Background: an optimization exercise with open tools, aiming at small area and a short achievable clock period. Do not read the settings as production practice. Where RTL was checked, it was by simulation tests only, not by an equivalence proof against the original. Some runs may be left out. An edit can pass the tests and still lose a function that they never use. No functional check of the RTL was part of runs 3 to 10.

==> design/flow/design.v <==
module montgomery_reduce (
    input   [23:0]  p1,
    output  [12:0]  qh,
    input   [12:0]  qh2,
    input   [12:0]  pl2,
    output  [12:0]  rp
);
wire q_1;
wire q_2;
wire q_3;
wire q_4;
wire q_5;
wire q_6;
wire q_7;
wire q_8;
wire q_9;
wire q_10;
wire q_11;
wire q_12;
wire q_13;
wire q_14;
wire q_15;
wire q_16;
wire q_17;
wire q_18;
wire q_19;
wire q_20;
wire q_21;
wire q_22;
wire q_23;
wire q_24;
wire q_25;
wire q_26;
wire q_27;
wire q_28;
wire q_29;
wire q_30;
wire q_31;
wire q_32;
wire q_33;
wire q_34;
wire q_35;
wire q_36;
wire q_37;
wire q_38;
wire q_39;
wire q_40;
wire q_41;
wire q_42;
wire q_43;
wire q_44;
wire q_45;
wire q_46;
wire q_47;
wire q_48;
wire q_49;
wire q_50;
wire q_51;
wire q_52;
wire q_53;
wire q_54;
wire q_55;
wire q_56;
wire q_57;
wire q_58;
wire q_59;
wire q_60;
wire q_61;
wire q_62;
wire q_63;
wire q_64;
wire q_65;
wire q_66;
wire q_67;
wire q_68;
wire q_69;
wire q_70;
wire q_71;
wire q_72;
wire q_73;
wire q_74;
wire q_75;
wire q_76;
wire q_77;
wire q_78;
wire q_79;
wire q_80;
wire q_81;
wire q_82;
wire r_1;
wire r_2;
wire r_3;
wire r_4;
wire r_5;
wire r_6;
wire r_7;
wire r_8;
wire r_9;
wire r_10;
wire r_11;
wire r_12;
wire r_13;
wire r_14;
wire r_15;
wire r_16;
wire r_17;
wire r_18;
wire r_19;
wire r_20;
wire r_21;
wire r_22;
wire r_23;
wire r_24;
wire r_25;
wire r_26;
wire r_27;
wire r_28;
wire r_29;
wire r_30;
wire r_31;
wire r_32;
wire r_33;
wire r_34;
wire r_35;
wire r_36;
wire r_37;
wire r_38;
wire r_39;
wire r_40;
wire r_41;
wire r_42;
wire r_43;
wire r_44;
wire r_45;
wire r_46;
assign q_1 = p1[10] ^ p1[12];
assign q_2 = p1[10] & p1[12];
assign q_3 = p1[11] ^ p1[13];
assign q_4 = p1[11] & p1[13];
assign q_5 = p1[12] ^ p1[14];
assign q_6 = p1[12] & p1[14];
assign q_7 = p1[13] ^ p1[15];
assign q_8 = p1[13] & p1[15];
assign q_9 = p1[14] ^ p1[16];
assign q_10 = p1[14] & p1[16];
assign q_11 = p1[15] ^ p1[17];
assign q_12 = p1[15] & p1[17];
assign q_13 = p1[16] ^ p1[18];
assign q_14 = p1[16] & p1[18];
assign q_15 = p1[17] ^ p1[19];
assign q_16 = p1[17] & p1[19];
assign q_17 = p1[11] ^ ~p1[15];
assign q_18 = p1[11] & ~p1[15];
assign q_19 = ~p1[16] ^ ~p1[18] ^ 1'b1;
assign q_20 = (~p1[16] & ~p1[18]) | (1'b1 & (~p1[16] ^ ~p1[18]));
assign q_21 = ~p1[17] ^ ~p1[19] ^ q_2;
assign q_22 = (~p1[17] & ~p1[19]) | (q_2 & (~p1[17] ^ ~p1[19]));
assign q_23 = ~p1[18] ^ ~p1[20] ^ q_4;
assign q_24 = (~p1[18] & ~p1[20]) | (q_4 & (~p1[18] ^ ~p1[20]));
assign q_25 = ~p1[19] ^ ~p1[21] ^ q_6;
assign q_26 = (~p1[19] & ~p1[21]) | (q_6 & (~p1[19] ^ ~p1[21]));
assign q_27 = ~p1[20] ^ ~p1[22] ^ q_8;
assign q_28 = (~p1[20] & ~p1[22]) | (q_8 & (~p1[20] ^ ~p1[22]));
assign q_29 = ~p1[21] ^ ~p1[23] ^ q_10;
assign q_30 = (~p1[21] & ~p1[23]) | (q_10 & (~p1[21] ^ ~p1[23]));
assign q_31 = ~p1[22] ^ 1'b1 ^ q_12;
assign q_32 = (~p1[22] & 1'b1) | (q_12 & (~p1[22] ^ 1'b1));
assign q_33 = ~p1[23] ^ 1'b1 ^ q_14;
assign q_34 = (~p1[23] & 1'b1) | (q_14 & (~p1[23] ^ 1'b1));
assign q_35 = p1[18] ^ p1[20];
assign q_36 = p1[18] & p1[20];
assign q_37 = p1[19] ^ p1[21];
assign q_38 = p1[19] & p1[21];
assign q_39 = p1[20] ^ p1[22];
assign q_40 = p1[20] & p1[22];
assign q_41 = p1[21] ^ p1[23];
assign q_42 = p1[21] & p1[23];
assign q_43 = ~p1[10] ^ ~p1[12];
assign q_44 = ~p1[10] & ~p1[12];
assign q_45 = ~p1[11] ^ ~p1[13];
assign q_46 = ~p1[11] & ~p1[13];
assign q_47 = ~p1[12] ^ ~p1[14];
assign q_48 = ~p1[12] & ~p1[14];
assign q_49 = ~p1[13] ^ ~p1[15];
assign q_50 = ~p1[13] & ~p1[15];
assign q_51 = p1[10] ^ ~p1[14] ^ ~p1[16];
assign q_52 = (p1[10] & ~p1[14]) | (~p1[16] & (p1[10] ^ ~p1[14]));
assign q_53 = ~p1[17] ^ 1'b1 ^ q_17;
assign q_54 = (~p1[17] & 1'b1) | (q_17 & (~p1[17] ^ 1'b1));
assign q_55 = q_1 ^ q_18 ^ q_19;
assign q_56 = (q_1 & q_18) | (q_19 & (q_1 ^ q_18));
assign q_57 = q_3 ^ q_20 ^ q_21;
assign q_58 = (q_3 & q_20) | (q_21 & (q_3 ^ q_20));
assign q_59 = q_5 ^ q_22 ^ q_23;
assign q_60 = (q_5 & q_22) | (q_23 & (q_5 ^ q_22));
assign q_61 = q_7 ^ q_24 ^ q_25;
assign q_62 = (q_7 & q_24) | (q_25 & (q_7 ^ q_24));
assign q_63 = q_9 ^ q_26 ^ q_27;
assign q_64 = (q_9 & q_26) | (q_27 & (q_9 ^ q_26));
assign q_65 = q_11 ^ q_28 ^ q_29;
assign q_66 = (q_11 & q_28) | (q_29 & (q_11 ^ q_28));
assign q_67 = q_13 ^ q_30 ^ q_31;
assign q_68 = (q_13 & q_30) | (q_31 & (q_13 ^ q_30));
assign q_69 = q_15 ^ q_32 ^ q_33;
assign q_70 = (q_15 & q_32) | (q_33 & (q_15 ^ q_32));
assign q_71 = q_16 ^ q_34 ^ q_35;
assign q_72 = (q_16 & q_34) | (q_35 & (q_16 ^ q_34));
assign q_73 = 1'b1 ^ q_36 ^ q_37;
assign q_74 = (1'b1 & q_36) | (q_37 & (1'b1 ^ q_36));
assign q_75 = 1'b1 ^ q_38 ^ q_39;
assign q_76 = (1'b1 & q_38) | (q_39 & (1'b1 ^ q_38));
assign q_77 = 1'b1 ^ q_40 ^ q_41;
assign q_78 = (1'b1 & q_40) | (q_41 & (1'b1 ^ q_40));
assign q_79 = p1[22] ^ 1'b1 ^ q_42;
assign q_80 = (p1[22] & 1'b1) | (q_42 & (p1[22] ^ 1'b1));
assign q_81 = p1[23] ^ 1'b1;
assign q_82 = p1[23] & 1'b1;
wire [23:0] qsum = {1'b1, 1'b1, q_80, q_78, q_76, q_74, q_72, q_70, q_68, q_66, q_64, q_62, q_60, q_58, q_56, q_54, q_52, q_50, q_48, q_46, q_44, 1'b1, ~p1[11], ~p1[10]} + {1'b0, q_82, q_81, q_79, q_77, q_75, q_73, q_71, q_69, q_67, q_65, q_63, q_61, q_59, q_57, q_55, q_53, q_51, q_49, q_47, q_45, q_43, 1'b0, 1'b1};
assign qh = qsum[22:10];
assign r_1 = pl2[10] ^ ~qh2[10];
assign r_2 = pl2[10] & ~qh2[10];
assign r_3 = pl2[11] ^ ~qh2[11] ^ ~qh2[3];
assign r_4 = (pl2[11] & ~qh2[11]) | (~qh2[3] & (pl2[11] ^ ~qh2[11]));
assign r_5 = ~qh2[1] ^ ~qh2[0];
assign r_6 = ~qh2[1] & ~qh2[0];
assign r_7 = pl2[12] ^ ~qh2[12] ^ ~qh2[4];
assign r_8 = (pl2[12] & ~qh2[12]) | (~qh2[4] & (pl2[12] ^ ~qh2[12]));
assign r_9 = ~qh2[2] ^ ~qh2[1];
assign r_10 = ~qh2[2] & ~qh2[1];
assign r_11 = pl2[8] ^ ~qh2[8];
assign r_12 = pl2[8] & ~qh2[8];
assign r_13 = pl2[9] ^ ~qh2[9];
assign r_14 = pl2[9] & ~qh2[9];
assign r_15 = ~qh2[2] ^ ~qh2[0] ^ 1'b1;
assign r_16 = (~qh2[2] & ~qh2[0]) | (1'b1 & (~qh2[2] ^ ~qh2[0]));
assign r_17 = 1'b1 ^ r_2 ^ r_3;
assign r_18 = (1'b1 & r_2) | (r_3 & (1'b1 ^ r_2));
assign r_19 = r_4 ^ r_6 ^ r_7;
assign r_20 = (r_4 & r_6) | (r_7 & (r_4 ^ r_6));
assign r_21 = pl2[0] ^ ~qh2[0];
assign r_22 = pl2[0] & ~qh2[0];
assign r_23 = pl2[1] ^ ~qh2[1];
assign r_24 = pl2[1] & ~qh2[1];
assign r_25 = pl2[2] ^ ~qh2[2];
assign r_26 = pl2[2] & ~qh2[2];
assign r_27 = pl2[3] ^ ~qh2[3];
assign r_28 = pl2[3] & ~qh2[3];
assign r_29 = pl2[4] ^ ~qh2[4];
assign r_30 = pl2[4] & ~qh2[4];
assign r_31 = pl2[5] ^ ~qh2[5];
assign r_32 = pl2[5] & ~qh2[5];
assign r_33 = pl2[6] ^ ~qh2[6];
assign r_34 = pl2[6] & ~qh2[6];
assign r_35 = pl2[7] ^ ~qh2[7];
assign r_36 = pl2[7] & ~qh2[7];
assign r_37 = ~qh2[0] ^ 1'b1 ^ r_11;
assign r_38 = (~qh2[0] & 1'b1) | (r_11 & (~qh2[0] ^ 1'b1));
assign r_39 = ~qh2[1] ^ r_12 ^ r_13;
assign r_40 = (~qh2[1] & r_12) | (r_13 & (~qh2[1] ^ r_12));
assign r_41 = r_1 ^ r_14 ^ r_15;
assign r_42 = (r_1 & r_14) | (r_15 & (r_1 ^ r_14));
assign r_43 = r_5 ^ r_16 ^ r_17;
assign r_44 = (r_5 & r_16) | (r_17 & (r_5 ^ r_16));
assign r_45 = r_9 ^ r_18 ^ r_19;
assign r_46 = (r_9 & r_18) | (r_19 & (r_9 ^ r_18));
assign rp = {r_44, r_42, r_40, r_38, r_36, r_34, r_32, r_30, r_28, r_26, r_24, r_22, 1'b1} + {r_45, r_43, r_41, r_39, r_37, r_35, r_33, r_31, r_29, r_27, r_25, r_23, r_21};
endmodule
module montgomery_multiply (
    input   [11:0]  a0,
    input   [11:0]  b0,
    output  [23:0]  p
);
wire m_1;
wire m_2;
wire m_3;
wire m_4;
wire m_5;
wire m_6;
wire m_7;
wire m_8;
wire m_9;
wire m_10;
wire m_11;
wire m_12;
wire m_13;
wire m_14;
wire m_15;
wire m_16;
wire m_17;
wire m_18;
wire m_19;
wire m_20;
wire m_21;
wire m_22;
wire m_23;
wire m_24;
wire m_25;
wire m_26;
wire m_27;
wire m_28;
wire m_29;
wire m_30;
wire m_31;
wire m_32;
wire m_33;
wire m_34;
wire m_35;
wire m_36;
wire m_37;
wire m_38;
wire m_39;
wire m_40;
wire m_41;
wire m_42;
wire m_43;
wire m_44;
wire m_45;
wire m_46;
wire m_47;
wire m_48;
wire m_49;
wire m_50;
wire m_51;
wire m_52;
wire m_53;
wire m_54;
wire m_55;
wire m_56;
wire m_57;
wire m_58;
wire m_59;
wire m_60;
wire m_61;
wire m_62;
wire m_63;
wire m_64;
wire m_65;
wire m_66;
wire m_67;
wire m_68;
wire m_69;
wire m_70;
wire m_71;
wire m_72;
wire m_73;
wire m_74;
wire m_75;
wire m_76;
wire m_77;
wire m_78;
wire m_79;
wire m_80;
wire m_81;
wire m_82;
wire m_83;
wire m_84;
wire m_85;
wire m_86;
wire m_87;
wire m_88;
wire m_89;
wire m_90;
wire m_91;
wire m_92;
wire m_93;
wire m_94;
wire m_95;
wire m_96;
wire m_97;
wire m_98;
wire m_99;
wire m_100;
wire m_101;
wire m_102;
wire m_103;
wire m_104;
wire m_105;
wire m_106;
wire m_107;
wire m_108;
wire m_109;
wire m_110;
wire m_111;
wire m_112;
wire m_113;
wire m_114;
wire m_115;
wire m_116;
wire m_117;
wire m_118;
wire m_119;
wire m_120;
wire m_121;
wire m_122;
wire m_123;
wire m_124;
wire m_125;
wire m_126;
wire m_127;
wire m_128;
wire m_129;
wire m_130;
wire m_131;
wire m_132;
wire m_133;
wire m_134;
wire m_135;
wire m_136;
wire m_137;
wire m_138;
wire m_139;
wire m_140;
wire m_141;
wire m_142;
wire m_143;
wire m_144;
wire m_145;
wire m_146;
wire m_147;
wire m_148;
wire m_149;
wire m_150;
wire m_151;
wire m_152;
wire m_153;
wire m_154;
wire m_155;
wire m_156;
wire m_157;
wire m_158;
wire m_159;
wire m_160;
wire m_161;
wire m_162;
wire m_163;
wire m_164;
wire m_165;
wire m_166;
wire m_167;
wire m_168;
wire m_169;
wire m_170;
wire m_171;
wire m_172;
wire m_173;
wire m_174;
wire m_175;
wire m_176;
wire m_177;
wire m_178;
wire m_179;
wire m_180;
wire m_181;
wire m_182;
wire m_183;
wire m_184;
wire m_185;
wire m_186;
wire m_187;
wire m_188;
wire m_189;
wire m_190;
wire m_191;
wire m_192;
wire m_193;
wire m_194;
wire m_195;
wire m_196;
wire m_197;
wire m_198;
wire m_199;
wire m_200;
wire m_201;
wire m_202;
wire m_203;
wire m_204;
wire m_205;
wire m_206;
wire m_207;
wire m_208;
wire m_209;
wire m_210;
wire m_211;
wire m_212;
wire m_213;
wire m_214;
wire m_215;
wire m_216;
wire m_217;
wire m_218;
wire m_219;
wire m_220;
wire m_221;
wire m_222;
wire m_223;
wire m_224;
wire m_225;
wire m_226;
wire m_227;
wire m_228;
wire m_229;
wire m_230;
wire m_231;
wire m_232;
wire m_233;
wire m_234;
wire m_235;
wire m_236;
wire m_237;
wire m_238;
wire m_239;
wire m_240;
wire m_241;
wire m_242;
wire m_243;
wire m_244;
wire m_245;
wire m_246;
wire m_247;
wire m_248;
wire m_249;
wire m_250;
wire m_251;
wire m_252;
wire m_253;
wire m_254;
wire m_255;
wire m_256;
wire m_257;
wire m_258;
wire m_259;
wire m_260;
wire m_261;
wire m_262;
wire m_263;
wire m_264;
wire m_265;
wire m_266;
wire m_267;
wire m_268;
wire m_269;
wire m_270;
wire m_271;
wire m_272;
wire m_273;
wire m_274;
wire m_275;
wire m_276;
wire m_277;
wire m_278;
wire m_279;
wire m_280;
wire m_281;
wire m_282;
wire m_283;
wire m_284;
wire m_285;
wire m_286;
wire m_287;
wire m_288;
wire m_289;
wire m_290;
wire m_291;
wire m_292;
wire m_293;
wire m_294;
wire m_295;
wire m_296;
wire m_297;
wire m_298;
wire m_299;
wire m_300;
wire m_301;
wire m_302;
wire m_303;
wire m_304;
wire m_305;
wire m_306;
wire m_307;
wire m_308;
wire m_309;
wire m_310;
wire m_311;
wire m_312;
wire m_313;
wire m_314;
wire m_315;
wire m_316;
wire m_317;
wire m_318;
wire m_319;
wire m_320;
wire m_321;
wire m_322;
wire m_323;
wire m_324;
wire m_325;
wire m_326;
wire m_327;
wire m_328;
wire m_329;
wire m_330;
wire m_331;
wire m_332;
wire m_333;
wire m_334;
wire m_335;
wire m_336;
wire m_337;
wire m_338;
wire m_339;
wire m_340;
wire m_341;
wire m_342;
wire m_343;
wire m_344;
wire m_345;
wire m_346;
wire m_347;
wire m_348;
wire m_349;
wire m_350;
wire m_351;
wire m_352;
wire m_353;
wire m_354;
wire m_355;
wire m_356;
wire m_357;
wire m_358;
wire m_359;
wire m_360;
wire m_361;
wire m_362;
wire m_363;
wire m_364;
assign m_1 = a0[0] & b0[0];
assign m_2 = a0[0] & b0[1];
assign m_3 = a0[0] & b0[2];
assign m_4 = a0[0] & b0[3];
assign m_5 = a0[0] & b0[4];
assign m_6 = a0[0] & b0[5];
assign m_7 = a0[0] & b0[6];
assign m_8 = a0[0] & b0[7];
assign m_9 = a0[0] & b0[8];
assign m_10 = a0[0] & b0[9];
assign m_11 = a0[0] & b0[10];
assign m_12 = a0[0] & b0[11];
assign m_13 = a0[1] & b0[0];
assign m_14 = a0[1] & b0[1];
assign m_15 = a0[1] & b0[2];
assign m_16 = a0[1] & b0[3];
assign m_17 = a0[1] & b0[4];
assign m_18 = a0[1] & b0[5];
assign m_19 = a0[1] & b0[6];
assign m_20 = a0[1] & b0[7];
assign m_21 = a0[1] & b0[8];
assign m_22 = a0[1] & b0[9];
assign m_23 = a0[1] & b0[10];
assign m_24 = a0[1] & b0[11];
assign m_25 = a0[2] & b0[0];
assign m_26 = a0[2] & b0[1];
assign m_27 = a0[2] & b0[2];
assign m_28 = a0[2] & b0[3];
assign m_29 = a0[2] & b0[4];
assign m_30 = a0[2] & b0[5];
assign m_31 = a0[2] & b0[6];
assign m_32 = a0[2] & b0[7];
assign m_33 = a0[2] & b0[8];
assign m_34 = a0[2] & b0[9];
assign m_35 = a0[2] & b0[10];
assign m_36 = a0[2] & b0[11];
assign m_37 = a0[3] & b0[0];
assign m_38 = a0[3] & b0[1];
assign m_39 = a0[3] & b0[2];
assign m_40 = a0[3] & b0[3];
assign m_41 = a0[3] & b0[4];
assign m_42 = a0[3] & b0[5];
assign m_43 = a0[3] & b0[6];
assign m_44 = a0[3] & b0[7];
assign m_45 = a0[3] & b0[8];
assign m_46 = a0[3] & b0[9];
assign m_47 = a0[3] & b0[10];
assign m_48 = a0[3] & b0[11];
assign m_49 = a0[4] & b0[0];
assign m_50 = a0[4] & b0[1];
assign m_51 = a0[4] & b0[2];
assign m_52 = a0[4] & b0[3];
assign m_53 = a0[4] & b0[4];
assign m_54 = a0[4] & b0[5];
assign m_55 = a0[4] & b0[6];
assign m_56 = a0[4] & b0[7];
assign m_57 = a0[4] & b0[8];
assign m_58 = a0[4] & b0[9];
assign m_59 = a0[4] & b0[10];
assign m_60 = a0[4] & b0[11];
assign m_61 = a0[5] & b0[0];
assign m_62 = a0[5] & b0[1];
assign m_63 = a0[5] & b0[2];
assign m_64 = a0[5] & b0[3];
assign m_65 = a0[5] & b0[4];
assign m_66 = a0[5] & b0[5];
assign m_67 = a0[5] & b0[6];
assign m_68 = a0[5] & b0[7];
assign m_69 = a0[5] & b0[8];
assign m_70 = a0[5] & b0[9];
assign m_71 = a0[5] & b0[10];
assign m_72 = a0[5] & b0[11];
assign m_73 = a0[6] & b0[0];
assign m_74 = a0[6] & b0[1];
assign m_75 = a0[6] & b0[2];
assign m_76 = a0[6] & b0[3];
assign m_77 = a0[6] & b0[4];
assign m_78 = a0[6] & b0[5];
assign m_79 = a0[6] & b0[6];
assign m_80 = a0[6] & b0[7];
assign m_81 = a0[6] & b0[8];
assign m_82 = a0[6] & b0[9];
assign m_83 = a0[6] & b0[10];
assign m_84 = a0[6] & b0[11];
assign m_85 = a0[7] & b0[0];
assign m_86 = a0[7] & b0[1];
assign m_87 = a0[7] & b0[2];
assign m_88 = a0[7] & b0[3];
assign m_89 = a0[7] & b0[4];
assign m_90 = a0[7] & b0[5];
assign m_91 = a0[7] & b0[6];
assign m_92 = a0[7] & b0[7];
assign m_93 = a0[7] & b0[8];
assign m_94 = a0[7] & b0[9];
assign m_95 = a0[7] & b0[10];
assign m_96 = a0[7] & b0[11];
assign m_97 = a0[8] & b0[0];
assign m_98 = a0[8] & b0[1];
assign m_99 = a0[8] & b0[2];
assign m_100 = a0[8] & b0[3];
assign m_101 = a0[8] & b0[4];
assign m_102 = a0[8] & b0[5];
assign m_103 = a0[8] & b0[6];
assign m_104 = a0[8] & b0[7];
assign m_105 = a0[8] & b0[8];
assign m_106 = a0[8] & b0[9];
assign m_107 = a0[8] & b0[10];
assign m_108 = a0[8] & b0[11];
assign m_109 = a0[9] & b0[0];
assign m_110 = a0[9] & b0[1];
assign m_111 = a0[9] & b0[2];
assign m_112 = a0[9] & b0[3];
assign m_113 = a0[9] & b0[4];
assign m_114 = a0[9] & b0[5];
assign m_115 = a0[9] & b0[6];
assign m_116 = a0[9] & b0[7];
assign m_117 = a0[9] & b0[8];
assign m_118 = a0[9] & b0[9];
assign m_119 = a0[9] & b0[10];
assign m_120 = a0[9] & b0[11];
assign m_121 = a0[10] & b0[0];
assign m_122 = a0[10] & b0[1];
assign m_123 = a0[10] & b0[2];
assign m_124 = a0[10] & b0[3];
assign m_125 = a0[10] & b0[4];
assign m_126 = a0[10] & b0[5];
assign m_127 = a0[10] & b0[6];
assign m_128 = a0[10] & b0[7];
assign m_129 = a0[10] & b0[8];
assign m_130 = a0[10] & b0[9];
assign m_131 = a0[10] & b0[10];
assign m_132 = a0[10] & b0[11];
assign m_133 = a0[11] & b0[0];
assign m_134 = a0[11] & b0[1];
assign m_135 = a0[11] & b0[2];
assign m_136 = a0[11] & b0[3];
assign m_137 = a0[11] & b0[4];
assign m_138 = a0[11] & b0[5];
assign m_139 = a0[11] & b0[6];
assign m_140 = a0[11] & b0[7];
assign m_141 = a0[11] & b0[8];
assign m_142 = a0[11] & b0[9];
assign m_143 = a0[11] & b0[10];
assign m_144 = a0[11] & b0[11];
assign m_145 = m_10 ^ m_21;
assign m_146 = m_10 & m_21;
assign m_147 = m_11 ^ m_22 ^ m_33;
assign m_148 = (m_11 & m_22) | (m_33 & (m_11 ^ m_22));
assign m_149 = m_44 ^ m_55;
assign m_150 = m_44 & m_55;
assign m_151 = m_12 ^ m_23 ^ m_34;
assign m_152 = (m_12 & m_23) | (m_34 & (m_12 ^ m_23));
assign m_153 = m_45 ^ m_56 ^ m_67;
assign m_154 = (m_45 & m_56) | (m_67 & (m_45 ^ m_56));
assign m_155 = m_78 ^ m_89;
assign m_156 = m_78 & m_89;
assign m_157 = m_24 ^ m_35 ^ m_46;
assign m_158 = (m_24 & m_35) | (m_46 & (m_24 ^ m_35));
assign m_159 = m_57 ^ m_68 ^ m_79;
assign m_160 = (m_57 & m_68) | (m_79 & (m_57 ^ m_68));
assign m_161 = m_90 ^ m_101;
assign m_162 = m_90 & m_101;
assign m_163 = m_36 ^ m_47 ^ m_58;
assign m_164 = (m_36 & m_47) | (m_58 & (m_36 ^ m_47));
assign m_165 = m_69 ^ m_80 ^ m_91;
assign m_166 = (m_69 & m_80) | (m_91 & (m_69 ^ m_80));
assign m_167 = m_48 ^ m_59 ^ m_70;
assign m_168 = (m_48 & m_59) | (m_70 & (m_48 ^ m_59));
assign m_169 = m_7 ^ m_18;
assign m_170 = m_7 & m_18;
assign m_171 = m_8 ^ m_19 ^ m_30;
assign m_172 = (m_8 & m_19) | (m_30 & (m_8 ^ m_19));
assign m_173 = m_41 ^ m_52;
assign m_174 = m_41 & m_52;
assign m_175 = m_9 ^ m_20 ^ m_31;
assign m_176 = (m_9 & m_20) | (m_31 & (m_9 ^ m_20));
assign m_177 = m_42 ^ m_53 ^ m_64;
assign m_178 = (m_42 & m_53) | (m_64 & (m_42 ^ m_53));
assign m_179 = m_75 ^ m_86;
assign m_180 = m_75 & m_86;
assign m_181 = m_32 ^ m_43 ^ m_54;
assign m_182 = (m_32 & m_43) | (m_54 & (m_32 ^ m_43));
assign m_183 = m_65 ^ m_76 ^ m_87;
assign m_184 = (m_65 & m_76) | (m_87 & (m_65 ^ m_76));
assign m_185 = m_98 ^ m_109 ^ m_145;
assign m_186 = (m_98 & m_109) | (m_145 & (m_98 ^ m_109));
assign m_187 = m_66 ^ m_77 ^ m_88;
assign m_188 = (m_66 & m_77) | (m_88 & (m_66 ^ m_77));
assign m_189 = m_99 ^ m_110 ^ m_121;
assign m_190 = (m_99 & m_110) | (m_121 & (m_99 ^ m_110));
assign m_191 = m_146 ^ m_147 ^ m_149;
assign m_192 = (m_146 & m_147) | (m_149 & (m_146 ^ m_147));
assign m_193 = m_100 ^ m_111 ^ m_122;
assign m_194 = (m_100 & m_111) | (m_122 & (m_100 ^ m_111));
assign m_195 = m_133 ^ m_148 ^ m_150;
assign m_196 = (m_133 & m_148) | (m_150 & (m_133 ^ m_148));
assign m_197 = m_151 ^ m_153 ^ m_155;
assign m_198 = (m_151 & m_153) | (m_155 & (m_151 ^ m_153));
assign m_199 = m_112 ^ m_123 ^ m_134;
assign m_200 = (m_112 & m_123) | (m_134 & (m_112 ^ m_123));
assign m_201 = m_152 ^ m_154 ^ m_156;
assign m_202 = (m_152 & m_154) | (m_156 & (m_152 ^ m_154));
assign m_203 = m_157 ^ m_159 ^ m_161;
assign m_204 = (m_157 & m_159) | (m_161 & (m_157 ^ m_159));
assign m_205 = m_102 ^ m_113 ^ m_124;
assign m_206 = (m_102 & m_113) | (m_124 & (m_102 ^ m_113));
assign m_207 = m_135 ^ m_158 ^ m_160;
assign m_208 = (m_135 & m_158) | (m_160 & (m_135 ^ m_158));
assign m_209 = m_162 ^ m_163 ^ m_165;
assign m_210 = (m_162 & m_163) | (m_165 & (m_162 ^ m_163));
assign m_211 = m_81 ^ m_92 ^ m_103;
assign m_212 = (m_81 & m_92) | (m_103 & (m_81 ^ m_92));
assign m_213 = m_114 ^ m_125 ^ m_136;
assign m_214 = (m_114 & m_125) | (m_136 & (m_114 ^ m_125));
assign m_215 = m_164 ^ m_166 ^ m_167;
assign m_216 = (m_164 & m_166) | (m_167 & (m_164 ^ m_166));
assign m_217 = m_60 ^ m_71 ^ m_82;
assign m_218 = (m_60 & m_71) | (m_82 & (m_60 ^ m_71));
assign m_219 = m_93 ^ m_104 ^ m_115;
assign m_220 = (m_93 & m_104) | (m_115 & (m_93 ^ m_104));
assign m_221 = m_126 ^ m_137 ^ m_168;
assign m_222 = (m_126 & m_137) | (m_168 & (m_126 ^ m_137));
assign m_223 = m_72 ^ m_83 ^ m_94;
assign m_224 = (m_72 & m_83) | (m_94 & (m_72 ^ m_83));
assign m_225 = m_105 ^ m_116 ^ m_127;
assign m_226 = (m_105 & m_116) | (m_127 & (m_105 ^ m_116));
assign m_227 = m_84 ^ m_95 ^ m_106;
assign m_228 = (m_84 & m_95) | (m_106 & (m_84 ^ m_95));
assign m_229 = m_5 ^ m_16;
assign m_230 = m_5 & m_16;
assign m_231 = m_6 ^ m_17 ^ m_28;
assign m_232 = (m_6 & m_17) | (m_28 & (m_6 ^ m_17));
assign m_233 = m_39 ^ m_50;
assign m_234 = m_39 & m_50;
assign m_235 = m_29 ^ m_40 ^ m_51;
assign m_236 = (m_29 & m_40) | (m_51 & (m_29 ^ m_40));
assign m_237 = m_62 ^ m_73 ^ m_169;
assign m_238 = (m_62 & m_73) | (m_169 & (m_62 ^ m_73));
assign m_239 = m_63 ^ m_74 ^ m_85;
assign m_240 = (m_63 & m_74) | (m_85 & (m_63 ^ m_74));
assign m_241 = m_170 ^ m_171 ^ m_173;
assign m_242 = (m_170 & m_171) | (m_173 & (m_170 ^ m_171));
assign m_243 = m_97 ^ m_172 ^ m_174;
assign m_244 = (m_97 & m_172) | (m_174 & (m_97 ^ m_172));
assign m_245 = m_175 ^ m_177 ^ m_179;
assign m_246 = (m_175 & m_177) | (m_179 & (m_175 ^ m_177));
assign m_247 = m_176 ^ m_178 ^ m_180;
assign m_248 = (m_176 & m_178) | (m_180 & (m_176 ^ m_178));
assign m_249 = m_181 ^ m_183 ^ m_185;
assign m_250 = (m_181 & m_183) | (m_185 & (m_181 ^ m_183));
assign m_251 = m_182 ^ m_184 ^ m_186;
assign m_252 = (m_182 & m_184) | (m_186 & (m_182 ^ m_184));
assign m_253 = m_187 ^ m_189 ^ m_191;
assign m_254 = (m_187 & m_189) | (m_191 & (m_187 ^ m_189));
assign m_255 = m_188 ^ m_190 ^ m_192;
assign m_256 = (m_188 & m_190) | (m_192 & (m_188 ^ m_190));
assign m_257 = m_193 ^ m_195 ^ m_197;
assign m_258 = (m_193 & m_195) | (m_197 & (m_193 ^ m_195));
assign m_259 = m_194 ^ m_196 ^ m_198;
assign m_260 = (m_194 & m_196) | (m_198 & (m_194 ^ m_196));
assign m_261 = m_199 ^ m_201 ^ m_203;
assign m_262 = (m_199 & m_201) | (m_203 & (m_199 ^ m_201));
assign m_263 = m_200 ^ m_202 ^ m_204;
assign m_264 = (m_200 & m_202) | (m_204 & (m_200 ^ m_202));
assign m_265 = m_205 ^ m_207 ^ m_209;
assign m_266 = (m_205 & m_207) | (m_209 & (m_205 ^ m_207));
assign m_267 = m_206 ^ m_208 ^ m_210;
assign m_268 = (m_206 & m_208) | (m_210 & (m_206 ^ m_208));
assign m_269 = m_211 ^ m_213 ^ m_215;
assign m_270 = (m_211 & m_213) | (m_215 & (m_211 ^ m_213));
assign m_271 = m_212 ^ m_214 ^ m_216;
assign m_272 = (m_212 & m_214) | (m_216 & (m_212 ^ m_214));
assign m_273 = m_217 ^ m_219 ^ m_221;
assign m_274 = (m_217 & m_219) | (m_221 & (m_217 ^ m_219));
assign m_275 = m_138 ^ m_218 ^ m_220;
assign m_276 = (m_138 & m_218) | (m_220 & (m_138 ^ m_218));
assign m_277 = m_222 ^ m_223 ^ m_225;
assign m_278 = (m_222 & m_223) | (m_225 & (m_222 ^ m_223));
assign m_279 = m_117 ^ m_128 ^ m_139;
assign m_280 = (m_117 & m_128) | (m_139 & (m_117 ^ m_128));
assign m_281 = m_224 ^ m_226 ^ m_227;
assign m_282 = (m_224 & m_226) | (m_227 & (m_224 ^ m_226));
assign m_283 = m_96 ^ m_107 ^ m_118;
assign m_284 = (m_96 & m_107) | (m_118 & (m_96 ^ m_107));
assign m_285 = m_129 ^ m_140 ^ m_228;
assign m_286 = (m_129 & m_140) | (m_228 & (m_129 ^ m_140));
assign m_287 = m_108 ^ m_119 ^ m_130;
assign m_288 = (m_108 & m_119) | (m_130 & (m_108 ^ m_119));
assign m_289 = m_4 ^ m_15;
assign m_290 = m_4 & m_15;
assign m_291 = m_27 ^ m_38 ^ m_49;
assign m_292 = (m_27 & m_38) | (m_49 & (m_27 ^ m_38));
assign m_293 = m_61 ^ m_230 ^ m_231;
assign m_294 = (m_61 & m_230) | (m_231 & (m_61 ^ m_230));
assign m_295 = m_232 ^ m_234 ^ m_235;
assign m_296 = (m_232 & m_234) | (m_235 & (m_232 ^ m_234));
assign m_297 = m_236 ^ m_238 ^ m_239;
assign m_298 = (m_236 & m_238) | (m_239 & (m_236 ^ m_238));
assign m_299 = m_240 ^ m_242 ^ m_243;
assign m_300 = (m_240 & m_242) | (m_243 & (m_240 ^ m_242));
assign m_301 = m_244 ^ m_246 ^ m_247;
assign m_302 = (m_244 & m_246) | (m_247 & (m_244 ^ m_246));
assign m_303 = m_248 ^ m_250 ^ m_251;
assign m_304 = (m_248 & m_250) | (m_251 & (m_248 ^ m_250));
assign m_305 = m_252 ^ m_254 ^ m_255;
assign m_306 = (m_252 & m_254) | (m_255 & (m_252 ^ m_254));
assign m_307 = m_256 ^ m_258 ^ m_259;
assign m_308 = (m_256 & m_258) | (m_259 & (m_256 ^ m_258));
assign m_309 = m_260 ^ m_262 ^ m_263;
assign m_310 = (m_260 & m_262) | (m_263 & (m_260 ^ m_262));
assign m_311 = m_264 ^ m_266 ^ m_267;
assign m_312 = (m_264 & m_266) | (m_267 & (m_264 ^ m_266));
assign m_313 = m_268 ^ m_270 ^ m_271;
assign m_314 = (m_268 & m_270) | (m_271 & (m_268 ^ m_270));
assign m_315 = m_272 ^ m_274 ^ m_275;
assign m_316 = (m_272 & m_274) | (m_275 & (m_272 ^ m_274));
assign m_317 = m_276 ^ m_278 ^ m_279;
assign m_318 = (m_276 & m_278) | (m_279 & (m_276 ^ m_278));
assign m_319 = m_280 ^ m_282 ^ m_283;
assign m_320 = (m_280 & m_282) | (m_283 & (m_280 ^ m_282));
assign m_321 = m_141 ^ m_284 ^ m_286;
assign m_322 = (m_141 & m_284) | (m_286 & (m_141 ^ m_284));
assign m_323 = m_120 ^ m_131 ^ m_142;
assign m_324 = (m_120 & m_131) | (m_142 & (m_120 ^ m_131));
assign m_325 = m_3 ^ m_14;
assign m_326 = m_3 & m_14;
assign m_327 = m_26 ^ m_37 ^ m_289;
assign m_328 = (m_26 & m_37) | (m_289 & (m_26 ^ m_37));
assign m_329 = m_229 ^ m_290 ^ m_291;
assign m_330 = (m_229 & m_290) | (m_291 & (m_229 ^ m_290));
assign m_331 = m_233 ^ m_292 ^ m_293;
assign m_332 = (m_233 & m_292) | (m_293 & (m_233 ^ m_292));
assign m_333 = m_237 ^ m_294 ^ m_295;
assign m_334 = (m_237 & m_294) | (m_295 & (m_237 ^ m_294));
assign m_335 = m_241 ^ m_296 ^ m_297;
assign m_336 = (m_241 & m_296) | (m_297 & (m_241 ^ m_296));
assign m_337 = m_245 ^ m_298 ^ m_299;
assign m_338 = (m_245 & m_298) | (m_299 & (m_245 ^ m_298));
assign m_339 = m_249 ^ m_300 ^ m_301;
assign m_340 = (m_249 & m_300) | (m_301 & (m_249 ^ m_300));
assign m_341 = m_253 ^ m_302 ^ m_303;
assign m_342 = (m_253 & m_302) | (m_303 & (m_253 ^ m_302));
assign m_343 = m_257 ^ m_304 ^ m_305;
assign m_344 = (m_257 & m_304) | (m_305 & (m_257 ^ m_304));
assign m_345 = m_261 ^ m_306 ^ m_307;
assign m_346 = (m_261 & m_306) | (m_307 & (m_261 ^ m_306));
assign m_347 = m_265 ^ m_308 ^ m_309;
assign m_348 = (m_265 & m_308) | (m_309 & (m_265 ^ m_308));
assign m_349 = m_269 ^ m_310 ^ m_311;
assign m_350 = (m_269 & m_310) | (m_311 & (m_269 ^ m_310));
assign m_351 = m_273 ^ m_312 ^ m_313;
assign m_352 = (m_273 & m_312) | (m_313 & (m_273 ^ m_312));
assign m_353 = m_277 ^ m_314 ^ m_315;
assign m_354 = (m_277 & m_314) | (m_315 & (m_277 ^ m_314));
assign m_355 = m_281 ^ m_316 ^ m_317;
assign m_356 = (m_281 & m_316) | (m_317 & (m_281 ^ m_316));
assign m_357 = m_285 ^ m_318 ^ m_319;
assign m_358 = (m_285 & m_318) | (m_319 & (m_285 ^ m_318));
assign m_359 = m_287 ^ m_320 ^ m_321;
assign m_360 = (m_287 & m_320) | (m_321 & (m_287 ^ m_320));
assign m_361 = m_288 ^ m_322 ^ m_323;
assign m_362 = (m_288 & m_322) | (m_323 & (m_288 ^ m_322));
assign m_363 = m_132 ^ m_143 ^ m_324;
assign m_364 = (m_132 & m_143) | (m_324 & (m_132 ^ m_143));
assign p = {1'b0, m_144, m_362, m_360, m_358, m_356, m_354, m_352, m_350, m_348, m_346, m_344, m_342, m_340, m_338, m_336, m_334, m_332, m_330, m_328, m_326, m_25, m_2, m_1} + {1'b0, m_364, m_363, m_361, m_359, m_357, m_355, m_353, m_351, m_349, m_347, m_345, m_343, m_341, m_339, m_337, m_335, m_333, m_331, m_329, m_327, m_325, m_13, 1'b0};
endmodule
module montgomery_top (
    input           clk     ,
    input           rst_n   ,
    input           en      ,
    input   [11:0]  a       ,
    input   [11:0]  b       ,
    output          busy    ,
    output          done    ,
    output  [11:0]  r
);
reg [3:0] vld;
always @(posedge clk) begin
    if (!rst_n) vld <= 4'd0;
    else        vld <= {vld[2:0], en};
end
assign done = vld[3];
assign busy = en | done;
reg [11:0] a0, b0;
always @(posedge clk) begin
    a0 <= a;
    b0 <= b;
end
wire [23:0] p;
montgomery_multiply u_mul (.a0(a0), .b0(b0), .p(p));
reg [23:0] p1;
always @(posedge clk) p1 <= p;
wire [12:0] qh;
wire [12:0] rp;
reg  [12:0] qh2, pl2, rp3;
montgomery_reduce u_red (.p1(p1), .qh(qh), .qh2(qh2), .pl2(pl2), .rp(rp));
always @(posedge clk) begin
    qh2 <= qh;
    pl2 <= p1[12:0];
    rp3 <= rp;
end
assign r = rp3[12] ? rp3[11:0] + 12'd3329 : rp3[11:0];
endmodule
==> design/flow/run.sh <==
#!/bin/bash
# synth_recipe.tcl (not shown) runs the flow's synth.tcl, then flattens the netlist and writes it again
# the make line also repeats each setting of config.mk as NAME=value (left out here)
make -C /OpenROAD-flow-scripts/flow DESIGN_CONFIG=/design/flow/config.mk WORK_HOME=/design/flow/orfs CLKGATE_MAP_FILE= SYNTH_SCRIPT=/design/flow/synth_recipe.tcl finish
==> design/flow/config.mk <==
export PLATFORM = sky130hd
export DESIGN_NAME = montgomery_top
export DESIGN_NICKNAME = montgomery_top
export VERILOG_FILES = /design/flow/design.v
export SDC_FILE = /design/flow/constraint.sdc
export NUM_CORES = 4
export LEC_CHECK = 0
export ABC_CLOCK_PERIOD_IN_PS = 3500
export CAP_MARGIN = 20
export CORE_MARGIN = 2
export CORE_UTILIZATION = 40
export SETUP_SLACK_MARGIN = 4.4
export SLEW_MARGIN = 20
==> design/flow/constraint.sdc <==
create_clock -name core_clock -period 8.0 [get_ports {clk}]
set_input_delay 1.6000 -clock core_clock [delete_from_list [all_inputs] [get_ports {clk}]]
set_output_delay 1.6000 -clock core_clock [all_outputs]
set_load 0.01 [all_outputs]
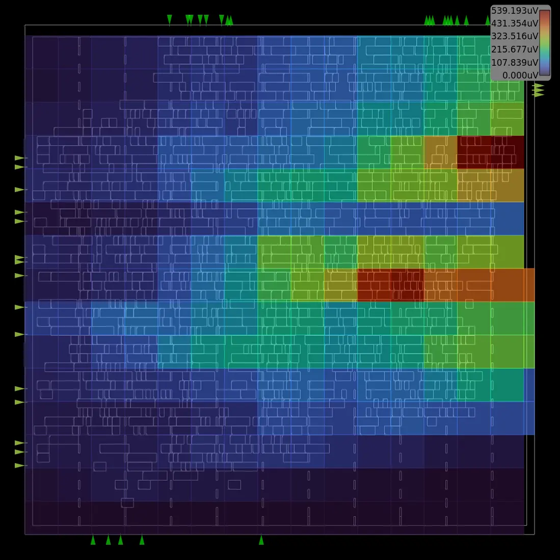
*Supply voltage drop heat map, run 1*

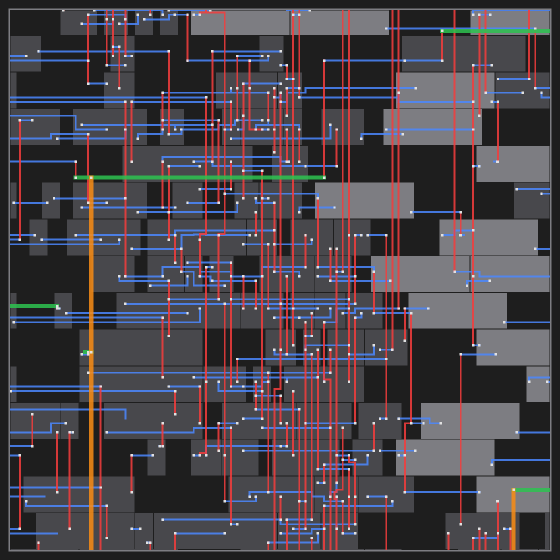
*Close-up of the layout, run 1*
Region (57, 87) to (97, 127) um. Cells in grey, sequential cells in the stronger grey; small squares are vias.
legend:
  orange:
    layer: metal 4
  green:
    layer: metal 3
  blue:
    layer: metal 1
  red:
    layer: metal 2
netlist names of flops here include: p1 (8), pl2 (5), qh2 (2)
cells with their middle in the window: 90
most frequent: dfxtp_1 (15), nor2_1 (7), inv_1 (6)
sequential cells in the window: 15

==> notes.md, run 1 <==
Run status:
- The flow ran to the end and the layout has no timing, DRC or antenna violations.

GRT:
- Across every metal layer, demand over resource in global routing totals 0.162.
- The wire length of the first global-routing pass is 31.0 mm.
- The busiest layer in global routing is met2.
- The number of global-route vias before repair was 6353.
- The number of antenna violations at the first check in global routing was 0.
- The aggregate global routing overflow is 0.
- In the global route stage, met1 resource usage came out at 0.218.

Die:
- The height of the die is 153 um.
- The site row count is 54.
- The area of the core region is 21800 um^2.
- From left edge to right edge, the die measures 153 um.
- The initial utilization of the core area, before any placement, comes to 0.408.
- During I/O placement, the number of pins put on the boundary was 41.

Route:
- The first detailed-routing pass took 4 iterations.
- The total length of routed met2 wires is 9.06 mm.
- The total length of routed met3 wires is 372 um.
- The top routing layer in use is met4.
- The detailed router finished its first iteration with 233 violations.
- The average wire per cell in the routed design is 14.2 um.
- The remaining antenna violation count is 0.
- The via-per-instance ratio is 4.74.
- The total vias in the final route is 6169.
- After detailed routing, the wire length on met1 is 8.79 mm.
- The number of remaining DRC errors is 0.

Timing:
- Dividing the final minimum period by the clock period gives 0.560.
- The relative slew slack is 0.646.
- The worst-case setup margin in the final layout is 3520 ps.
- Based on the critical path, the design can be clocked at up to 223 MHz.
- The post-route clock skew is 16.1 ps.
- Setup repair after global routing could not meet its margin everywhere.
- Hold is met by 327 ps.
- The worst path in the final design needs a cycle of 4480 ps, including I/O delays and setup.
- Setup total negative slack on the finished layout was measured at 0 ps.
- The final count of hold timing violations is 0.
- The setup violation total in the final timing report is 0.

Clock network:
- The H-tree generated during clock tree synthesis spans 3 levels.
- TritonCTS built the clock tree.
- Once the clock tree was built, the resizer swapped 54 gates to a different size.
- The post-cts hold buffer count is 0.
- The clock passes through at most 2 buffers.
- The number of buffers added by the clock tree synthesis step is 9.
- Clock-pin slew was measured on the worst setup and hold paths at 70 ps.
- The tree built by TritonCTS fans out to 91 sinks.

Placed design:
- In this run the tool buffered the top-level ports with 40 buffer cells.
- In this run, placement finished with an instance count of 1245.
- OpenSTA, run right after detailed placement, puts the worst setup slack at 3200 ps.
- The routability congestion estimate is 0.802.
- Once placement finished, the instance area stood at 9710 um^2.

Synthesis:
- The compound-cell area share of the yosys netlist is 0.0962.
- Each instance of the synthesized netlist takes up on average 9.36 um^2.
- The most used standard cell by instance count after synthesis is sky130_fd_sc_hd__inv_1.
- Counting every instance in the synthesized netlist gives 951.
- After synthesis the netlist holds a flip-flop and latch count of 91.
- The netlist uses 53 different library cells.
- The multiplexer share of the synthesized area is 0.00126.
- The arithmetic-cell share of the synthesized area counting full adders, half adders and majority gates is 0.420.
- The main combinational cell family by area after synthesis is adder cells.
- The count of yosys warnings during synthesis is 1.
- The simple-gate share of the synthesized area is 0.137.
- Yosys attributes the largest share of cell area to sky130_fd_sc_hd__fa_1 27%, sky130_fd_sc_hd__dfxtp_1 20%, sky130_fd_sc_hd__ha_1 15%, sky130_fd_sc_hd__inv_1 7.8%, sky130_fd_sc_hd__and2_1 5.3%.
- Ranked by instance count, the synthesized netlist is headed by 184 x sky130_fd_sc_hd__inv_1, 120 x sky130_fd_sc_hd__fa_1, 107 x sky130_fd_sc_hd__ha_1.
- The xor/xnor share of the synthesized area is 0.0521.
- The number of enable flip-flop cells after synthesis is 0.
- The largest total area in the synthesized netlist belongs to sky130_fd_sc_hd__fa_1.

Final layout:
- Across the whole layout, storage elements account for 1890 um^2.
- For this run, the share of the core covered by cells in the final layout is 0.487.
- The final net count is 1271.
- The finished cells cover 10600 um^2.
- Summing all multi-input logic gate instances after layout gives 6680 um^2.
- The total of fill cells in the finished design is 2083.
- In the layout the commonest cells are 181 x sky130_fd_sc_hd__inv_1, 105 x sky130_fd_sc_hd__fa_1, 94 x sky130_fd_sc_hd__ha_1.
- The leading cell type in the layout, fill and taps excluded is sky130_fd_sc_hd__inv_1.
- The repair_antennas step left the layout with diodes totalling 0.
- The proportion of layout cells with a drive suffix above 1 is 0.166.

Worst setup path:
- The critical path launch point is a0[2].
- The most repeated library cell on the critical path is sky130_fd_sc_hd__fa_1.
- At the worst endpoint, the required time is 8230 ps.
- The worst setup path is launched from a register.
- In this design, the stage delay of the slowest critical-path cell is 560 ps.
- STA puts the critical path data arrival time at 4710 ps.
- The cell type of the slowest stage on the worst timing path is sky130_fd_sc_hd__fa_1.
- In this run the critical register-to-register path is launched from a0[2].
- The maximum fanout along the worst path is 4.

Run:
- The tool flagged a number of max-cap violations equal to 0.

Worst hold path:
- The startpoint of the worst hold path is p1[2].
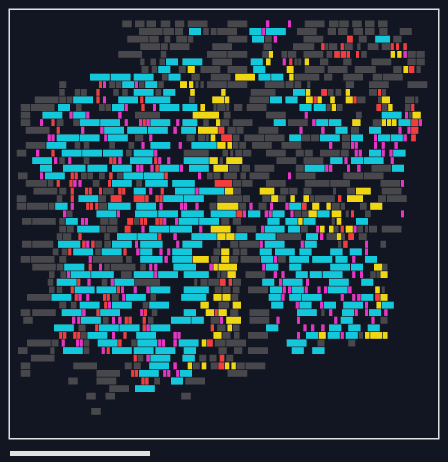
*Gate families picked out, run 1*
The bar under the picture is 50 um long.
legend:
  yellow:
    family: aoi and oai cells
    cells: 91
  magenta:
    family: inv cells
    cells: 184
  red:
    family: nand cells
    cells: 114
    where: spread over the die
  cyan:
    family: fa/ha/maj cells
    cells: 227

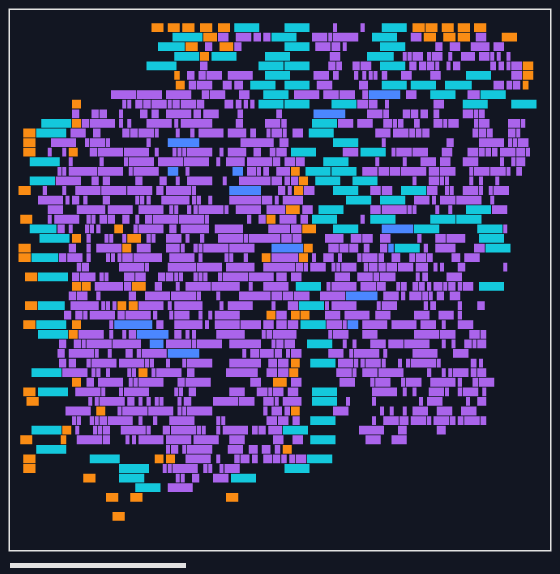
*Placement by cell class, run 1*
The bar under the picture is 50 um long.
legend:
  purple:
    class: combinational and other logic
    cells: 834
  orange:
    class: remaining buffers and delay cells
    cells: 81
  blue:
    class: clock drivers and dummy loads
    cells: 15
  cyan:
    class: sequential cells
    cells: 91

==> run 1: worst max-delay path, delay by kind of cell (launching register included) <==
kind | cells | cell delay, ps
fa+ha+maj | 6 | 2600
compound gates | 5 | 990
flops | 1 | 370
simple gates | 1 | 160
xor+xnor | 1 | 140
buf+inv | 2 | 100
==> run 1: state kept, by name (all words and copies together) (netlist names) <==
signal,cells
b0,12
rp3,13
qh2,13
vld,4
pl2,13
p1,24
a0,12
==> run 1: layout make-up <==
type / instances / area share
Sequential cell: 91 / 0.177
Multi-Input combinational cell: 650 / 0.629
Inverter: 184 / 0.0650
Tap cell: 280 / 0.0330
Timing Repair Buffer: 81 / 0.0677
Clock inverter: 6 / 0.00683
Clock buffer: 9 / 0.0212
==> run 1: final timing paths <==
path	endpoint	slack, ps	cells after the start
setup / recovery	p1[21]	3520	15
hold / removal	pl2[2]	330	0
setup reg to reg	p1[21]	3520	15
hold reg to reg	pl2[2]	330	0
==> run 2: changes to the inputs <==
--- a/design/flow/config.mk
+++ b/design/flow/config.mk
@@ -6,8 +6,6 @@
 export NUM_CORES = 4
 export LEC_CHECK = 0
-export ABC_CLOCK_PERIOD_IN_PS = 3500
 export CAP_MARGIN = 20
 export CORE_MARGIN = 2
 export CORE_UTILIZATION = 40
-export SETUP_SLACK_MARGIN = 4.4
 export SLEW_MARGIN = 20
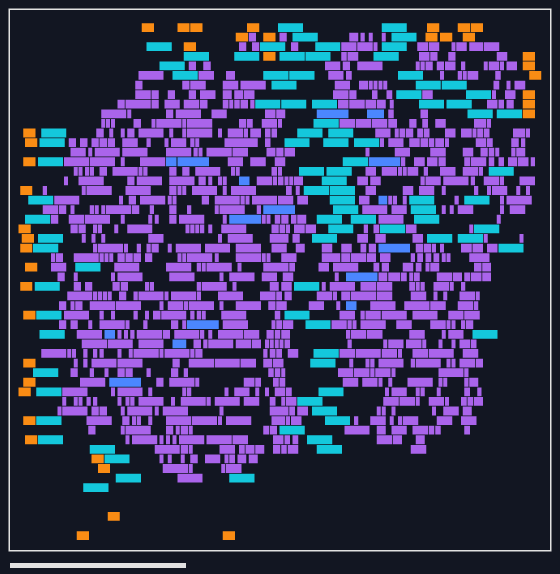
*Placement by cell class, run 2*
The bar under the picture is 50 um long.
legend:
  blue:
    class: clock drivers and dummy loads
    cells: 16
  cyan:
    class: sequential cells
    cells: 91
  orange:
    class: remaining buffers and delay cells
    cells: 40
  purple:
    class: combinational and other logic
    cells: 834

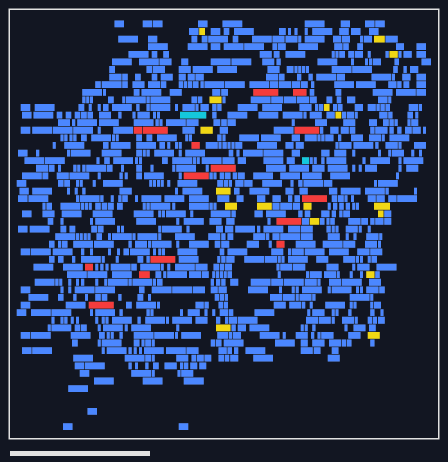
*Drive-strength map, run 2*
The bar under the picture is 50 um long.
legend:
  red:
    size: _6 and larger
    cells: 15
  blue:
    size: _0 and _1 cells
    cells: 947
  yellow:
    size: _2 cells
    cells: 17
  cyan:
    size: _3 and _4 cells
    cells: 2

==> run 2 against run 1 <==
Effect of this change:
- sequential cell count stayed put
- die area stayed put
- register-to-register slack worse by 490 ps
- cell count is 3.1% lower
- fmax is 9.8% lower
- wire length is 4.2% lower
- critical path depth is 1 lower
- critical endpoint unchanged
- design area is 7.3% lower
- critical path type unchanged
- count of clock-buffer cells in the layout is 1 higher
==> notes.md, run 2 <==
Die:
- The site row count is 54 (unchanged).
- The height of the die was 153 um (unchanged).
- The initial core utilization is 0.408 (unchanged).

Timing:
- The final count of hold timing violations was 0 (unchanged).
- The achievable clock frequency is 201 MHz (was 223 MHz).
- The final total negative setup slack was 0 ps (unchanged).
- The post-route clock skew came to 9.84 ps (was 16.1 ps).
- The share of the cycle needed by the critical path after routing is 0.621 (was 0.560).
- The post-route worst hold slack came to 328 ps (was 327 ps).
- Unrepaired setup endpoints after global routing: no (was yes).

Clock network:
- The number of buffers added by the clock tree synthesis step came to 9 (unchanged).
- The post-cts hold buffer count came to 0 (unchanged).
- The number of levels the H-tree was split into is 3 (unchanged).
- The CTS tree was done (unchanged).

GRT:
- The number of global-route vias before repair is 6374 (was 6353).
- The aggregate global routing overflow is 0 (unchanged).
- The met1 usage is 0.227 (was 0.218).
- The busiest layer in global routing is met2 (unchanged).
- The all-layer global routing usage is 0.163 (was 0.162).
- The wire length of the first global-routing pass is 31.2 mm (was 31.0 mm).
- The number of antenna violations at the first check in global routing is 0 (unchanged).

Synthesis:
- The cell type with the highest aggregate area in the netlist is sky130_fd_sc_hd__fa_1 (unchanged).
- The number of enable flip-flop cells after synthesis is 0 (unchanged).
- The count of yosys warnings during synthesis is 1 (unchanged).
- The number of different library cells in the post-synthesis netlist came to 53 (unchanged).
- Commonest cells in the netlist: 184 x sky130_fd_sc_hd__inv_1, 120 x sky130_fd_sc_hd__fa_1, 107 x sky130_fd_sc_hd__ha_1 (unchanged).

Route:
- The total length of routed met3 wires is 641 um (was 372 um).
- The average wire per cell in the routed design is 14.1 um (was 14.2 um).
- The remaining antenna violation count is 0 (unchanged).
- The initial DRC count is 276 (was 233).
- The length of the first detailed-routing pass in iterations is 4 (unchanged).
- The wire length on met1 is 8.72 mm (was 8.79 mm).
- The total vias in the final route is 6030 (was 6169).

Worst setup path:
- The cell type of the slowest stage on the worst timing path is sky130_fd_sc_hd__dfxtp_1 (was sky130_fd_sc_hd__fa_1).
- The most repeated library cell on the critical path is sky130_fd_sc_hd__fa_1 (unchanged).
- The worst reg-to-reg setup slack was 3030 ps (was 3520 ps).
- The required arrival time at the worst endpoint is 8240 ps (was 8230 ps).
- The count of cells along the worst register-to-register path is 14 (was 15).
- The worst flop-to-flop path endpoint was p1[21] (unchanged).
- The capture point of the worst path is p1[21] (unchanged).

Worst hold path:
- The endpoint of the worst hold path is pl2[1] (was pl2[2]).

Final layout:
- The leading cell type in the layout, fill and taps excluded was sky130_fd_sc_hd__inv_1 (unchanged).
- The post-route standard cell area excluding fillers is 9850 um^2 (was 10600 um^2).
- The final net count is 1230 (was 1271).
- The flip-flop count of the largest register, all copies and words added is 24 (unchanged).
- The proportion of layout cells with a drive suffix above 1 is 0.0347 (was 0.166).
- The top register by number of flip-flops is p1 (unchanged).

Run:
- The reported max-cap violation count is 0 (unchanged).

Run status:
- Outcome: finished clean (unchanged).

Placed design:
- The placed instance area came to 9560 um^2 (was 9710 um^2).
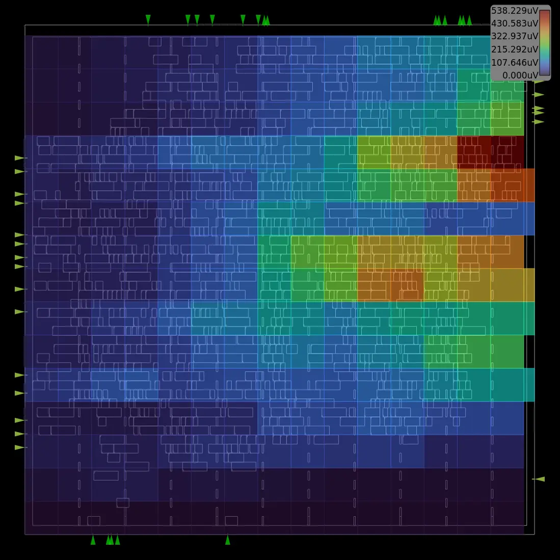
*Supply voltage drop heat map, run 2*

[run 2: cell counts after synthesis]
Identical to the previous run, type by type.
[run 2: logic make-up (layout without fill, tap and decap cells)]
group                    after synthesis  after routing  share of synthesized area
multiplexers                           1              1                    0.00126
XOR/XNOR                              53             53                     0.0521
AND/OR/NAND/NOR                      248            248                      0.137
AO/OA/AOI/OAI                        121            121                     0.0962
buffers and inverters                210            240                     0.0885
adder cells (fa/ha/maj)              227            227                      0.420
flip-flops                            91             91                      0.205
[run 2: layout make-up]
cell class | instances | area (um^2) | area share
flip-flops and latches | 91 | 1820 | 0.185
well taps | 280 | 350 | 0.0356
clock buffers | 10 | 239 | 0.0243
inverters | 184 | 691 | 0.0701
multi-input cells | 650 | 6300 | 0.639
repair buffers | 40 | 400 | 0.0406
clock inverters | 6 | 53.8 | 0.00546
[run 2: critical path: cells and delay by family (launching register included)]
family	cells	cell delay (ps)
buffers and inverters	1	50
XOR/XNOR	1	140
adder cells (fa/ha/maj)	6	2740
flip-flops	1	600
AND/OR/NAND/NOR	1	140
AO/OA/AOI/OAI	5	1180
### Close-up of the layout, run 2

Region (57, 87) to (97, 127) um. Cells in grey, sequential cells in the stronger grey; small squares are vias.
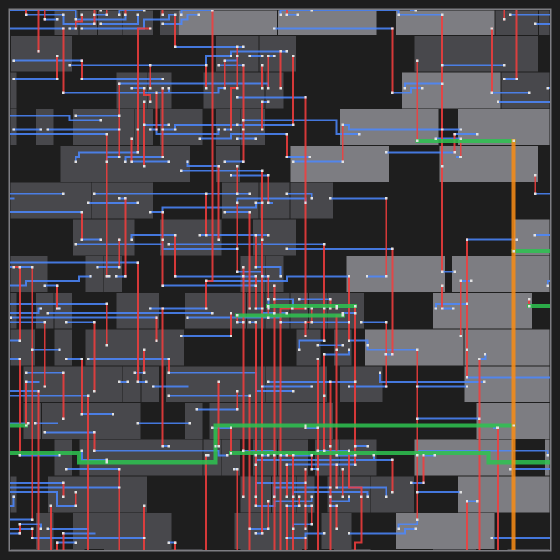

## Run 3: files that changed since run 2, shown whole
==> design/flow/design.v <==
module montgomery_reduce (
    input               clk ,
    input       [23:0]  p   ,
    output reg  [11:0]  r
);
localparam [11:0] Q = 12'd3329;
wire [26:0] prod = p[23:11] * 14'd10079;
reg [12:0] qh;
reg [13:0] pl;
always @(posedge clk) begin
    qh <= prod[26:14];
    pl <= p[13:0];
end
wire [13:0] rr  = pl - qh * Q;
wire [13:0] rs  = rr - {2'b0, Q};
always @(posedge clk)
    r <= rs[13] ? rr[11:0] : rs[11:0];
endmodule
module montgomery_multiply (
    input               clk ,
    input       [11:0]  a   ,
    input       [11:0]  b   ,
    output reg  [23:0]  p
);
always @(posedge clk)
    p <= a * b;
endmodule
module montgomery_top (
    input           clk     ,
    input           rst_n   ,
    input           en      ,
    input   [11:0]  a       ,
    input   [11:0]  b       ,
    output          busy    ,
    output          done    ,
    output  [11:0]  r
);
reg [3:0] vld;
always @(posedge clk) begin
    if (!rst_n) vld <= 4'd0;
    else        vld <= {vld[2:0], en};
end
reg [11:0] a0, b0;
always @(posedge clk) begin
    a0 <= a;
    b0 <= b;
end
wire [23:0] p;
montgomery_multiply u_mul (.clk(clk), .a(a0), .b(b0), .p(p));
montgomery_reduce u_red (.clk(clk), .p(p), .r(r));
assign done = vld[3];
assign busy = en | done;
endmodule
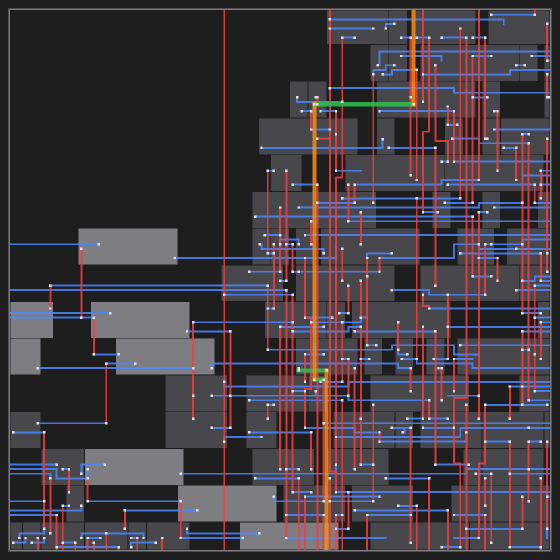
*Close-up of the layout, run 3*
Region (69, 104) to (109, 144) um. Cells in grey, sequential cells in the stronger grey; small squares are vias.
legend:
  green:
    layer: metal 3
  orange:
    layer: metal 4
  blue:
    layer: metal 1
  red:
    layer: metal 2
netlist names of flops here include: u_mul.p (6)
most frequent: inv_1 (20), ha_1 (19), fa_1 (15)
sequential cells in the window: 6
cells with their middle in the window: 75

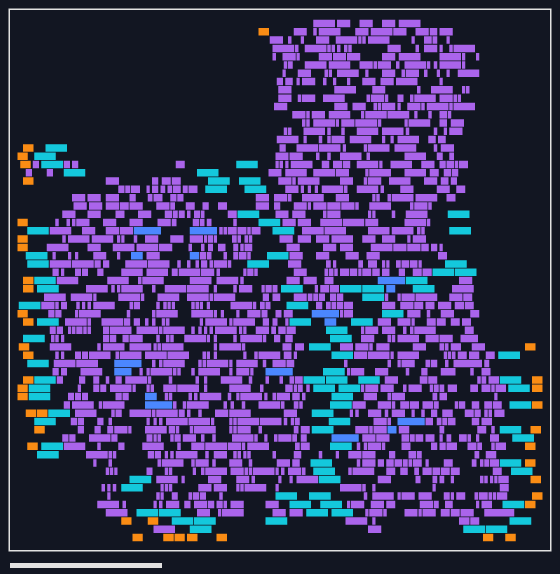
*Placement by cell class, run 3*
The bar under the picture is 50 um long.
legend:
  purple:
    class: combinational and other logic
    cells: 1136
  blue:
    class: clock drivers and dummy loads
    cells: 16
  cyan:
    class: sequential cells
    cells: 91
  orange:
    class: remaining buffers and delay cells
    cells: 40

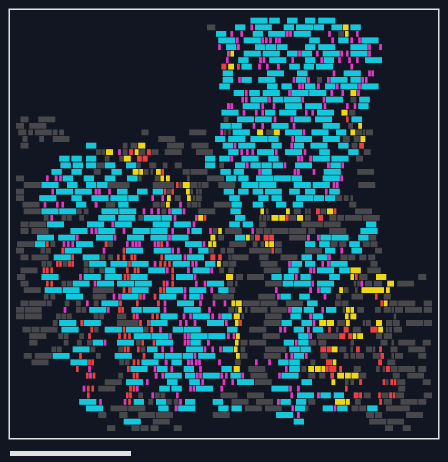
*Gate families picked out, run 3*
The bar under the picture is 50 um long.
legend:
  red:
    family: nand cells
    cells: 137
  cyan:
    family: fa/ha/maj cells
    cells: 380
  yellow:
    family: aoi and oai cells
    cells: 81
  magenta:
    family: inv cells
    cells: 283

==> run 3 against run 2 <==
Effect of this change:
- cell count rose by 33%
- design area rose by 33%
- core utilization fell by 0.98 points
- clock skew rose by 1.4 ps
- synthesized cell count rose by 32%
- sequential cell count did not move
- setup slack got worse by 630 ps
- wire length rose by 29%
- critical path type unchanged
==> notes.md, run 3 <==
Run status:
- Outcome: finished clean (unchanged).

Final layout:
- The footprint of the flip-flops and latches is 1820 um^2 (unchanged).
- The final net count came to 1685 (was 1230).
- The number of clock buffer instances in the layout is 9 (was 10).
- The post-route standard cell area excluding fillers came to 13100 um^2 (was 9850 um^2).
- The total of fill cells in the finished design is 2892 (was 2157).
- The leading cell type in the layout, fill and taps excluded is sky130_fd_sc_hd__inv_1 (unchanged).
- The cell type taking the most area was multi-input gates (unchanged).
- Most used cells in the layout excluding fill and tap cells: 283 x sky130_fd_sc_hd__inv_1, 203 x sky130_fd_sc_hd__ha_1, 177 x sky130_fd_sc_hd__fa_1 (was 184 x sky130_fd_sc_hd__inv_1, 120 x sky130_fd_sc_hd__fa_1, 107 x sky130_fd_sc_hd__ha_1).
- The non-clock buffer instance count of the final layout is 40 (unchanged).
- The post-layout utilization of the core is 0.442 (was 0.451).
- The top register by number of flip-flops was u_mul.p (was p1).

Placed design:
- The number of cells in the design after placement is 1657 (was 1245).
- The number of buffer cells added on primary ports was 40 (unchanged).

Synthesis:
- The main combinational cell family by area after synthesis is adder cells (unchanged).
- The synthesized area per cell is 9.53 um^2 (was 9.36 um^2).
- The count of state elements after synthesis came to 91 (unchanged).
- The simple-gate share of the synthesized area is 0.122 (was 0.137).
- The multiplexer share of the synthesized area came to 0.0117 (was 0.00126).
- Commonest cells in the netlist: 283 x sky130_fd_sc_hd__inv_1, 203 x sky130_fd_sc_hd__ha_1, 177 x sky130_fd_sc_hd__fa_1 (was 184 x sky130_fd_sc_hd__inv_1, 120 x sky130_fd_sc_hd__fa_1, 107 x sky130_fd_sc_hd__ha_1).
- The gate count of the mapped netlist came to 1258 (was 951).
- The arithmetic-cell share of the synthesized area counting full adders, half adders and majority gates is 0.507 (was 0.420).
- The cell type with the highest aggregate area in the netlist is sky130_fd_sc_hd__fa_1 (unchanged).

Route:
- The average wire per cell in the routed design came to 13.6 um (was 14.1 um).
- The total length of routed met2 wires is 11.1 mm (was 8.14 mm).

Timing:
- The setup violation total in the final timing report is 0 (unchanged).
- The post-route clock skew was 11.3 ps (was 9.84 ps).
- The final total negative setup slack is 0 ps (unchanged).
- The worst-case setup margin in the final layout is 2400 ps (was 3030 ps).
- The post-route worst hold slack came to 325 ps (was 328 ps).
- The relative slew slack is 0.439 (was 0.613).
- The final count of hold timing violations is 0 (unchanged).
- The post-route minimum period is 5600 ps (was 4970 ps).
- The achievable clock frequency is 179 MHz (was 201 MHz).

Clock network:
- The number of buffers on the longest clock path is 2 (unchanged).
- The number of clock sinks is 91 (unchanged).
- The number of buffers added by the clock tree synthesis step was 9 (unchanged).
- The number of levels the H-tree was split into is 3 (unchanged).
- The clock-pin slew of the registers on the worst-case setup and hold paths came to 80 ps (was 70 ps).

Die:
- The height of the die came to 177 um (was 153 um).
- The well tap count is 390 (was 280).

Worst setup path:
- The count of cells along the worst register-to-register path is 17 (was 14).

GRT:
- The wire length of the first global-routing pass is 40.0 mm (was 31.2 mm).
- The aggregate global routing overflow was 0 (unchanged).
- The all-layer global routing usage is 0.161 (was 0.163).

Worst hold path:
- The cell depth of the worst min-delay path is 0 (unchanged).
## run 3: changes by cell type after synthesis, moves of 7 or more
cell / delta
sky130_fd_sc_hd__inv_1: +99
sky130_fd_sc_hd__ha_1: +96
sky130_fd_sc_hd__fa_1: +57
sky130_fd_sc_hd__nand2_1: +16
sky130_fd_sc_hd__mux2i_1: +14
sky130_fd_sc_hd__a21oi_1: -8
sky130_fd_sc_hd__o21ai_0: -8
sky130_fd_sc_hd__nor2_1: +7
sky130_fd_sc_hd__nor3_1: +7
## run 3: worst max-delay path by stage
stage                from     endpoint  slack (ps)  cells after the start
floorplan           a0[2]  u_mul.p[23]        2780                     18
global placement    a0[2]  u_mul.p[23]        2530                     17
detailed placement  a0[2]  u_mul.p[23]        2420                     17
CTS                 a0[2]  u_mul.p[23]        2400                     17
global route        a0[2]  u_mul.p[23]        1950                     17
finish              a0[2]  u_mul.p[23]        2400                     17
==> run 4: changes to the inputs <==
--- a/design/flow/config.mk
+++ b/design/flow/config.mk
@@ -6,6 +6,8 @@
 export NUM_CORES = 4
 export LEC_CHECK = 0
+export ABC_CLOCK_PERIOD_IN_PS = 3000
 export CAP_MARGIN = 20
 export CORE_MARGIN = 2
 export CORE_UTILIZATION = 40
+export SETUP_SLACK_MARGIN = 4.6
 export SLEW_MARGIN = 20
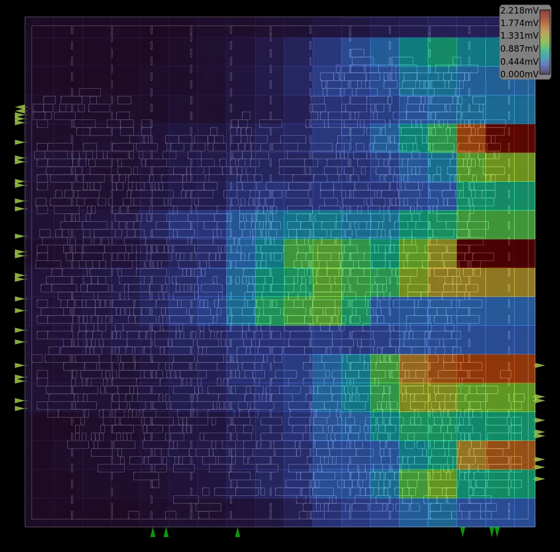
*Supply voltage drop heat map, run 4*

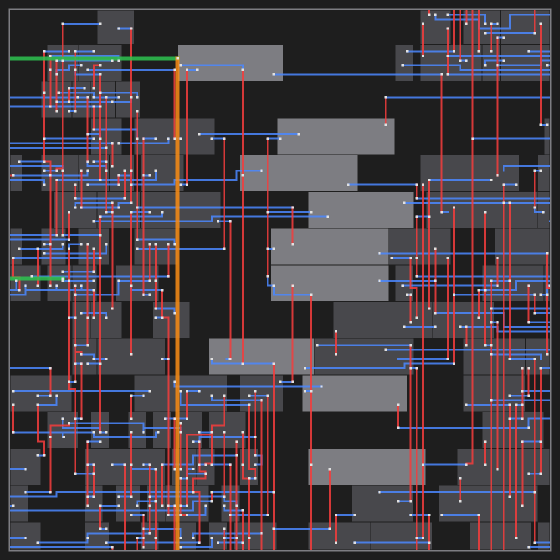
*Close-up of the layout, run 4*
Region (69, 104) to (109, 144) um. Cells in grey, sequential cells in the stronger grey; small squares are vias.
legend:
  green:
    layer: metal 3
  red:
    layer: metal 2
  blue:
    layer: metal 1
  orange:
    layer: metal 4
netlist names of flops here include: u_mul.p (9)
cells with their middle in the window: 88
most frequent: ha_1 (15), nor2_1 (7), fa_1 (6)
sequential cells in the window: 9

==> run 4 against run 3 <==
Effect of this change:
- highest routed layer unchanged
- still clean on timing, DRC and antenna
- core utilization rose by 5.4 points
- critical path type unchanged
- synthesized area is the same
- fmax rose by 15%
- count of clock-buffer cells in the layout is the same
- register-to-register slack better by 710 ps
- die area did not move
==> notes.md, run 4 <==
Run status:
- Outcome: finished clean (unchanged).

Worst setup path:
- The count of cells along the worst register-to-register path is 18 (was 17).
- The cell count along the critical path is 18 (was 17).
- The sort of element at the start of the critical path is a register (unchanged).
- The capture point of the worst path is u_mul.p[23] (unchanged).
- The cell type of the slowest stage on the worst timing path is sky130_fd_sc_hd__fa_1 (was sky130_fd_sc_hd__dfxtp_1).
- The critical path launch point is a0[3] (was a0[2]).
- The endpoint arrival time on the critical path is 5180 ps (was 5900 ps).
- The most repeated library cell on the critical path is sky130_fd_sc_hd__fa_1 (unchanged).
- The critical register-to-register path startpoint is a0[3] (was a0[2]).
- The maximum fanout along the worst path is 5 (was 12).
- The required arrival time at the worst endpoint is 8300 ps (about the same).

Timing:
- The post-route minimum period is 4890 ps (was 5600 ps).
- Unrepaired setup endpoints after global routing: yes (was no).
- The relative slew slack was 0.640 (was 0.439).
- The share of the cycle needed by the critical path after routing is 0.611 (was 0.700).
- The final total negative setup slack is 0 ps (unchanged).
- The post-route clock skew came to 12.1 ps (was 11.3 ps).
- The final count of hold timing violations is 0 (unchanged).
- The worst-case setup margin in the final layout is 3110 ps (was 2400 ps).
- The setup violation total in the final timing report was 0 (unchanged).

Final layout:
- The top register by number of flip-flops was u_mul.p (unchanged).
- The flip-flop count of the largest register, all copies and words added was 24 (unchanged).
- The proportion of layout cells with a drive suffix above 1 came to 0.209 (was 0.0265).
- Most used cells in the layout excluding fill and tap cells: 265 x sky130_fd_sc_hd__inv_1, 180 x sky130_fd_sc_hd__ha_1, 166 x sky130_fd_sc_hd__fa_1 (was 283 x sky130_fd_sc_hd__inv_1, 203 x sky130_fd_sc_hd__ha_1, 177 x sky130_fd_sc_hd__fa_1).
- The post-layout utilization of the core is 0.496 (was 0.442).
- Registers with the highest flip-flop counts: u_mul.p x24, u_red.pl x14, u_red.qh x13 (unchanged).

Placed design:
- The number of cells in the design after placement was 1657 (unchanged).
- The routability congestion estimate is 0.845 (was 0.872).
- The worst setup slack after placement was 2670 ps (was 2420 ps).
- The number of buffer cells added on primary ports came to 40 (unchanged).
- The placed instance area is 13100 um^2 (was 12700 um^2).

Synthesis:
- Most area-consuming cells after synthesis: sky130_fd_sc_hd__fa_1 30%, sky130_fd_sc_hd__ha_1 21%, sky130_fd_sc_hd__dfxtp_1 15%, sky130_fd_sc_hd__inv_1 8.9%, sky130_fd_sc_hd__and2_1 3.6% (unchanged).
- The count of state elements after synthesis was 91 (unchanged).
- The count of yosys warnings during synthesis was 3 (unchanged).
- The number of enable flip-flop cells after synthesis is 0 (unchanged).
- The cell type with the highest aggregate area in the netlist was sky130_fd_sc_hd__fa_1 (unchanged).
- The synthesized area per cell is 9.53 um^2 (unchanged).
- The most used standard cell by instance count after synthesis is sky130_fd_sc_hd__inv_1 (unchanged).

Worst hold path:
- The cell depth of the worst min-delay path is 0 (unchanged).
- The startpoint of the worst hold path is u_mul.p[5] (was u_mul.p[6]).

GRT:
- The busiest layer in global routing was met2 (unchanged).
- The met1 usage was 0.221 (was 0.216).
- The number of global-route vias before repair is 8580 (was 8274).
- The number of antenna violations at the first check in global routing is 0 (unchanged).
- The all-layer global routing usage is 0.161 (about the same).

Route:
- The via-per-instance ratio is 4.70 (was 4.68).
- The number of remaining DRC errors is 0 (unchanged).
- The initial DRC count is 283 (was 343).
- The length of the first detailed-routing pass in iterations is 4 (unchanged).
- The remaining antenna violation count is 0 (unchanged).
- The top routing layer in use was met4 (unchanged).
- The wire length on met1 came to 11.7 mm (was 11.0 mm).
- The total length of routed met2 wires is 11.5 mm (was 11.1 mm).
- The average wire per cell in the routed design was 13.8 um (was 13.6 um).
- The total length of routed met3 wires is 620 um (was 496 um).

Die:
- The height of the die is 177 um (unchanged).
- The site row count is 63 (unchanged).
- The number of placed I/O pins is 41 (unchanged).
- The area of the core region came to 29600 um^2 (unchanged).
- The initial core utilization is 0.406 (unchanged).

Clock network:
- The clock-pin slew of the registers on the worst-case setup and hold paths is 80 ps (about the same).
- The number of clock sinks is 91 (unchanged).

Run:
- The reported max-cap violation count is 0 (unchanged).
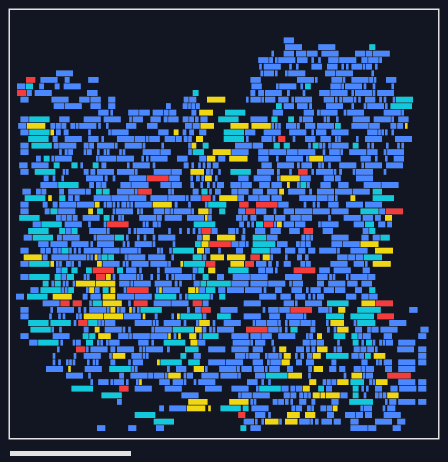
*Drive-strength map, run 4*
The bar under the picture is 50 um long.
legend:
  yellow:
    size: _2 cells
    cells: 109
  cyan:
    size: _3 and _4 cells
    cells: 138
  red:
    size: _6 and larger
    cells: 37
  blue:
    size: _0 and _1 cells
    cells: 1077

[run 4: cell count changes in the layout (fill, tap and decap cells not counted), sizes merged]
cell	delta
clkbuf	+1
buf	+79
inv	-3
clkinv	+3
clkdlybuf4s50	-2
[run 4: stage by stage]
stage | hold slack (ps)
after global routing | 335
after floorplan | 310
final | 329
after CTS | 330
after global placement | 312
after detailed placement | 312
[run 4: cell families after synthesis]
group	Yosys count	share of synthesized area
DFF	91	0.152
buffers and inverters	314	0.0999
and+or+nand+nor	293	0.122
adders and majority gates	380	0.507
muxes	14	0.0117
xor gates and xnor gates	59	0.0446
AOI/OAI and AO/OA	107	0.0627
[run 4: cell type report]
cell class	count	area, um^2
fillers	2746	14900
multi-input cells	853	9740
flip-flops and latches	91	1950
repair buffers	118	1100
inverters	283	1070
well taps	390	488
clock buffers	9	225
clock inverters	7	81.3
[run 4: timing repair]
action,4_1_cts,5_1_grt
cloned,1,0
hold buffers,0,0
resized for setup,120,54
buffers inserted,58,19
pin swaps,71,45
endpoints found under the setup margin,45,45
## Run 5: files that changed since run 4, shown whole
==> design/flow/design.v <==
module montgomery_reduce #(
    parameter [11:0]    N = 3329        ,
    parameter [12:0]    R = 12          ,
    parameter [12:0]    N_prime = 3327  
)
(
    input                   clk     ,
    input                   rst_n   ,
    input                   en      ,
    input    [25:0]         X       , 
    output   [14:0]         y       ,
    output                  valid
);
reg     [25:0]      X_delay_1       ;
reg     [25:0]      X_delay_2       ;
always@(posedge clk)begin
    if(!rst_n)begin
        X_delay_1 <= 26'b0;
        X_delay_2 <= 26'b0;
    end
    else begin
        X_delay_1 <= X;
        X_delay_2 <= X_delay_1;
    end
end
reg  [3:0]   valid_delay_reg;  
always @(posedge clk)begin	
    if(!rst_n)
        valid_delay_reg <= 4'd0;
    else if(en == 1'b1)
        valid_delay_reg <= {valid_delay_reg[2:0],en};
    else
        valid_delay_reg <= {valid_delay_reg[2:0],1'b0};
end
assign valid = valid_delay_reg[3];  
reg     [11:0]      m               ;
reg     [23:0]      m_mul_N         ;
reg     [26:0]      X_plus_mul      ;
reg     [14:0]      result_reduce   ;
always@(posedge clk)begin
    if(!rst_n)begin
        m <= 12'b0;
        m_mul_N <= 24'b0;
        X_plus_mul <= 27'b0;
        result_reduce <= 15'b0;
    end
    else begin
        m <= X * N_prime;
        m_mul_N <= m * N;
        X_plus_mul <= X_delay_2 + m_mul_N;
        result_reduce <= X_plus_mul >> R;
    end
end
assign y = (result_reduce < N) ? result_reduce : result_reduce - N;
endmodule
module montgomery_multiply #(
    parameter [11:0]    N = 3329        ,
    parameter [12:0]    R = 12          ,
    parameter [12:0]    N_prime = 3327  ,
    parameter [12:0]    R_sq_modN = 2385
)
(
    input                   clk     ,
    input                   rst_n   ,
    input                   en      ,
    input    [11:0]         a       ,
    input    [11:0]         b       ,
    output   [11:0]         result  ,
    output                  valid
);
reg     [23:0]              A1;
reg     [23:0]              B1;
wire    [14:0]              a_mont;
wire    [14:0]              b_mont;
wire                        a_mont_valid;
wire                        b_mont_valid;
reg  [3:0]   en_delay_reg ;
wire         en_delay_1;
always @(posedge clk)begin	
    if(!rst_n)
        en_delay_reg <= 4'd0;
    else if(en == 1'b1)
        en_delay_reg <= {en_delay_reg[2:0],en};
    else
        en_delay_reg <= {en_delay_reg[2:0],1'b0};
end
assign en_delay_1 = en_delay_reg[0] ;
always@(posedge clk)begin
    if(!rst_n)begin
        A1 <= 24'b0;
        B1 <= 24'b0;
    end
    else if(en)begin
        A1 <= a * R_sq_modN;
        B1 <= b * R_sq_modN;
    end
end
montgomery_reduce #(
    .N          (N),
    .R          (R),
    .N_prime    (N_prime)
)
montgomery_reduce_A1
(
    .clk     (clk           ),
    .rst_n   (rst_n         ),
    .en      (en_delay_1    ),
    .X       ({2'b0, A1}    ), 
    .y       (a_mont        ),
    .valid   (a_mont_valid  )
);
montgomery_reduce #(
    .N          (N),
    .R          (R),
    .N_prime    (N_prime)
)
montgomery_reduce_B1
(
    .clk     (clk           ),
    .rst_n   (rst_n         ),
    .en      (en_delay_1    ),
    .X       ({2'b0, B1}    ), 
    .y       (b_mont        ),
    .valid   (b_mont_valid  )
);
reg         [25:0]      X_mul_ab;
reg                     X_mul_ab_valid;
always@(posedge clk)begin
    if(!rst_n)begin 
        X_mul_ab <= 26'b0;
        X_mul_ab_valid <= 1'b0;
    end
    else if(a_mont_valid & b_mont_valid)begin
        X_mul_ab <= a_mont * b_mont;
        X_mul_ab_valid <= a_mont_valid && b_mont_valid;
    end
    else begin 
        X_mul_ab_valid <= a_mont_valid && b_mont_valid;
    end
end
wire     [14:0]     X_out;
wire                X_out_valid;
montgomery_reduce #(
    .N          (N),
    .R          (R),
    .N_prime    (N_prime)
)
montgomery_reduce_X
(
    .clk     (clk           ),
    .rst_n   (rst_n         ),
    .en      (X_mul_ab_valid),
    .X       (X_mul_ab      ), 
    .y       (X_out         ),
    .valid   (X_out_valid   )
);
wire     [14:0]     X1_out;
wire                X1_out_valid;
montgomery_reduce #(
    .N          (N),
    .R          (R),
    .N_prime    (N_prime)
)
montgomery_reduce_X1
(
    .clk     (clk           ),
    .rst_n   (rst_n         ),
    .en      (X_out_valid   ),
    .X       ({11'b0, X_out}), 
    .y       (X1_out        ),
    .valid   (X1_out_valid  )
);
assign result = X1_out;
assign valid = X1_out_valid;
endmodule
module montgomery_top#(
    parameter [11:0]    N = 3329        ,
    parameter [12:0]    R = 12          ,
    parameter [12:0]    N_prime = 3327  ,
    parameter [12:0]    R_sq_modN = 2385
)
(
    input           clk     ,
    input           rst_n   ,
    input           en      ,
    input   [11:0]  a       ,
    input   [11:0]  b       ,
    output          busy    ,
    output          done    ,
    output  [11:0]  r       
);
montgomery_multiply #(
    .N          (N          ),
    .R          (R          ),
    .N_prime    (N_prime    ),
    .R_sq_modN  (R_sq_modN  )
)
u_montgomery_multiply
(
    .clk     (clk       ),
    .rst_n   (rst_n     ),
    .en      (en        ),
    .a       (a         ),
    .b       (b         ),
    .result  (r         ),
    .valid   (done      )
);
assign busy = en || done;
endmodule
==> design/flow/config.mk <==
export PLATFORM = sky130hd
export DESIGN_NAME = montgomery_top
export DESIGN_NICKNAME = montgomery_top
export VERILOG_FILES = /design/flow/design.v
export SDC_FILE = /design/flow/constraint.sdc
export NUM_CORES = 4
export LEC_CHECK = 0
export CAP_MARGIN = 20
export CORE_MARGIN = 2
export CORE_UTILIZATION = 40
export SLEW_MARGIN = 20
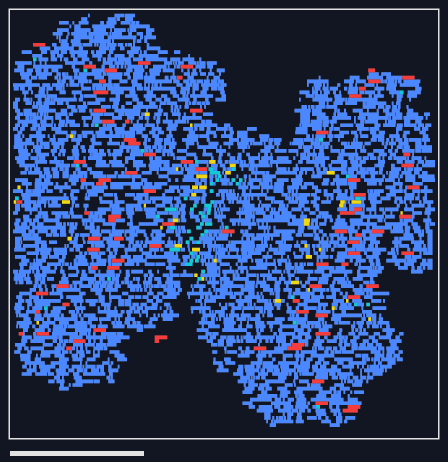
*Drive-strength map, run 5*
The bar under the picture is 100 um long.
legend:
  cyan:
    size: _3 and _4 cells
    cells: 61
  blue:
    size: _0 and _1 cells
    cells: 4001
  yellow:
    size: _2 cells
    cells: 42
  red:
    size: _6 and larger
    cells: 83

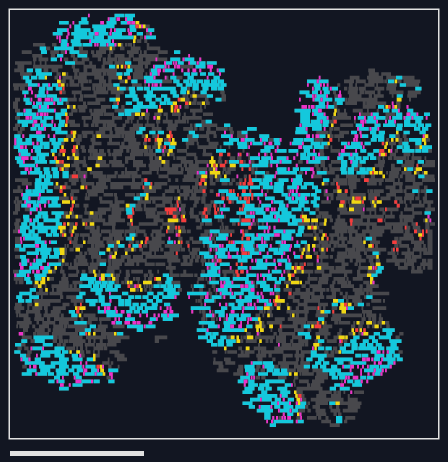
*Gate families picked out, run 5*
The bar under the picture is 100 um long.
legend:
  red:
    family: nand cells
    cells: 229
  cyan:
    family: fa/ha/maj cells
    cells: 1043
    where: spread over the die
  yellow:
    family: aoi and oai cells
    cells: 313
  magenta:
    family: inv cells
    cells: 645
    where: spread over the die

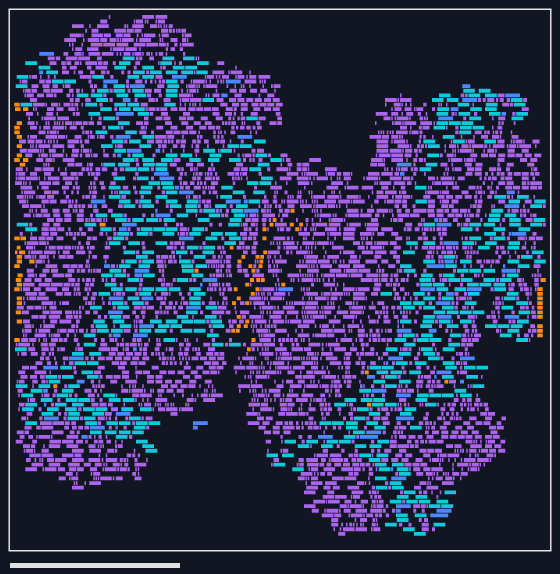
*Placement by cell class, run 5*
The bar under the picture is 100 um long.
legend:
  cyan:
    class: sequential cells
    cells: 510
  purple:
    class: combinational and other logic
    cells: 3487
  blue:
    class: clock drivers and dummy loads
    cells: 106
  orange:
    class: remaining buffers and delay cells
    cells: 84

==> run 5 against run 4 <==
Effect of this change:
- still clean on timing, DRC and antenna
- sequential share of layout area grew 10 points
- setup slack got worse by 2700 ps
- die area rose to 3.2 times the previous value
- critical endpoint is now u_montgomery_multiply.X_mul_ab[24]
- largest cell class unchanged
==> notes.md, run 5 <==
Route:
- The number of remaining DRC errors is 0 (unchanged).
- The wire length on met1 is 35.2 mm (was 11.7 mm).
- The via-per-instance ratio came to 4.69 (was 4.70).
- The remaining antenna violation count is 0 (unchanged).
- The length of the first detailed-routing pass in iterations is 5 (was 4).
- The top routing layer in use is met4 (unchanged).
- The initial DRC count is 967 (was 283).
- The total vias in the final route came to 25700 (was 8221).

Clock network:
- The CTS tree was done (unchanged).
- The clock-pin slew of the registers on the worst-case setup and hold paths was 60 ps (was 80 ps).
- The number of resized instances in the post-cts repair step was 0 (was 120).
- The number of clock sinks is 510 (was 91).
- The post-cts hold buffer count is 0 (unchanged).
- The number of levels the H-tree was split into came to 2 (was 3).
- The number of buffers added by the clock tree synthesis step is 56 (was 9).
- The number of buffers on the longest clock path is 3 (was 2).
- The number of buffers inserted by post-CTS setup repair is 0 (was 58).

Final layout:
- The footprint of the flip-flops and latches is 10200 um^2 (was 1950 um^2).
- The number of clock buffer instances in the layout was 72 (was 9).
- The proportion of layout cells with a drive suffix above 1 is 0.0444 (was 0.209).
- The post-layout utilization of the core is 0.445 (was 0.496).
- The multi-input gate share of total cell area was 0.612 (was 0.665).
- The post-route standard cell area excluding fillers came to 43600 um^2 (was 14700 um^2).
- The final net count is 5209 (was 1763).
- The non-clock buffer instance count of the final layout is 84 (was 118).
- The leading cell type in the layout, fill and taps excluded is sky130_fd_sc_hd__ha_1 (was sky130_fd_sc_hd__inv_1).
- The count of antenna diodes in the layout was 0 (unchanged).
- The fraction of area in registers was 0.234 (was 0.133).
- The multi-input gate area in the final layout is 26700 um^2 (was 9740 um^2).
- The clock network contribution to total cell area is 0.0449 (was 0.0209).
- The flip-flop and latch count is 510 (was 91).
- The total of fill cells in the finished design is 9563 (was 2746).
- The cell type taking the most area is multi-input gates (unchanged).
- The number of multi-input combinational cells is 2842 (was 853).
- Most used cells in the layout excluding fill and tap cells: 689 x sky130_fd_sc_hd__ha_1, 644 x sky130_fd_sc_hd__inv_1, 510 x sky130_fd_sc_hd__dfxtp_1 (was 265 x sky130_fd_sc_hd__inv_1, 180 x sky130_fd_sc_hd__ha_1, 166 x sky130_fd_sc_hd__fa_1).
- The non-clock buffer area fraction after layout was 0.0168 (was 0.0750).
- The layout inverter count without the clock tree is 645 (was 283).

Worst hold path:
- The cell depth of the worst min-delay path is 1 (was 0).

Synthesis:
- The arithmetic-cell share of the synthesized area counting full adders, half adders and majority gates is 0.398 (was 0.507).
- The gate count of the mapped netlist is 4059 (was 1258).
- The multiplexer share of the synthesized area came to 0.0145 (was 0.0117).
- Commonest cells in the netlist: 689 x sky130_fd_sc_hd__ha_1, 644 x sky130_fd_sc_hd__inv_1, 510 x sky130_fd_sc_hd__dfxtp_1 (was 283 x sky130_fd_sc_hd__inv_1, 203 x sky130_fd_sc_hd__ha_1, 177 x sky130_fd_sc_hd__fa_1).
- The most used standard cell by instance count after synthesis is sky130_fd_sc_hd__ha_1 (was sky130_fd_sc_hd__inv_1).
- The main combinational cell family by area after synthesis is adder cells (unchanged).
- Most area-consuming cells after synthesis: sky130_fd_sc_hd__dfxtp_1 26%, sky130_fd_sc_hd__ha_1 22%, sky130_fd_sc_hd__fa_1 18%, sky130_fd_sc_hd__inv_1 6.1%, sky130_fd_sc_hd__and2_1 4.6% (was sky130_fd_sc_hd__fa_1 30%, sky130_fd_sc_hd__ha_1 21%, sky130_fd_sc_hd__dfxtp_1 15%, sky130_fd_sc_hd__inv_1 8.9%, sky130_fd_sc_hd__and2_1 3.6%).
- The compound-cell area share of the yosys netlist is 0.0699 (was 0.0627).
- The simple-gate share of the synthesized area is 0.131 (was 0.122).
- The number of enable flip-flop cells after synthesis is 0 (unchanged).
- The number of different library cells in the post-synthesis netlist is 80 (was 59).
- The count of state elements after synthesis is 510 (was 91).
- The cell type with the highest aggregate area in the netlist was sky130_fd_sc_hd__dfxtp_1 (was sky130_fd_sc_hd__fa_1).

Worst setup path:
- The cell type of the slowest stage on the worst timing path is sky130_fd_sc_hd__fa_1 (unchanged).
- The dominant delay contributor by cell family on the critical path is adder cells (unchanged).
- The most repeated library cell on the critical path is sky130_fd_sc_hd__fa_1 (unchanged).
- The buffers plus inverters on the worst setup path was 6 (was 4).
- The sort of element at the start of the critical path is a register (unchanged).
- The maximum fanout along the worst path is 9 (was 5).
- The endpoint arrival time on the critical path came to 8070 ps (was 5180 ps).
- The worst reg-to-reg setup slack is 420 ps (was 3110 ps).
- The required arrival time at the worst endpoint was 8490 ps (was 8300 ps).
- The peak per-stage delay on the critical path came to 540 ps (was 530 ps).
- The type of the worst setup path is reg2reg (unchanged).

GRT:
- The aggregate global routing overflow is 0 (unchanged).
- The met1 usage is 0.200 (was 0.221).
- The all-layer global routing usage is 0.149 (was 0.161).
- The busiest layer in global routing is met2 (unchanged).

Timing:
- The post-route minimum period was 7580 ps (was 4890 ps).
- The achievable clock frequency is 132 MHz (was 205 MHz).
- The post-route clock skew came to 37.0 ps (was 12.1 ps).
- The relative slew slack was 0.188 (was 0.640).
- The final total negative setup slack is 0 ps (unchanged).
- The final count of hold timing violations is 0 (unchanged).
- The setup violation total in the final timing report is 0 (unchanged).

Die:
- The initial core utilization is 0.402 (was 0.406).
- The well tap count was 1287 (was 390).
- The area of the core region is 98100 um^2 (was 29600 um^2).
- The site row count is 115 (was 63).
- The height of the die is 318 um (was 177 um).
- The number of placed I/O pins was 41 (unchanged).
- The die width was 318 um (was 177 um).

Placed design:
- The placed instance area is 41600 um^2 (was 13100 um^2).
- The number of buffer cells added on primary ports is 40 (unchanged).
- The routability congestion estimate is 0.898 (was 0.845).
- The number of cells in the design after placement came to 5368 (was 1657).

Run:
- The reported max-cap violation count is 0 (unchanged).

Run status:
- Outcome: finished clean (unchanged).
run 5: cell types whose count changed in the layout (fill, tap and decap cells not counted), sizes merged, moves of 52 or more:
cell | before | now
a21o | 9 | 67
a21oi | 27 | 122
and2 | 69 | 290
clkbuf | 10 | 72
dfxtp | 91 | 510
fa | 177 | 354
ha | 203 | 689
inv | 285 | 652
nor2 | 40 | 369
nor3 | 13 | 65
o21ai | 16 | 76
xnor2 | 41 | 169
xor2 | 18 | 92
run 5: worst max path at each step:
stage	start	end	slack, ps	cells after the start
finish	register	u_montgomery_multiply.X_mul_ab[24]	420	29
global route	register	u_montgomery_multiply.X_mul_ab[22]	-3	30
CTS	register	u_montgomery_multiply.X_mul_ab[25]	50	25
detailed placement	register	u_montgomery_multiply.X_mul_ab[25]	90	25
global placement	register	u_montgomery_multiply.X_mul_ab[25]	230	30
floorplan	register	u_montgomery_multiply.X_mul_ab[25]	520	29
run 5: stage by stage:
stage | hold slack, ps | worst slack [ps]
finish | 410 | 416
global route | 427 | -2.56
CTS | 419 | 54.7
detailed placement | 417 | 89.6
global placement | 414 | 232
floorplan | 412 | 523
==> run 6: a larger rewrite; changed files in full <==
==> design/flow/design.v <==
module montgomery_reduce;
endmodule
module montgomery_multiply (
    input           clk,
    input   [11:0]  a0,
    input   [11:0]  b0,
    output  [11:0]  r
);
reg [22:0] px1;
reg [21:0] py1;
reg [20:0] qx2;
reg [20:0] qy2;
reg [12:0] pl2;
reg [11:0] rx3;
reg [12:0] ry3;
reg [11:0] r4;
wire w1;
wire w2;
wire w3;
wire w4;
wire w5;
wire w6;
wire w7;
wire w8;
wire w9;
wire w10;
wire w11;
wire w12;
wire w13;
wire w14;
wire w15;
wire w16;
wire w17;
wire w18;
wire w19;
wire w20;
wire w21;
wire w22;
wire w23;
wire w24;
wire w25;
wire w26;
wire w27;
wire w28;
wire w29;
wire w30;
wire w31;
wire w32;
wire w33;
wire w34;
wire w35;
wire w36;
wire w37;
wire w38;
wire w39;
wire w40;
wire w41;
wire w42;
wire w43;
wire w44;
wire w45;
wire w46;
wire w47;
wire w48;
wire w49;
wire w50;
wire w51;
wire w52;
wire w53;
wire w54;
wire w55;
wire w56;
wire w57;
wire w58;
wire w59;
wire w60;
wire w61;
wire w62;
wire w63;
wire w64;
wire w65;
wire w66;
wire w67;
wire w68;
wire w69;
wire w70;
wire w71;
wire w72;
wire w73;
wire w74;
wire w75;
wire w76;
wire w77;
wire w78;
wire w79;
wire w80;
wire w81;
wire w82;
wire w83;
wire w84;
wire w85;
wire w86;
wire w87;
wire w88;
wire w89;
wire w90;
wire w91;
wire w92;
wire w93;
wire w94;
wire w95;
wire w96;
wire w97;
wire w98;
wire w99;
wire w100;
wire w101;
wire w102;
wire w103;
wire w104;
wire w105;
wire w106;
wire w107;
wire w108;
wire w109;
wire w110;
wire w111;
wire w112;
wire w113;
wire w114;
wire w115;
wire w116;
wire w117;
wire w118;
wire w119;
wire w120;
wire w121;
wire w122;
wire w123;
wire w124;
wire w125;
wire w126;
wire w127;
wire w128;
wire w129;
wire w130;
wire w131;
wire w132;
wire w133;
wire w134;
wire w135;
wire w136;
wire w137;
wire w138;
wire w139;
wire w140;
wire w141;
wire w142;
wire w143;
wire w144;
wire w145;
wire w146;
wire w147;
wire w148;
wire w149;
wire w150;
wire w151;
wire w152;
wire w153;
wire w154;
wire w155;
wire w156;
wire w157;
wire w158;
wire w159;
wire w160;
wire w161;
wire w162;
wire w163;
wire w164;
wire w165;
wire w166;
wire w167;
wire w168;
wire w169;
wire w170;
wire w171;
wire w172;
wire w173;
wire w174;
wire w175;
wire w176;
wire w177;
wire w178;
wire w179;
wire w180;
wire w181;
wire w182;
wire w183;
wire w184;
wire w185;
wire w186;
wire w187;
wire w188;
wire w189;
wire w190;
wire w191;
wire w192;
wire w193;
wire w194;
wire w195;
wire w196;
wire w197;
wire w198;
wire w199;
wire w200;
wire w201;
wire w202;
wire w203;
wire w204;
wire w205;
wire w206;
wire w207;
wire w208;
wire w209;
wire w210;
wire w211;
wire w212;
wire w213;
wire w214;
wire w215;
wire w216;
wire w217;
wire w218;
wire w219;
wire w220;
wire w221;
wire w222;
wire w223;
wire w224;
wire w225;
wire w226;
wire w227;
wire w228;
wire w229;
wire w230;
wire w231;
wire w232;
wire w233;
wire w234;
wire w235;
wire w236;
wire w237;
wire w238;
wire w239;
wire w240;
wire w241;
wire w242;
wire w243;
wire w244;
wire w245;
wire w246;
wire w247;
wire w248;
wire w249;
wire w250;
wire w251;
wire w252;
wire w253;
wire w254;
wire w255;
wire w256;
wire w257;
wire w258;
wire w259;
wire w260;
wire w261;
wire w262;
wire w263;
wire w264;
wire w265;
wire w266;
wire w267;
wire w268;
wire w269;
wire w270;
wire w271;
wire w272;
wire w273;
wire w274;
wire w275;
wire w276;
wire w277;
wire w278;
wire w279;
wire w280;
wire w281;
wire w282;
wire w283;
wire w284;
wire w285;
wire w286;
wire w287;
wire w288;
wire w289;
wire w290;
wire w291;
wire w292;
wire w293;
wire w294;
wire w295;
wire w296;
wire w297;
wire w298;
wire w299;
wire w300;
wire w301;
wire w302;
wire w303;
wire w304;
wire w305;
wire w306;
wire w307;
wire w308;
wire w309;
wire w310;
wire w311;
wire w312;
wire w313;
wire w314;
wire w315;
wire w316;
wire w317;
wire w318;
wire w319;
wire w320;
wire w321;
wire w322;
wire w323;
wire w324;
wire w325;
wire w326;
wire w327;
wire w328;
wire w329;
wire w330;
wire w331;
wire w332;
wire w333;
wire w334;
wire w335;
wire w336;
wire w337;
wire w338;
wire w339;
wire w340;
wire w341;
wire w342;
wire w343;
wire w344;
wire w345;
wire w346;
wire w347;
wire w348;
wire w349;
wire w350;
wire w351;
wire w352;
wire w353;
wire w354;
wire w355;
wire w356;
wire w357;
wire w358;
wire w359;
wire w360;
wire w361;
wire w362;
wire w363;
wire w364;
wire w365;
wire w366;
wire w367;
wire w368;
wire w369;
wire w370;
wire w371;
wire w372;
wire w373;
wire w374;
wire w375;
wire w376;
wire w377;
wire w378;
wire w379;
wire w380;
wire w381;
wire w382;
wire w383;
wire w384;
wire w385;
wire w386;
wire w387;
wire w388;
wire w389;
wire w390;
wire w391;
wire w392;
wire w393;
wire w394;
wire w395;
wire w396;
wire w397;
wire w398;
wire w399;
wire w400;
wire w401;
wire w402;
wire w403;
wire w404;
wire w405;
wire w406;
wire w407;
wire w408;
wire w409;
wire w410;
wire w411;
wire w412;
wire w413;
wire w414;
wire w415;
wire w416;
wire w417;
wire w418;
wire w419;
wire w420;
wire w421;
wire w422;
wire w423;
wire w424;
wire w425;
wire w426;
wire w427;
wire w428;
wire w429;
wire w430;
wire w431;
wire w432;
wire w433;
wire w434;
wire w435;
wire w436;
wire w437;
wire w438;
wire w439;
wire w440;
wire w441;
wire w442;
wire w443;
wire w444;
wire w445;
wire w446;
wire w447;
wire w448;
wire w449;
wire w450;
wire w451;
wire w452;
wire w453;
wire w454;
wire w455;
wire w456;
wire w457;
wire w458;
wire w459;
wire w460;
wire w461;
wire w462;
wire w463;
wire w464;
wire w465;
wire w466;
wire w467;
wire w468;
wire w469;
wire w470;
wire w471;
wire w472;
wire w473;
wire w474;
wire w475;
wire w476;
wire w477;
wire w478;
wire w479;
wire w480;
wire w481;
wire w482;
wire w483;
wire w484;
wire w485;
wire w486;
wire w487;
wire w488;
wire w489;
wire w490;
wire w491;
wire w492;
assign w1 = a0[0] & b0[0];
assign w2 = a0[0] & b0[1];
assign w3 = a0[0] & b0[2];
assign w4 = a0[0] & b0[3];
assign w5 = a0[0] & b0[4];
assign w6 = a0[0] & b0[5];
assign w7 = a0[0] & b0[6];
assign w8 = a0[0] & b0[7];
assign w9 = a0[0] & b0[8];
assign w10 = a0[0] & b0[9];
assign w11 = a0[0] & b0[10];
assign w12 = a0[0] & b0[11];
assign w13 = a0[1] & b0[0];
assign w14 = a0[1] & b0[1];
assign w15 = a0[1] & b0[2];
assign w16 = a0[1] & b0[3];
assign w17 = a0[1] & b0[4];
assign w18 = a0[1] & b0[5];
assign w19 = a0[1] & b0[6];
assign w20 = a0[1] & b0[7];
assign w21 = a0[1] & b0[8];
assign w22 = a0[1] & b0[9];
assign w23 = a0[1] & b0[10];
assign w24 = a0[1] & b0[11];
assign w25 = a0[2] & b0[0];
assign w26 = a0[2] & b0[1];
assign w27 = a0[2] & b0[2];
assign w28 = a0[2] & b0[3];
assign w29 = a0[2] & b0[4];
assign w30 = a0[2] & b0[5];
assign w31 = a0[2] & b0[6];
assign w32 = a0[2] & b0[7];
assign w33 = a0[2] & b0[8];
assign w34 = a0[2] & b0[9];
assign w35 = a0[2] & b0[10];
assign w36 = a0[2] & b0[11];
assign w37 = a0[3] & b0[0];
assign w38 = a0[3] & b0[1];
assign w39 = a0[3] & b0[2];
assign w40 = a0[3] & b0[3];
assign w41 = a0[3] & b0[4];
assign w42 = a0[3] & b0[5];
assign w43 = a0[3] & b0[6];
assign w44 = a0[3] & b0[7];
assign w45 = a0[3] & b0[8];
assign w46 = a0[3] & b0[9];
assign w47 = a0[3] & b0[10];
assign w48 = a0[3] & b0[11];
assign w49 = a0[4] & b0[0];
assign w50 = a0[4] & b0[1];
assign w51 = a0[4] & b0[2];
assign w52 = a0[4] & b0[3];
assign w53 = a0[4] & b0[4];
assign w54 = a0[4] & b0[5];
assign w55 = a0[4] & b0[6];
assign w56 = a0[4] & b0[7];
assign w57 = a0[4] & b0[8];
assign w58 = a0[4] & b0[9];
assign w59 = a0[4] & b0[10];
assign w60 = a0[4] & b0[11];
assign w61 = a0[5] & b0[0];
assign w62 = a0[5] & b0[1];
assign w63 = a0[5] & b0[2];
assign w64 = a0[5] & b0[3];
assign w65 = a0[5] & b0[4];
assign w66 = a0[5] & b0[5];
assign w67 = a0[5] & b0[6];
assign w68 = a0[5] & b0[7];
assign w69 = a0[5] & b0[8];
assign w70 = a0[5] & b0[9];
assign w71 = a0[5] & b0[10];
assign w72 = a0[5] & b0[11];
assign w73 = a0[6] & b0[0];
assign w74 = a0[6] & b0[1];
assign w75 = a0[6] & b0[2];
assign w76 = a0[6] & b0[3];
assign w77 = a0[6] & b0[4];
assign w78 = a0[6] & b0[5];
assign w79 = a0[6] & b0[6];
assign w80 = a0[6] & b0[7];
assign w81 = a0[6] & b0[8];
assign w82 = a0[6] & b0[9];
assign w83 = a0[6] & b0[10];
assign w84 = a0[6] & b0[11];
assign w85 = a0[7] & b0[0];
assign w86 = a0[7] & b0[1];
assign w87 = a0[7] & b0[2];
assign w88 = a0[7] & b0[3];
assign w89 = a0[7] & b0[4];
assign w90 = a0[7] & b0[5];
assign w91 = a0[7] & b0[6];
assign w92 = a0[7] & b0[7];
assign w93 = a0[7] & b0[8];
assign w94 = a0[7] & b0[9];
assign w95 = a0[7] & b0[10];
assign w96 = a0[7] & b0[11];
assign w97 = a0[8] & b0[0];
assign w98 = a0[8] & b0[1];
assign w99 = a0[8] & b0[2];
assign w100 = a0[8] & b0[3];
assign w101 = a0[8] & b0[4];
assign w102 = a0[8] & b0[5];
assign w103 = a0[8] & b0[6];
assign w104 = a0[8] & b0[7];
assign w105 = a0[8] & b0[8];
assign w106 = a0[8] & b0[9];
assign w107 = a0[8] & b0[10];
assign w108 = a0[8] & b0[11];
assign w109 = a0[9] & b0[0];
assign w110 = a0[9] & b0[1];
assign w111 = a0[9] & b0[2];
assign w112 = a0[9] & b0[3];
assign w113 = a0[9] & b0[4];
assign w114 = a0[9] & b0[5];
assign w115 = a0[9] & b0[6];
assign w116 = a0[9] & b0[7];
assign w117 = a0[9] & b0[8];
assign w118 = a0[9] & b0[9];
assign w119 = a0[9] & b0[10];
assign w120 = a0[9] & b0[11];
assign w121 = a0[10] & b0[0];
assign w122 = a0[10] & b0[1];
assign w123 = a0[10] & b0[2];
assign w124 = a0[10] & b0[3];
assign w125 = a0[10] & b0[4];
assign w126 = a0[10] & b0[5];
assign w127 = a0[10] & b0[6];
assign w128 = a0[10] & b0[7];
assign w129 = a0[10] & b0[8];
assign w130 = a0[10] & b0[9];
assign w131 = a0[10] & b0[10];
assign w132 = a0[10] & b0[11];
assign w133 = a0[11] & b0[0];
assign w134 = a0[11] & b0[1];
assign w135 = a0[11] & b0[2];
assign w136 = a0[11] & b0[3];
assign w137 = a0[11] & b0[4];
assign w138 = a0[11] & b0[5];
assign w139 = a0[11] & b0[6];
assign w140 = a0[11] & b0[7];
assign w141 = a0[11] & b0[8];
assign w142 = a0[11] & b0[9];
assign w143 = a0[11] & b0[10];
assign w144 = a0[11] & b0[11];
assign w145 = w10 ^ w21;
assign w146 = w10 & w21;
assign w147 = w11 ^ w22 ^ w33;
assign w148 = (w11 & w22) | (w33 & (w11 ^ w22));
assign w149 = w44 ^ w55;
assign w150 = w44 & w55;
assign w151 = w12 ^ w23 ^ w34;
assign w152 = (w12 & w23) | (w34 & (w12 ^ w23));
assign w153 = w45 ^ w56 ^ w67;
assign w154 = (w45 & w56) | (w67 & (w45 ^ w56));
assign w155 = w78 ^ w89;
assign w156 = w78 & w89;
assign w157 = w24 ^ w35 ^ w46;
assign w158 = (w24 & w35) | (w46 & (w24 ^ w35));
assign w159 = w57 ^ w68 ^ w79;
assign w160 = (w57 & w68) | (w79 & (w57 ^ w68));
assign w161 = w90 ^ w101;
assign w162 = w90 & w101;
assign w163 = w36 ^ w47 ^ w58;
assign w164 = (w36 & w47) | (w58 & (w36 ^ w47));
assign w165 = w69 ^ w80 ^ w91;
assign w166 = (w69 & w80) | (w91 & (w69 ^ w80));
assign w167 = w48 ^ w59 ^ w70;
assign w168 = (w48 & w59) | (w70 & (w48 ^ w59));
assign w169 = w7 ^ w18;
assign w170 = w7 & w18;
assign w171 = w8 ^ w19 ^ w30;
assign w172 = (w8 & w19) | (w30 & (w8 ^ w19));
assign w173 = w41 ^ w52;
assign w174 = w41 & w52;
assign w175 = w9 ^ w20 ^ w31;
assign w176 = (w9 & w20) | (w31 & (w9 ^ w20));
assign w177 = w42 ^ w53 ^ w64;
assign w178 = (w42 & w53) | (w64 & (w42 ^ w53));
assign w179 = w75 ^ w86;
assign w180 = w75 & w86;
assign w181 = w32 ^ w43 ^ w54;
assign w182 = (w32 & w43) | (w54 & (w32 ^ w43));
assign w183 = w65 ^ w76 ^ w87;
assign w184 = (w65 & w76) | (w87 & (w65 ^ w76));
assign w185 = w98 ^ w109 ^ w145;
assign w186 = (w98 & w109) | (w145 & (w98 ^ w109));
assign w187 = w66 ^ w77 ^ w88;
assign w188 = (w66 & w77) | (w88 & (w66 ^ w77));
assign w189 = w99 ^ w110 ^ w121;
assign w190 = (w99 & w110) | (w121 & (w99 ^ w110));
assign w191 = w146 ^ w147 ^ w149;
assign w192 = (w146 & w147) | (w149 & (w146 ^ w147));
assign w193 = w100 ^ w111 ^ w122;
assign w194 = (w100 & w111) | (w122 & (w100 ^ w111));
assign w195 = w133 ^ w148 ^ w150;
assign w196 = (w133 & w148) | (w150 & (w133 ^ w148));
assign w197 = w151 ^ w153 ^ w155;
assign w198 = (w151 & w153) | (w155 & (w151 ^ w153));
assign w199 = w112 ^ w123 ^ w134;
assign w200 = (w112 & w123) | (w134 & (w112 ^ w123));
assign w201 = w152 ^ w154 ^ w156;
assign w202 = (w152 & w154) | (w156 & (w152 ^ w154));
assign w203 = w157 ^ w159 ^ w161;
assign w204 = (w157 & w159) | (w161 & (w157 ^ w159));
assign w205 = w102 ^ w113 ^ w124;
assign w206 = (w102 & w113) | (w124 & (w102 ^ w113));
assign w207 = w135 ^ w158 ^ w160;
assign w208 = (w135 & w158) | (w160 & (w135 ^ w158));
assign w209 = w162 ^ w163 ^ w165;
assign w210 = (w162 & w163) | (w165 & (w162 ^ w163));
assign w211 = w81 ^ w92 ^ w103;
assign w212 = (w81 & w92) | (w103 & (w81 ^ w92));
assign w213 = w114 ^ w125 ^ w136;
assign w214 = (w114 & w125) | (w136 & (w114 ^ w125));
assign w215 = w164 ^ w166 ^ w167;
assign w216 = (w164 & w166) | (w167 & (w164 ^ w166));
assign w217 = w60 ^ w71 ^ w82;
assign w218 = (w60 & w71) | (w82 & (w60 ^ w71));
assign w219 = w93 ^ w104 ^ w115;
assign w220 = (w93 & w104) | (w115 & (w93 ^ w104));
assign w221 = w126 ^ w137 ^ w168;
assign w222 = (w126 & w137) | (w168 & (w126 ^ w137));
assign w223 = w72 ^ w83 ^ w94;
assign w224 = (w72 & w83) | (w94 & (w72 ^ w83));
assign w225 = w105 ^ w116 ^ w127;
assign w226 = (w105 & w116) | (w127 & (w105 ^ w116));
assign w227 = w84 ^ w95 ^ w106;
assign w228 = (w84 & w95) | (w106 & (w84 ^ w95));
assign w229 = w5 ^ w16;
assign w230 = w5 & w16;
assign w231 = w6 ^ w17 ^ w28;
assign w232 = (w6 & w17) | (w28 & (w6 ^ w17));
assign w233 = w39 ^ w50;
assign w234 = w39 & w50;
assign w235 = w29 ^ w40 ^ w51;
assign w236 = (w29 & w40) | (w51 & (w29 ^ w40));
assign w237 = w62 ^ w73 ^ w169;
assign w238 = (w62 & w73) | (w169 & (w62 ^ w73));
assign w239 = w63 ^ w74 ^ w85;
assign w240 = (w63 & w74) | (w85 & (w63 ^ w74));
assign w241 = w170 ^ w171 ^ w173;
assign w242 = (w170 & w171) | (w173 & (w170 ^ w171));
assign w243 = w97 ^ w172 ^ w174;
assign w244 = (w97 & w172) | (w174 & (w97 ^ w172));
assign w245 = w175 ^ w177 ^ w179;
assign w246 = (w175 & w177) | (w179 & (w175 ^ w177));
assign w247 = w176 ^ w178 ^ w180;
assign w248 = (w176 & w178) | (w180 & (w176 ^ w178));
assign w249 = w181 ^ w183 ^ w185;
assign w250 = (w181 & w183) | (w185 & (w181 ^ w183));
assign w251 = w182 ^ w184 ^ w186;
assign w252 = (w182 & w184) | (w186 & (w182 ^ w184));
assign w253 = w187 ^ w189 ^ w191;
assign w254 = (w187 & w189) | (w191 & (w187 ^ w189));
assign w255 = w188 ^ w190 ^ w192;
assign w256 = (w188 & w190) | (w192 & (w188 ^ w190));
assign w257 = w193 ^ w195 ^ w197;
assign w258 = (w193 & w195) | (w197 & (w193 ^ w195));
assign w259 = w194 ^ w196 ^ w198;
assign w260 = (w194 & w196) | (w198 & (w194 ^ w196));
assign w261 = w199 ^ w201 ^ w203;
assign w262 = (w199 & w201) | (w203 & (w199 ^ w201));
assign w263 = w200 ^ w202 ^ w204;
assign w264 = (w200 & w202) | (w204 & (w200 ^ w202));
assign w265 = w205 ^ w207 ^ w209;
assign w266 = (w205 & w207) | (w209 & (w205 ^ w207));
assign w267 = w206 ^ w208 ^ w210;
assign w268 = (w206 & w208) | (w210 & (w206 ^ w208));
assign w269 = w211 ^ w213 ^ w215;
assign w270 = (w211 & w213) | (w215 & (w211 ^ w213));
assign w271 = w212 ^ w214 ^ w216;
assign w272 = (w212 & w214) | (w216 & (w212 ^ w214));
assign w273 = w217 ^ w219 ^ w221;
assign w274 = (w217 & w219) | (w221 & (w217 ^ w219));
assign w275 = w138 ^ w218 ^ w220;
assign w276 = (w138 & w218) | (w220 & (w138 ^ w218));
assign w277 = w222 ^ w223 ^ w225;
assign w278 = (w222 & w223) | (w225 & (w222 ^ w223));
assign w279 = w117 ^ w128 ^ w139;
assign w280 = (w117 & w128) | (w139 & (w117 ^ w128));
assign w281 = w224 ^ w226 ^ w227;
assign w282 = (w224 & w226) | (w227 & (w224 ^ w226));
assign w283 = w96 ^ w107 ^ w118;
assign w284 = (w96 & w107) | (w118 & (w96 ^ w107));
assign w285 = w129 ^ w140 ^ w228;
assign w286 = (w129 & w140) | (w228 & (w129 ^ w140));
assign w287 = w108 ^ w119 ^ w130;
assign w288 = (w108 & w119) | (w130 & (w108 ^ w119));
assign w289 = w4 ^ w15;
assign w290 = w4 & w15;
assign w291 = w27 ^ w38 ^ w49;
assign w292 = (w27 & w38) | (w49 & (w27 ^ w38));
assign w293 = w61 ^ w230 ^ w231;
assign w294 = (w61 & w230) | (w231 & (w61 ^ w230));
assign w295 = w232 ^ w234 ^ w235;
assign w296 = (w232 & w234) | (w235 & (w232 ^ w234));
assign w297 = w236 ^ w238 ^ w239;
assign w298 = (w236 & w238) | (w239 & (w236 ^ w238));
assign w299 = w240 ^ w242 ^ w243;
assign w300 = (w240 & w242) | (w243 & (w240 ^ w242));
assign w301 = w244 ^ w246 ^ w247;
assign w302 = (w244 & w246) | (w247 & (w244 ^ w246));
assign w303 = w248 ^ w250 ^ w251;
assign w304 = (w248 & w250) | (w251 & (w248 ^ w250));
assign w305 = w252 ^ w254 ^ w255;
assign w306 = (w252 & w254) | (w255 & (w252 ^ w254));
assign w307 = w256 ^ w258 ^ w259;
assign w308 = (w256 & w258) | (w259 & (w256 ^ w258));
assign w309 = w260 ^ w262 ^ w263;
assign w310 = (w260 & w262) | (w263 & (w260 ^ w262));
assign w311 = w264 ^ w266 ^ w267;
assign w312 = (w264 & w266) | (w267 & (w264 ^ w266));
assign w313 = w268 ^ w270 ^ w271;
assign w314 = (w268 & w270) | (w271 & (w268 ^ w270));
assign w315 = w272 ^ w274 ^ w275;
assign w316 = (w272 & w274) | (w275 & (w272 ^ w274));
assign w317 = w276 ^ w278 ^ w279;
assign w318 = (w276 & w278) | (w279 & (w276 ^ w278));
assign w319 = w280 ^ w282 ^ w283;
assign w320 = (w280 & w282) | (w283 & (w280 ^ w282));
assign w321 = w141 ^ w284 ^ w286;
assign w322 = (w141 & w284) | (w286 & (w141 ^ w284));
assign w323 = w120 ^ w131 ^ w142;
assign w324 = (w120 & w131) | (w142 & (w120 ^ w131));
assign w325 = w3 ^ w14;
assign w326 = w3 & w14;
assign w327 = w26 ^ w37 ^ w289;
assign w328 = (w26 & w37) | (w289 & (w26 ^ w37));
assign w329 = w229 ^ w290 ^ w291;
assign w330 = (w229 & w290) | (w291 & (w229 ^ w290));
assign w331 = w233 ^ w292 ^ w293;
assign w332 = (w233 & w292) | (w293 & (w233 ^ w292));
assign w333 = w237 ^ w294 ^ w295;
assign w334 = (w237 & w294) | (w295 & (w237 ^ w294));
assign w335 = w241 ^ w296 ^ w297;
assign w336 = (w241 & w296) | (w297 & (w241 ^ w296));
assign w337 = w245 ^ w298 ^ w299;
assign w338 = (w245 & w298) | (w299 & (w245 ^ w298));
assign w339 = w249 ^ w300 ^ w301;
assign w340 = (w249 & w300) | (w301 & (w249 ^ w300));
assign w341 = w253 ^ w302 ^ w303;
assign w342 = (w253 & w302) | (w303 & (w253 ^ w302));
assign w343 = w257 ^ w304 ^ w305;
assign w344 = (w257 & w304) | (w305 & (w257 ^ w304));
assign w345 = w261 ^ w306 ^ w307;
assign w346 = (w261 & w306) | (w307 & (w261 ^ w306));
assign w347 = w265 ^ w308 ^ w309;
assign w348 = (w265 & w308) | (w309 & (w265 ^ w308));
assign w349 = w269 ^ w310 ^ w311;
assign w350 = (w269 & w310) | (w311 & (w269 ^ w310));
assign w351 = w273 ^ w312 ^ w313;
assign w352 = (w273 & w312) | (w313 & (w273 ^ w312));
assign w353 = w277 ^ w314 ^ w315;
assign w354 = (w277 & w314) | (w315 & (w277 ^ w314));
assign w355 = w281 ^ w316 ^ w317;
assign w356 = (w281 & w316) | (w317 & (w281 ^ w316));
assign w357 = w285 ^ w318 ^ w319;
assign w358 = (w285 & w318) | (w319 & (w285 ^ w318));
assign w359 = w287 ^ w320 ^ w321;
assign w360 = (w287 & w320) | (w321 & (w287 ^ w320));
assign w361 = w288 ^ w322 ^ w323;
assign w362 = (w288 & w322) | (w323 & (w288 ^ w322));
assign w363 = w132 ^ w143 ^ w324;
assign w364 = (w132 & w143) | (w324 & (w132 ^ w143));
assign w365 = p2[10] ^ p2[12];
assign w366 = p2[10] & p2[12];
assign w367 = p2[11] ^ p2[13];
assign w368 = p2[11] & p2[13];
assign w369 = p2[12] ^ p2[14];
assign w370 = p2[12] & p2[14];
assign w371 = p2[13] ^ p2[15];
assign w372 = p2[13] & p2[15];
assign w373 = p2[14] ^ p2[16];
assign w374 = p2[14] & p2[16];
assign w375 = p2[15] ^ p2[17];
assign w376 = p2[15] & p2[17];
assign w377 = p2[16] ^ p2[18];
assign w378 = p2[16] & p2[18];
assign w379 = p2[17] ^ p2[19];
assign w380 = p2[17] & p2[19];
assign w381 = p2[11] ^ ~p2[15];
assign w382 = p2[11] & ~p2[15];
assign w383 = ~p2[16] ^ ~p2[18] ^ 1'b1;
assign w384 = (~p2[16] & ~p2[18]) | (1'b1 & (~p2[16] ^ ~p2[18]));
assign w385 = ~p2[17] ^ ~p2[19] ^ w366;
assign w386 = (~p2[17] & ~p2[19]) | (w366 & (~p2[17] ^ ~p2[19]));
assign w387 = ~p2[18] ^ ~p2[20] ^ w368;
assign w388 = (~p2[18] & ~p2[20]) | (w368 & (~p2[18] ^ ~p2[20]));
assign w389 = ~p2[19] ^ ~p2[21] ^ w370;
assign w390 = (~p2[19] & ~p2[21]) | (w370 & (~p2[19] ^ ~p2[21]));
assign w391 = ~p2[20] ^ ~p2[22] ^ w372;
assign w392 = (~p2[20] & ~p2[22]) | (w372 & (~p2[20] ^ ~p2[22]));
assign w393 = ~p2[21] ^ ~p2[23] ^ w374;
assign w394 = (~p2[21] & ~p2[23]) | (w374 & (~p2[21] ^ ~p2[23]));
assign w395 = ~p2[22] ^ 1'b1 ^ w376;
assign w396 = (~p2[22] & 1'b1) | (w376 & (~p2[22] ^ 1'b1));
assign w397 = ~p2[23] ^ 1'b1 ^ w378;
assign w398 = (~p2[23] & 1'b1) | (w378 & (~p2[23] ^ 1'b1));
assign w399 = p2[18] ^ p2[20];
assign w400 = p2[18] & p2[20];
assign w401 = p2[19] ^ p2[21];
assign w402 = p2[19] & p2[21];
assign w403 = p2[20] ^ p2[22];
assign w404 = p2[20] & p2[22];
assign w405 = p2[21] ^ p2[23];
assign w406 = p2[21] & p2[23];
assign w407 = ~p2[10] ^ ~p2[12];
assign w408 = ~p2[10] & ~p2[12];
assign w409 = ~p2[11] ^ ~p2[13];
assign w410 = ~p2[11] & ~p2[13];
assign w411 = ~p2[12] ^ ~p2[14];
assign w412 = ~p2[12] & ~p2[14];
assign w413 = ~p2[13] ^ ~p2[15];
assign w414 = ~p2[13] & ~p2[15];
assign w415 = p2[10] ^ ~p2[14] ^ ~p2[16];
assign w416 = (p2[10] & ~p2[14]) | (~p2[16] & (p2[10] ^ ~p2[14]));
assign w417 = ~p2[17] ^ 1'b1 ^ w381;
assign w418 = (~p2[17] & 1'b1) | (w381 & (~p2[17] ^ 1'b1));
assign w419 = w365 ^ w382 ^ w383;
assign w420 = (w365 & w382) | (w383 & (w365 ^ w382));
assign w421 = w367 ^ w384 ^ w385;
assign w422 = (w367 & w384) | (w385 & (w367 ^ w384));
assign w423 = w369 ^ w386 ^ w387;
assign w424 = (w369 & w386) | (w387 & (w369 ^ w386));
assign w425 = w371 ^ w388 ^ w389;
assign w426 = (w371 & w388) | (w389 & (w371 ^ w388));
assign w427 = w373 ^ w390 ^ w391;
assign w428 = (w373 & w390) | (w391 & (w373 ^ w390));
assign w429 = w375 ^ w392 ^ w393;
assign w430 = (w375 & w392) | (w393 & (w375 ^ w392));
assign w431 = w377 ^ w394 ^ w395;
assign w432 = (w377 & w394) | (w395 & (w377 ^ w394));
assign w433 = w379 ^ w396 ^ w397;
assign w434 = (w379 & w396) | (w397 & (w379 ^ w396));
assign w435 = w380 ^ w398 ^ w399;
assign w436 = (w380 & w398) | (w399 & (w380 ^ w398));
assign w437 = 1'b1 ^ w400 ^ w401;
assign w438 = (1'b1 & w400) | (w401 & (1'b1 ^ w400));
assign w439 = 1'b1 ^ w402 ^ w403;
assign w440 = (1'b1 & w402) | (w403 & (1'b1 ^ w402));
assign w441 = 1'b1 ^ w404 ^ w405;
assign w442 = (1'b1 & w404) | (w405 & (1'b1 ^ w404));
assign w443 = p2[22] ^ 1'b1 ^ w406;
assign w444 = (p2[22] & 1'b1) | (w406 & (p2[22] ^ 1'b1));
assign w445 = p2[23] ^ 1'b1;
assign w446 = p2[23] & 1'b1;
assign w447 = pl2[10] ^ ~qh3[10];
assign w448 = pl2[10] & ~qh3[10];
assign w449 = pl2[11] ^ ~qh3[11] ^ ~qh3[3];
assign w450 = (pl2[11] & ~qh3[11]) | (~qh3[3] & (pl2[11] ^ ~qh3[11]));
assign w451 = ~qh3[1] ^ ~qh3[0];
assign w452 = ~qh3[1] & ~qh3[0];
assign w453 = pl2[12] ^ ~qh3[12] ^ ~qh3[4];
assign w454 = (pl2[12] & ~qh3[12]) | (~qh3[4] & (pl2[12] ^ ~qh3[12]));
assign w455 = ~qh3[2] ^ ~qh3[1];
assign w456 = ~qh3[2] & ~qh3[1];
assign w457 = pl2[8] ^ ~qh3[8];
assign w458 = pl2[8] & ~qh3[8];
assign w459 = pl2[9] ^ ~qh3[9];
assign w460 = pl2[9] & ~qh3[9];
assign w461 = ~qh3[2] ^ ~qh3[0] ^ 1'b1;
assign w462 = (~qh3[2] & ~qh3[0]) | (1'b1 & (~qh3[2] ^ ~qh3[0]));
assign w463 = 1'b1 ^ w448 ^ w449;
assign w464 = (1'b1 & w448) | (w449 & (1'b1 ^ w448));
assign w465 = w450 ^ w452 ^ w453;
assign w466 = (w450 & w452) | (w453 & (w450 ^ w452));
assign w467 = pl2[0] ^ ~qh3[0];
assign w468 = pl2[0] & ~qh3[0];
assign w469 = pl2[1] ^ ~qh3[1];
assign w470 = pl2[1] & ~qh3[1];
assign w471 = pl2[2] ^ ~qh3[2];
assign w472 = pl2[2] & ~qh3[2];
assign w473 = pl2[3] ^ ~qh3[3];
assign w474 = pl2[3] & ~qh3[3];
assign w475 = pl2[4] ^ ~qh3[4];
assign w476 = pl2[4] & ~qh3[4];
assign w477 = pl2[5] ^ ~qh3[5];
assign w478 = pl2[5] & ~qh3[5];
assign w479 = pl2[6] ^ ~qh3[6];
assign w480 = pl2[6] & ~qh3[6];
assign w481 = pl2[7] ^ ~qh3[7];
assign w482 = pl2[7] & ~qh3[7];
assign w483 = ~qh3[0] ^ 1'b1 ^ w457;
assign w484 = (~qh3[0] & 1'b1) | (w457 & (~qh3[0] ^ 1'b1));
assign w485 = ~qh3[1] ^ w458 ^ w459;
assign w486 = (~qh3[1] & w458) | (w459 & (~qh3[1] ^ w458));
assign w487 = w447 ^ w460 ^ w461;
assign w488 = (w447 & w460) | (w461 & (w447 ^ w460));
assign w489 = w451 ^ w462 ^ w463;
assign w490 = (w451 & w462) | (w463 & (w451 ^ w462));
assign w491 = w455 ^ w464 ^ w465;
assign w492 = (w455 & w464) | (w465 & (w455 ^ w464));
wire [23:0] p2 = {1'b0, px1[22], px1[21], px1[20], px1[19], px1[18], px1[17], px1[16], px1[15], px1[14], px1[13], px1[12], px1[11], px1[10], px1[9], px1[8], px1[7], px1[6], px1[5], px1[4], px1[3], px1[2], px1[1], px1[0]} + {1'b0, py1[21], py1[20], py1[19], py1[18], py1[17], py1[16], py1[15], py1[14], py1[13], py1[12], py1[11], py1[10], py1[9], py1[8], py1[7], py1[6], py1[5], py1[4], py1[3], py1[2], py1[1], py1[0], 1'b0};
wire [22:0] qs3 = {1'b1, qx2[20], qx2[19], qx2[18], qx2[17], qx2[16], qx2[15], qx2[14], qx2[13], qx2[12], qx2[11], qx2[10], qx2[9], qx2[8], qx2[7], qx2[6], qx2[5], qx2[4], qx2[3], qx2[2], 1'b1, qx2[1], qx2[0]} + {qy2[20], qy2[19], qy2[18], qy2[17], qy2[16], qy2[15], qy2[14], qy2[13], qy2[12], qy2[11], qy2[10], qy2[9], qy2[8], qy2[7], qy2[6], qy2[5], qy2[4], qy2[3], qy2[2], qy2[1], qy2[0], 1'b0, 1'b1};
wire [12:0] qh3 = qs3[22:10];
wire [12:0] ra4 = {rx3[11], rx3[10], rx3[9], rx3[8], rx3[7], rx3[6], rx3[5], rx3[4], rx3[3], rx3[2], rx3[1], rx3[0], 1'b1} + {ry3[12], ry3[11], ry3[10], ry3[9], ry3[8], ry3[7], ry3[6], ry3[5], ry3[4], ry3[3], ry3[2], ry3[1], ry3[0]};
wire [11:0] rb4 = {rx3[10], rx3[9], rx3[8], rx3[7], rx3[6], rx3[5], rx3[4], rx3[3], rx3[2], rx3[1], rx3[0], 1'b1} + {ry3[11], ry3[10], ry3[9], ry3[8], ry3[7], ry3[6], ry3[5], ry3[4], ry3[3], ry3[2], ry3[1], ry3[0]} + 12'd3329;
always @(posedge clk) begin
    px1[0] <= w1;
    px1[1] <= w2;
    px1[2] <= w25;
    px1[3] <= w326;
    px1[4] <= w328;
    px1[5] <= w330;
    px1[6] <= w332;
    px1[7] <= w334;
    px1[8] <= w336;
    px1[9] <= w338;
    px1[10] <= w340;
    px1[11] <= w342;
    px1[12] <= w344;
    px1[13] <= w346;
    px1[14] <= w348;
    px1[15] <= w350;
    px1[16] <= w352;
    px1[17] <= w354;
    px1[18] <= w356;
    px1[19] <= w358;
    px1[20] <= w360;
    px1[21] <= w362;
    px1[22] <= w144;
    py1[0] <= w13;
    py1[1] <= w325;
    py1[2] <= w327;
    py1[3] <= w329;
    py1[4] <= w331;
    py1[5] <= w333;
    py1[6] <= w335;
    py1[7] <= w337;
    py1[8] <= w339;
    py1[9] <= w341;
    py1[10] <= w343;
    py1[11] <= w345;
    py1[12] <= w347;
    py1[13] <= w349;
    py1[14] <= w351;
    py1[15] <= w353;
    py1[16] <= w355;
    py1[17] <= w357;
    py1[18] <= w359;
    py1[19] <= w361;
    py1[20] <= w363;
    py1[21] <= w364;
    qx2[0] <= ~p2[10];
    qx2[1] <= ~p2[11];
    qx2[2] <= w408;
    qx2[3] <= w410;
    qx2[4] <= w412;
    qx2[5] <= w414;
    qx2[6] <= w416;
    qx2[7] <= w418;
    qx2[8] <= w420;
    qx2[9] <= w422;
    qx2[10] <= w424;
    qx2[11] <= w426;
    qx2[12] <= w428;
    qx2[13] <= w430;
    qx2[14] <= w432;
    qx2[15] <= w434;
    qx2[16] <= w436;
    qx2[17] <= w438;
    qx2[18] <= w440;
    qx2[19] <= w442;
    qx2[20] <= w444;
    qy2[0] <= w407;
    qy2[1] <= w409;
    qy2[2] <= w411;
    qy2[3] <= w413;
    qy2[4] <= w415;
    qy2[5] <= w417;
    qy2[6] <= w419;
    qy2[7] <= w421;
    qy2[8] <= w423;
    qy2[9] <= w425;
    qy2[10] <= w427;
    qy2[11] <= w429;
    qy2[12] <= w431;
    qy2[13] <= w433;
    qy2[14] <= w435;
    qy2[15] <= w437;
    qy2[16] <= w439;
    qy2[17] <= w441;
    qy2[18] <= w443;
    qy2[19] <= w445;
    qy2[20] <= w446;
    pl2[0] <= p2[0];
    pl2[1] <= p2[1];
    pl2[2] <= p2[2];
    pl2[3] <= p2[3];
    pl2[4] <= p2[4];
    pl2[5] <= p2[5];
    pl2[6] <= p2[6];
    pl2[7] <= p2[7];
    pl2[8] <= p2[8];
    pl2[9] <= p2[9];
    pl2[10] <= p2[10];
    pl2[11] <= p2[11];
    pl2[12] <= p2[12];
    rx3[0] <= w468;
    rx3[1] <= w470;
    rx3[2] <= w472;
    rx3[3] <= w474;
    rx3[4] <= w476;
    rx3[5] <= w478;
    rx3[6] <= w480;
    rx3[7] <= w482;
    rx3[8] <= w484;
    rx3[9] <= w486;
    rx3[10] <= w488;
    rx3[11] <= w490;
    ry3[0] <= w467;
    ry3[1] <= w469;
    ry3[2] <= w471;
    ry3[3] <= w473;
    ry3[4] <= w475;
    ry3[5] <= w477;
    ry3[6] <= w479;
    ry3[7] <= w481;
    ry3[8] <= w483;
    ry3[9] <= w485;
    ry3[10] <= w487;
    ry3[11] <= w489;
    ry3[12] <= w491;
    r4 <= ra4[12] ? rb4 : ra4[11:0];
end
assign r = r4;
endmodule
module montgomery_top (
    input           clk     ,
    input           rst_n   ,
    input           en      ,
    input   [11:0]  a       ,
    input   [11:0]  b       ,
    output          busy    ,
    output          done    ,
    output  [11:0]  r
);
reg [4:0] vld;
always @(posedge clk) begin
    if (!rst_n) vld <= 5'd0;
    else        vld <= {vld[3:0], en};
end
assign done = vld[4];
assign busy = en | done;
reg [11:0] a0, b0;
always @(posedge clk) begin
    a0 <= a;
    b0 <= b;
end
montgomery_multiply u_mm (.clk(clk), .a0(a0), .b0(b0), .r(r));
endmodule
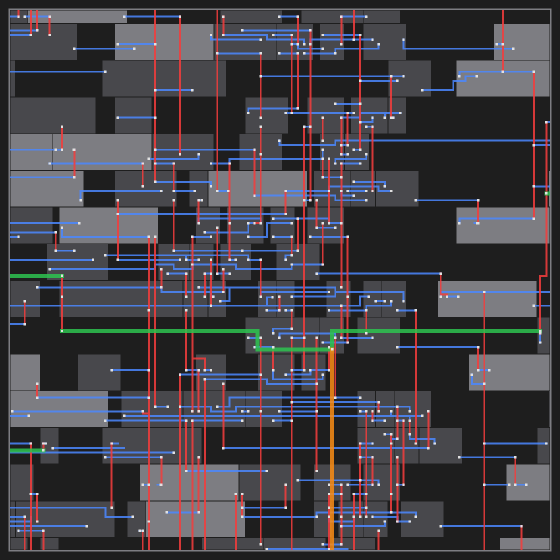
*Close-up of the layout, run 6*
Region (64, 97) to (104, 137) um. Cells in grey, sequential cells in the stronger grey; small squares are vias.
legend:
  red:
    layer: metal 2
  green:
    layer: metal 3
  orange:
    layer: metal 4
  blue:
    layer: metal 1
netlist names of flops here include: u_mm.pl2 (5), u_mm.py1 (5), u_mm.px1 (3)
most frequent: dfxtp_1 (13), a21oi_1 (7)
sequential cells in the window: 13
cells with their middle in the window: 79

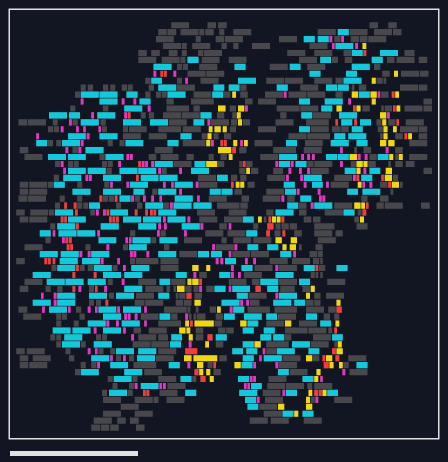
*Gate families picked out, run 6*
The bar under the picture is 50 um long.
legend:
  red:
    family: nand cells
    cells: 77
  yellow:
    family: aoi and oai cells
    cells: 97
  cyan:
    family: fa/ha/maj cells
    cells: 240
    where: spread over the die
  magenta:
    family: inv cells
    cells: 170

==> run 6 against run 5 <==
Effect of this change:
- design area shrank 72%
- wire length shrank 73%
- core utilization grew 1.5 points
- die area shrank 72%
- synthesized cell count shrank 75%
- sequential cell count shrank 344
- highest routed layer unchanged
==> notes.md, run 6 <==
Clock network:
- The number of levels the H-tree was split into is 4 (was 2).
- The CTS tree is done (unchanged).
- The number of buffers inserted by post-CTS setup repair is 0 (unchanged).
- The number of resized instances in the post-cts repair step is 0 (unchanged).
- The clock-pin slew of the registers on the worst-case setup and hold paths is 70 ps (was 60 ps).
- The number of clock sinks was 166 (was 510).
- The post-cts hold buffer count was 0 (unchanged).

Run:
- The reported max-cap violation count was 0 (unchanged).

Final layout:
- The final net count is 1334 (was 5209).
- The count of antenna diodes in the layout came to 0 (unchanged).
- The number of clock buffer instances in the layout was 17 (was 72).
- The multi-input gate share of total cell area is 0.554 (was 0.612).
- The number of multi-input combinational cells was 671 (was 2842).
- The clock network contribution to total cell area is 0.0481 (was 0.0449).
- Most used cells in the layout excluding fill and tap cells: 170 x sky130_fd_sc_hd__inv_1, 166 x sky130_fd_sc_hd__dfxtp_1, 124 x sky130_fd_sc_hd__fa_1 (was 689 x sky130_fd_sc_hd__ha_1, 644 x sky130_fd_sc_hd__inv_1, 510 x sky130_fd_sc_hd__dfxtp_1).
- The non-clock buffer instance count of the final layout came to 41 (was 84).
- The multi-input gate area in the final layout is 6670 um^2 (was 26700 um^2).
- The synthesis-to-finish area growth came to 12.2% (was 10.4%).
- The total of fill cells in the finished design is 2433 (was 9563).
- The footprint of the flip-flops and latches came to 3320 um^2 (was 10200 um^2).
- The post-route standard cell area excluding fillers came to 12000 um^2 (was 43600 um^2).
- The leading cell type in the layout, fill and taps excluded is sky130_fd_sc_hd__inv_1 (was sky130_fd_sc_hd__ha_1).
- The flip-flop and latch count is 166 (was 510).
- The layout inverter count without the clock tree was 170 (was 645).
- The cell type taking the most area is multi-input gates (unchanged).
- Counting flops per register, the top entry is u_mm.px1.
- The fraction of area in registers is 0.276 (was 0.234).
- The non-clock buffer area fraction after layout is 0.0339 (was 0.0168).
- The post-layout utilization of the core was 0.459 (was 0.445).
- Registers with the highest flip-flop counts: u_mm.px1 x23, u_mm.py1 x22 (was u_montgomery_multiply.X_mul_ab x26, u_montgomery_multiply.montgomery_reduce_X.X_delay_1 x26, u_montgomery_multiply.montgomery_reduce_X.X_delay_2 x26).
- The proportion of layout cells with a drive suffix above 1 is 0.0426 (was 0.0444).
- The flip-flop count of the largest register, all copies and words added is 23.

Synthesis:
- The count of state elements after synthesis is 166 (was 510).
- The multiplexer share of the synthesized area was 0.00385 (was 0.0145).
- The synthesized area per cell is 10.4 um^2 (was 9.73 um^2).
- Commonest cells in the netlist: 170 x sky130_fd_sc_hd__inv_1, 166 x sky130_fd_sc_hd__dfxtp_1, 124 x sky130_fd_sc_hd__fa_1 (was 689 x sky130_fd_sc_hd__ha_1, 644 x sky130_fd_sc_hd__inv_1, 510 x sky130_fd_sc_hd__dfxtp_1).
- The main combinational cell family by area after synthesis was adder cells (unchanged).
- The gate count of the mapped netlist is 1034 (was 4059).
- The compound-cell area share of the yosys netlist is 0.0797 (was 0.0699).
- The most used standard cell by instance count after synthesis is sky130_fd_sc_hd__inv_1 (was sky130_fd_sc_hd__ha_1).
- The cell type with the highest aggregate area in the netlist is sky130_fd_sc_hd__dfxtp_1 (unchanged).
- The xor/xnor share of the synthesized area is 0.0511 (was 0.0586).
- Most area-consuming cells after synthesis: sky130_fd_sc_hd__dfxtp_1 31%, sky130_fd_sc_hd__fa_1 23%, sky130_fd_sc_hd__ha_1 14%, sky130_fd_sc_hd__and2_1 6.8%, sky130_fd_sc_hd__inv_1 5.9% (was sky130_fd_sc_hd__dfxtp_1 26%, sky130_fd_sc_hd__ha_1 22%, sky130_fd_sc_hd__fa_1 18%, sky130_fd_sc_hd__inv_1 6.1%, sky130_fd_sc_hd__and2_1 4.6%).
- The arithmetic-cell share of the synthesized area counting full adders, half adders and majority gates is 0.367 (was 0.398).
- The number of enable flip-flop cells after synthesis is 0 (unchanged).
- The count of yosys warnings during synthesis came to 2 (unchanged).

Die:
- The die width is 168 um (was 318 um).
- The height of the die came to 168 um (was 318 um).
- The initial core utilization is 0.410 (was 0.402).
- The site row count was 59 (was 115).
- The number of placed I/O pins is 41 (unchanged).

Route:
- The number of remaining DRC errors is 0 (unchanged).
- The remaining antenna violation count is 0 (unchanged).
- The average wire per cell in the routed design is 13.8 um (was 13.4 um).
- The initial DRC count is 200 (was 967).
- The total vias in the final route came to 6528 (was 25700).
- The via-per-instance ratio is 4.61 (was 4.69).

Timing:
- The final total negative setup slack came to 0 ps (unchanged).
- The post-route minimum period is 4360 ps (was 7580 ps).
- The share of the cycle needed by the critical path after routing is 0.545 (was 0.948).
- The post-route clock skew is 13.9 ps (was 37.0 ps).
- The final count of hold timing violations is 0 (unchanged).
- The achievable clock frequency is 229 MHz (was 132 MHz).
- The worst-case setup margin in the final layout is 3640 ps (was 416 ps).
- Setup repair after global routing left no endpoint under its margin.
- The relative slew slack is 0.455 (was 0.188).
- The setup violation total in the final timing report came to 0 (unchanged).
- The post-route worst hold slack is 335 ps (was 410 ps).

Worst setup path:
- The worst flop-to-flop path endpoint is u_mm.qy2[10] (was u_montgomery_multiply.X_mul_ab[24]).
- The worst reg-to-reg setup slack is 3910 ps (was 420 ps).
- The peak per-stage delay on the critical path is 480 ps (was 540 ps).
- The cell type of the slowest stage on the worst timing path is sky130_fd_sc_hd__clkdlybuf4s50_1 (was sky130_fd_sc_hd__fa_1).
- The most repeated library cell on the critical path is sky130_fd_sc_hd__clkdlybuf4s50_1 (was sky130_fd_sc_hd__fa_1).
- The maximum fanout along the worst path is 2 (was 9).
- In this run the critical register-to-register path is launched from u_mm.py1[0].
- The endpoint arrival time on the critical path was 2760 ps (was 8070 ps).
- The count of cells along the worst register-to-register path is 14 (was 29).
- The capture point of the worst path is busy (was u_montgomery_multiply.X_mul_ab[24]).
- The critical path launch point is en.
- The required arrival time at the worst endpoint was 6400 ps (was 8490 ps).

GRT:
- The all-layer global routing usage is 0.148 (was 0.149).
- The wire length of the first global-routing pass was 33.2 mm (was 127 mm).
- The number of antenna violations at the first check in global routing came to 0 (was 1).
- The aggregate global routing overflow was 0 (unchanged).

Placed design:
- The number of buffer cells added on primary ports was 40 (unchanged).
- The routability congestion estimate came to 0.815 (was 0.898).
- The placed instance area is 11500 um^2 (was 41600 um^2).
- The worst setup slack after placement is 3630 ps (was 89.6 ps).
- The number of cells in the design after placement is 1383 (was 5368).

Worst hold path:
- The cell depth of the worst min-delay path is 0 (was 1).
- For hold timing, the worst endpoint is u_mm.pl2[0].

Run status:
- Outcome: finished clean (unchanged).
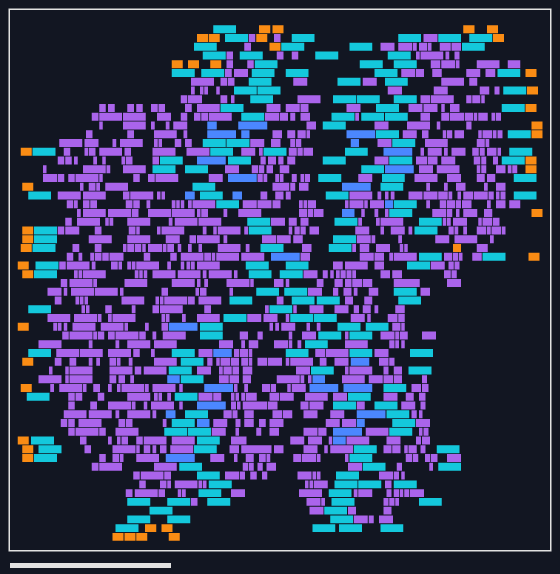
*Placement by cell class, run 6*
The bar under the picture is 50 um long.
legend:
  purple:
    class: combinational and other logic
    cells: 841
  orange:
    class: remaining buffers and delay cells
    cells: 41
  blue:
    class: clock drivers and dummy loads
    cells: 32
  cyan:
    class: sequential cells
    cells: 166

-- run 6: changes by cell type in the layout (fill, tap and decap cells not counted), sizes merged, moves of 69 or more --
cell / previous run / this run
a21oi: 122 / 34
nand2: 140 / 62
inv: 652 / 178
dfxtp: 510 / 166
fa: 354 / 124
and2: 290 / 116
xor2: 92 / 23
xnor2: 169 / 37
ha: 689 / 116
nor2: 369 / 22
-- run 6: cell families (layout without fill, tap and decap cells) --
| kind of cell | after synthesis | count (layout) |
|---|---|---|
| AOI/OAI and AO/OA | 126 | 126 |
| adders and majority gates | 240 | 240 |
| xor gates and xnor gates | 61 | 61 |
| muxes | 4 | 4 |
| DFF | 166 | 166 |
| and+or+nand+nor | 240 | 240 |
| buffers and inverters | 197 | 243 |
-- run 6: metal layers --
layer / global-route usage / part of all wire / up-vias
li1: - / - / 3305
met5: 0 / 0 / -
met3: 0.0219 / 0.027 / 23
met1: 0.193 / 0.47 / 3103
met4: 0.0529 / 0.019 / 0
met2: 0.252 / 0.48 / 97
-- run 6: critical path, delay by kind of cell --
family / cells / cell delay, ps
AND/OR/NAND/NOR: 1 / 270
buffers and inverters: 2 / 890
==> run 7: changes to the inputs <==
--- a/design/flow/config.mk
+++ b/design/flow/config.mk
@@ -6,6 +6,8 @@
 export NUM_CORES = 4
 export LEC_CHECK = 0
+export ABC_CLOCK_PERIOD_IN_PS = 3500
 export CAP_MARGIN = 20
 export CORE_MARGIN = 2
 export CORE_UTILIZATION = 40
+export SETUP_SLACK_MARGIN = 4.4
 export SLEW_MARGIN = 20
==> run 7 against run 6 <==
Effect of this change:
- still clean on timing, DRC and antenna
- sequential share of layout area fell by 1.1 points
- design area rose by 4.2%
- sequential cell count did not move
- synthesized cell count did not move
- die area did not move
- worst hold slack got worse by 2.4 ps
- cell count rose by 1.1%
- critical path type is now reg2reg
- critical endpoint is now u_mm.ry3[12]
==> notes.md, run 7 <==
Route:
- The initial DRC count came to 243 (was 200).
- The wire length on met1 was 9.18 mm (was 9.22 mm).
- The via-per-instance ratio is 4.68 (was 4.61).
- The total length of routed met2 wires is 9.77 mm (was 9.37 mm).
- The number of remaining DRC errors is 0 (unchanged).

GRT:
- The met3 track demand over resource is 0.0237 (was 0.0219).
- The aggregate global routing overflow is 0 (unchanged).
- The fraction of met2 tracks used by global routing is 0.266 (was 0.252).
- The wire length of the first global-routing pass came to 33.9 mm (was 33.2 mm).
- The met1 usage is 0.190 (was 0.193).
- The number of global-route vias before repair is 6929 (was 6702).
- The busiest layer in global routing is met2 (unchanged).
- The number of antenna violations at the first check in global routing was 0 (unchanged).

Final layout:
- The leading cell type in the layout, fill and taps excluded is sky130_fd_sc_hd__inv_1 (unchanged).
- The flip-flop and latch count is 166 (unchanged).
- The layout inverter count without the clock tree was 170 (unchanged).
- The clock network contribution to total cell area is 0.0494 (was 0.0481).
- The fraction of area in registers came to 0.265 (was 0.276).
- The footprint of the flip-flops and latches was 3330 um^2 (was 3320 um^2).
- The cell type taking the most area is multi-input gates (unchanged).
- The proportion of layout cells with a drive suffix above 1 came to 0.106 (was 0.0426).
- The total of fill cells in the finished design was 2381 (was 2433).
- Most used cells in the layout excluding fill and tap cells: 168 x sky130_fd_sc_hd__inv_1, 160 x sky130_fd_sc_hd__dfxtp_1, 119 x sky130_fd_sc_hd__fa_1 (was 170 x sky130_fd_sc_hd__inv_1, 166 x sky130_fd_sc_hd__dfxtp_1, 124 x sky130_fd_sc_hd__fa_1).
- The flip-flop count of the largest register, all copies and words added is 23 (unchanged).

Synthesis:
- The number of different library cells in the post-synthesis netlist is 52 (unchanged).
- The cell type with the highest aggregate area in the netlist is sky130_fd_sc_hd__dfxtp_1 (unchanged).
- The most used standard cell by instance count after synthesis is sky130_fd_sc_hd__inv_1 (unchanged).
- The number of enable flip-flop cells after synthesis is 0 (unchanged).
- Most area-consuming cells after synthesis: sky130_fd_sc_hd__dfxtp_1 31%, sky130_fd_sc_hd__fa_1 23%, sky130_fd_sc_hd__ha_1 14%, sky130_fd_sc_hd__and2_1 6.8%, sky130_fd_sc_hd__inv_1 5.9% (unchanged).
- The count of state elements after synthesis was 166 (unchanged).
- Commonest cells in the netlist: 170 x sky130_fd_sc_hd__inv_1, 166 x sky130_fd_sc_hd__dfxtp_1, 124 x sky130_fd_sc_hd__fa_1 (unchanged).
- The count of yosys warnings during synthesis was 2 (unchanged).

Placed design:
- The number of buffer cells added on primary ports is 40 (unchanged).
- The worst setup slack after placement was 3640 ps (was 3630 ps).
- The routability congestion estimate is 0.812 (was 0.815).

Clock network:
- The CTS tree is done (unchanged).
- The number of buffers added by the clock tree synthesis step is 17 (unchanged).
- The number of levels the H-tree was split into is 4 (unchanged).

Die:
- The site row count is 59 (unchanged).
- The initial core utilization is 0.410 (unchanged).
- The number of placed I/O pins was 41 (unchanged).
- The height of the die is 168 um (unchanged).

Worst hold path:
- The cell depth of the worst min-delay path was 0 (unchanged).

Timing:
- The share of the cycle needed by the critical path after routing came to 0.468 (was 0.545).
- The final total negative setup slack is 0 ps (unchanged).
- The post-route worst hold slack is 333 ps (was 335 ps).
- Unrepaired setup endpoints after global routing: yes (was no).

Worst setup path:
- The cell type of the slowest stage on the worst timing path is sky130_fd_sc_hd__fa_1 (was sky130_fd_sc_hd__clkdlybuf4s50_1).
- The type of the worst setup path is reg2reg (was in2out).
- The endpoint arrival time on the critical path is 4060 ps (was 2760 ps).
- The cell count along the critical path is 17 (was 3).
- The sort of element at the start of the critical path was a register (was primary input).
- The critical register-to-register path startpoint is u_mm.qx2[11] (was u_mm.py1[0]).
- The buffers plus inverters on the worst setup path is 0 (was 2).

Run status:
- Outcome: finished clean (unchanged).
-- run 7: cell count changes in the layout (fill, tap and decap cells not counted), sizes merged --
| cell | change |
|---|---|
| buf | +18 |
| clkinv | +3 |
| clkinvlp | -3 |
| clkdlybuf4s50 | -2 |
-- run 7: cells by family (layout without fill, tap and decap cells) --
| family | after synthesis | after routing | synth area share |
|---|---|---|---|
| AO/OA/AOI/OAI | 126 | 126 | 0.0797 |
| adder cells (fa/ha/maj) | 240 | 240 | 0.367 |
| multiplexers | 4 | 4 | 0.00385 |
| flip-flops | 166 | 166 | 0.310 |
| AND/OR/NAND/NOR | 240 | 240 | 0.120 |
| buffers and inverters | 197 | 259 | 0.0691 |
| XOR/XNOR | 61 | 61 | 0.0511 |
-- run 7: path summary, 6_finish.rpt --
kind | to | slack (ps)
worst max-delay path | u_mm.ry3[12] | 4260
worst min register to register | u_mm.pl2[0] | 330
worst max register to register | u_mm.ry3[12] | 4260
worst min-delay path | u_mm.pl2[0] | 330
-- run 7: what timing repair did --
item | CTS | global route
hold buffers | 0 | 0
setup buffers | 10 | 6
endpoints found under the setup margin | 14 | 16
pin swaps | 32 | 27
hold endpoints to repair | 0 | 0
gates resized for setup | 37 | 36
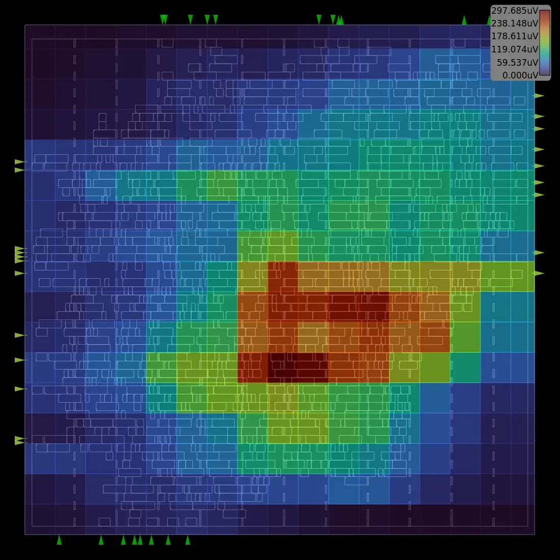
*Supply voltage drop heat map, run 7*

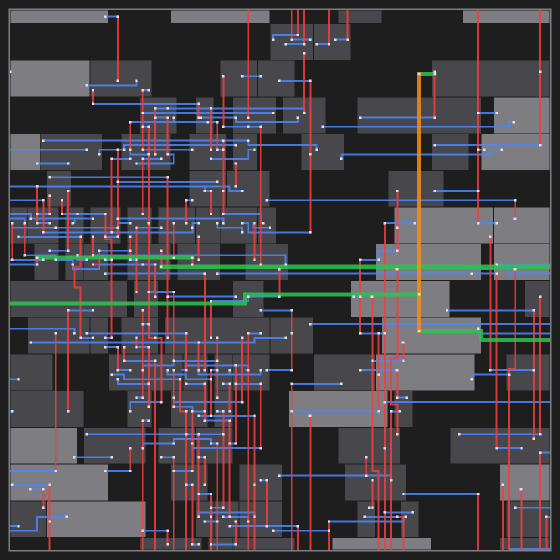
*Close-up of the layout, run 7*
Region (64, 97) to (104, 137) um. Cells in grey, sequential cells in the stronger grey; small squares are vias.
legend:
  orange:
    layer: metal 4
  red:
    layer: metal 2
  green:
    layer: metal 3
  blue:
    layer: metal 1
netlist names of flops here include: u_mm.qx2 (4), u_mm.qy2 (4), u_mm.pl2 (3)
most frequent: dfxtp_1 (14)
sequential cells in the window: 15
cells with their middle in the window: 84

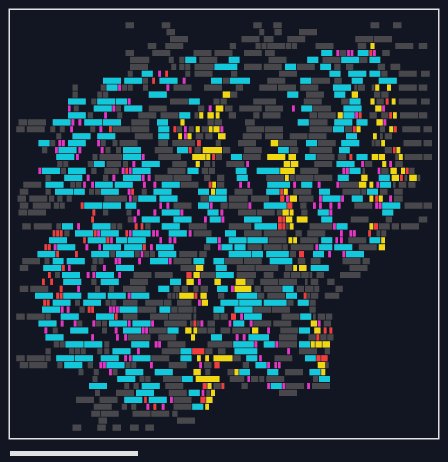
*Gate families picked out, run 7*
The bar under the picture is 50 um long.
legend:
  cyan:
    family: fa/ha/maj cells
    cells: 240
    where: spread over the die
  magenta:
    family: inv cells
    cells: 170
  yellow:
    family: aoi and oai cells
    cells: 97
  red:
    family: nand cells
    cells: 77

## Run 8: files that changed since run 7, shown whole
==> design/flow/design.v <==
module mm_fa (input a, input b, input c, output s, output co);
assign s  = a ^ b ^ c;
assign co = (a & b) | (c & (a ^ b));
endmodule
module mm_ha (input a, input b, output s, output co);
assign s  = a ^ b;
assign co = a & b;
endmodule
module montgomery_multiply (
    input           clk,
    input   [11:0]  a0,
    input   [11:0]  b0,
    output  [11:0]  r
);
reg [22:0] px1;
reg [21:0] py1;
reg [22:0] qx2;
reg [21:0] qy2;
reg [12:0] pl2;
reg [12:0] rx3;
reg [12:0] ry3;
reg [11:0] r4;
wire w1;
wire w2;
wire w3;
wire w4;
wire w5;
wire w6;
wire w7;
wire w8;
wire w9;
wire w10;
wire w11;
wire w12;
wire w13;
wire w14;
wire w15;
wire w16;
wire w17;
wire w18;
wire w19;
wire w20;
wire w21;
wire w22;
wire w23;
wire w24;
wire w25;
wire w26;
wire w27;
wire w28;
wire w29;
wire w30;
wire w31;
wire w32;
wire w33;
wire w34;
wire w35;
wire w36;
wire w37;
wire w38;
wire w39;
wire w40;
wire w41;
wire w42;
wire w43;
wire w44;
wire w45;
wire w46;
wire w47;
wire w48;
wire w49;
wire w50;
wire w51;
wire w52;
wire w53;
wire w54;
wire w55;
wire w56;
wire w57;
wire w58;
wire w59;
wire w60;
wire w61;
wire w62;
wire w63;
wire w64;
wire w65;
wire w66;
wire w67;
wire w68;
wire w69;
wire w70;
wire w71;
wire w72;
wire w73;
wire w74;
wire w75;
wire w76;
wire w77;
wire w78;
wire w79;
wire w80;
wire w81;
wire w82;
wire w83;
wire w84;
wire w85;
wire w86;
wire w87;
wire w88;
wire w89;
wire w90;
wire w91;
wire w92;
wire w93;
wire w94;
wire w95;
wire w96;
wire w97;
wire w98;
wire w99;
wire w100;
wire w101;
wire w102;
wire w103;
wire w104;
wire w105;
wire w106;
wire w107;
wire w108;
wire w109;
wire w110;
wire w111;
wire w112;
wire w113;
wire w114;
wire w115;
wire w116;
wire w117;
wire w118;
wire w119;
wire w120;
wire w121;
wire w122;
wire w123;
wire w124;
wire w125;
wire w126;
wire w127;
wire w128;
wire w129;
wire w130;
wire w131;
wire w132;
wire w133;
wire w134;
wire w135;
wire w136;
wire w137;
wire w138;
wire w139;
wire w140;
wire w141;
wire w142;
wire w143;
wire w144;
wire w145;
wire w146;
wire w147;
wire w148;
wire w149;
wire w150;
wire w151;
wire w152;
wire w153;
wire w154;
wire w155;
wire w156;
wire w157;
wire w158;
wire w159;
wire w160;
wire w161;
wire w162;
wire w163;
wire w164;
wire w165;
wire w166;
wire w167;
wire w168;
wire w169;
wire w170;
wire w171;
wire w172;
wire w173;
wire w174;
wire w175;
wire w176;
wire w177;
wire w178;
wire w179;
wire w180;
wire w181;
wire w182;
wire w183;
wire w184;
wire w185;
wire w186;
wire w187;
wire w188;
wire w189;
wire w190;
wire w191;
wire w192;
wire w193;
wire w194;
wire w195;
wire w196;
wire w197;
wire w198;
wire w199;
wire w200;
wire w201;
wire w202;
wire w203;
wire w204;
wire w205;
wire w206;
wire w207;
wire w208;
wire w209;
wire w210;
wire w211;
wire w212;
wire w213;
wire w214;
wire w215;
wire w216;
wire w217;
wire w218;
wire w219;
wire w220;
wire w221;
wire w222;
wire w223;
wire w224;
wire w225;
wire w226;
wire w227;
wire w228;
wire w229;
wire w230;
wire w231;
wire w232;
wire w233;
wire w234;
wire w235;
wire w236;
wire w237;
wire w238;
wire w239;
wire w240;
wire w241;
wire w242;
wire w243;
wire w244;
wire w245;
wire w246;
wire w247;
wire w248;
wire w249;
wire w250;
wire w251;
wire w252;
wire w253;
wire w254;
wire w255;
wire w256;
wire w257;
wire w258;
wire w259;
wire w260;
wire w261;
wire w262;
wire w263;
wire w264;
wire w265;
wire w266;
wire w267;
wire w268;
wire w269;
wire w270;
wire w271;
wire w272;
wire w273;
wire w274;
wire w275;
wire w276;
wire w277;
wire w278;
wire w279;
wire w280;
wire w281;
wire w282;
wire w283;
wire w284;
wire w285;
wire w286;
wire w287;
wire w288;
wire w289;
wire w290;
wire w291;
wire w292;
wire w293;
wire w294;
wire w295;
wire w296;
wire w297;
wire w298;
wire w299;
wire w300;
wire w301;
wire w302;
wire w303;
wire w304;
wire w305;
wire w306;
wire w307;
wire w308;
wire w309;
wire w310;
wire w311;
wire w312;
wire w313;
wire w314;
wire w315;
wire w316;
wire w317;
wire w318;
wire w319;
wire w320;
wire w321;
wire w322;
wire w323;
wire w324;
wire w325;
wire w326;
wire w327;
wire w328;
wire w329;
wire w330;
wire w331;
wire w332;
wire w333;
wire w334;
wire w335;
wire w336;
wire w337;
wire w338;
wire w339;
wire w340;
wire w341;
wire w342;
wire w343;
wire w344;
wire w345;
wire w346;
wire w347;
wire w348;
wire w349;
wire w350;
wire w351;
wire w352;
wire w353;
wire w354;
wire w355;
wire w356;
wire w357;
wire w358;
wire w359;
wire w360;
wire w361;
wire w362;
wire w363;
wire w364;
wire w365;
wire w366;
wire w367;
wire w368;
wire w369;
wire w370;
wire w371;
wire w372;
wire w373;
wire w374;
wire w375;
wire w376;
wire w377;
wire w378;
wire w379;
wire w380;
wire w381;
wire w382;
wire w383;
wire w384;
wire w385;
wire w386;
wire w387;
wire w388;
wire w389;
wire w390;
wire w391;
wire w392;
wire w393;
wire w394;
wire w395;
wire w396;
wire w397;
wire w398;
wire w399;
wire w400;
wire w401;
wire w402;
wire w403;
wire w404;
wire w405;
wire w406;
wire w407;
wire w408;
wire w409;
wire w410;
wire w411;
wire w412;
wire w413;
wire w414;
wire w415;
wire w416;
wire w417;
wire w418;
wire w419;
wire w420;
wire w421;
wire w422;
wire w423;
wire w424;
wire w425;
wire w426;
wire w427;
wire w428;
wire w429;
wire w430;
wire w431;
wire w432;
wire w433;
wire w434;
wire w435;
wire w436;
wire w437;
wire w438;
wire w439;
wire w440;
wire w441;
wire w442;
wire w443;
wire w444;
wire w445;
wire w446;
wire w447;
wire w448;
wire w449;
wire w450;
wire w451;
wire w452;
wire w453;
wire w454;
wire w455;
wire w456;
wire w457;
wire w458;
wire w459;
wire w460;
wire w461;
wire w462;
wire w463;
wire w464;
wire w465;
wire w466;
wire w467;
wire w468;
wire w469;
wire w470;
assign w1 = a0[0] & b0[0];
assign w2 = a0[0] & b0[1];
assign w3 = a0[0] & b0[2];
assign w4 = a0[0] & b0[3];
assign w5 = a0[0] & b0[4];
assign w6 = a0[0] & b0[5];
assign w7 = a0[0] & b0[6];
assign w8 = a0[0] & b0[7];
assign w9 = a0[0] & b0[8];
assign w10 = a0[0] & b0[9];
assign w11 = a0[0] & b0[10];
assign w12 = a0[0] & b0[11];
assign w13 = a0[1] & b0[0];
assign w14 = a0[1] & b0[1];
assign w15 = a0[1] & b0[2];
assign w16 = a0[1] & b0[3];
assign w17 = a0[1] & b0[4];
assign w18 = a0[1] & b0[5];
assign w19 = a0[1] & b0[6];
assign w20 = a0[1] & b0[7];
assign w21 = a0[1] & b0[8];
assign w22 = a0[1] & b0[9];
assign w23 = a0[1] & b0[10];
assign w24 = a0[1] & b0[11];
assign w25 = a0[2] & b0[0];
assign w26 = a0[2] & b0[1];
assign w27 = a0[2] & b0[2];
assign w28 = a0[2] & b0[3];
assign w29 = a0[2] & b0[4];
assign w30 = a0[2] & b0[5];
assign w31 = a0[2] & b0[6];
assign w32 = a0[2] & b0[7];
assign w33 = a0[2] & b0[8];
assign w34 = a0[2] & b0[9];
assign w35 = a0[2] & b0[10];
assign w36 = a0[2] & b0[11];
assign w37 = a0[3] & b0[0];
assign w38 = a0[3] & b0[1];
assign w39 = a0[3] & b0[2];
assign w40 = a0[3] & b0[3];
assign w41 = a0[3] & b0[4];
assign w42 = a0[3] & b0[5];
assign w43 = a0[3] & b0[6];
assign w44 = a0[3] & b0[7];
assign w45 = a0[3] & b0[8];
assign w46 = a0[3] & b0[9];
assign w47 = a0[3] & b0[10];
assign w48 = a0[3] & b0[11];
assign w49 = a0[4] & b0[0];
assign w50 = a0[4] & b0[1];
assign w51 = a0[4] & b0[2];
assign w52 = a0[4] & b0[3];
assign w53 = a0[4] & b0[4];
assign w54 = a0[4] & b0[5];
assign w55 = a0[4] & b0[6];
assign w56 = a0[4] & b0[7];
assign w57 = a0[4] & b0[8];
assign w58 = a0[4] & b0[9];
assign w59 = a0[4] & b0[10];
assign w60 = a0[4] & b0[11];
assign w61 = a0[5] & b0[0];
assign w62 = a0[5] & b0[1];
assign w63 = a0[5] & b0[2];
assign w64 = a0[5] & b0[3];
assign w65 = a0[5] & b0[4];
assign w66 = a0[5] & b0[5];
assign w67 = a0[5] & b0[6];
assign w68 = a0[5] & b0[7];
assign w69 = a0[5] & b0[8];
assign w70 = a0[5] & b0[9];
assign w71 = a0[5] & b0[10];
assign w72 = a0[5] & b0[11];
assign w73 = a0[6] & b0[0];
assign w74 = a0[6] & b0[1];
assign w75 = a0[6] & b0[2];
assign w76 = a0[6] & b0[3];
assign w77 = a0[6] & b0[4];
assign w78 = a0[6] & b0[5];
assign w79 = a0[6] & b0[6];
assign w80 = a0[6] & b0[7];
assign w81 = a0[6] & b0[8];
assign w82 = a0[6] & b0[9];
assign w83 = a0[6] & b0[10];
assign w84 = a0[6] & b0[11];
assign w85 = a0[7] & b0[0];
assign w86 = a0[7] & b0[1];
assign w87 = a0[7] & b0[2];
assign w88 = a0[7] & b0[3];
assign w89 = a0[7] & b0[4];
assign w90 = a0[7] & b0[5];
assign w91 = a0[7] & b0[6];
assign w92 = a0[7] & b0[7];
assign w93 = a0[7] & b0[8];
assign w94 = a0[7] & b0[9];
assign w95 = a0[7] & b0[10];
assign w96 = a0[7] & b0[11];
assign w97 = a0[8] & b0[0];
assign w98 = a0[8] & b0[1];
assign w99 = a0[8] & b0[2];
assign w100 = a0[8] & b0[3];
assign w101 = a0[8] & b0[4];
assign w102 = a0[8] & b0[5];
assign w103 = a0[8] & b0[6];
assign w104 = a0[8] & b0[7];
assign w105 = a0[8] & b0[8];
assign w106 = a0[8] & b0[9];
assign w107 = a0[8] & b0[10];
assign w108 = a0[8] & b0[11];
assign w109 = a0[9] & b0[0];
assign w110 = a0[9] & b0[1];
assign w111 = a0[9] & b0[2];
assign w112 = a0[9] & b0[3];
assign w113 = a0[9] & b0[4];
assign w114 = a0[9] & b0[5];
assign w115 = a0[9] & b0[6];
assign w116 = a0[9] & b0[7];
assign w117 = a0[9] & b0[8];
assign w118 = a0[9] & b0[9];
assign w119 = a0[9] & b0[10];
assign w120 = a0[9] & b0[11];
assign w121 = a0[10] & b0[0];
assign w122 = a0[10] & b0[1];
assign w123 = a0[10] & b0[2];
assign w124 = a0[10] & b0[3];
assign w125 = a0[10] & b0[4];
assign w126 = a0[10] & b0[5];
assign w127 = a0[10] & b0[6];
assign w128 = a0[10] & b0[7];
assign w129 = a0[10] & b0[8];
assign w130 = a0[10] & b0[9];
assign w131 = a0[10] & b0[10];
assign w132 = a0[10] & b0[11];
assign w133 = a0[11] & b0[0];
assign w134 = a0[11] & b0[1];
assign w135 = a0[11] & b0[2];
assign w136 = a0[11] & b0[3];
assign w137 = a0[11] & b0[4];
assign w138 = a0[11] & b0[5];
assign w139 = a0[11] & b0[6];
assign w140 = a0[11] & b0[7];
assign w141 = a0[11] & b0[8];
assign w142 = a0[11] & b0[9];
assign w143 = a0[11] & b0[10];
assign w144 = a0[11] & b0[11];
mm_ha u_w145 (.a(w10), .b(w21), .s(w145), .co(w146));
mm_fa u_w147 (.a(w11), .b(w22), .c(w33), .s(w147), .co(w148));
mm_ha u_w149 (.a(w44), .b(w55), .s(w149), .co(w150));
mm_fa u_w151 (.a(w12), .b(w23), .c(w34), .s(w151), .co(w152));
mm_fa u_w153 (.a(w45), .b(w56), .c(w67), .s(w153), .co(w154));
mm_ha u_w155 (.a(w78), .b(w89), .s(w155), .co(w156));
mm_fa u_w157 (.a(w24), .b(w35), .c(w46), .s(w157), .co(w158));
mm_fa u_w159 (.a(w57), .b(w68), .c(w79), .s(w159), .co(w160));
mm_ha u_w161 (.a(w90), .b(w101), .s(w161), .co(w162));
mm_fa u_w163 (.a(w36), .b(w47), .c(w58), .s(w163), .co(w164));
mm_fa u_w165 (.a(w69), .b(w80), .c(w91), .s(w165), .co(w166));
mm_fa u_w167 (.a(w48), .b(w59), .c(w70), .s(w167), .co(w168));
mm_ha u_w169 (.a(w7), .b(w18), .s(w169), .co(w170));
mm_fa u_w171 (.a(w8), .b(w19), .c(w30), .s(w171), .co(w172));
mm_ha u_w173 (.a(w41), .b(w52), .s(w173), .co(w174));
mm_fa u_w175 (.a(w9), .b(w20), .c(w31), .s(w175), .co(w176));
mm_fa u_w177 (.a(w42), .b(w53), .c(w64), .s(w177), .co(w178));
mm_ha u_w179 (.a(w75), .b(w86), .s(w179), .co(w180));
mm_fa u_w181 (.a(w32), .b(w43), .c(w54), .s(w181), .co(w182));
mm_fa u_w183 (.a(w65), .b(w76), .c(w87), .s(w183), .co(w184));
mm_fa u_w185 (.a(w98), .b(w109), .c(w145), .s(w185), .co(w186));
mm_fa u_w187 (.a(w66), .b(w77), .c(w88), .s(w187), .co(w188));
mm_fa u_w189 (.a(w99), .b(w110), .c(w121), .s(w189), .co(w190));
mm_fa u_w191 (.a(w146), .b(w147), .c(w149), .s(w191), .co(w192));
mm_fa u_w193 (.a(w100), .b(w111), .c(w122), .s(w193), .co(w194));
mm_fa u_w195 (.a(w133), .b(w148), .c(w150), .s(w195), .co(w196));
mm_fa u_w197 (.a(w151), .b(w153), .c(w155), .s(w197), .co(w198));
mm_fa u_w199 (.a(w112), .b(w123), .c(w134), .s(w199), .co(w200));
mm_fa u_w201 (.a(w152), .b(w154), .c(w156), .s(w201), .co(w202));
mm_fa u_w203 (.a(w157), .b(w159), .c(w161), .s(w203), .co(w204));
mm_fa u_w205 (.a(w102), .b(w113), .c(w124), .s(w205), .co(w206));
mm_fa u_w207 (.a(w135), .b(w158), .c(w160), .s(w207), .co(w208));
mm_fa u_w209 (.a(w162), .b(w163), .c(w165), .s(w209), .co(w210));
mm_fa u_w211 (.a(w81), .b(w92), .c(w103), .s(w211), .co(w212));
mm_fa u_w213 (.a(w114), .b(w125), .c(w136), .s(w213), .co(w214));
mm_fa u_w215 (.a(w164), .b(w166), .c(w167), .s(w215), .co(w216));
mm_fa u_w217 (.a(w60), .b(w71), .c(w82), .s(w217), .co(w218));
mm_fa u_w219 (.a(w93), .b(w104), .c(w115), .s(w219), .co(w220));
mm_fa u_w221 (.a(w126), .b(w137), .c(w168), .s(w221), .co(w222));
mm_fa u_w223 (.a(w72), .b(w83), .c(w94), .s(w223), .co(w224));
mm_fa u_w225 (.a(w105), .b(w116), .c(w127), .s(w225), .co(w226));
mm_fa u_w227 (.a(w84), .b(w95), .c(w106), .s(w227), .co(w228));
mm_ha u_w229 (.a(w5), .b(w16), .s(w229), .co(w230));
mm_fa u_w231 (.a(w6), .b(w17), .c(w28), .s(w231), .co(w232));
mm_ha u_w233 (.a(w39), .b(w50), .s(w233), .co(w234));
mm_fa u_w235 (.a(w29), .b(w40), .c(w51), .s(w235), .co(w236));
mm_fa u_w237 (.a(w62), .b(w73), .c(w169), .s(w237), .co(w238));
mm_fa u_w239 (.a(w63), .b(w74), .c(w85), .s(w239), .co(w240));
mm_fa u_w241 (.a(w170), .b(w171), .c(w173), .s(w241), .co(w242));
mm_fa u_w243 (.a(w97), .b(w172), .c(w174), .s(w243), .co(w244));
mm_fa u_w245 (.a(w175), .b(w177), .c(w179), .s(w245), .co(w246));
mm_fa u_w247 (.a(w176), .b(w178), .c(w180), .s(w247), .co(w248));
mm_fa u_w249 (.a(w181), .b(w183), .c(w185), .s(w249), .co(w250));
mm_fa u_w251 (.a(w182), .b(w184), .c(w186), .s(w251), .co(w252));
mm_fa u_w253 (.a(w187), .b(w189), .c(w191), .s(w253), .co(w254));
mm_fa u_w255 (.a(w188), .b(w190), .c(w192), .s(w255), .co(w256));
mm_fa u_w257 (.a(w193), .b(w195), .c(w197), .s(w257), .co(w258));
mm_fa u_w259 (.a(w194), .b(w196), .c(w198), .s(w259), .co(w260));
mm_fa u_w261 (.a(w199), .b(w201), .c(w203), .s(w261), .co(w262));
mm_fa u_w263 (.a(w200), .b(w202), .c(w204), .s(w263), .co(w264));
mm_fa u_w265 (.a(w205), .b(w207), .c(w209), .s(w265), .co(w266));
mm_fa u_w267 (.a(w206), .b(w208), .c(w210), .s(w267), .co(w268));
mm_fa u_w269 (.a(w211), .b(w213), .c(w215), .s(w269), .co(w270));
mm_fa u_w271 (.a(w212), .b(w214), .c(w216), .s(w271), .co(w272));
mm_fa u_w273 (.a(w217), .b(w219), .c(w221), .s(w273), .co(w274));
mm_fa u_w275 (.a(w138), .b(w218), .c(w220), .s(w275), .co(w276));
mm_fa u_w277 (.a(w222), .b(w223), .c(w225), .s(w277), .co(w278));
mm_fa u_w279 (.a(w117), .b(w128), .c(w139), .s(w279), .co(w280));
mm_fa u_w281 (.a(w224), .b(w226), .c(w227), .s(w281), .co(w282));
mm_fa u_w283 (.a(w96), .b(w107), .c(w118), .s(w283), .co(w284));
mm_fa u_w285 (.a(w129), .b(w140), .c(w228), .s(w285), .co(w286));
mm_fa u_w287 (.a(w108), .b(w119), .c(w130), .s(w287), .co(w288));
mm_ha u_w289 (.a(w4), .b(w15), .s(w289), .co(w290));
mm_fa u_w291 (.a(w27), .b(w38), .c(w49), .s(w291), .co(w292));
mm_fa u_w293 (.a(w61), .b(w230), .c(w231), .s(w293), .co(w294));
mm_fa u_w295 (.a(w232), .b(w234), .c(w235), .s(w295), .co(w296));
mm_fa u_w297 (.a(w236), .b(w238), .c(w239), .s(w297), .co(w298));
mm_fa u_w299 (.a(w240), .b(w242), .c(w243), .s(w299), .co(w300));
mm_fa u_w301 (.a(w244), .b(w246), .c(w247), .s(w301), .co(w302));
mm_fa u_w303 (.a(w248), .b(w250), .c(w251), .s(w303), .co(w304));
mm_fa u_w305 (.a(w252), .b(w254), .c(w255), .s(w305), .co(w306));
mm_fa u_w307 (.a(w256), .b(w258), .c(w259), .s(w307), .co(w308));
mm_fa u_w309 (.a(w260), .b(w262), .c(w263), .s(w309), .co(w310));
mm_fa u_w311 (.a(w264), .b(w266), .c(w267), .s(w311), .co(w312));
mm_fa u_w313 (.a(w268), .b(w270), .c(w271), .s(w313), .co(w314));
mm_fa u_w315 (.a(w272), .b(w274), .c(w275), .s(w315), .co(w316));
mm_fa u_w317 (.a(w276), .b(w278), .c(w279), .s(w317), .co(w318));
mm_fa u_w319 (.a(w280), .b(w282), .c(w283), .s(w319), .co(w320));
mm_fa u_w321 (.a(w141), .b(w284), .c(w286), .s(w321), .co(w322));
mm_fa u_w323 (.a(w120), .b(w131), .c(w142), .s(w323), .co(w324));
mm_ha u_w325 (.a(w3), .b(w14), .s(w325), .co(w326));
mm_fa u_w327 (.a(w26), .b(w37), .c(w289), .s(w327), .co(w328));
mm_fa u_w329 (.a(w229), .b(w290), .c(w291), .s(w329), .co(w330));
mm_fa u_w331 (.a(w233), .b(w292), .c(w293), .s(w331), .co(w332));
mm_fa u_w333 (.a(w237), .b(w294), .c(w295), .s(w333), .co(w334));
mm_fa u_w335 (.a(w241), .b(w296), .c(w297), .s(w335), .co(w336));
mm_fa u_w337 (.a(w245), .b(w298), .c(w299), .s(w337), .co(w338));
mm_fa u_w339 (.a(w249), .b(w300), .c(w301), .s(w339), .co(w340));
mm_fa u_w341 (.a(w253), .b(w302), .c(w303), .s(w341), .co(w342));
mm_fa u_w343 (.a(w257), .b(w304), .c(w305), .s(w343), .co(w344));
mm_fa u_w345 (.a(w261), .b(w306), .c(w307), .s(w345), .co(w346));
mm_fa u_w347 (.a(w265), .b(w308), .c(w309), .s(w347), .co(w348));
mm_fa u_w349 (.a(w269), .b(w310), .c(w311), .s(w349), .co(w350));
mm_fa u_w351 (.a(w273), .b(w312), .c(w313), .s(w351), .co(w352));
mm_fa u_w353 (.a(w277), .b(w314), .c(w315), .s(w353), .co(w354));
mm_fa u_w355 (.a(w281), .b(w316), .c(w317), .s(w355), .co(w356));
mm_fa u_w357 (.a(w285), .b(w318), .c(w319), .s(w357), .co(w358));
mm_fa u_w359 (.a(w287), .b(w320), .c(w321), .s(w359), .co(w360));
mm_fa u_w361 (.a(w288), .b(w322), .c(w323), .s(w361), .co(w362));
mm_fa u_w363 (.a(w132), .b(w143), .c(w324), .s(w363), .co(w364));
mm_ha u_w365 (.a(p2[12]), .b(~p2[16]), .s(w365), .co(w366));
mm_fa u_w367 (.a(p2[11]), .b(p2[13]), .c(~p2[17]), .s(w367), .co(w368));
mm_ha u_w369 (.a(p2[12]), .b(p2[14]), .s(w369), .co(w370));
mm_ha u_w371 (.a(p2[13]), .b(p2[15]), .s(w371), .co(w372));
mm_ha u_w373 (.a(p2[14]), .b(p2[16]), .s(w373), .co(w374));
mm_ha u_w375 (.a(p2[15]), .b(p2[17]), .s(w375), .co(w376));
mm_ha u_w377 (.a(~p2[18]), .b(p2[11]), .s(w377), .co(w378));
mm_fa u_w379 (.a(~p2[19]), .b(p2[10]), .c(w366), .s(w379), .co(w380));
mm_fa u_w381 (.a(~p2[18]), .b(~p2[20]), .c(w368), .s(w381), .co(w382));
mm_fa u_w383 (.a(~p2[19]), .b(~p2[21]), .c(w370), .s(w383), .co(w384));
mm_fa u_w385 (.a(~p2[20]), .b(~p2[22]), .c(w372), .s(w385), .co(w386));
mm_fa u_w387 (.a(~p2[21]), .b(~p2[23]), .c(w374), .s(w387), .co(w388));
mm_fa u_w389 (.a(p2[18]), .b(~p2[22]), .c(~p2[16]), .s(w389), .co(w390));
mm_fa u_w391 (.a(p2[19]), .b(~p2[23]), .c(p2[16]), .s(w391), .co(w392));
mm_ha u_w393 (.a(p2[18]), .b(p2[20]), .s(w393), .co(w394));
mm_ha u_w395 (.a(~p2[11]), .b(~p2[13]), .s(w395), .co(w396));
mm_ha u_w397 (.a(~p2[12]), .b(~p2[14]), .s(w397), .co(w398));
mm_ha u_w399 (.a(~p2[13]), .b(~p2[15]), .s(w399), .co(w400));
mm_fa u_w401 (.a(p2[10]), .b(~p2[14]), .c(~p2[16]), .s(w401), .co(w402));
mm_fa u_w403 (.a(~p2[15]), .b(~p2[17]), .c(~p2[11]), .s(w403), .co(w404));
mm_fa u_w405 (.a(~p2[10]), .b(w365), .c(w377), .s(w405), .co(w406));
mm_fa u_w407 (.a(w367), .b(w378), .c(w379), .s(w407), .co(w408));
mm_fa u_w409 (.a(w369), .b(w380), .c(w381), .s(w409), .co(w410));
mm_fa u_w411 (.a(w371), .b(w382), .c(w383), .s(w411), .co(w412));
mm_fa u_w413 (.a(w373), .b(w384), .c(w385), .s(w413), .co(w414));
mm_fa u_w415 (.a(w375), .b(w386), .c(w387), .s(w415), .co(w416));
mm_fa u_w417 (.a(w376), .b(w388), .c(w389), .s(w417), .co(w418));
mm_fa u_w419 (.a(~p2[17]), .b(w390), .c(w391), .s(w419), .co(w420));
mm_fa u_w421 (.a(p2[17]), .b(w392), .c(w393), .s(w421), .co(w422));
mm_fa u_w423 (.a(p2[21]), .b(~p2[19]), .c(w394), .s(w423), .co(w424));
mm_fa u_w425 (.a(p2[22]), .b(p2[19]), .c(~p2[20]), .s(w425), .co(w426));
mm_fa u_w427 (.a(p2[23]), .b(p2[20]), .c(~p2[21]), .s(w427), .co(w428));
mm_ha u_w429 (.a(p2[21]), .b(~p2[22]), .s(w429), .co(w430));
mm_ha u_w431 (.a(p2[22]), .b(~p2[23]), .s(w431), .co(w432));
mm_fa u_w433 (.a(~qh3[11]), .b(~qh3[3]), .c(~qh3[1]), .s(w433), .co(w434));
mm_fa u_w435 (.a(pl2[12]), .b(~qh3[12]), .c(~qh3[4]), .s(w435), .co(w436));
mm_ha u_w437 (.a(~qh3[2]), .b(~qh3[1]), .s(w437), .co(w438));
mm_ha u_w439 (.a(pl2[9]), .b(~qh3[9]), .s(w439), .co(w440));
mm_fa u_w441 (.a(~qh3[10]), .b(~qh3[2]), .c(~qh3[0]), .s(w441), .co(w442));
mm_fa u_w443 (.a(~qh3[0]), .b(pl2[10]), .c(~pl2[11]), .s(w443), .co(w444));
mm_fa u_w445 (.a(pl2[11]), .b(w434), .c(w435), .s(w445), .co(w446));
mm_ha u_w447 (.a(pl2[1]), .b(~qh3[1]), .s(w447), .co(w448));
mm_ha u_w449 (.a(pl2[2]), .b(~qh3[2]), .s(w449), .co(w450));
mm_ha u_w451 (.a(pl2[3]), .b(~qh3[3]), .s(w451), .co(w452));
mm_ha u_w453 (.a(pl2[4]), .b(~qh3[4]), .s(w453), .co(w454));
mm_ha u_w455 (.a(pl2[5]), .b(~qh3[5]), .s(w455), .co(w456));
mm_ha u_w457 (.a(pl2[6]), .b(~qh3[6]), .s(w457), .co(w458));
mm_ha u_w459 (.a(pl2[7]), .b(~qh3[7]), .s(w459), .co(w460));
mm_fa u_w461 (.a(~qh3[8]), .b(~qh3[0]), .c(~pl2[8]), .s(w461), .co(w462));
mm_fa u_w463 (.a(~qh3[1]), .b(pl2[8]), .c(w439), .s(w463), .co(w464));
mm_fa u_w465 (.a(~pl2[10]), .b(w440), .c(w441), .s(w465), .co(w466));
mm_fa u_w467 (.a(w433), .b(w442), .c(w443), .s(w467), .co(w468));
mm_fa u_w469 (.a(w437), .b(w444), .c(w445), .s(w469), .co(w470));
wire [23:0] p2 = {1'b0, px1[22], px1[21], px1[20], px1[19], px1[18], px1[17], px1[16], px1[15], px1[14], px1[13], px1[12], px1[11], px1[10], px1[9], px1[8], px1[7], px1[6], px1[5], px1[4], px1[3], px1[2], px1[1], px1[0]} + {1'b0, py1[21], py1[20], py1[19], py1[18], py1[17], py1[16], py1[15], py1[14], py1[13], py1[12], py1[11], py1[10], py1[9], py1[8], py1[7], py1[6], py1[5], py1[4], py1[3], py1[2], py1[1], py1[0], 1'b0};
wire [22:0] qs3 = {qx2[22], qx2[21], qx2[20], qx2[19], qx2[18], qx2[17], qx2[16], qx2[15], qx2[14], qx2[13], qx2[12], qx2[11], qx2[10], qx2[9], qx2[8], qx2[7], qx2[6], qx2[5], qx2[4], qx2[3], qx2[2], qx2[1], qx2[0]} + {qy2[21], qy2[20], qy2[19], qy2[18], qy2[17], qy2[16], qy2[15], qy2[14], qy2[13], qy2[12], qy2[11], qy2[10], qy2[9], qy2[8], qy2[7], qy2[6], qy2[5], qy2[4], qy2[3], qy2[2], qy2[1], qy2[0], 1'b0};
wire [12:0] qh3 = qs3[22:10];
wire [12:0] ra4 = {rx3[12], rx3[11], rx3[10], rx3[9], rx3[8], rx3[7], rx3[6], rx3[5], rx3[4], rx3[3], rx3[2], rx3[1], rx3[0]} + {ry3[12], ry3[11], ry3[10], ry3[9], ry3[8], ry3[7], ry3[6], ry3[5], ry3[4], ry3[3], ry3[2], ry3[1], ry3[0]};
wire [11:0] rb4 = {rx3[11], rx3[10], rx3[9], rx3[8], rx3[7], rx3[6], rx3[5], rx3[4], rx3[3], rx3[2], rx3[1], rx3[0]} + {ry3[11], ry3[10], ry3[9], ry3[8], ry3[7], ry3[6], ry3[5], ry3[4], ry3[3], ry3[2], ry3[1], ry3[0]} + 12'd3329;
always @(posedge clk) begin
    px1[0] <= w1;
    px1[1] <= w2;
    px1[2] <= w25;
    px1[3] <= w326;
    px1[4] <= w328;
    px1[5] <= w330;
    px1[6] <= w332;
    px1[7] <= w334;
    px1[8] <= w336;
    px1[9] <= w338;
    px1[10] <= w340;
    px1[11] <= w342;
    px1[12] <= w344;
    px1[13] <= w346;
    px1[14] <= w348;
    px1[15] <= w350;
    px1[16] <= w352;
    px1[17] <= w354;
    px1[18] <= w356;
    px1[19] <= w358;
    px1[20] <= w360;
    px1[21] <= w362;
    px1[22] <= w144;
    py1[0] <= w13;
    py1[1] <= w325;
    py1[2] <= w327;
    py1[3] <= w329;
    py1[4] <= w331;
    py1[5] <= w333;
    py1[6] <= w335;
    py1[7] <= w337;
    py1[8] <= w339;
    py1[9] <= w341;
    py1[10] <= w343;
    py1[11] <= w345;
    py1[12] <= w347;
    py1[13] <= w349;
    py1[14] <= w351;
    py1[15] <= w353;
    py1[16] <= w355;
    py1[17] <= w357;
    py1[18] <= w359;
    py1[19] <= w361;
    py1[20] <= w363;
    py1[21] <= w364;
    qx2[0] <= p2[10];
    qx2[1] <= ~p2[11];
    qx2[2] <= ~p2[12];
    qx2[3] <= ~p2[10];
    qx2[4] <= w396;
    qx2[5] <= w398;
    qx2[6] <= w400;
    qx2[7] <= w402;
    qx2[8] <= w404;
    qx2[9] <= w406;
    qx2[10] <= w408;
    qx2[11] <= w410;
    qx2[12] <= w412;
    qx2[13] <= w414;
    qx2[14] <= w416;
    qx2[15] <= w418;
    qx2[16] <= w420;
    qx2[17] <= w422;
    qx2[18] <= w424;
    qx2[19] <= w426;
    qx2[20] <= w428;
    qx2[21] <= w430;
    qx2[22] <= ~p2[23];
    qy2[0] <= ~p2[10];
    qy2[1] <= p2[10];
    qy2[2] <= w395;
    qy2[3] <= w397;
    qy2[4] <= w399;
    qy2[5] <= w401;
    qy2[6] <= w403;
    qy2[7] <= w405;
    qy2[8] <= w407;
    qy2[9] <= w409;
    qy2[10] <= w411;
    qy2[11] <= w413;
    qy2[12] <= w415;
    qy2[13] <= w417;
    qy2[14] <= w419;
    qy2[15] <= w421;
    qy2[16] <= w423;
    qy2[17] <= w425;
    qy2[18] <= w427;
    qy2[19] <= w429;
    qy2[20] <= w431;
    qy2[21] <= w432;
    pl2[0] <= p2[0];
    pl2[1] <= p2[1];
    pl2[2] <= p2[2];
    pl2[3] <= p2[3];
    pl2[4] <= p2[4];
    pl2[5] <= p2[5];
    pl2[6] <= p2[6];
    pl2[7] <= p2[7];
    pl2[8] <= p2[8];
    pl2[9] <= p2[9];
    pl2[10] <= p2[10];
    pl2[11] <= p2[11];
    pl2[12] <= p2[12];
    rx3[0] <= ~qh3[0];
    rx3[1] <= pl2[0];
    rx3[2] <= w448;
    rx3[3] <= w450;
    rx3[4] <= w452;
    rx3[5] <= w454;
    rx3[6] <= w456;
    rx3[7] <= w458;
    rx3[8] <= w460;
    rx3[9] <= w462;
    rx3[10] <= w464;
    rx3[11] <= w466;
    rx3[12] <= w468;
    ry3[0] <= ~pl2[0];
    ry3[1] <= w447;
    ry3[2] <= w449;
    ry3[3] <= w451;
    ry3[4] <= w453;
    ry3[5] <= w455;
    ry3[6] <= w457;
    ry3[7] <= w459;
    ry3[8] <= w461;
    ry3[9] <= w463;
    ry3[10] <= w465;
    ry3[11] <= w467;
    ry3[12] <= w469;
    r4 <= ra4[12] ? rb4 : ra4[11:0];
end
assign r = r4;
endmodule
module montgomery_top (
    input           clk     ,
    input           rst_n   ,
    input           en      ,
    input   [11:0]  a       ,
    input   [11:0]  b       ,
    output          busy    ,
    output          done    ,
    output  [11:0]  r
);
reg [4:0] vld;
always @(posedge clk) begin
    if (!rst_n) vld <= 5'd0;
    else        vld <= {vld[3:0], en};
end
assign done = vld[4];
assign busy = en | done;
reg [11:0] a0, b0;
always @(posedge clk) begin
    a0 <= a;
    b0 <= b;
end
montgomery_multiply u_mm (.clk(clk), .a0(a0), .b0(b0), .r(r));
endmodule
==> design/flow/config.mk <==
export PLATFORM = sky130hd
export DESIGN_NAME = montgomery_top
export DESIGN_NICKNAME = montgomery_top
export VERILOG_FILES = /design/flow/design.v
export SDC_FILE = /design/flow/constraint.sdc
export NUM_CORES = 4
export LEC_CHECK = 0
export ABC_CLOCK_PERIOD_IN_PS = 3500
export CAP_MARGIN = 20
export CORE_MARGIN = 2
export CORE_UTILIZATION = 40
export SETUP_SLACK_MARGIN = 4.4
export SLEW_MARGIN = 20
export SYNTH_HIERARCHICAL = 1
==> run 8 against run 7 <==
Effect of this change:
- critical path type is now in2out
- worst hold slack improved by 1.9 ps
- critical endpoint is now busy
- synthesized area shrank 0.52%
- die area shrank 0.51%
==> notes.md, run 8 <==
Die:
- The number of placed I/O pins is 41 (unchanged).
- The site row count came to 59 (unchanged).
- The die width is 167 um (was 168 um).
- The initial core utilization is 0.409 (was 0.410).
- The die area is 28000 um^2 (was 28200 um^2).
- The height of the die was 167 um (was 168 um).
- The area of the core region came to 26100 um^2 (was 26200 um^2).

GRT:
- The met1 usage was 0.196 (was 0.190).
- The all-layer global routing usage is 0.154 (was 0.152).
- The fraction of met2 tracks used by global routing was 0.268 (was 0.266).
- The met3 track demand over resource is 0.0251 (was 0.0237).
- The busiest layer in global routing is met2 (unchanged).
- The wire length of the first global-routing pass is 34.4 mm (was 33.9 mm).
- The number of antenna violations at the first check in global routing is 0 (unchanged).
- The aggregate global routing overflow is 0 (unchanged).
- The number of global-route vias before repair came to 6922 (was 6929).

Route:
- The remaining antenna violation count came to 0 (unchanged).
- The total vias in the final route is 6456 (was 6701).
- The total length of routed met3 wires is 436 um (was 564 um).
- The total length of routed met2 wires is 10.2 mm (was 9.77 mm).
- The top routing layer in use is met4 (unchanged).
- The average wire per cell in the routed design is 15.3 um (was 14.1 um).
- The length of the first detailed-routing pass in iterations is 4 (unchanged).
- The via-per-instance ratio was 4.87 (was 4.68).
- The number of remaining DRC errors is 0 (unchanged).
- The wire length on met1 came to 9.35 mm (was 9.18 mm).
- The initial DRC count came to 216 (was 243).

Synthesis:
- The count of yosys warnings during synthesis is 8 (was 2).
- The number of different library cells in the post-synthesis netlist is 62 (was 52).
- The number of enable flip-flop cells after synthesis is 0 (unchanged).
- The gate count of the mapped netlist is 939 (was 1034).
- The share of the synthesized area in the top cell type is 0.313 (was 0.310).
- The most used standard cell by instance count after synthesis is sky130_fd_sc_hd__dfxtp_1 (was sky130_fd_sc_hd__inv_1).
- The cell type with the highest aggregate area in the netlist is sky130_fd_sc_hd__dfxtp_1 (unchanged).
- Commonest cells in the netlist: 167 x sky130_fd_sc_hd__dfxtp_1, 152 x sky130_fd_sc_hd__and2_1, 138 x sky130_fd_sc_hd__fa_1 (was 170 x sky130_fd_sc_hd__inv_1, 166 x sky130_fd_sc_hd__dfxtp_1, 124 x sky130_fd_sc_hd__fa_1).
- The dominant synthesized flop cell is sky130_fd_sc_hd__dfxtp_1 (unchanged).
- Most area-consuming cells after synthesis: sky130_fd_sc_hd__dfxtp_1 31%, sky130_fd_sc_hd__fa_1 26%, sky130_fd_sc_hd__ha_1 12%, sky130_fd_sc_hd__and2_1 8.9%, sky130_fd_sc_hd__xnor2_1 2.7% (was sky130_fd_sc_hd__dfxtp_1 31%, sky130_fd_sc_hd__fa_1 23%, sky130_fd_sc_hd__ha_1 14%, sky130_fd_sc_hd__and2_1 6.8%, sky130_fd_sc_hd__inv_1 5.9%).
- The share of synthesized area occupied by flip-flops and latches came to 0.313 (was 0.310).
- The count of state elements after synthesis is 167 (was 166).
- The synthesized area per cell is 11.4 um^2 (was 10.4 um^2).

Timing:
- The share of the cycle needed by the critical path after routing is 0.454 (was 0.468).
- The final total negative setup slack is 0 ps (unchanged).
- The setup violation total in the final timing report came to 0 (unchanged).
- The achievable clock frequency is 276 MHz (was 267 MHz).
- The final count of hold timing violations is 0 (unchanged).
- The slew at the pin with the worst max-slew slack is 677 ps (was 890 ps).
- The post-route clock skew is 13.1 ps (was 11.8 ps).
- The worst-case setup margin in the final layout came to 4370 ps (was 4260 ps).
- The relative slew slack is 0.547 (was 0.400).
- The number of max-slew violations in the final report came to 0 (unchanged).
- Unrepaired setup endpoints after global routing: yes (unchanged).
- The post-route minimum period was 3630 ps (was 3740 ps).

Clock network:
- The CTS tree is done (unchanged).
- The number of buffers on the longest clock path is 2 (unchanged).
- The number of buffers added by the clock tree synthesis step was 17 (unchanged).
- The number of clock sinks is 167 (was 166).
- The number of levels the H-tree was split into is 4 (unchanged).
- The clock latency at the later pin of the worst-skew pair is 430 ps (about the same).
- The buffer cell driving the clock tree root is sky130_fd_sc_hd__clkbuf_16 (unchanged).
- The clock-pin slew of the registers on the worst-case setup and hold paths came to 70 ps (was 80 ps).

Placed design:
- The number of cells in the design after placement is 1281 (was 1383).
- The routability congestion estimate came to 0.808 (was 0.812).
- The number of buffer cells added on primary ports is 40 (unchanged).
- The placed instance area is 11400 um^2 (was 11500 um^2).
- The HPWL reported at the end of detailed placement came to 15.7 mm (was 15.5 mm).
- The worst setup slack after placement came to 3700 ps (was 3640 ps).

Final layout:
- The final net count is 1242 (was 1350).
- The count of non-filler cells in the finished layout is 1325 (was 1431).
- Registers with the highest flip-flop counts: u_mm.px1 x23, u_mm.py1 x22 (unchanged).
- The post-route standard cell area excluding fillers is 12300 um^2 (was 12600 um^2).
- The proportion of layout cells with a drive suffix above 1 came to 0.101 (was 0.106).
- The flip-flop count of the largest register, all copies and words added was 23 (unchanged).
- Most used cells in the layout excluding fill and tap cells: 163 x sky130_fd_sc_hd__dfxtp_1, 152 x sky130_fd_sc_hd__and2_1, 134 x sky130_fd_sc_hd__fa_1 (was 168 x sky130_fd_sc_hd__inv_1, 160 x sky130_fd_sc_hd__dfxtp_1, 119 x sky130_fd_sc_hd__fa_1).
- The synthesis-to-finish area growth is 14.8% (was 16.9%).
- The count of antenna diodes in the layout is 0 (unchanged).
- The leading cell type in the layout, fill and taps excluded is sky130_fd_sc_hd__dfxtp_1 (was sky130_fd_sc_hd__inv_1).
- The top register by number of flip-flops is u_mm.px1 (unchanged).

Worst setup path:
- The peak per-stage delay on the critical path is 200 ps (was 530 ps).
- The sort of element at the start of the critical path was a primary input (was register).
- The cell type of the slowest stage on the worst timing path is sky130_fd_sc_hd__or2_1 (was sky130_fd_sc_hd__fa_1).
- The maximum fanout along the worst path was 2 (was 3).
- The required arrival time at the worst endpoint came to 6400 ps (was 8320 ps).
- The endpoint arrival time on the critical path came to 2030 ps (was 4060 ps).
- The buffers plus inverters on the worst setup path is 2 (was 0).
- The type of the worst setup path is in2out (was reg2reg).
- The sort of element at the end of the critical path is a primary output (was register).
- The dominant delay contributor by cell family on the critical path is buffers and inverters (was compound AO/OA/AOI/OAI gates).

Run status:
- Outcome: finished clean (unchanged).

Run:
- The reported max-cap violation count was 0 (unchanged).
## run 8: worst paths after layout
check,endpoint,startpoint,slack [ps],depth (start not counted)
worst max-delay path,busy,en,4370,3
worst min-delay path,u_mm.pl2[0],u_mm.px1[0],330,0
worst max register to register,u_mm.qy2[9],u_mm.px1[1],4430,14
worst min register to register,u_mm.pl2[0],u_mm.px1[0],330,0
## run 8: logic make-up after synthesis
kind of cell / count (synthesis) / synth area share
AND/OR/NAND/NOR: 247 / 0.132
adder cells (fa/ha/maj): 238 / 0.376
flip-flops: 167 / 0.313
AO/OA/AOI/OAI: 143 / 0.0935
buffers and inverters: 79 / 0.0289
XOR/XNOR: 57 / 0.0485
multiplexers: 8 / 0.00750
## run 8: through the flow
stage               hold WS, ps   util
floorplan                   310      -
global placement            314  0.435
detailed placement          325  0.435
CTS                         339  0.461
global route                346  0.469
finish                      334  0.469
## run 8: layout make-up
cell class,instances,area [um^2]
timing repair buffer,52,487
inverter,46,173
sequential,167,3350
tap,335,419
fill,2406,13900
clock buffer,17,425
clock inverter,15,181
multi-input combinational,693,7220
## run 8: what timing repair did
item	CTS	global route
setup buffers	4	8
hold buffers	0	0
resized for setup	15	33
pin swaps	6	17
endpoints found under the setup margin	17	18
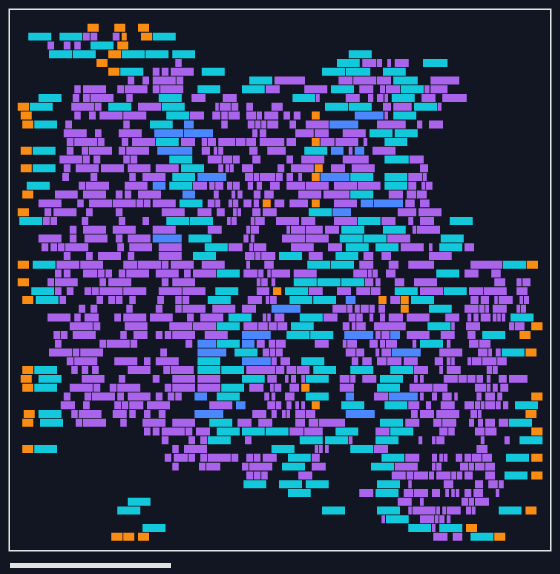
*Placement by cell class, run 8*
The bar under the picture is 50 um long.
legend:
  blue:
    class: clock drivers and dummy loads
    cells: 32
  purple:
    class: combinational and other logic
    cells: 739
  orange:
    class: remaining buffers and delay cells
    cells: 52
  cyan:
    class: sequential cells
    cells: 167

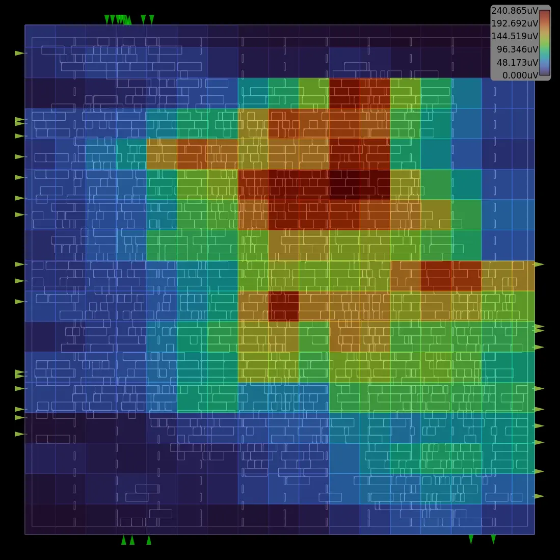
*Supply voltage drop heat map, run 8*

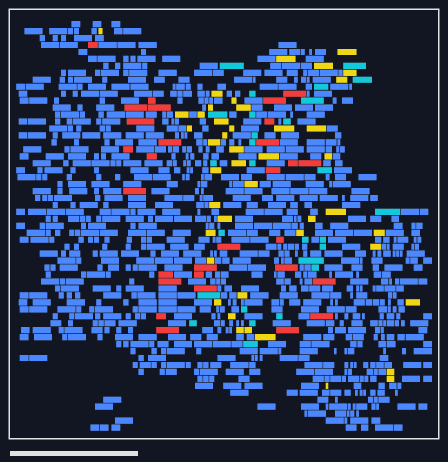
*Drive-strength map, run 8*
The bar under the picture is 50 um long.
legend:
  blue:
    size: _0 and _1 cells
    cells: 890
  yellow:
    size: _2 cells
    cells: 44
  red:
    size: _6 and larger
    cells: 29
  cyan:
    size: _3 and _4 cells
    cells: 27

==> run 9: changes to the inputs <==
--- a/design/flow/config.mk
+++ b/design/flow/config.mk
@@ -9,5 +9,6 @@
 export CAP_MARGIN = 20
 export CORE_MARGIN = 2
-export CORE_UTILIZATION = 40
+export CORE_UTILIZATION = 65
+export CTS_CLUSTER_SIZE = 40
 export SETUP_SLACK_MARGIN = 4.4
 export SLEW_MARGIN = 20
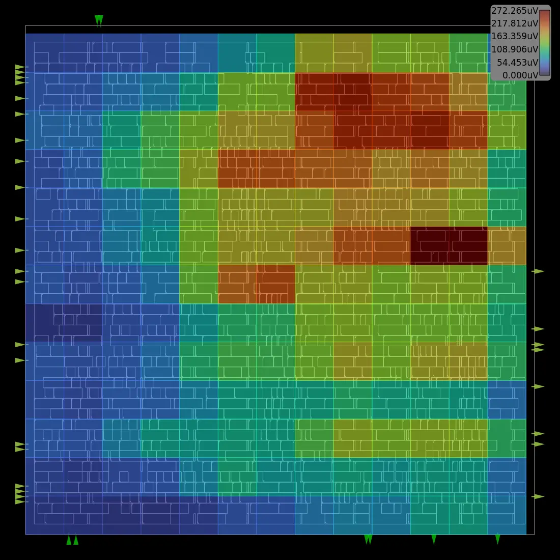
*Supply voltage drop heat map, run 9*

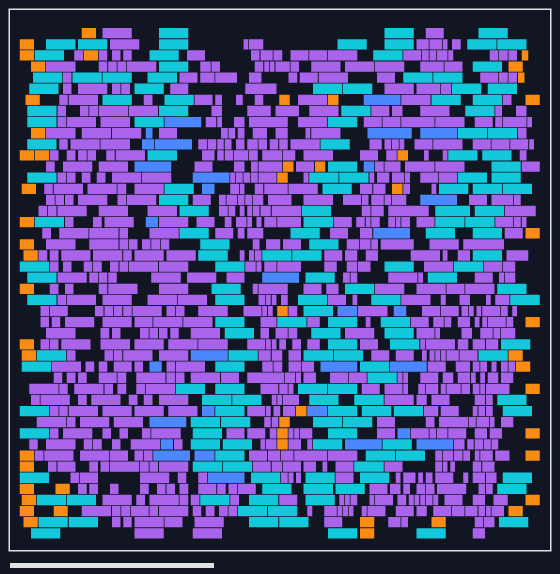
*Placement by cell class, run 9*
The bar under the picture is 50 um long.
legend:
  cyan:
    class: sequential cells
    cells: 167
  orange:
    class: remaining buffers and delay cells
    cells: 52
  purple:
    class: combinational and other logic
    cells: 739
  blue:
    class: clock drivers and dummy loads
    cells: 31

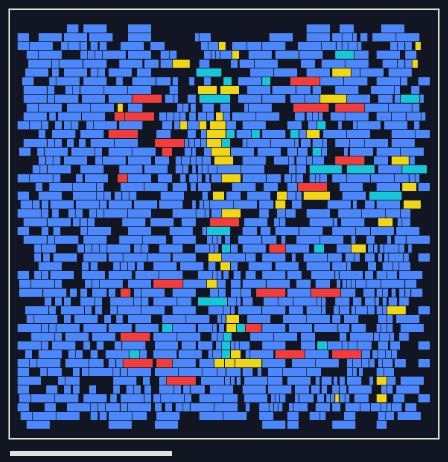
*Drive-strength map, run 9*
The bar under the picture is 50 um long.
legend:
  blue:
    size: _0 and _1 cells
    cells: 894
  cyan:
    size: _3 and _4 cells
    cells: 27
  yellow:
    size: _2 cells
    cells: 43
  red:
    size: _6 and larger
    cells: 25

==> run 9 against run 8 <==
Effect of this change:
- synthesized cell count stayed put
- critical endpoint unchanged
- wire length up 1.0%
- largest cell class unchanged
- critical path type unchanged
==> notes.md, run 9 <==
Clock network:
- The number of buffers on the longest clock path is 2 (unchanged).
- The number of resized instances in the post-cts repair step is 18 (was 15).
- The buffer cell driving the clock tree root is sky130_fd_sc_hd__clkbuf_16 (unchanged).
- The number of buffers added by the clock tree synthesis step is 17 (unchanged).
- The clock latency at the later pin of the worst-skew pair is 420 ps (was 430 ps).
- The number of buffers inserted by post-CTS setup repair is 5 (was 4).
- The post-cts hold buffer count is 0 (unchanged).
- The number of levels the H-tree was split into is 4 (unchanged).
- The number of clock sinks was 167 (unchanged).

Final layout:
- Registers with the highest flip-flop counts: u_mm.px1 x23, u_mm.py1 x22 (unchanged).
- The proportion of layout cells with a drive suffix above 1 was 0.0961 (was 0.101).
- The synthesis-to-finish area growth is 12.9% (was 14.8%).
- The post-layout utilization of the core is 0.756 (was 0.469).
- The total of fill cells in the finished design is 1061 (was 2406).
- The post-route standard cell area excluding fillers came to 12100 um^2 (was 12300 um^2).

Route:
- The remaining antenna violation count is 0 (unchanged).
- The via-per-instance ratio came to 5.57 (was 4.87).
- The average wire per cell in the routed design came to 17.1 um (was 15.3 um).
- The total vias in the final route was 6717 (was 6456).
- The initial DRC count came to 232 (was 216).
- The length of the first detailed-routing pass in iterations was 4 (unchanged).

GRT:
- The aggregate global routing overflow was 0 (unchanged).
- The number of antenna violations at the first check in global routing came to 0 (unchanged).
- The fraction of met2 tracks used by global routing is 0.468 (was 0.268).
- The number of global-route vias before repair is 7306 (was 6922).
- The busiest layer in global routing is met2 (unchanged).

Synthesis:
- The cell type with the highest aggregate area in the netlist is sky130_fd_sc_hd__dfxtp_1 (unchanged).
- The gate count of the mapped netlist is 939 (unchanged).
- The number of different library cells in the post-synthesis netlist is 62 (unchanged).
- The count of yosys warnings during synthesis came to 8 (unchanged).
- The share of the synthesized area in the top cell type came to 0.313 (unchanged).
- Most area-consuming cells after synthesis: sky130_fd_sc_hd__dfxtp_1 31%, sky130_fd_sc_hd__fa_1 26%, sky130_fd_sc_hd__ha_1 12%, sky130_fd_sc_hd__and2_1 8.9%, sky130_fd_sc_hd__xnor2_1 2.7% (unchanged).
- The share of synthesized area occupied by flip-flops and latches is 0.313 (unchanged).

Worst setup path:
- The buffers plus inverters on the worst setup path came to 2 (unchanged).
- The peak per-stage delay on the critical path came to 190 ps (was 200 ps).
- The count of cells along the worst register-to-register path was 14 (unchanged).
- The critical path launch point is en (unchanged).

Die:
- The initial core utilization is 0.670 (was 0.409).
- The number of placed I/O pins is 41 (unchanged).

Timing:
- The slew at the pin with the worst max-slew slack is 673 ps (was 677 ps).
- The post-route clock skew is 11.6 ps (was 13.1 ps).
- The post-route worst hold slack is 326 ps (was 334 ps).

Run:
- The reported max-cap violation count was 0 (unchanged).

Placed design:
- The number of buffer cells added on primary ports is 40 (unchanged).
- The worst setup slack after placement is 3710 ps (was 3700 ps).

Run status:
- Outcome: finished clean (unchanged).
## run 9: cell counts after synthesis
No cell type changed its count.
## run 9: final cells by class
cell class	instances	area [um^2]	share of cell area
inverter	46	173	0.0143
sequential	167	3350	0.278
clock inverter	11	113	0.00934
tap	216	270	0.0224
clock buffer	20	467	0.0387
timing repair buffer	52	480	0.0399
multi-input combinational	693	7210	0.598
## run 9: worst register-to-register path: cells and delay by family, from the launching register on
| family | cells | cell delay (ps) |
|---|---|---|
| buf+inv | 1 | 60 |
| fa+ha+maj | 5 | 1800 |
| compound gates | 5 | 740 |
| simple gates | 2 | 240 |
| mux | 1 | 230 |
| flops | 1 | 310 |
## run 9: cell families (layout without fill, tap and decap cells)
| logic type | Yosys count | count (layout) | synth area share |
|---|---|---|---|
| XOR/XNOR | 57 | 57 | 0.0485 |
| buffers and inverters | 79 | 129 | 0.0289 |
| multiplexers | 8 | 8 | 0.00750 |
| flip-flops | 167 | 167 | 0.313 |
| AND/OR/NAND/NOR | 247 | 247 | 0.132 |
| adder cells (fa/ha/maj) | 238 | 238 | 0.376 |
| AO/OA/AOI/OAI | 143 | 143 | 0.0935 |
### Gate families picked out, run 9

The bar under the picture is 50 um long.
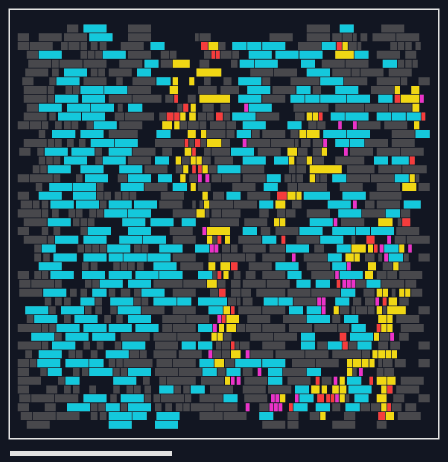

==> run 10: changes to the inputs <==
--- a/design/flow/config.mk
+++ b/design/flow/config.mk
@@ -9,5 +9,6 @@
 export CAP_MARGIN = 20
 export CORE_MARGIN = 2
-export CORE_UTILIZATION = 65
+export CORE_UTILIZATION = 40
+export CTS_CLUSTER_DIAMETER = 100
 export CTS_CLUSTER_SIZE = 40
 export SETUP_SLACK_MARGIN = 4.4
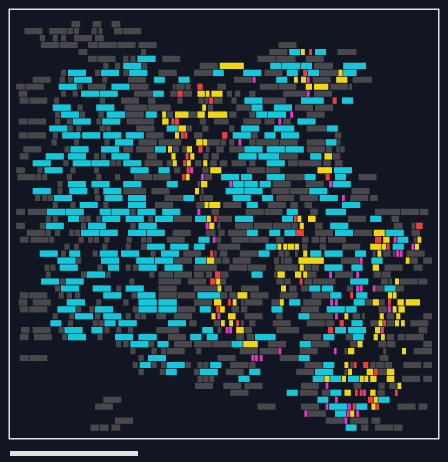
*Gate families picked out, run 10*
The bar under the picture is 50 um long.
legend:
  magenta:
    family: inv cells
    cells: 46
  cyan:
    family: fa/ha/maj cells
    cells: 238
  yellow:
    family: aoi and oai cells
    cells: 111
  red:
    family: nand cells
    cells: 44

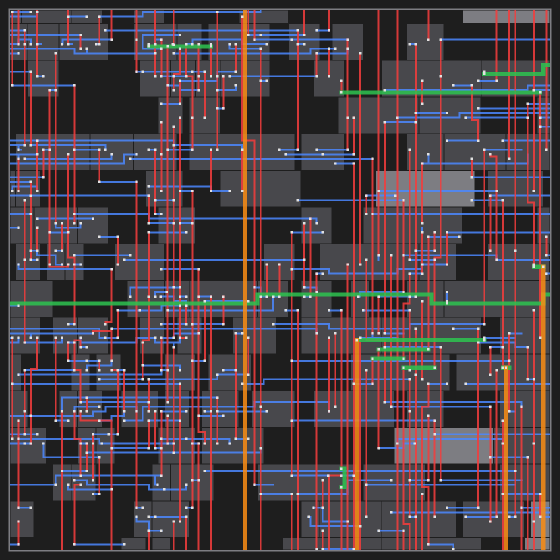
*Close-up of the layout, run 10*
Region (64, 97) to (104, 137) um. Cells in grey, sequential cells in the stronger grey; small squares are vias.
legend:
  blue:
    layer: metal 1
  green:
    layer: metal 3
  orange:
    layer: metal 4
  red:
    layer: metal 2
sequential cells in the window: 2
most frequent: fa_1 (9)
cells with their middle in the window: 98
netlist names of flops here include: u_mm.qx2 (1), u_mm.qy2 (1)

==> run 10 against run 9 <==
Effect of this change:
- highest routed layer unchanged
- die area is 60% higher
- via count decreased by 3.9%
- critical path depth stayed put
- design area rose by 1.6%
- critical path type unchanged
- still clean on timing, DRC and antenna
- sequential cell count unchanged
- largest cell class unchanged
- count of clock-buffer cells in the layout fell by 3
==> notes.md, run 10 <==
Run status:
- Outcome: finished clean (unchanged).

Final layout:
- The leading cell type in the layout, fill and taps excluded is sky130_fd_sc_hd__dfxtp_1 (unchanged).
- The flip-flop and latch count is 167 (unchanged).
- The total of fill cells in the finished design is 2406 (was 1061).
- The non-clock buffer area fraction after layout was 0.0397 (was 0.0399).
- Registers with the highest flip-flop counts: u_mm.px1 x23, u_mm.py1 x22 (unchanged).
- The post-route standard cell area excluding fillers is 12300 um^2 (was 12100 um^2).
- The multi-input gate share of total cell area was 0.589 (was 0.598).
- The layout inverter count without the clock tree is 46 (unchanged).
- The multi-input gate area in the final layout is 7220 um^2 (was 7210 um^2).
- The number of clock buffer instances in the layout is 17 (was 20).
- The cell type taking the most area is multi-input gates (unchanged).
- The footprint of the flip-flops and latches is 3350 um^2 (about the same).

Clock network:
- The number of clock sinks is 167 (unchanged).
- The buffer cell driving the clock tree root is sky130_fd_sc_hd__clkbuf_16 (unchanged).
- The clock latency at the later pin of the worst-skew pair is 430 ps (was 420 ps).

Route:
- The top routing layer in use is met4 (unchanged).

Placed design:
- The number of buffer cells added on primary ports came to 40 (unchanged).
- The number of cells in the design after placement is 1281 (was 1162).

Synthesis:
- The multiplexer share of the synthesized area is 0.00750 (unchanged).
- The synthesized area per cell is 11.4 um^2 (unchanged).
- Most area-consuming cells after synthesis: sky130_fd_sc_hd__dfxtp_1 31%, sky130_fd_sc_hd__fa_1 26%, sky130_fd_sc_hd__ha_1 12%, sky130_fd_sc_hd__and2_1 8.9%, sky130_fd_sc_hd__xnor2_1 2.7% (unchanged).
- The count of state elements after synthesis is 167 (unchanged).
- The gate count of the mapped netlist is 939 (unchanged).
- The simple-gate share of the synthesized area was 0.132 (unchanged).
- The share of synthesized area occupied by flip-flops and latches is 0.313 (unchanged).

Timing:
- The post-route minimum period was 3630 ps (about the same).
- The achievable clock frequency is 276 MHz (about the same).
- The post-route worst hold slack was 334 ps (was 326 ps).
- The share of the cycle needed by the critical path after routing was 0.454 (was 0.453).
- The post-route clock skew came to 13.1 ps (was 11.6 ps).

Die:
- The area of the core region was 26100 um^2 (was 15900 um^2).
- The height of the die came to 167 um (was 132 um).
- The initial core utilization is 0.409 (was 0.670).
- The die width is 167 um (was 132 um).

Run:
- The reported max-cap violation count came to 0 (unchanged).

GRT:
- The all-layer global routing usage is 0.154 (was 0.248).
- The number of global-route vias before repair was 6922 (was 7306).

Worst setup path:
- The required arrival time at the worst endpoint is 6400 ps (about the same).
- The maximum fanout along the worst path is 2 (unchanged).
- The critical path launch point is en (unchanged).
- The worst flop-to-flop path endpoint is u_mm.qy2[9] (unchanged).
-- run 10: worst min-delay path by stage --
stage	startpoint	to	slack (ps)	depth (start not counted)
2_1_floorplan	u_mm.px1[0]	u_mm.pl2[0]	310	0
3_3_place_gp	u_mm.px1[0]	u_mm.pl2[0]	310	0
3_5_place_dp	u_mm.px1[0]	u_mm.pl2[0]	330	0
4_1_cts	u_mm.px1[0]	u_mm.pl2[0]	340	0
5_1_grt	u_mm.px1[0]	u_mm.pl2[0]	350	0
6_report	u_mm.px1[0]	u_mm.pl2[0]	330	0
-- run 10: cell families after synthesis --
group / after synthesis
muxes: 8
DFF: 167
adders and majority gates: 238
AOI/OAI and AO/OA: 143
xor gates and xnor gates: 57
and+or+nand+nor: 247
buffers and inverters: 79
-- run 10: Yosys stat by module, one instance, submodules excluded --
module               times used  cells inside
mm_fa                       131             1
mm_ha                        32             1
montgomery_multiply           1           741
montgomery_top                1            35
-- run 10: worst max-delay path: stages --
cell and delay, ps:
sky130_fd_sc_hd__buf_6 90, sky130_fd_sc_hd__or2_1 200, sky130_fd_sc_hd__buf_2 140
==> run 11: changes to the inputs <==
--- a/design/flow/design.v
+++ b/design/flow/design.v
@@ -15,10 +15,8 @@
 reg [22:0] px1;
 reg [21:0] py1;
-reg [22:0] qx2;
-reg [21:0] qy2;
-reg [12:0] pl2;
-reg [12:0] rx3;
-reg [12:0] ry3;
-reg [11:0] r4;
+reg [23:0] p2r;
+reg [12:0] qhn3;
+reg [12:0] pl3;
+reg [12:0] r4;
 wire w1;
 wire w2;
@@ -745,25 +743,25 @@
 mm_fa u_w361 (.a(w288), .b(w322), .c(w323), .s(w361), .co(w362));
 mm_fa u_w363 (.a(w132), .b(w143), .c(w324), .s(w363), .co(w364));
-mm_ha u_w365 (.a(p2[12]), .b(~p2[16]), .s(w365), .co(w366));
-mm_fa u_w367 (.a(p2[11]), .b(p2[13]), .c(~p2[17]), .s(w367), .co(w368));
-mm_ha u_w369 (.a(p2[12]), .b(p2[14]), .s(w369), .co(w370));
-mm_ha u_w371 (.a(p2[13]), .b(p2[15]), .s(w371), .co(w372));
-mm_ha u_w373 (.a(p2[14]), .b(p2[16]), .s(w373), .co(w374));
-mm_ha u_w375 (.a(p2[15]), .b(p2[17]), .s(w375), .co(w376));
-mm_ha u_w377 (.a(~p2[18]), .b(p2[11]), .s(w377), .co(w378));
-mm_fa u_w379 (.a(~p2[19]), .b(p2[10]), .c(w366), .s(w379), .co(w380));
-mm_fa u_w381 (.a(~p2[18]), .b(~p2[20]), .c(w368), .s(w381), .co(w382));
-mm_fa u_w383 (.a(~p2[19]), .b(~p2[21]), .c(w370), .s(w383), .co(w384));
-mm_fa u_w385 (.a(~p2[20]), .b(~p2[22]), .c(w372), .s(w385), .co(w386));
-mm_fa u_w387 (.a(~p2[21]), .b(~p2[23]), .c(w374), .s(w387), .co(w388));
-mm_fa u_w389 (.a(p2[18]), .b(~p2[22]), .c(~p2[16]), .s(w389), .co(w390));
-mm_fa u_w391 (.a(p2[19]), .b(~p2[23]), .c(p2[16]), .s(w391), .co(w392));
-mm_ha u_w393 (.a(p2[18]), .b(p2[20]), .s(w393), .co(w394));
-mm_ha u_w395 (.a(~p2[11]), .b(~p2[13]), .s(w395), .co(w396));
-mm_ha u_w397 (.a(~p2[12]), .b(~p2[14]), .s(w397), .co(w398));
-mm_ha u_w399 (.a(~p2[13]), .b(~p2[15]), .s(w399), .co(w400));
-mm_fa u_w401 (.a(p2[10]), .b(~p2[14]), .c(~p2[16]), .s(w401), .co(w402));
-mm_fa u_w403 (.a(~p2[15]), .b(~p2[17]), .c(~p2[11]), .s(w403), .co(w404));
-mm_fa u_w405 (.a(~p2[10]), .b(w365), .c(w377), .s(w405), .co(w406));
+mm_ha u_w365 (.a(p2r[12]), .b(~p2r[16]), .s(w365), .co(w366));
+mm_fa u_w367 (.a(p2r[11]), .b(p2r[13]), .c(~p2r[17]), .s(w367), .co(w368));
+mm_ha u_w369 (.a(p2r[12]), .b(p2r[14]), .s(w369), .co(w370));
+mm_ha u_w371 (.a(p2r[13]), .b(p2r[15]), .s(w371), .co(w372));
+mm_ha u_w373 (.a(p2r[14]), .b(p2r[16]), .s(w373), .co(w374));
+mm_ha u_w375 (.a(p2r[15]), .b(p2r[17]), .s(w375), .co(w376));
+mm_ha u_w377 (.a(~p2r[18]), .b(p2r[11]), .s(w377), .co(w378));
+mm_fa u_w379 (.a(~p2r[19]), .b(p2r[10]), .c(w366), .s(w379), .co(w380));
+mm_fa u_w381 (.a(~p2r[18]), .b(~p2r[20]), .c(w368), .s(w381), .co(w382));
+mm_fa u_w383 (.a(~p2r[19]), .b(~p2r[21]), .c(w370), .s(w383), .co(w384));
+mm_fa u_w385 (.a(~p2r[20]), .b(~p2r[22]), .c(w372), .s(w385), .co(w386));
+mm_fa u_w387 (.a(~p2r[21]), .b(~p2r[23]), .c(w374), .s(w387), .co(w388));
+mm_fa u_w389 (.a(p2r[18]), .b(~p2r[22]), .c(~p2r[16]), .s(w389), .co(w390));
+mm_fa u_w391 (.a(p2r[19]), .b(~p2r[23]), .c(p2r[16]), .s(w391), .co(w392));
+mm_ha u_w393 (.a(p2r[18]), .b(p2r[20]), .s(w393), .co(w394));
+mm_ha u_w395 (.a(~p2r[11]), .b(~p2r[13]), .s(w395), .co(w396));
+mm_ha u_w397 (.a(~p2r[12]), .b(~p2r[14]), .s(w397), .co(w398));
+mm_ha u_w399 (.a(~p2r[13]), .b(~p2r[15]), .s(w399), .co(w400));
+mm_fa u_w401 (.a(p2r[10]), .b(~p2r[14]), .c(~p2r[16]), .s(w401), .co(w402));
+mm_fa u_w403 (.a(~p2r[15]), .b(~p2r[17]), .c(~p2r[11]), .s(w403), .co(w404));
+mm_fa u_w405 (.a(~p2r[10]), .b(w365), .c(w377), .s(w405), .co(w406));
 mm_fa u_w407 (.a(w367), .b(w378), .c(w379), .s(w407), .co(w408));
 mm_fa u_w409 (.a(w369), .b(w380), .c(w381), .s(w409), .co(w410));
@@ -772,35 +770,33 @@
 mm_fa u_w415 (.a(w375), .b(w386), .c(w387), .s(w415), .co(w416));
 mm_fa u_w417 (.a(w376), .b(w388), .c(w389), .s(w417), .co(w418));
-mm_fa u_w419 (.a(~p2[17]), .b(w390), .c(w391), .s(w419), .co(w420));
-mm_fa u_w421 (.a(p2[17]), .b(w392), .c(w393), .s(w421), .co(w422));
-mm_fa u_w423 (.a(p2[21]), .b(~p2[19]), .c(w394), .s(w423), .co(w424));
-mm_fa u_w425 (.a(p2[22]), .b(p2[19]), .c(~p2[20]), .s(w425), .co(w426));
-mm_fa u_w427 (.a(p2[23]), .b(p2[20]), .c(~p2[21]), .s(w427), .co(w428));
-mm_ha u_w429 (.a(p2[21]), .b(~p2[22]), .s(w429), .co(w430));
-mm_ha u_w431 (.a(p2[22]), .b(~p2[23]), .s(w431), .co(w432));
-mm_fa u_w433 (.a(~qh3[11]), .b(~qh3[3]), .c(~qh3[1]), .s(w433), .co(w434));
-mm_fa u_w435 (.a(pl2[12]), .b(~qh3[12]), .c(~qh3[4]), .s(w435), .co(w436));
-mm_ha u_w437 (.a(~qh3[2]), .b(~qh3[1]), .s(w437), .co(w438));
-mm_ha u_w439 (.a(pl2[9]), .b(~qh3[9]), .s(w439), .co(w440));
-mm_fa u_w441 (.a(~qh3[10]), .b(~qh3[2]), .c(~qh3[0]), .s(w441), .co(w442));
-mm_fa u_w443 (.a(~qh3[0]), .b(pl2[10]), .c(~pl2[11]), .s(w443), .co(w444));
-mm_fa u_w445 (.a(pl2[11]), .b(w434), .c(w435), .s(w445), .co(w446));
-mm_ha u_w447 (.a(pl2[1]), .b(~qh3[1]), .s(w447), .co(w448));
-mm_ha u_w449 (.a(pl2[2]), .b(~qh3[2]), .s(w449), .co(w450));
-mm_ha u_w451 (.a(pl2[3]), .b(~qh3[3]), .s(w451), .co(w452));
-mm_ha u_w453 (.a(pl2[4]), .b(~qh3[4]), .s(w453), .co(w454));
-mm_ha u_w455 (.a(pl2[5]), .b(~qh3[5]), .s(w455), .co(w456));
-mm_ha u_w457 (.a(pl2[6]), .b(~qh3[6]), .s(w457), .co(w458));
-mm_ha u_w459 (.a(pl2[7]), .b(~qh3[7]), .s(w459), .co(w460));
-mm_fa u_w461 (.a(~qh3[8]), .b(~qh3[0]), .c(~pl2[8]), .s(w461), .co(w462));
-mm_fa u_w463 (.a(~qh3[1]), .b(pl2[8]), .c(w439), .s(w463), .co(w464));
-mm_fa u_w465 (.a(~pl2[10]), .b(w440), .c(w441), .s(w465), .co(w466));
+mm_fa u_w419 (.a(~p2r[17]), .b(w390), .c(w391), .s(w419), .co(w420));
+mm_fa u_w421 (.a(p2r[17]), .b(w392), .c(w393), .s(w421), .co(w422));
+mm_fa u_w423 (.a(p2r[21]), .b(~p2r[19]), .c(w394), .s(w423), .co(w424));
+mm_fa u_w425 (.a(p2r[22]), .b(p2r[19]), .c(~p2r[20]), .s(w425), .co(w426));
+mm_fa u_w427 (.a(p2r[23]), .b(p2r[20]), .c(~p2r[21]), .s(w427), .co(w428));
+mm_ha u_w429 (.a(p2r[21]), .b(~p2r[22]), .s(w429), .co(w430));
+mm_ha u_w431 (.a(p2r[22]), .b(~p2r[23]), .s(w431), .co(w432));
+mm_fa u_w433 (.a(qhn3[11]), .b(qhn3[3]), .c(qhn3[1]), .s(w433), .co(w434));
+mm_fa u_w435 (.a(pl3[12]), .b(qhn3[12]), .c(qhn3[4]), .s(w435), .co(w436));
+mm_ha u_w437 (.a(qhn3[2]), .b(qhn3[1]), .s(w437), .co(w438));
+mm_ha u_w439 (.a(pl3[9]), .b(qhn3[9]), .s(w439), .co(w440));
+mm_fa u_w441 (.a(qhn3[10]), .b(qhn3[2]), .c(qhn3[0]), .s(w441), .co(w442));
+mm_fa u_w443 (.a(qhn3[0]), .b(pl3[10]), .c(~pl3[11]), .s(w443), .co(w444));
+mm_fa u_w445 (.a(pl3[11]), .b(w434), .c(w435), .s(w445), .co(w446));
+mm_ha u_w447 (.a(pl3[1]), .b(qhn3[1]), .s(w447), .co(w448));
+mm_ha u_w449 (.a(pl3[2]), .b(qhn3[2]), .s(w449), .co(w450));
+mm_ha u_w451 (.a(pl3[3]), .b(qhn3[3]), .s(w451), .co(w452));
+mm_ha u_w453 (.a(pl3[4]), .b(qhn3[4]), .s(w453), .co(w454));
+mm_ha u_w455 (.a(pl3[5]), .b(qhn3[5]), .s(w455), .co(w456));
+mm_ha u_w457 (.a(pl3[6]), .b(qhn3[6]), .s(w457), .co(w458));
+mm_ha u_w459 (.a(pl3[7]), .b(qhn3[7]), .s(w459), .co(w460));
+mm_fa u_w461 (.a(qhn3[8]), .b(qhn3[0]), .c(~pl3[8]), .s(w461), .co(w462));
+mm_fa u_w463 (.a(qhn3[1]), .b(pl3[8]), .c(w439), .s(w463), .co(w464));
+mm_fa u_w465 (.a(~pl3[10]), .b(w440), .c(w441), .s(w465), .co(w466));
 mm_fa u_w467 (.a(w433), .b(w442), .c(w443), .s(w467), .co(w468));
 mm_fa u_w469 (.a(w437), .b(w444), .c(w445), .s(w469), .co(w470));
 wire [23:0] p2 = {1'b0, px1[22], px1[21], px1[20], px1[19], px1[18], px1[17], px1[16], px1[15], px1[14], px1[13], px1[12], px1[11], px1[10], px1[9], px1[8], px1[7], px1[6], px1[5], px1[4], px1[3], px1[2], px1[1], px1[0]} + {1'b0, py1[21], py1[20], py1[19], py1[18], py1[17], py1[16], py1[15], py1[14], py1[13], py1[12], py1[11], py1[10], py1[9], py1[8], py1[7], py1[6], py1[5], py1[4], py1[3], py1[2], py1[1], py1[0], 1'b0};
-wire [22:0] qs3 = {qx2[22], qx2[21], qx2[20], qx2[19], qx2[18], qx2[17], qx2[16], qx2[15], qx2[14], qx2[13], qx2[12], qx2[11], qx2[10], qx2[9], qx2[8], qx2[7], qx2[6], qx2[5], qx2[4], qx2[3], qx2[2], qx2[1], qx2[0]} + {qy2[21], qy2[20], qy2[19], qy2[18], qy2[17], qy2[16], qy2[15], qy2[14], qy2[13], qy2[12], qy2[11], qy2[10], qy2[9], qy2[8], qy2[7], qy2[6], qy2[5], qy2[4], qy2[3], qy2[2], qy2[1], qy2[0], 1'b0};
-wire [12:0] qh3 = qs3[22:10];
-wire [12:0] ra4 = {rx3[12], rx3[11], rx3[10], rx3[9], rx3[8], rx3[7], rx3[6], rx3[5], rx3[4], rx3[3], rx3[2], rx3[1], rx3[0]} + {ry3[12], ry3[11], ry3[10], ry3[9], ry3[8], ry3[7], ry3[6], ry3[5], ry3[4], ry3[3], ry3[2], ry3[1], ry3[0]};
-wire [11:0] rb4 = {rx3[11], rx3[10], rx3[9], rx3[8], rx3[7], rx3[6], rx3[5], rx3[4], rx3[3], rx3[2], rx3[1], rx3[0]} + {ry3[11], ry3[10], ry3[9], ry3[8], ry3[7], ry3[6], ry3[5], ry3[4], ry3[3], ry3[2], ry3[1], ry3[0]} + 12'd3329;
+wire [22:0] qs3 = {~p2r[23], w430, w428, w426, w424, w422, w420, w418, w416, w414, w412, w410, w408, w406, w404, w402, w400, w398, w396, ~p2r[10], ~p2r[12], ~p2r[11], p2r[10]} + {w432, w431, w429, w427, w425, w423, w421, w419, w417, w415, w413, w411, w409, w407, w405, w403, w401, w399, w397, w395, p2r[10], ~p2r[10], 1'b0};
+wire [12:0] ra4 = {w468, w466, w464, w462, w460, w458, w456, w454, w452, w450, w448, pl3[0], qhn3[0]} + {w469, w467, w465, w463, w461, w459, w457, w455, w453, w451, w449, w447, ~pl3[0]};
 always @(posedge clk) begin
     px1[0] <= w1;
@@ -849,91 +845,57 @@
     py1[20] <= w363;
     py1[21] <= w364;
-    qx2[0] <= p2[10];
-    qx2[1] <= ~p2[11];
-    qx2[2] <= ~p2[12];
-    qx2[3] <= ~p2[10];
-    qx2[4] <= w396;
-    qx2[5] <= w398;
-    qx2[6] <= w400;
-    qx2[7] <= w402;
-    qx2[8] <= w404;
-    qx2[9] <= w406;
-    qx2[10] <= w408;
-    qx2[11] <= w410;
-    qx2[12] <= w412;
-    qx2[13] <= w414;
-    qx2[14] <= w416;
-    qx2[15] <= w418;
-    qx2[16] <= w420;
-    qx2[17] <= w422;
-    qx2[18] <= w424;
-    qx2[19] <= w426;
-    qx2[20] <= w428;
-    qx2[21] <= w430;
-    qx2[22] <= ~p2[23];
-    qy2[0] <= ~p2[10];
-    qy2[1] <= p2[10];
-    qy2[2] <= w395;
-    qy2[3] <= w397;
-    qy2[4] <= w399;
-    qy2[5] <= w401;
-    qy2[6] <= w403;
-    qy2[7] <= w405;
-    qy2[8] <= w407;
-    qy2[9] <= w409;
-    qy2[10] <= w411;
-    qy2[11] <= w413;
-    qy2[12] <= w415;
-    qy2[13] <= w417;
-    qy2[14] <= w419;
-    qy2[15] <= w421;
-    qy2[16] <= w423;
-    qy2[17] <= w425;
-    qy2[18] <= w427;
-    qy2[19] <= w429;
-    qy2[20] <= w431;
-    qy2[21] <= w432;
-    pl2[0] <= p2[0];
-    pl2[1] <= p2[1];
-    pl2[2] <= p2[2];
-    pl2[3] <= p2[3];
-    pl2[4] <= p2[4];
-    pl2[5] <= p2[5];
-    pl2[6] <= p2[6];
-    pl2[7] <= p2[7];
-    pl2[8] <= p2[8];
-    pl2[9] <= p2[9];
-    pl2[10] <= p2[10];
-    pl2[11] <= p2[11];
-    pl2[12] <= p2[12];
-    rx3[0] <= ~qh3[0];
-    rx3[1] <= pl2[0];
-    rx3[2] <= w448;
-    rx3[3] <= w450;
-    rx3[4] <= w452;
-    rx3[5] <= w454;
-    rx3[6] <= w456;
-    rx3[7] <= w458;
-    rx3[8] <= w460;
-    rx3[9] <= w462;
-    rx3[10] <= w464;
-    rx3[11] <= w466;
-    rx3[12] <= w468;
-    ry3[0] <= ~pl2[0];
-    ry3[1] <= w447;
-    ry3[2] <= w449;
-    ry3[3] <= w451;
-    ry3[4] <= w453;
-    ry3[5] <= w455;
-    ry3[6] <= w457;
-    ry3[7] <= w459;
-    ry3[8] <= w461;
-    ry3[9] <= w463;
-    ry3[10] <= w465;
-    ry3[11] <= w467;
-    ry3[12] <= w469;
-    r4 <= ra4[12] ? rb4 : ra4[11:0];
+    p2r[0] <= p2[0];
+    p2r[1] <= p2[1];
+    p2r[2] <= p2[2];
+    p2r[3] <= p2[3];
+    p2r[4] <= p2[4];
+    p2r[5] <= p2[5];
+    p2r[6] <= p2[6];
+    p2r[7] <= p2[7];
+    p2r[8] <= p2[8];
+    p2r[9] <= p2[9];
+    p2r[10] <= p2[10];
+    p2r[11] <= p2[11];
+    p2r[12] <= p2[12];
+    p2r[13] <= p2[13];
+    p2r[14] <= p2[14];
+    p2r[15] <= p2[15];
+    p2r[16] <= p2[16];
+    p2r[17] <= p2[17];
+    p2r[18] <= p2[18];
+    p2r[19] <= p2[19];
+    p2r[20] <= p2[20];
+    p2r[21] <= p2[21];
+    p2r[22] <= p2[22];
+    p2r[23] <= p2[23];
+    qhn3[0] <= ~qs3[10];
+    qhn3[1] <= ~qs3[11];
+    qhn3[2] <= ~qs3[12];
+    qhn3[3] <= ~qs3[13];
+    qhn3[4] <= ~qs3[14];
+    qhn3[5] <= ~qs3[15];
+    qhn3[6] <= ~qs3[16];
+    qhn3[7] <= ~qs3[17];
+    qhn3[8] <= ~qs3[18];
+    qhn3[9] <= ~qs3[19];
+    qhn3[10] <= ~qs3[20];
+    qhn3[11] <= ~qs3[21];
+    qhn3[12] <= ~qs3[22];
+    pl3[0] <= p2r[0];
+    pl3[1] <= p2r[1];
+    pl3[2] <= p2r[2];
+    pl3[3] <= p2r[3];
+    pl3[4] <= p2r[4];
+    pl3[5] <= p2r[5];
+    pl3[6] <= p2r[6];
+    pl3[7] <= p2r[7];
+    pl3[8] <= p2r[8];
+    pl3[9] <= p2r[9];
+    pl3[10] <= p2r[10];
+    pl3[11] <= p2r[11];
+    pl3[12] <= p2r[12];
+    r4 <= ra4;
 end
-assign r = r4;
+assign r = r4[12] ? r4[11:0] + 12'd3329 : r4[11:0];
 endmodule
 module montgomery_top (
--- a/design/flow/config.mk
+++ b/design/flow/config.mk
@@ -10,6 +10,4 @@
 export CORE_MARGIN = 2
 export CORE_UTILIZATION = 40
-export CTS_CLUSTER_DIAMETER = 100
-export CTS_CLUSTER_SIZE = 40
 export SETUP_SLACK_MARGIN = 4.4
 export SLEW_MARGIN = 20
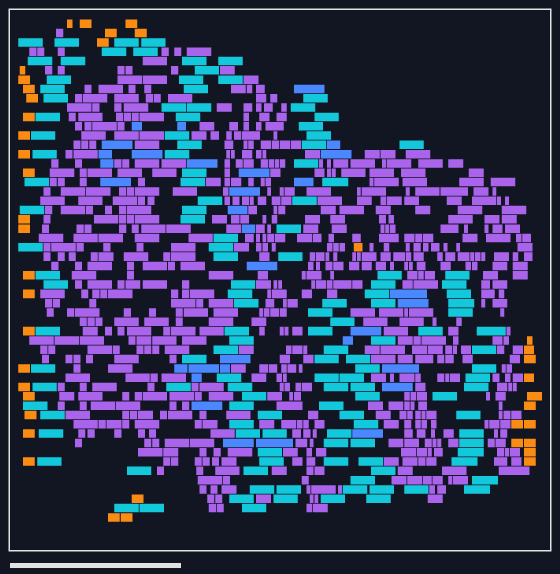
*Placement by cell class, run 11*
The bar under the picture is 50 um long.
legend:
  purple:
    class: combinational and other logic
    cells: 678
  orange:
    class: remaining buffers and delay cells
    cells: 41
  cyan:
    class: sequential cells
    cells: 137
  blue:
    class: clock drivers and dummy loads
    cells: 32

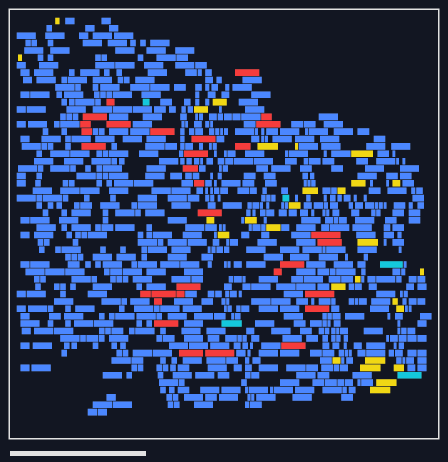
*Drive-strength map, run 11*
The bar under the picture is 50 um long.
legend:
  red:
    size: _6 and larger
    cells: 31
  yellow:
    size: _2 cells
    cells: 28
  cyan:
    size: _3 and _4 cells
    cells: 5
  blue:
    size: _0 and _1 cells
    cells: 824

==> run 11 against run 10 <==
Effect of this change:
- still clean on timing, DRC and antenna
- sequential cell count is 30 lower
- critical endpoint unchanged
- setup slack better by 15 ps
- core utilization decreased by 0.46 points
- fmax rose by 0.41%
- via count is 9.5% lower
- global-route usage rose by 0.54 points
- count of clock-buffer cells in the layout did not move
- first-iteration DRC count shrank 16%
==> notes.md, run 11 <==
Final layout:
- The count of antenna diodes in the layout came to 0 (unchanged).
- The flip-flop count of the largest register, all copies and words added is 24 (was 23).
- The top register by number of flip-flops is u_mm.p2r (was u_mm.px1).
- The post-route standard cell area excluding fillers came to 10800 um^2 (was 12300 um^2).
- The proportion of layout cells with a drive suffix above 1 is 0.0721 (was 0.101).
- Most used cells in the layout excluding fill and tap cells: 151 x sky130_fd_sc_hd__and2_1, 132 x sky130_fd_sc_hd__fa_1, 130 x sky130_fd_sc_hd__dfxtp_1 (was 163 x sky130_fd_sc_hd__dfxtp_1, 152 x sky130_fd_sc_hd__and2_1, 134 x sky130_fd_sc_hd__fa_1).
- The count of non-filler cells in the finished layout came to 1207 (was 1325).
- The leading cell type in the layout, fill and taps excluded was sky130_fd_sc_hd__and2_1 (was sky130_fd_sc_hd__dfxtp_1).
- The synthesis-to-finish area growth is 14.6% (was 14.8%).
- The post-layout utilization of the core is 0.464 (was 0.469).
- Registers with the highest flip-flop counts: u_mm.p2r x24, u_mm.px1 x23, u_mm.py1 x22 (was u_mm.px1 x23, u_mm.py1 x22).
- The final net count is 1122 (was 1242).

Worst setup path:
- The maximum fanout along the worst path came to 2 (unchanged).
- The sort of element at the end of the critical path is a primary output (unchanged).
- The worst reg-to-reg setup slack is 4570 ps (was 4430 ps).
- The type of the worst setup path was in2out (unchanged).
- The sort of element at the start of the critical path is a primary input (unchanged).
- The critical path launch point was en (unchanged).
- The required arrival time at the worst endpoint is 6400 ps (about the same).
- The capture point of the worst path was busy (unchanged).
- The count of cells along the worst register-to-register path is 12 (was 14).
- The worst flop-to-flop path endpoint is u_mm.qhn3[10] (was u_mm.qy2[9]).
- The critical register-to-register path startpoint is u_mm.p2r[17] (was u_mm.px1[1]).
- The endpoint arrival time on the critical path is 2010 ps (was 2030 ps).

Route:
- The total vias in the final route came to 5842 (was 6456).
- The initial DRC count is 182 (was 216).
- The remaining antenna violation count is 0 (unchanged).
- The average wire per cell in the routed design is 15.0 um (was 15.3 um).
- The via-per-instance ratio is 4.84 (was 4.87).
- The number of remaining DRC errors is 0 (unchanged).
- The length of the first detailed-routing pass in iterations came to 4 (unchanged).

GRT:
- The met3 track demand over resource is 0.0257 (was 0.0251).
- The number of antenna violations at the first check in global routing is 0 (unchanged).
- The met1 usage is 0.212 (was 0.196).
- The number of global-route vias before repair was 6267 (was 6922).
- The aggregate global routing overflow is 0 (unchanged).
- The fraction of met2 tracks used by global routing is 0.266 (was 0.268).
- The wire length of the first global-routing pass came to 31.0 mm (was 34.4 mm).
- The all-layer global routing usage is 0.160 (was 0.154).
- The busiest layer in global routing is met2 (unchanged).

Timing:
- The final total negative setup slack is 0 ps (unchanged).
- The worst-case setup margin in the final layout was 4390 ps (was 4370 ps).
- The achievable clock frequency is 277 MHz (was 276 MHz).
- The post-route minimum period is 3610 ps (was 3630 ps).
- Unrepaired setup endpoints after global routing: yes (unchanged).
- The number of max-slew violations in the final report is 0 (unchanged).
- The slew at the pin with the worst max-slew slack was 529 ps (was 677 ps).
- The relative slew slack is 0.639 (was 0.547).
- The share of the cycle needed by the critical path after routing is 0.452 (was 0.454).
- The setup violation total in the final timing report is 0 (unchanged).
- The post-route clock skew was 11.5 ps (was 13.1 ps).
- The final count of hold timing violations is 0 (unchanged).
- The post-route worst hold slack is 320 ps (was 334 ps).

Synthesis:
- The most used standard cell by instance count after synthesis is sky130_fd_sc_hd__and2_1 (was sky130_fd_sc_hd__dfxtp_1).
- The share of the synthesized area in the top cell type was 0.290 (was 0.313).
- The multiplexer share of the synthesized area is 0.00119 (was 0.00750).
- Commonest cells in the netlist: 151 x sky130_fd_sc_hd__and2_1, 137 x sky130_fd_sc_hd__dfxtp_1, 133 x sky130_fd_sc_hd__fa_1 (was 167 x sky130_fd_sc_hd__dfxtp_1, 152 x sky130_fd_sc_hd__and2_1, 138 x sky130_fd_sc_hd__fa_1).
- The number of different library cells in the post-synthesis netlist is 50 (was 62).
- The main combinational cell family by area after synthesis is adder cells (unchanged).
- The dominant synthesized flop cell is sky130_fd_sc_hd__dfxtp_1 (unchanged).
- Most area-consuming cells after synthesis: sky130_fd_sc_hd__dfxtp_1 29%, sky130_fd_sc_hd__fa_1 28%, sky130_fd_sc_hd__ha_1 12%, sky130_fd_sc_hd__and2_1 10%, sky130_fd_sc_hd__xnor2_1 4.0% (was sky130_fd_sc_hd__dfxtp_1 31%, sky130_fd_sc_hd__fa_1 26%, sky130_fd_sc_hd__ha_1 12%, sky130_fd_sc_hd__and2_1 8.9%, sky130_fd_sc_hd__xnor2_1 2.7%).
- The share of synthesized area occupied by flip-flops and latches was 0.290 (was 0.313).
- The arithmetic-cell share of the synthesized area counting full adders, half adders and majority gates was 0.397 (was 0.376).
- The count of state elements after synthesis is 137 (was 167).
- The async set-or-reset flop fraction in the synthesized netlist is 0 (unchanged).
- The gate count of the mapped netlist is 843 (was 939).
- The xor/xnor share of the synthesized area is 0.0510 (was 0.0485).
- The count of yosys warnings during synthesis is 8 (unchanged).
- The simple-gate share of the synthesized area is 0.153 (was 0.132).
- The cell type with the highest aggregate area in the netlist was sky130_fd_sc_hd__dfxtp_1 (unchanged).
- The compound-cell area share of the yosys netlist came to 0.0839 (was 0.0935).
- The synthesized area per cell is 11.2 um^2 (was 11.4 um^2).
- The number of enable flip-flop cells after synthesis was 0 (unchanged).

Die:
- The height of the die was 158 um (was 167 um).
- The number of placed I/O pins is 41 (unchanged).
- The initial core utilization is 0.405 (was 0.409).
- The die width is 158 um (was 167 um).
- The site row count came to 56 (was 59).
- The area of the core region is 23300 um^2 (was 26100 um^2).

Clock network:
- The number of resized instances in the post-cts repair step was 14 (was 15).
- The number of buffers added by the clock tree synthesis step is 17 (unchanged).
- The buffer cell driving the clock tree root is sky130_fd_sc_hd__clkbuf_16 (unchanged).
- The post-cts hold buffer count was 0 (unchanged).
- The number of buffers on the longest clock path came to 2 (unchanged).
- The number of buffers inserted by post-CTS setup repair was 0 (was 4).
- The clock latency at the later pin of the worst-skew pair is 420 ps (was 430 ps).
- The CTS tree is done (unchanged).
- The number of levels the H-tree was split into is 4 (unchanged).
- The clock-pin slew of the registers on the worst-case setup and hold paths is 60 ps (was 70 ps).
- The number of clock sinks is 137 (was 167).

Run:
- The reported max-cap violation count is 0 (unchanged).

Worst hold path:
- The startpoint of the worst hold path is u_mm.p2r[7] (was u_mm.px1[0]).
- The cell depth of the worst min-delay path came to 0 (unchanged).
- The endpoint of the worst hold path is u_mm.pl3[7] (was u_mm.pl2[0]).

Placed design:
- The worst setup slack after placement came to 3690 ps (was 3700 ps).
- The HPWL reported at the end of detailed placement was 14.0 mm (was 15.7 mm).
- The placed instance area is 10100 um^2 (was 11400 um^2).
- The number of cells in the design after placement is 1174 (was 1281).
- The routability congestion estimate is 0.886 (was 0.808).
- The number of buffer cells added on primary ports is 40 (unchanged).

Run status:
- Outcome: finished clean (unchanged).
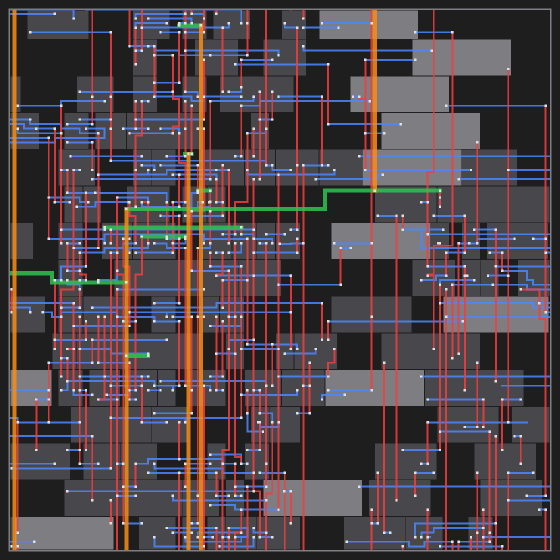
*Close-up of the layout, run 11*
Region (59, 90) to (99, 130) um. Cells in grey, sequential cells in the stronger grey; small squares are vias.
legend:
  red:
    layer: metal 2
  blue:
    layer: metal 1
  orange:
    layer: metal 4
  green:
    layer: metal 3
sequential cells in the window: 10
netlist names of flops here include: u_mm.p2r (9), u_mm.px1 (1)
most frequent: ha_1 (12), a21oi_1 (9), dfxtp_1 (9)
cells with their middle in the window: 105

run 11: changes by cell type after synthesis, sizes merged, moves of 8 or more:
cell / delta
o21ai: -10
nor2: +8
xnor2: +9
xor2: -11
ha: -13
dfxtp: -30
inv: -13
mux2i: -8
run 11: final cells by class:
class | instances | area [um^2]
Clock buffer | 17 | 425
Clock inverter | 15 | 221
Fill cell | 2203 | 12500
Inverter | 33 | 124
Multi-Input combinational cell | 645 | 6520
Sequential cell | 137 | 2750
Tap cell | 319 | 399
Timing Repair Buffer | 41 | 393
run 11: worst max-delay path, stage by stage:
cell	delay, ps
sky130_fd_sc_hd__clkbuf_2	90
sky130_fd_sc_hd__or2_1	190
sky130_fd_sc_hd__buf_2	140
run 11: routing by layer:
layer | share of wire | wire (um)
met1 | 0.48 | 8630
met2 | 0.48 | 8680
met3 | 0.024 | 438
met4 | 0.017 | 303
met5 | 0 | 0
run 11: Yosys stat by module (local to each module, per instance):
module,cells,flip-flops and latches
mm_ha,1,0
mm_fa,1,0
montgomery_top,35,29
montgomery_multiply,645,108
### Gate families picked out, run 11

The bar under the picture is 50 um long.
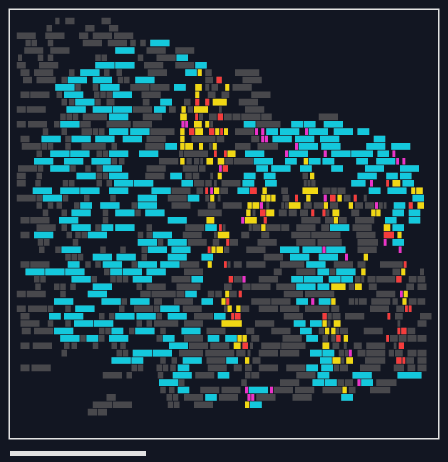

==> run 12: changes to the inputs <==
--- a/design/flow/config.mk
+++ b/design/flow/config.mk
@@ -9,5 +9,6 @@
 export CAP_MARGIN = 20
 export CORE_MARGIN = 2
-export CORE_UTILIZATION = 40
+export CORE_UTILIZATION = 65
+export CTS_CLUSTER_SIZE = 40
 export SETUP_SLACK_MARGIN = 4.4
 export SLEW_MARGIN = 20
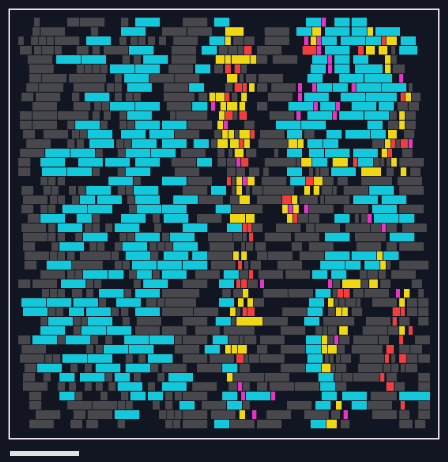
*Gate families picked out, run 12*
The bar under the picture is 20 um long.
legend:
  yellow:
    family: aoi and oai cells
    cells: 86
  red:
    family: nand cells
    cells: 46
  magenta:
    family: inv cells
    cells: 33
  cyan:
    family: fa/ha/maj cells
    cells: 220
    where: spread over the die

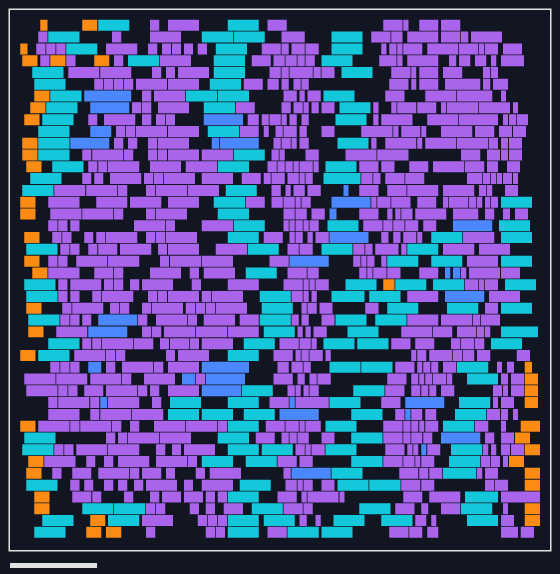
*Placement by cell class, run 12*
The bar under the picture is 20 um long.
legend:
  blue:
    class: clock drivers and dummy loads
    cells: 31
  cyan:
    class: sequential cells
    cells: 137
  purple:
    class: combinational and other logic
    cells: 678
  orange:
    class: remaining buffers and delay cells
    cells: 41

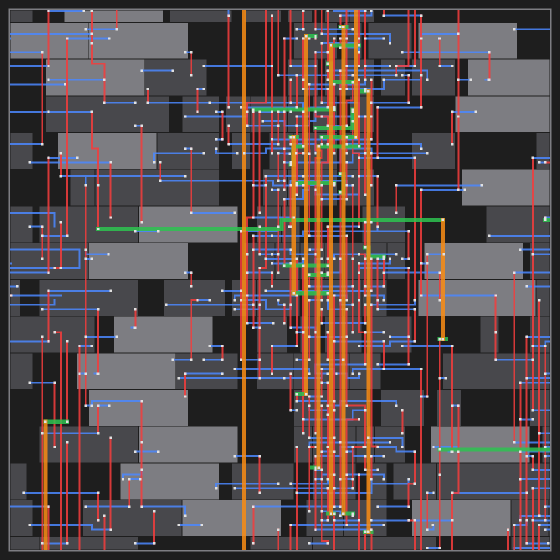
*Close-up of the layout, run 12*
Region (42, 67) to (82, 107) um. Cells in grey, sequential cells in the stronger grey; small squares are vias.
legend:
  blue:
    layer: metal 1
  red:
    layer: metal 2
  orange:
    layer: metal 4
  green:
    layer: metal 3
cells with their middle in the window: 99
sequential cells in the window: 20
netlist names of flops here include: u_mm.p2r (8), u_mm.px1 (6), u_mm.py1 (6)
most frequent: dfxtp_1 (19), a21oi_1 (9)

==> run 12 against run 11 <==
Effect of this change:
- fmax grew 0.28%
- sequential share of layout area grew 0.60 points
- worst hold slack gained 2.5 ps
- count of clock-buffer cells in the layout grew 6
- critical path depth is the same
- setup slack gained 10 ps
- global-route usage grew 9.2 points
==> notes.md, run 12 <==
Worst setup path:
- The cell count along the critical path came to 3 (unchanged).
- The cell type of the slowest stage on the worst timing path is sky130_fd_sc_hd__or2_1 (unchanged).
- The critical path launch point is en (unchanged).
- The type of the worst setup path was in2out (unchanged).

Final layout:
- The count of antenna diodes in the layout was 0 (unchanged).
- The clock network contribution to total cell area is 0.0525 (was 0.0597).
- The cell type taking the most area is multi-input gates (unchanged).
- Registers with the highest flip-flop counts: u_mm.p2r x24, u_mm.px1 x23, u_mm.py1 x22 (unchanged).
- The final net count is 1122 (unchanged).
- The post-route standard cell area excluding fillers is 10600 um^2 (was 10800 um^2).
- The top register by number of flip-flops was u_mm.p2r (unchanged).
- The synthesis-to-finish area growth is 12.0% (was 14.6%).

Die:
- The well tap count is 184 (was 319).
- The die width is 125 um (was 158 um).
- The number of placed I/O pins came to 41 (unchanged).

Clock network:
- The number of clock sinks is 137 (unchanged).
- The post-cts hold buffer count is 0 (unchanged).
- The clock-pin slew of the registers on the worst-case setup and hold paths is 50 ps (was 60 ps).

Timing:
- The share of the cycle needed by the critical path after routing is 0.451 (was 0.452).
- The relative slew slack came to 0.673 (was 0.639).
- The slew at the pin with the worst max-slew slack came to 489 ps (was 529 ps).
- The number of max-slew violations in the final report was 0 (unchanged).
- The post-route clock skew is 13.1 ps (was 11.5 ps).
- The achievable clock frequency is 277 MHz (about the same).
- The final count of hold timing violations came to 0 (unchanged).

Route:
- The number of remaining DRC errors is 0 (unchanged).
- The top routing layer in use is met4 (unchanged).
- The length of the first detailed-routing pass in iterations was 5 (was 4).
- The total vias in the final route was 6072 (was 5842).
- The average wire per cell in the routed design is 17.0 um (was 15.0 um).
- The initial DRC count is 357 (was 182).

Synthesis:
- The dominant synthesized flop cell is sky130_fd_sc_hd__dfxtp_1 (unchanged).
- The count of yosys warnings during synthesis is 8 (unchanged).
- The most used standard cell by instance count after synthesis is sky130_fd_sc_hd__and2_1 (unchanged).

Run status:
- Outcome: finished clean (unchanged).

Placed design:
- The routability congestion estimate is 0.942 (was 0.886).

GRT:
- The wire length of the first global-routing pass was 31.1 mm (was 31.0 mm).
==> run 12: cell counts after synthesis <==
Identical to the previous run, type by type.
==> run 12: logic make-up (layout without fill, tap and decap cells) <==
kind of cell | Yosys count | after routing | synth area share
muxes | 1 | 1 | 0.00119
buffers and inverters | 61 | 105 | 0.0242
xor gates and xnor gates | 55 | 55 | 0.0510
and+or+nand+nor | 255 | 255 | 0.153
adders and majority gates | 220 | 220 | 0.397
AOI/OAI and AO/OA | 114 | 114 | 0.0839
DFF | 137 | 137 | 0.290
==> run 12: per-stage QoR <==
| step | setup WS (ps) |
|---|---|
| 6_report | 4400 |
| 5_1_grt | 4370 |
| 4_1_cts | 4220 |
| 3_5_place_dp | 3720 |
| 3_3_place_gp | 3720 |
| 2_1_floorplan | 4570 |
==> run 12: routing by layer <==
layer | track usage | vias to the layer above
met3 | 0.0477 | 49
met4 | 0.101 | 0
met5 | 0 | -
met2 | 0.447 | 183
li1 | - | 2858
met1 | 0.302 | 2982
==> run 12: what timing repair did <==
item	4_1_cts	5_1_grt
pin swaps	2	5
setup endpoints to repair	8	13
buffers inserted	1	0
resized for setup	14	19
==> run 13: changes to the inputs <==
--- a/design/flow/config.mk
+++ b/design/flow/config.mk
@@ -10,4 +10,5 @@
 export CORE_MARGIN = 2
 export CORE_UTILIZATION = 65
+export CTS_BUF_LIST = sky130_fd_sc_hd__clkbuf_4
 export CTS_CLUSTER_SIZE = 40
 export SETUP_SLACK_MARGIN = 4.4
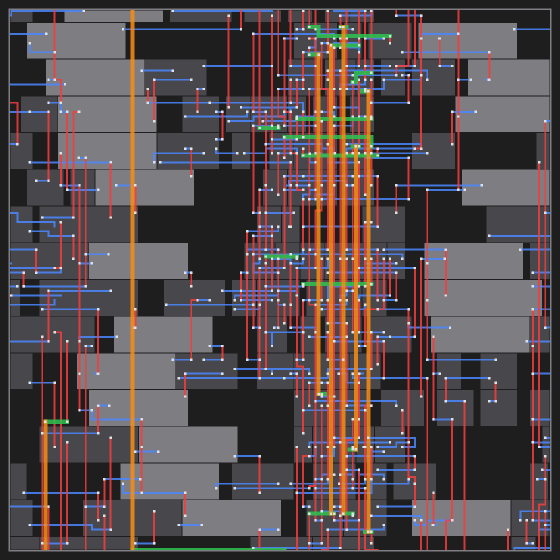
*Close-up of the layout, run 13*
Region (42, 67) to (82, 107) um. Cells in grey, sequential cells in the stronger grey; small squares are vias.
legend:
  blue:
    layer: metal 1
  red:
    layer: metal 2
  green:
    layer: metal 3
  orange:
    layer: metal 4
sequential cells in the window: 20
most frequent: dfxtp_1 (19), a21oi_1 (9)
netlist names of flops here include: u_mm.p2r (8), u_mm.px1 (6), u_mm.py1 (6)
cells with their middle in the window: 100

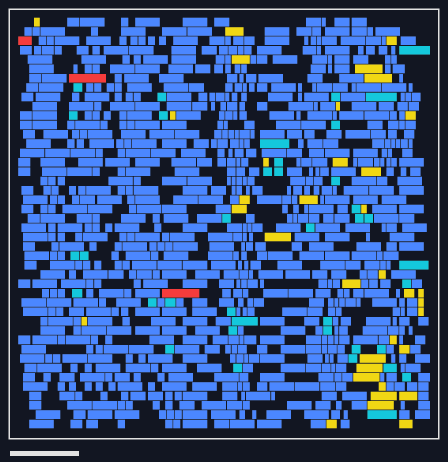
*Drive-strength map, run 13*
The bar under the picture is 20 um long.
legend:
  cyan:
    size: _3 and _4 cells
    cells: 38
  yellow:
    size: _2 cells
    cells: 35
  blue:
    size: _0 and _1 cells
    cells: 817
  red:
    size: _6 and larger
    cells: 3

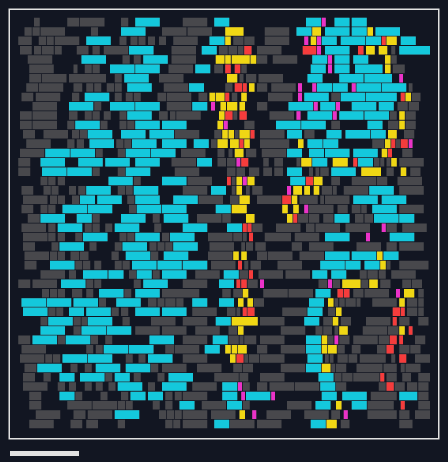
*Gate families picked out, run 13*
The bar under the picture is 20 um long.
legend:
  magenta:
    family: inv cells
    cells: 33
  red:
    family: nand cells
    cells: 46
  yellow:
    family: aoi and oai cells
    cells: 86
  cyan:
    family: fa/ha/maj cells
    cells: 220
    where: spread over the die

==> run 13 against run 12 <==
Effect of this change:
- still clean
- sequential cell count unchanged
- synthesized cell count unchanged
- count of clock-buffer cells in the layout decreased by 1
- cell count increased by 0.56%
==> notes.md, run 13 <==
Worst setup path:
- The sort of element at the start of the critical path is a primary input (unchanged).
- The count of cells along the worst register-to-register path came to 12 (unchanged).
- The worst reg-to-reg setup slack is 4500 ps (was 4520 ps).
- The maximum fanout along the worst path came to 2 (unchanged).
- The critical register-to-register path startpoint is u_mm.p2r[17] (unchanged).
- The worst flop-to-flop path endpoint is u_mm.qhn3[10] (was u_mm.qhn3[12]).
- The critical path launch point was en (unchanged).
- The sort of element at the end of the critical path is a primary output (unchanged).
- The required arrival time at the worst endpoint is 6400 ps (about the same).
- The capture point of the worst path is busy (unchanged).

Synthesis:
- The simple-gate share of the synthesized area is 0.153 (unchanged).
- The count of state elements after synthesis is 137 (unchanged).
- The count of yosys warnings during synthesis was 8 (unchanged).
- The number of enable flip-flop cells after synthesis is 0 (unchanged).
- The number of different library cells in the post-synthesis netlist is 50 (unchanged).
- The share of synthesized area occupied by flip-flops and latches was 0.290 (unchanged).
- Commonest cells in the netlist: 151 x sky130_fd_sc_hd__and2_1, 137 x sky130_fd_sc_hd__dfxtp_1, 133 x sky130_fd_sc_hd__fa_1 (unchanged).
- The share of the synthesized area in the top cell type is 0.290 (unchanged).
- The xor/xnor share of the synthesized area came to 0.0510 (unchanged).
- The synthesized area per cell came to 11.2 um^2 (unchanged).
- The arithmetic-cell share of the synthesized area counting full adders, half adders and majority gates came to 0.397 (unchanged).

Placed design:
- The number of buffer cells added on primary ports is 40 (unchanged).
- The placed instance area is 9980 um^2 (unchanged).
- The number of cells in the design after placement came to 1039 (unchanged).

Final layout:
- The top register by number of flip-flops is u_mm.p2r (unchanged).
- The post-route standard cell area excluding fillers is 10400 um^2 (was 10600 um^2).
- The total of fill cells in the finished design is 1070 (was 1027).
- The flip-flop count of the largest register, all copies and words added is 24 (unchanged).
- Most used cells in the layout excluding fill and tap cells: 151 x sky130_fd_sc_hd__and2_1, 131 x sky130_fd_sc_hd__fa_1, 128 x sky130_fd_sc_hd__dfxtp_1 (was 151 x sky130_fd_sc_hd__and2_1, 132 x sky130_fd_sc_hd__dfxtp_1, 131 x sky130_fd_sc_hd__fa_1).
- The count of antenna diodes in the layout is 0 (unchanged).
- The count of non-filler cells in the finished layout is 1077 (was 1071).
- The leading cell type in the layout, fill and taps excluded is sky130_fd_sc_hd__and2_1 (unchanged).

Timing:
- The final count of hold timing violations is 0 (unchanged).
- The achievable clock frequency is 277 MHz (about the same).
- The setup violation total in the final timing report is 0 (unchanged).
- The post-route clock skew is 21.0 ps (was 13.1 ps).
- The slew at the pin with the worst max-slew slack is 442 ps (was 489 ps).
- The post-route minimum period is 3610 ps (was 3600 ps).
- Unrepaired setup endpoints after global routing: yes (unchanged).

Route:
- The length of the first detailed-routing pass in iterations came to 4 (was 5).
- The initial DRC count is 291 (was 357).
- The average wire per cell in the routed design is 16.8 um (was 17.0 um).
- The via-per-instance ratio was 5.65 (was 5.67).
- The total vias in the final route is 6083 (was 6072).

Die:
- The die area is 15500 um^2 (unchanged).
- The number of placed I/O pins was 41 (unchanged).
- The initial core utilization came to 0.658 (unchanged).
- The area of the core region is 14400 um^2 (unchanged).
- The height of the die was 125 um (unchanged).

Run status:
- Outcome: finished clean (unchanged).

Worst hold path:
- The startpoint of the worst hold path is u_mm.p2r[7] (unchanged).
- The endpoint of the worst hold path is u_mm.pl3[7] (unchanged).
- The cell depth of the worst min-delay path is 0 (unchanged).

Clock network:
- The clock-pin slew of the registers on the worst-case setup and hold paths came to 100 ps (was 50 ps).
- The CTS tree is done (unchanged).
- The buffer cell driving the clock tree root is sky130_fd_sc_hd__clkbuf_4 (was sky130_fd_sc_hd__clkbuf_16).
- The number of buffers on the longest clock path is 2 (unchanged).
- The clock latency at the later pin of the worst-skew pair is 560 ps (was 420 ps).
- The post-cts hold buffer count is 0 (unchanged).
- The number of buffers added by the clock tree synthesis step was 17 (unchanged).

GRT:
- The number of antenna violations at the first check in global routing was 0 (unchanged).
- The aggregate global routing overflow is 0 (unchanged).
## run 13: layout make-up
class                   count  area, um^2  share of cell area
clock buffers              22         165              0.0159
clock inverters             9         101             0.00979
repair buffers             47         437              0.0422
flip-flops and latches    137        2760               0.267
inverters                  33         124              0.0120
well taps                 184         230              0.0222
multi-input cells         645        6540               0.631
## run 13: what timing repair did
action | CTS | global route
setup endpoints to repair | 13 | 12
pin swaps | 3 | 9
setup buffers | 3 | 4
resized for setup | 28 | 23
## run 13: worst max-delay path, cell delays in order
cell                    delay, ps
sky130_fd_sc_hd__buf_6         90
sky130_fd_sc_hd__or2_1        190
sky130_fd_sc_hd__buf_2        130
## run 13: per-stage QoR
step                hold slack (ps)  setup slack, ps  utilization
floorplan                       310             4570            -
global placement                311             3720        0.694
detailed placement              312             3720        0.694
CTS                             339             4220        0.715
global route                    337             4350        0.721
finish                          335             4390        0.721
## run 13: per-layer routing
layer  up-vias  GRT usage  share of wire
met4         0     0.0998          0.034
met2       184      0.441           0.51
met3        48     0.0503          0.047
li1       2869          -              -
met5         -          0              0
met1      2982      0.299           0.41

==> screenshots <==
Placement by cell class.
picture 1
The bar under the picture is 50 um long.
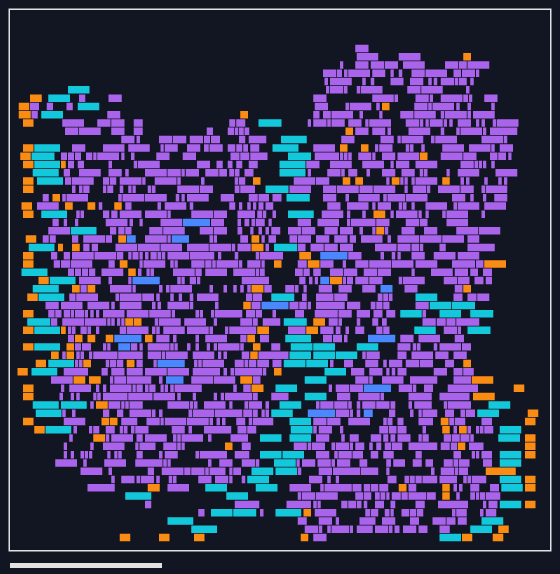
picture 2
The bar under the picture is 50 um long.
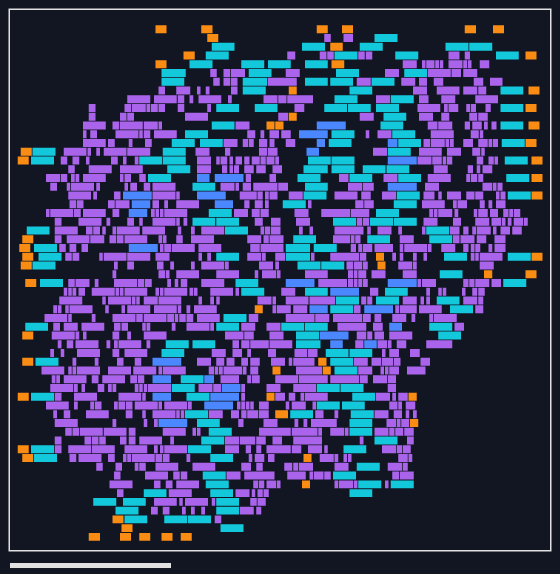
picture 3
The bar under the picture is 20 um long.
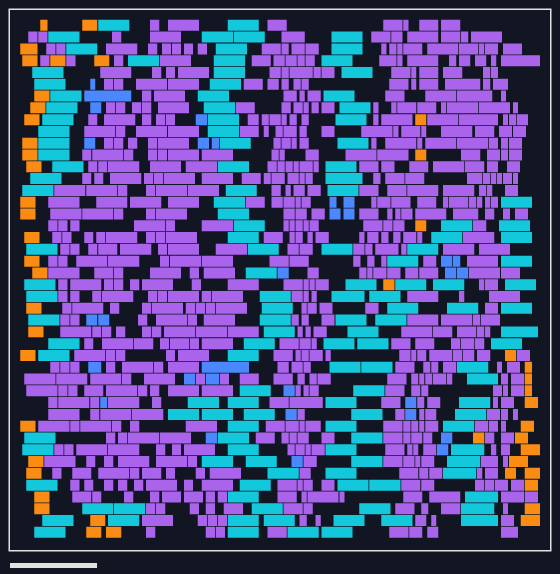
| from | picture |
|---|---|
| run 7 | picture 2 |
| run 13 | picture 3 |
| run 4 | picture 1 |
- fewest sequential cells: picture 1
- most sequential cells: picture 2


==> gallery <==
Drive-strength map.
image #1
The bar under the picture is 50 um long.
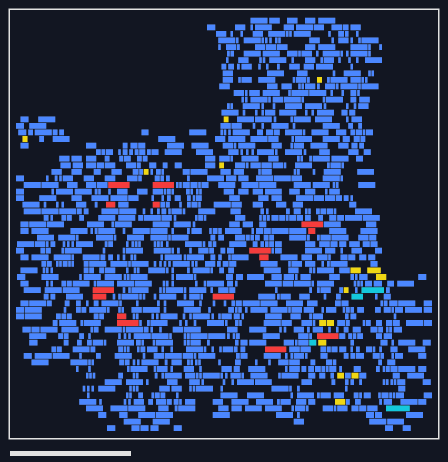
image #2
The bar under the picture is 50 um long.
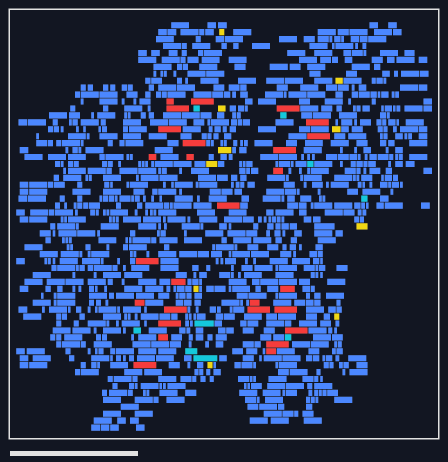
image #3
The bar under the picture is 20 um long.
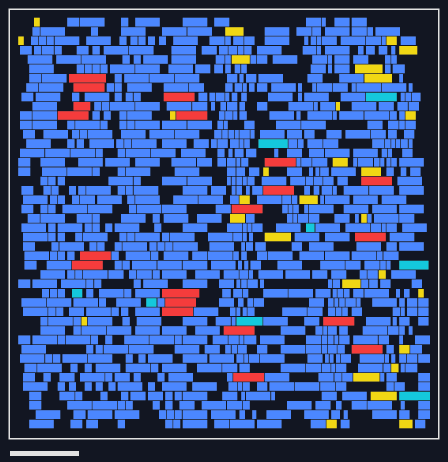
image #4
The bar under the picture is 50 um long.
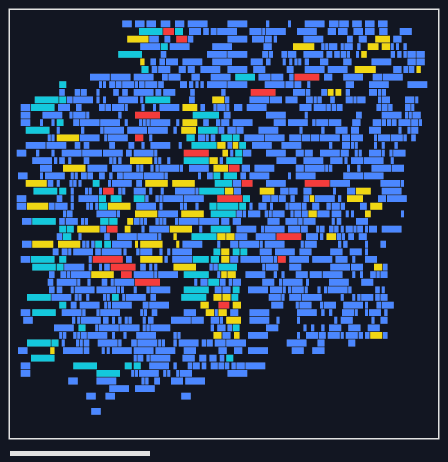
- image #2 = run 6
- image #3 = run 12
- image #4 = run 1
- image #1 = run 3
- fewest cells: image #3

Key to image #3:
legend:
  cyan:
    size: _3 and _4 cells
    cells: 8
  blue:
    size: _0 and _1 cells
    cells: 830
  red:
    size: _6 and larger
    cells: 20
  yellow:
    size: _2 cells
    cells: 29

-- what the ideal ports hide --
How much do the figures lean on ideal ports? The routed layouts below were timed once more, with nothing changed but the port constraints. Step 1 sets driving cells, clkbuf_16 on the clock port and buf_2 on the other inputs (assumed; they add their load-dependent delay and slew). Step 2 moves the port delays by t, midway between the first and last clock arrival at a register: inputs arrive t later, outputs are due t later. That takes back most of the time a late clock gives input paths. a / b / c = ideal / step 1 / step 2; a / b = the first two.
| run | shift t [ns] | slack for setup (ns) | clock arrival spread, ns |
|---|---|---|---|
| run 1 | 0.391 | 3.516 / 3.516 / 3.516 | 0.017 / 0.016 |
| run 2 | 0.392 | 3.030 / 3.030 / 3.030 | 0.010 / 0.011 |
| run 3 | 0.404 | 2.401 / 2.401 / 2.401 | 0.012 / 0.012 |
| run 4 | 0.403 | 3.113 / 3.113 / 3.113 | 0.014 / 0.014 |
| run 5 | 0.680 | 0.416 / 0.416 / 0.416 | 0.043 / 0.043 |
| run 6 | 0.460 | 3.639 / 3.615 / 3.615 | 0.015 / 0.014 |
| run 7 | 0.474 | 4.257 / 4.257 / 4.257 | 0.013 / 0.014 |
| run 8 | 0.472 | 4.370 / 4.336 / 4.336 | 0.014 / 0.014 |
| run 9 | 0.459 | 4.374 / 4.353 / 4.353 | 0.012 / 0.011 |
| run 10 | 0.472 | 4.370 / 4.336 / 4.336 | 0.014 / 0.014 |
| run 11 | 0.463 | 4.385 / 4.364 / 4.364 | 0.014 / 0.013 |
| run 12 | 0.455 | 4.395 / 4.375 / 4.375 | 0.013 / 0.014 |
| run 13 | 0.580 | 4.389 / 4.358 / 4.358 | 0.022 / 0.022 |
After both steps every run listed still meets setup and hold.
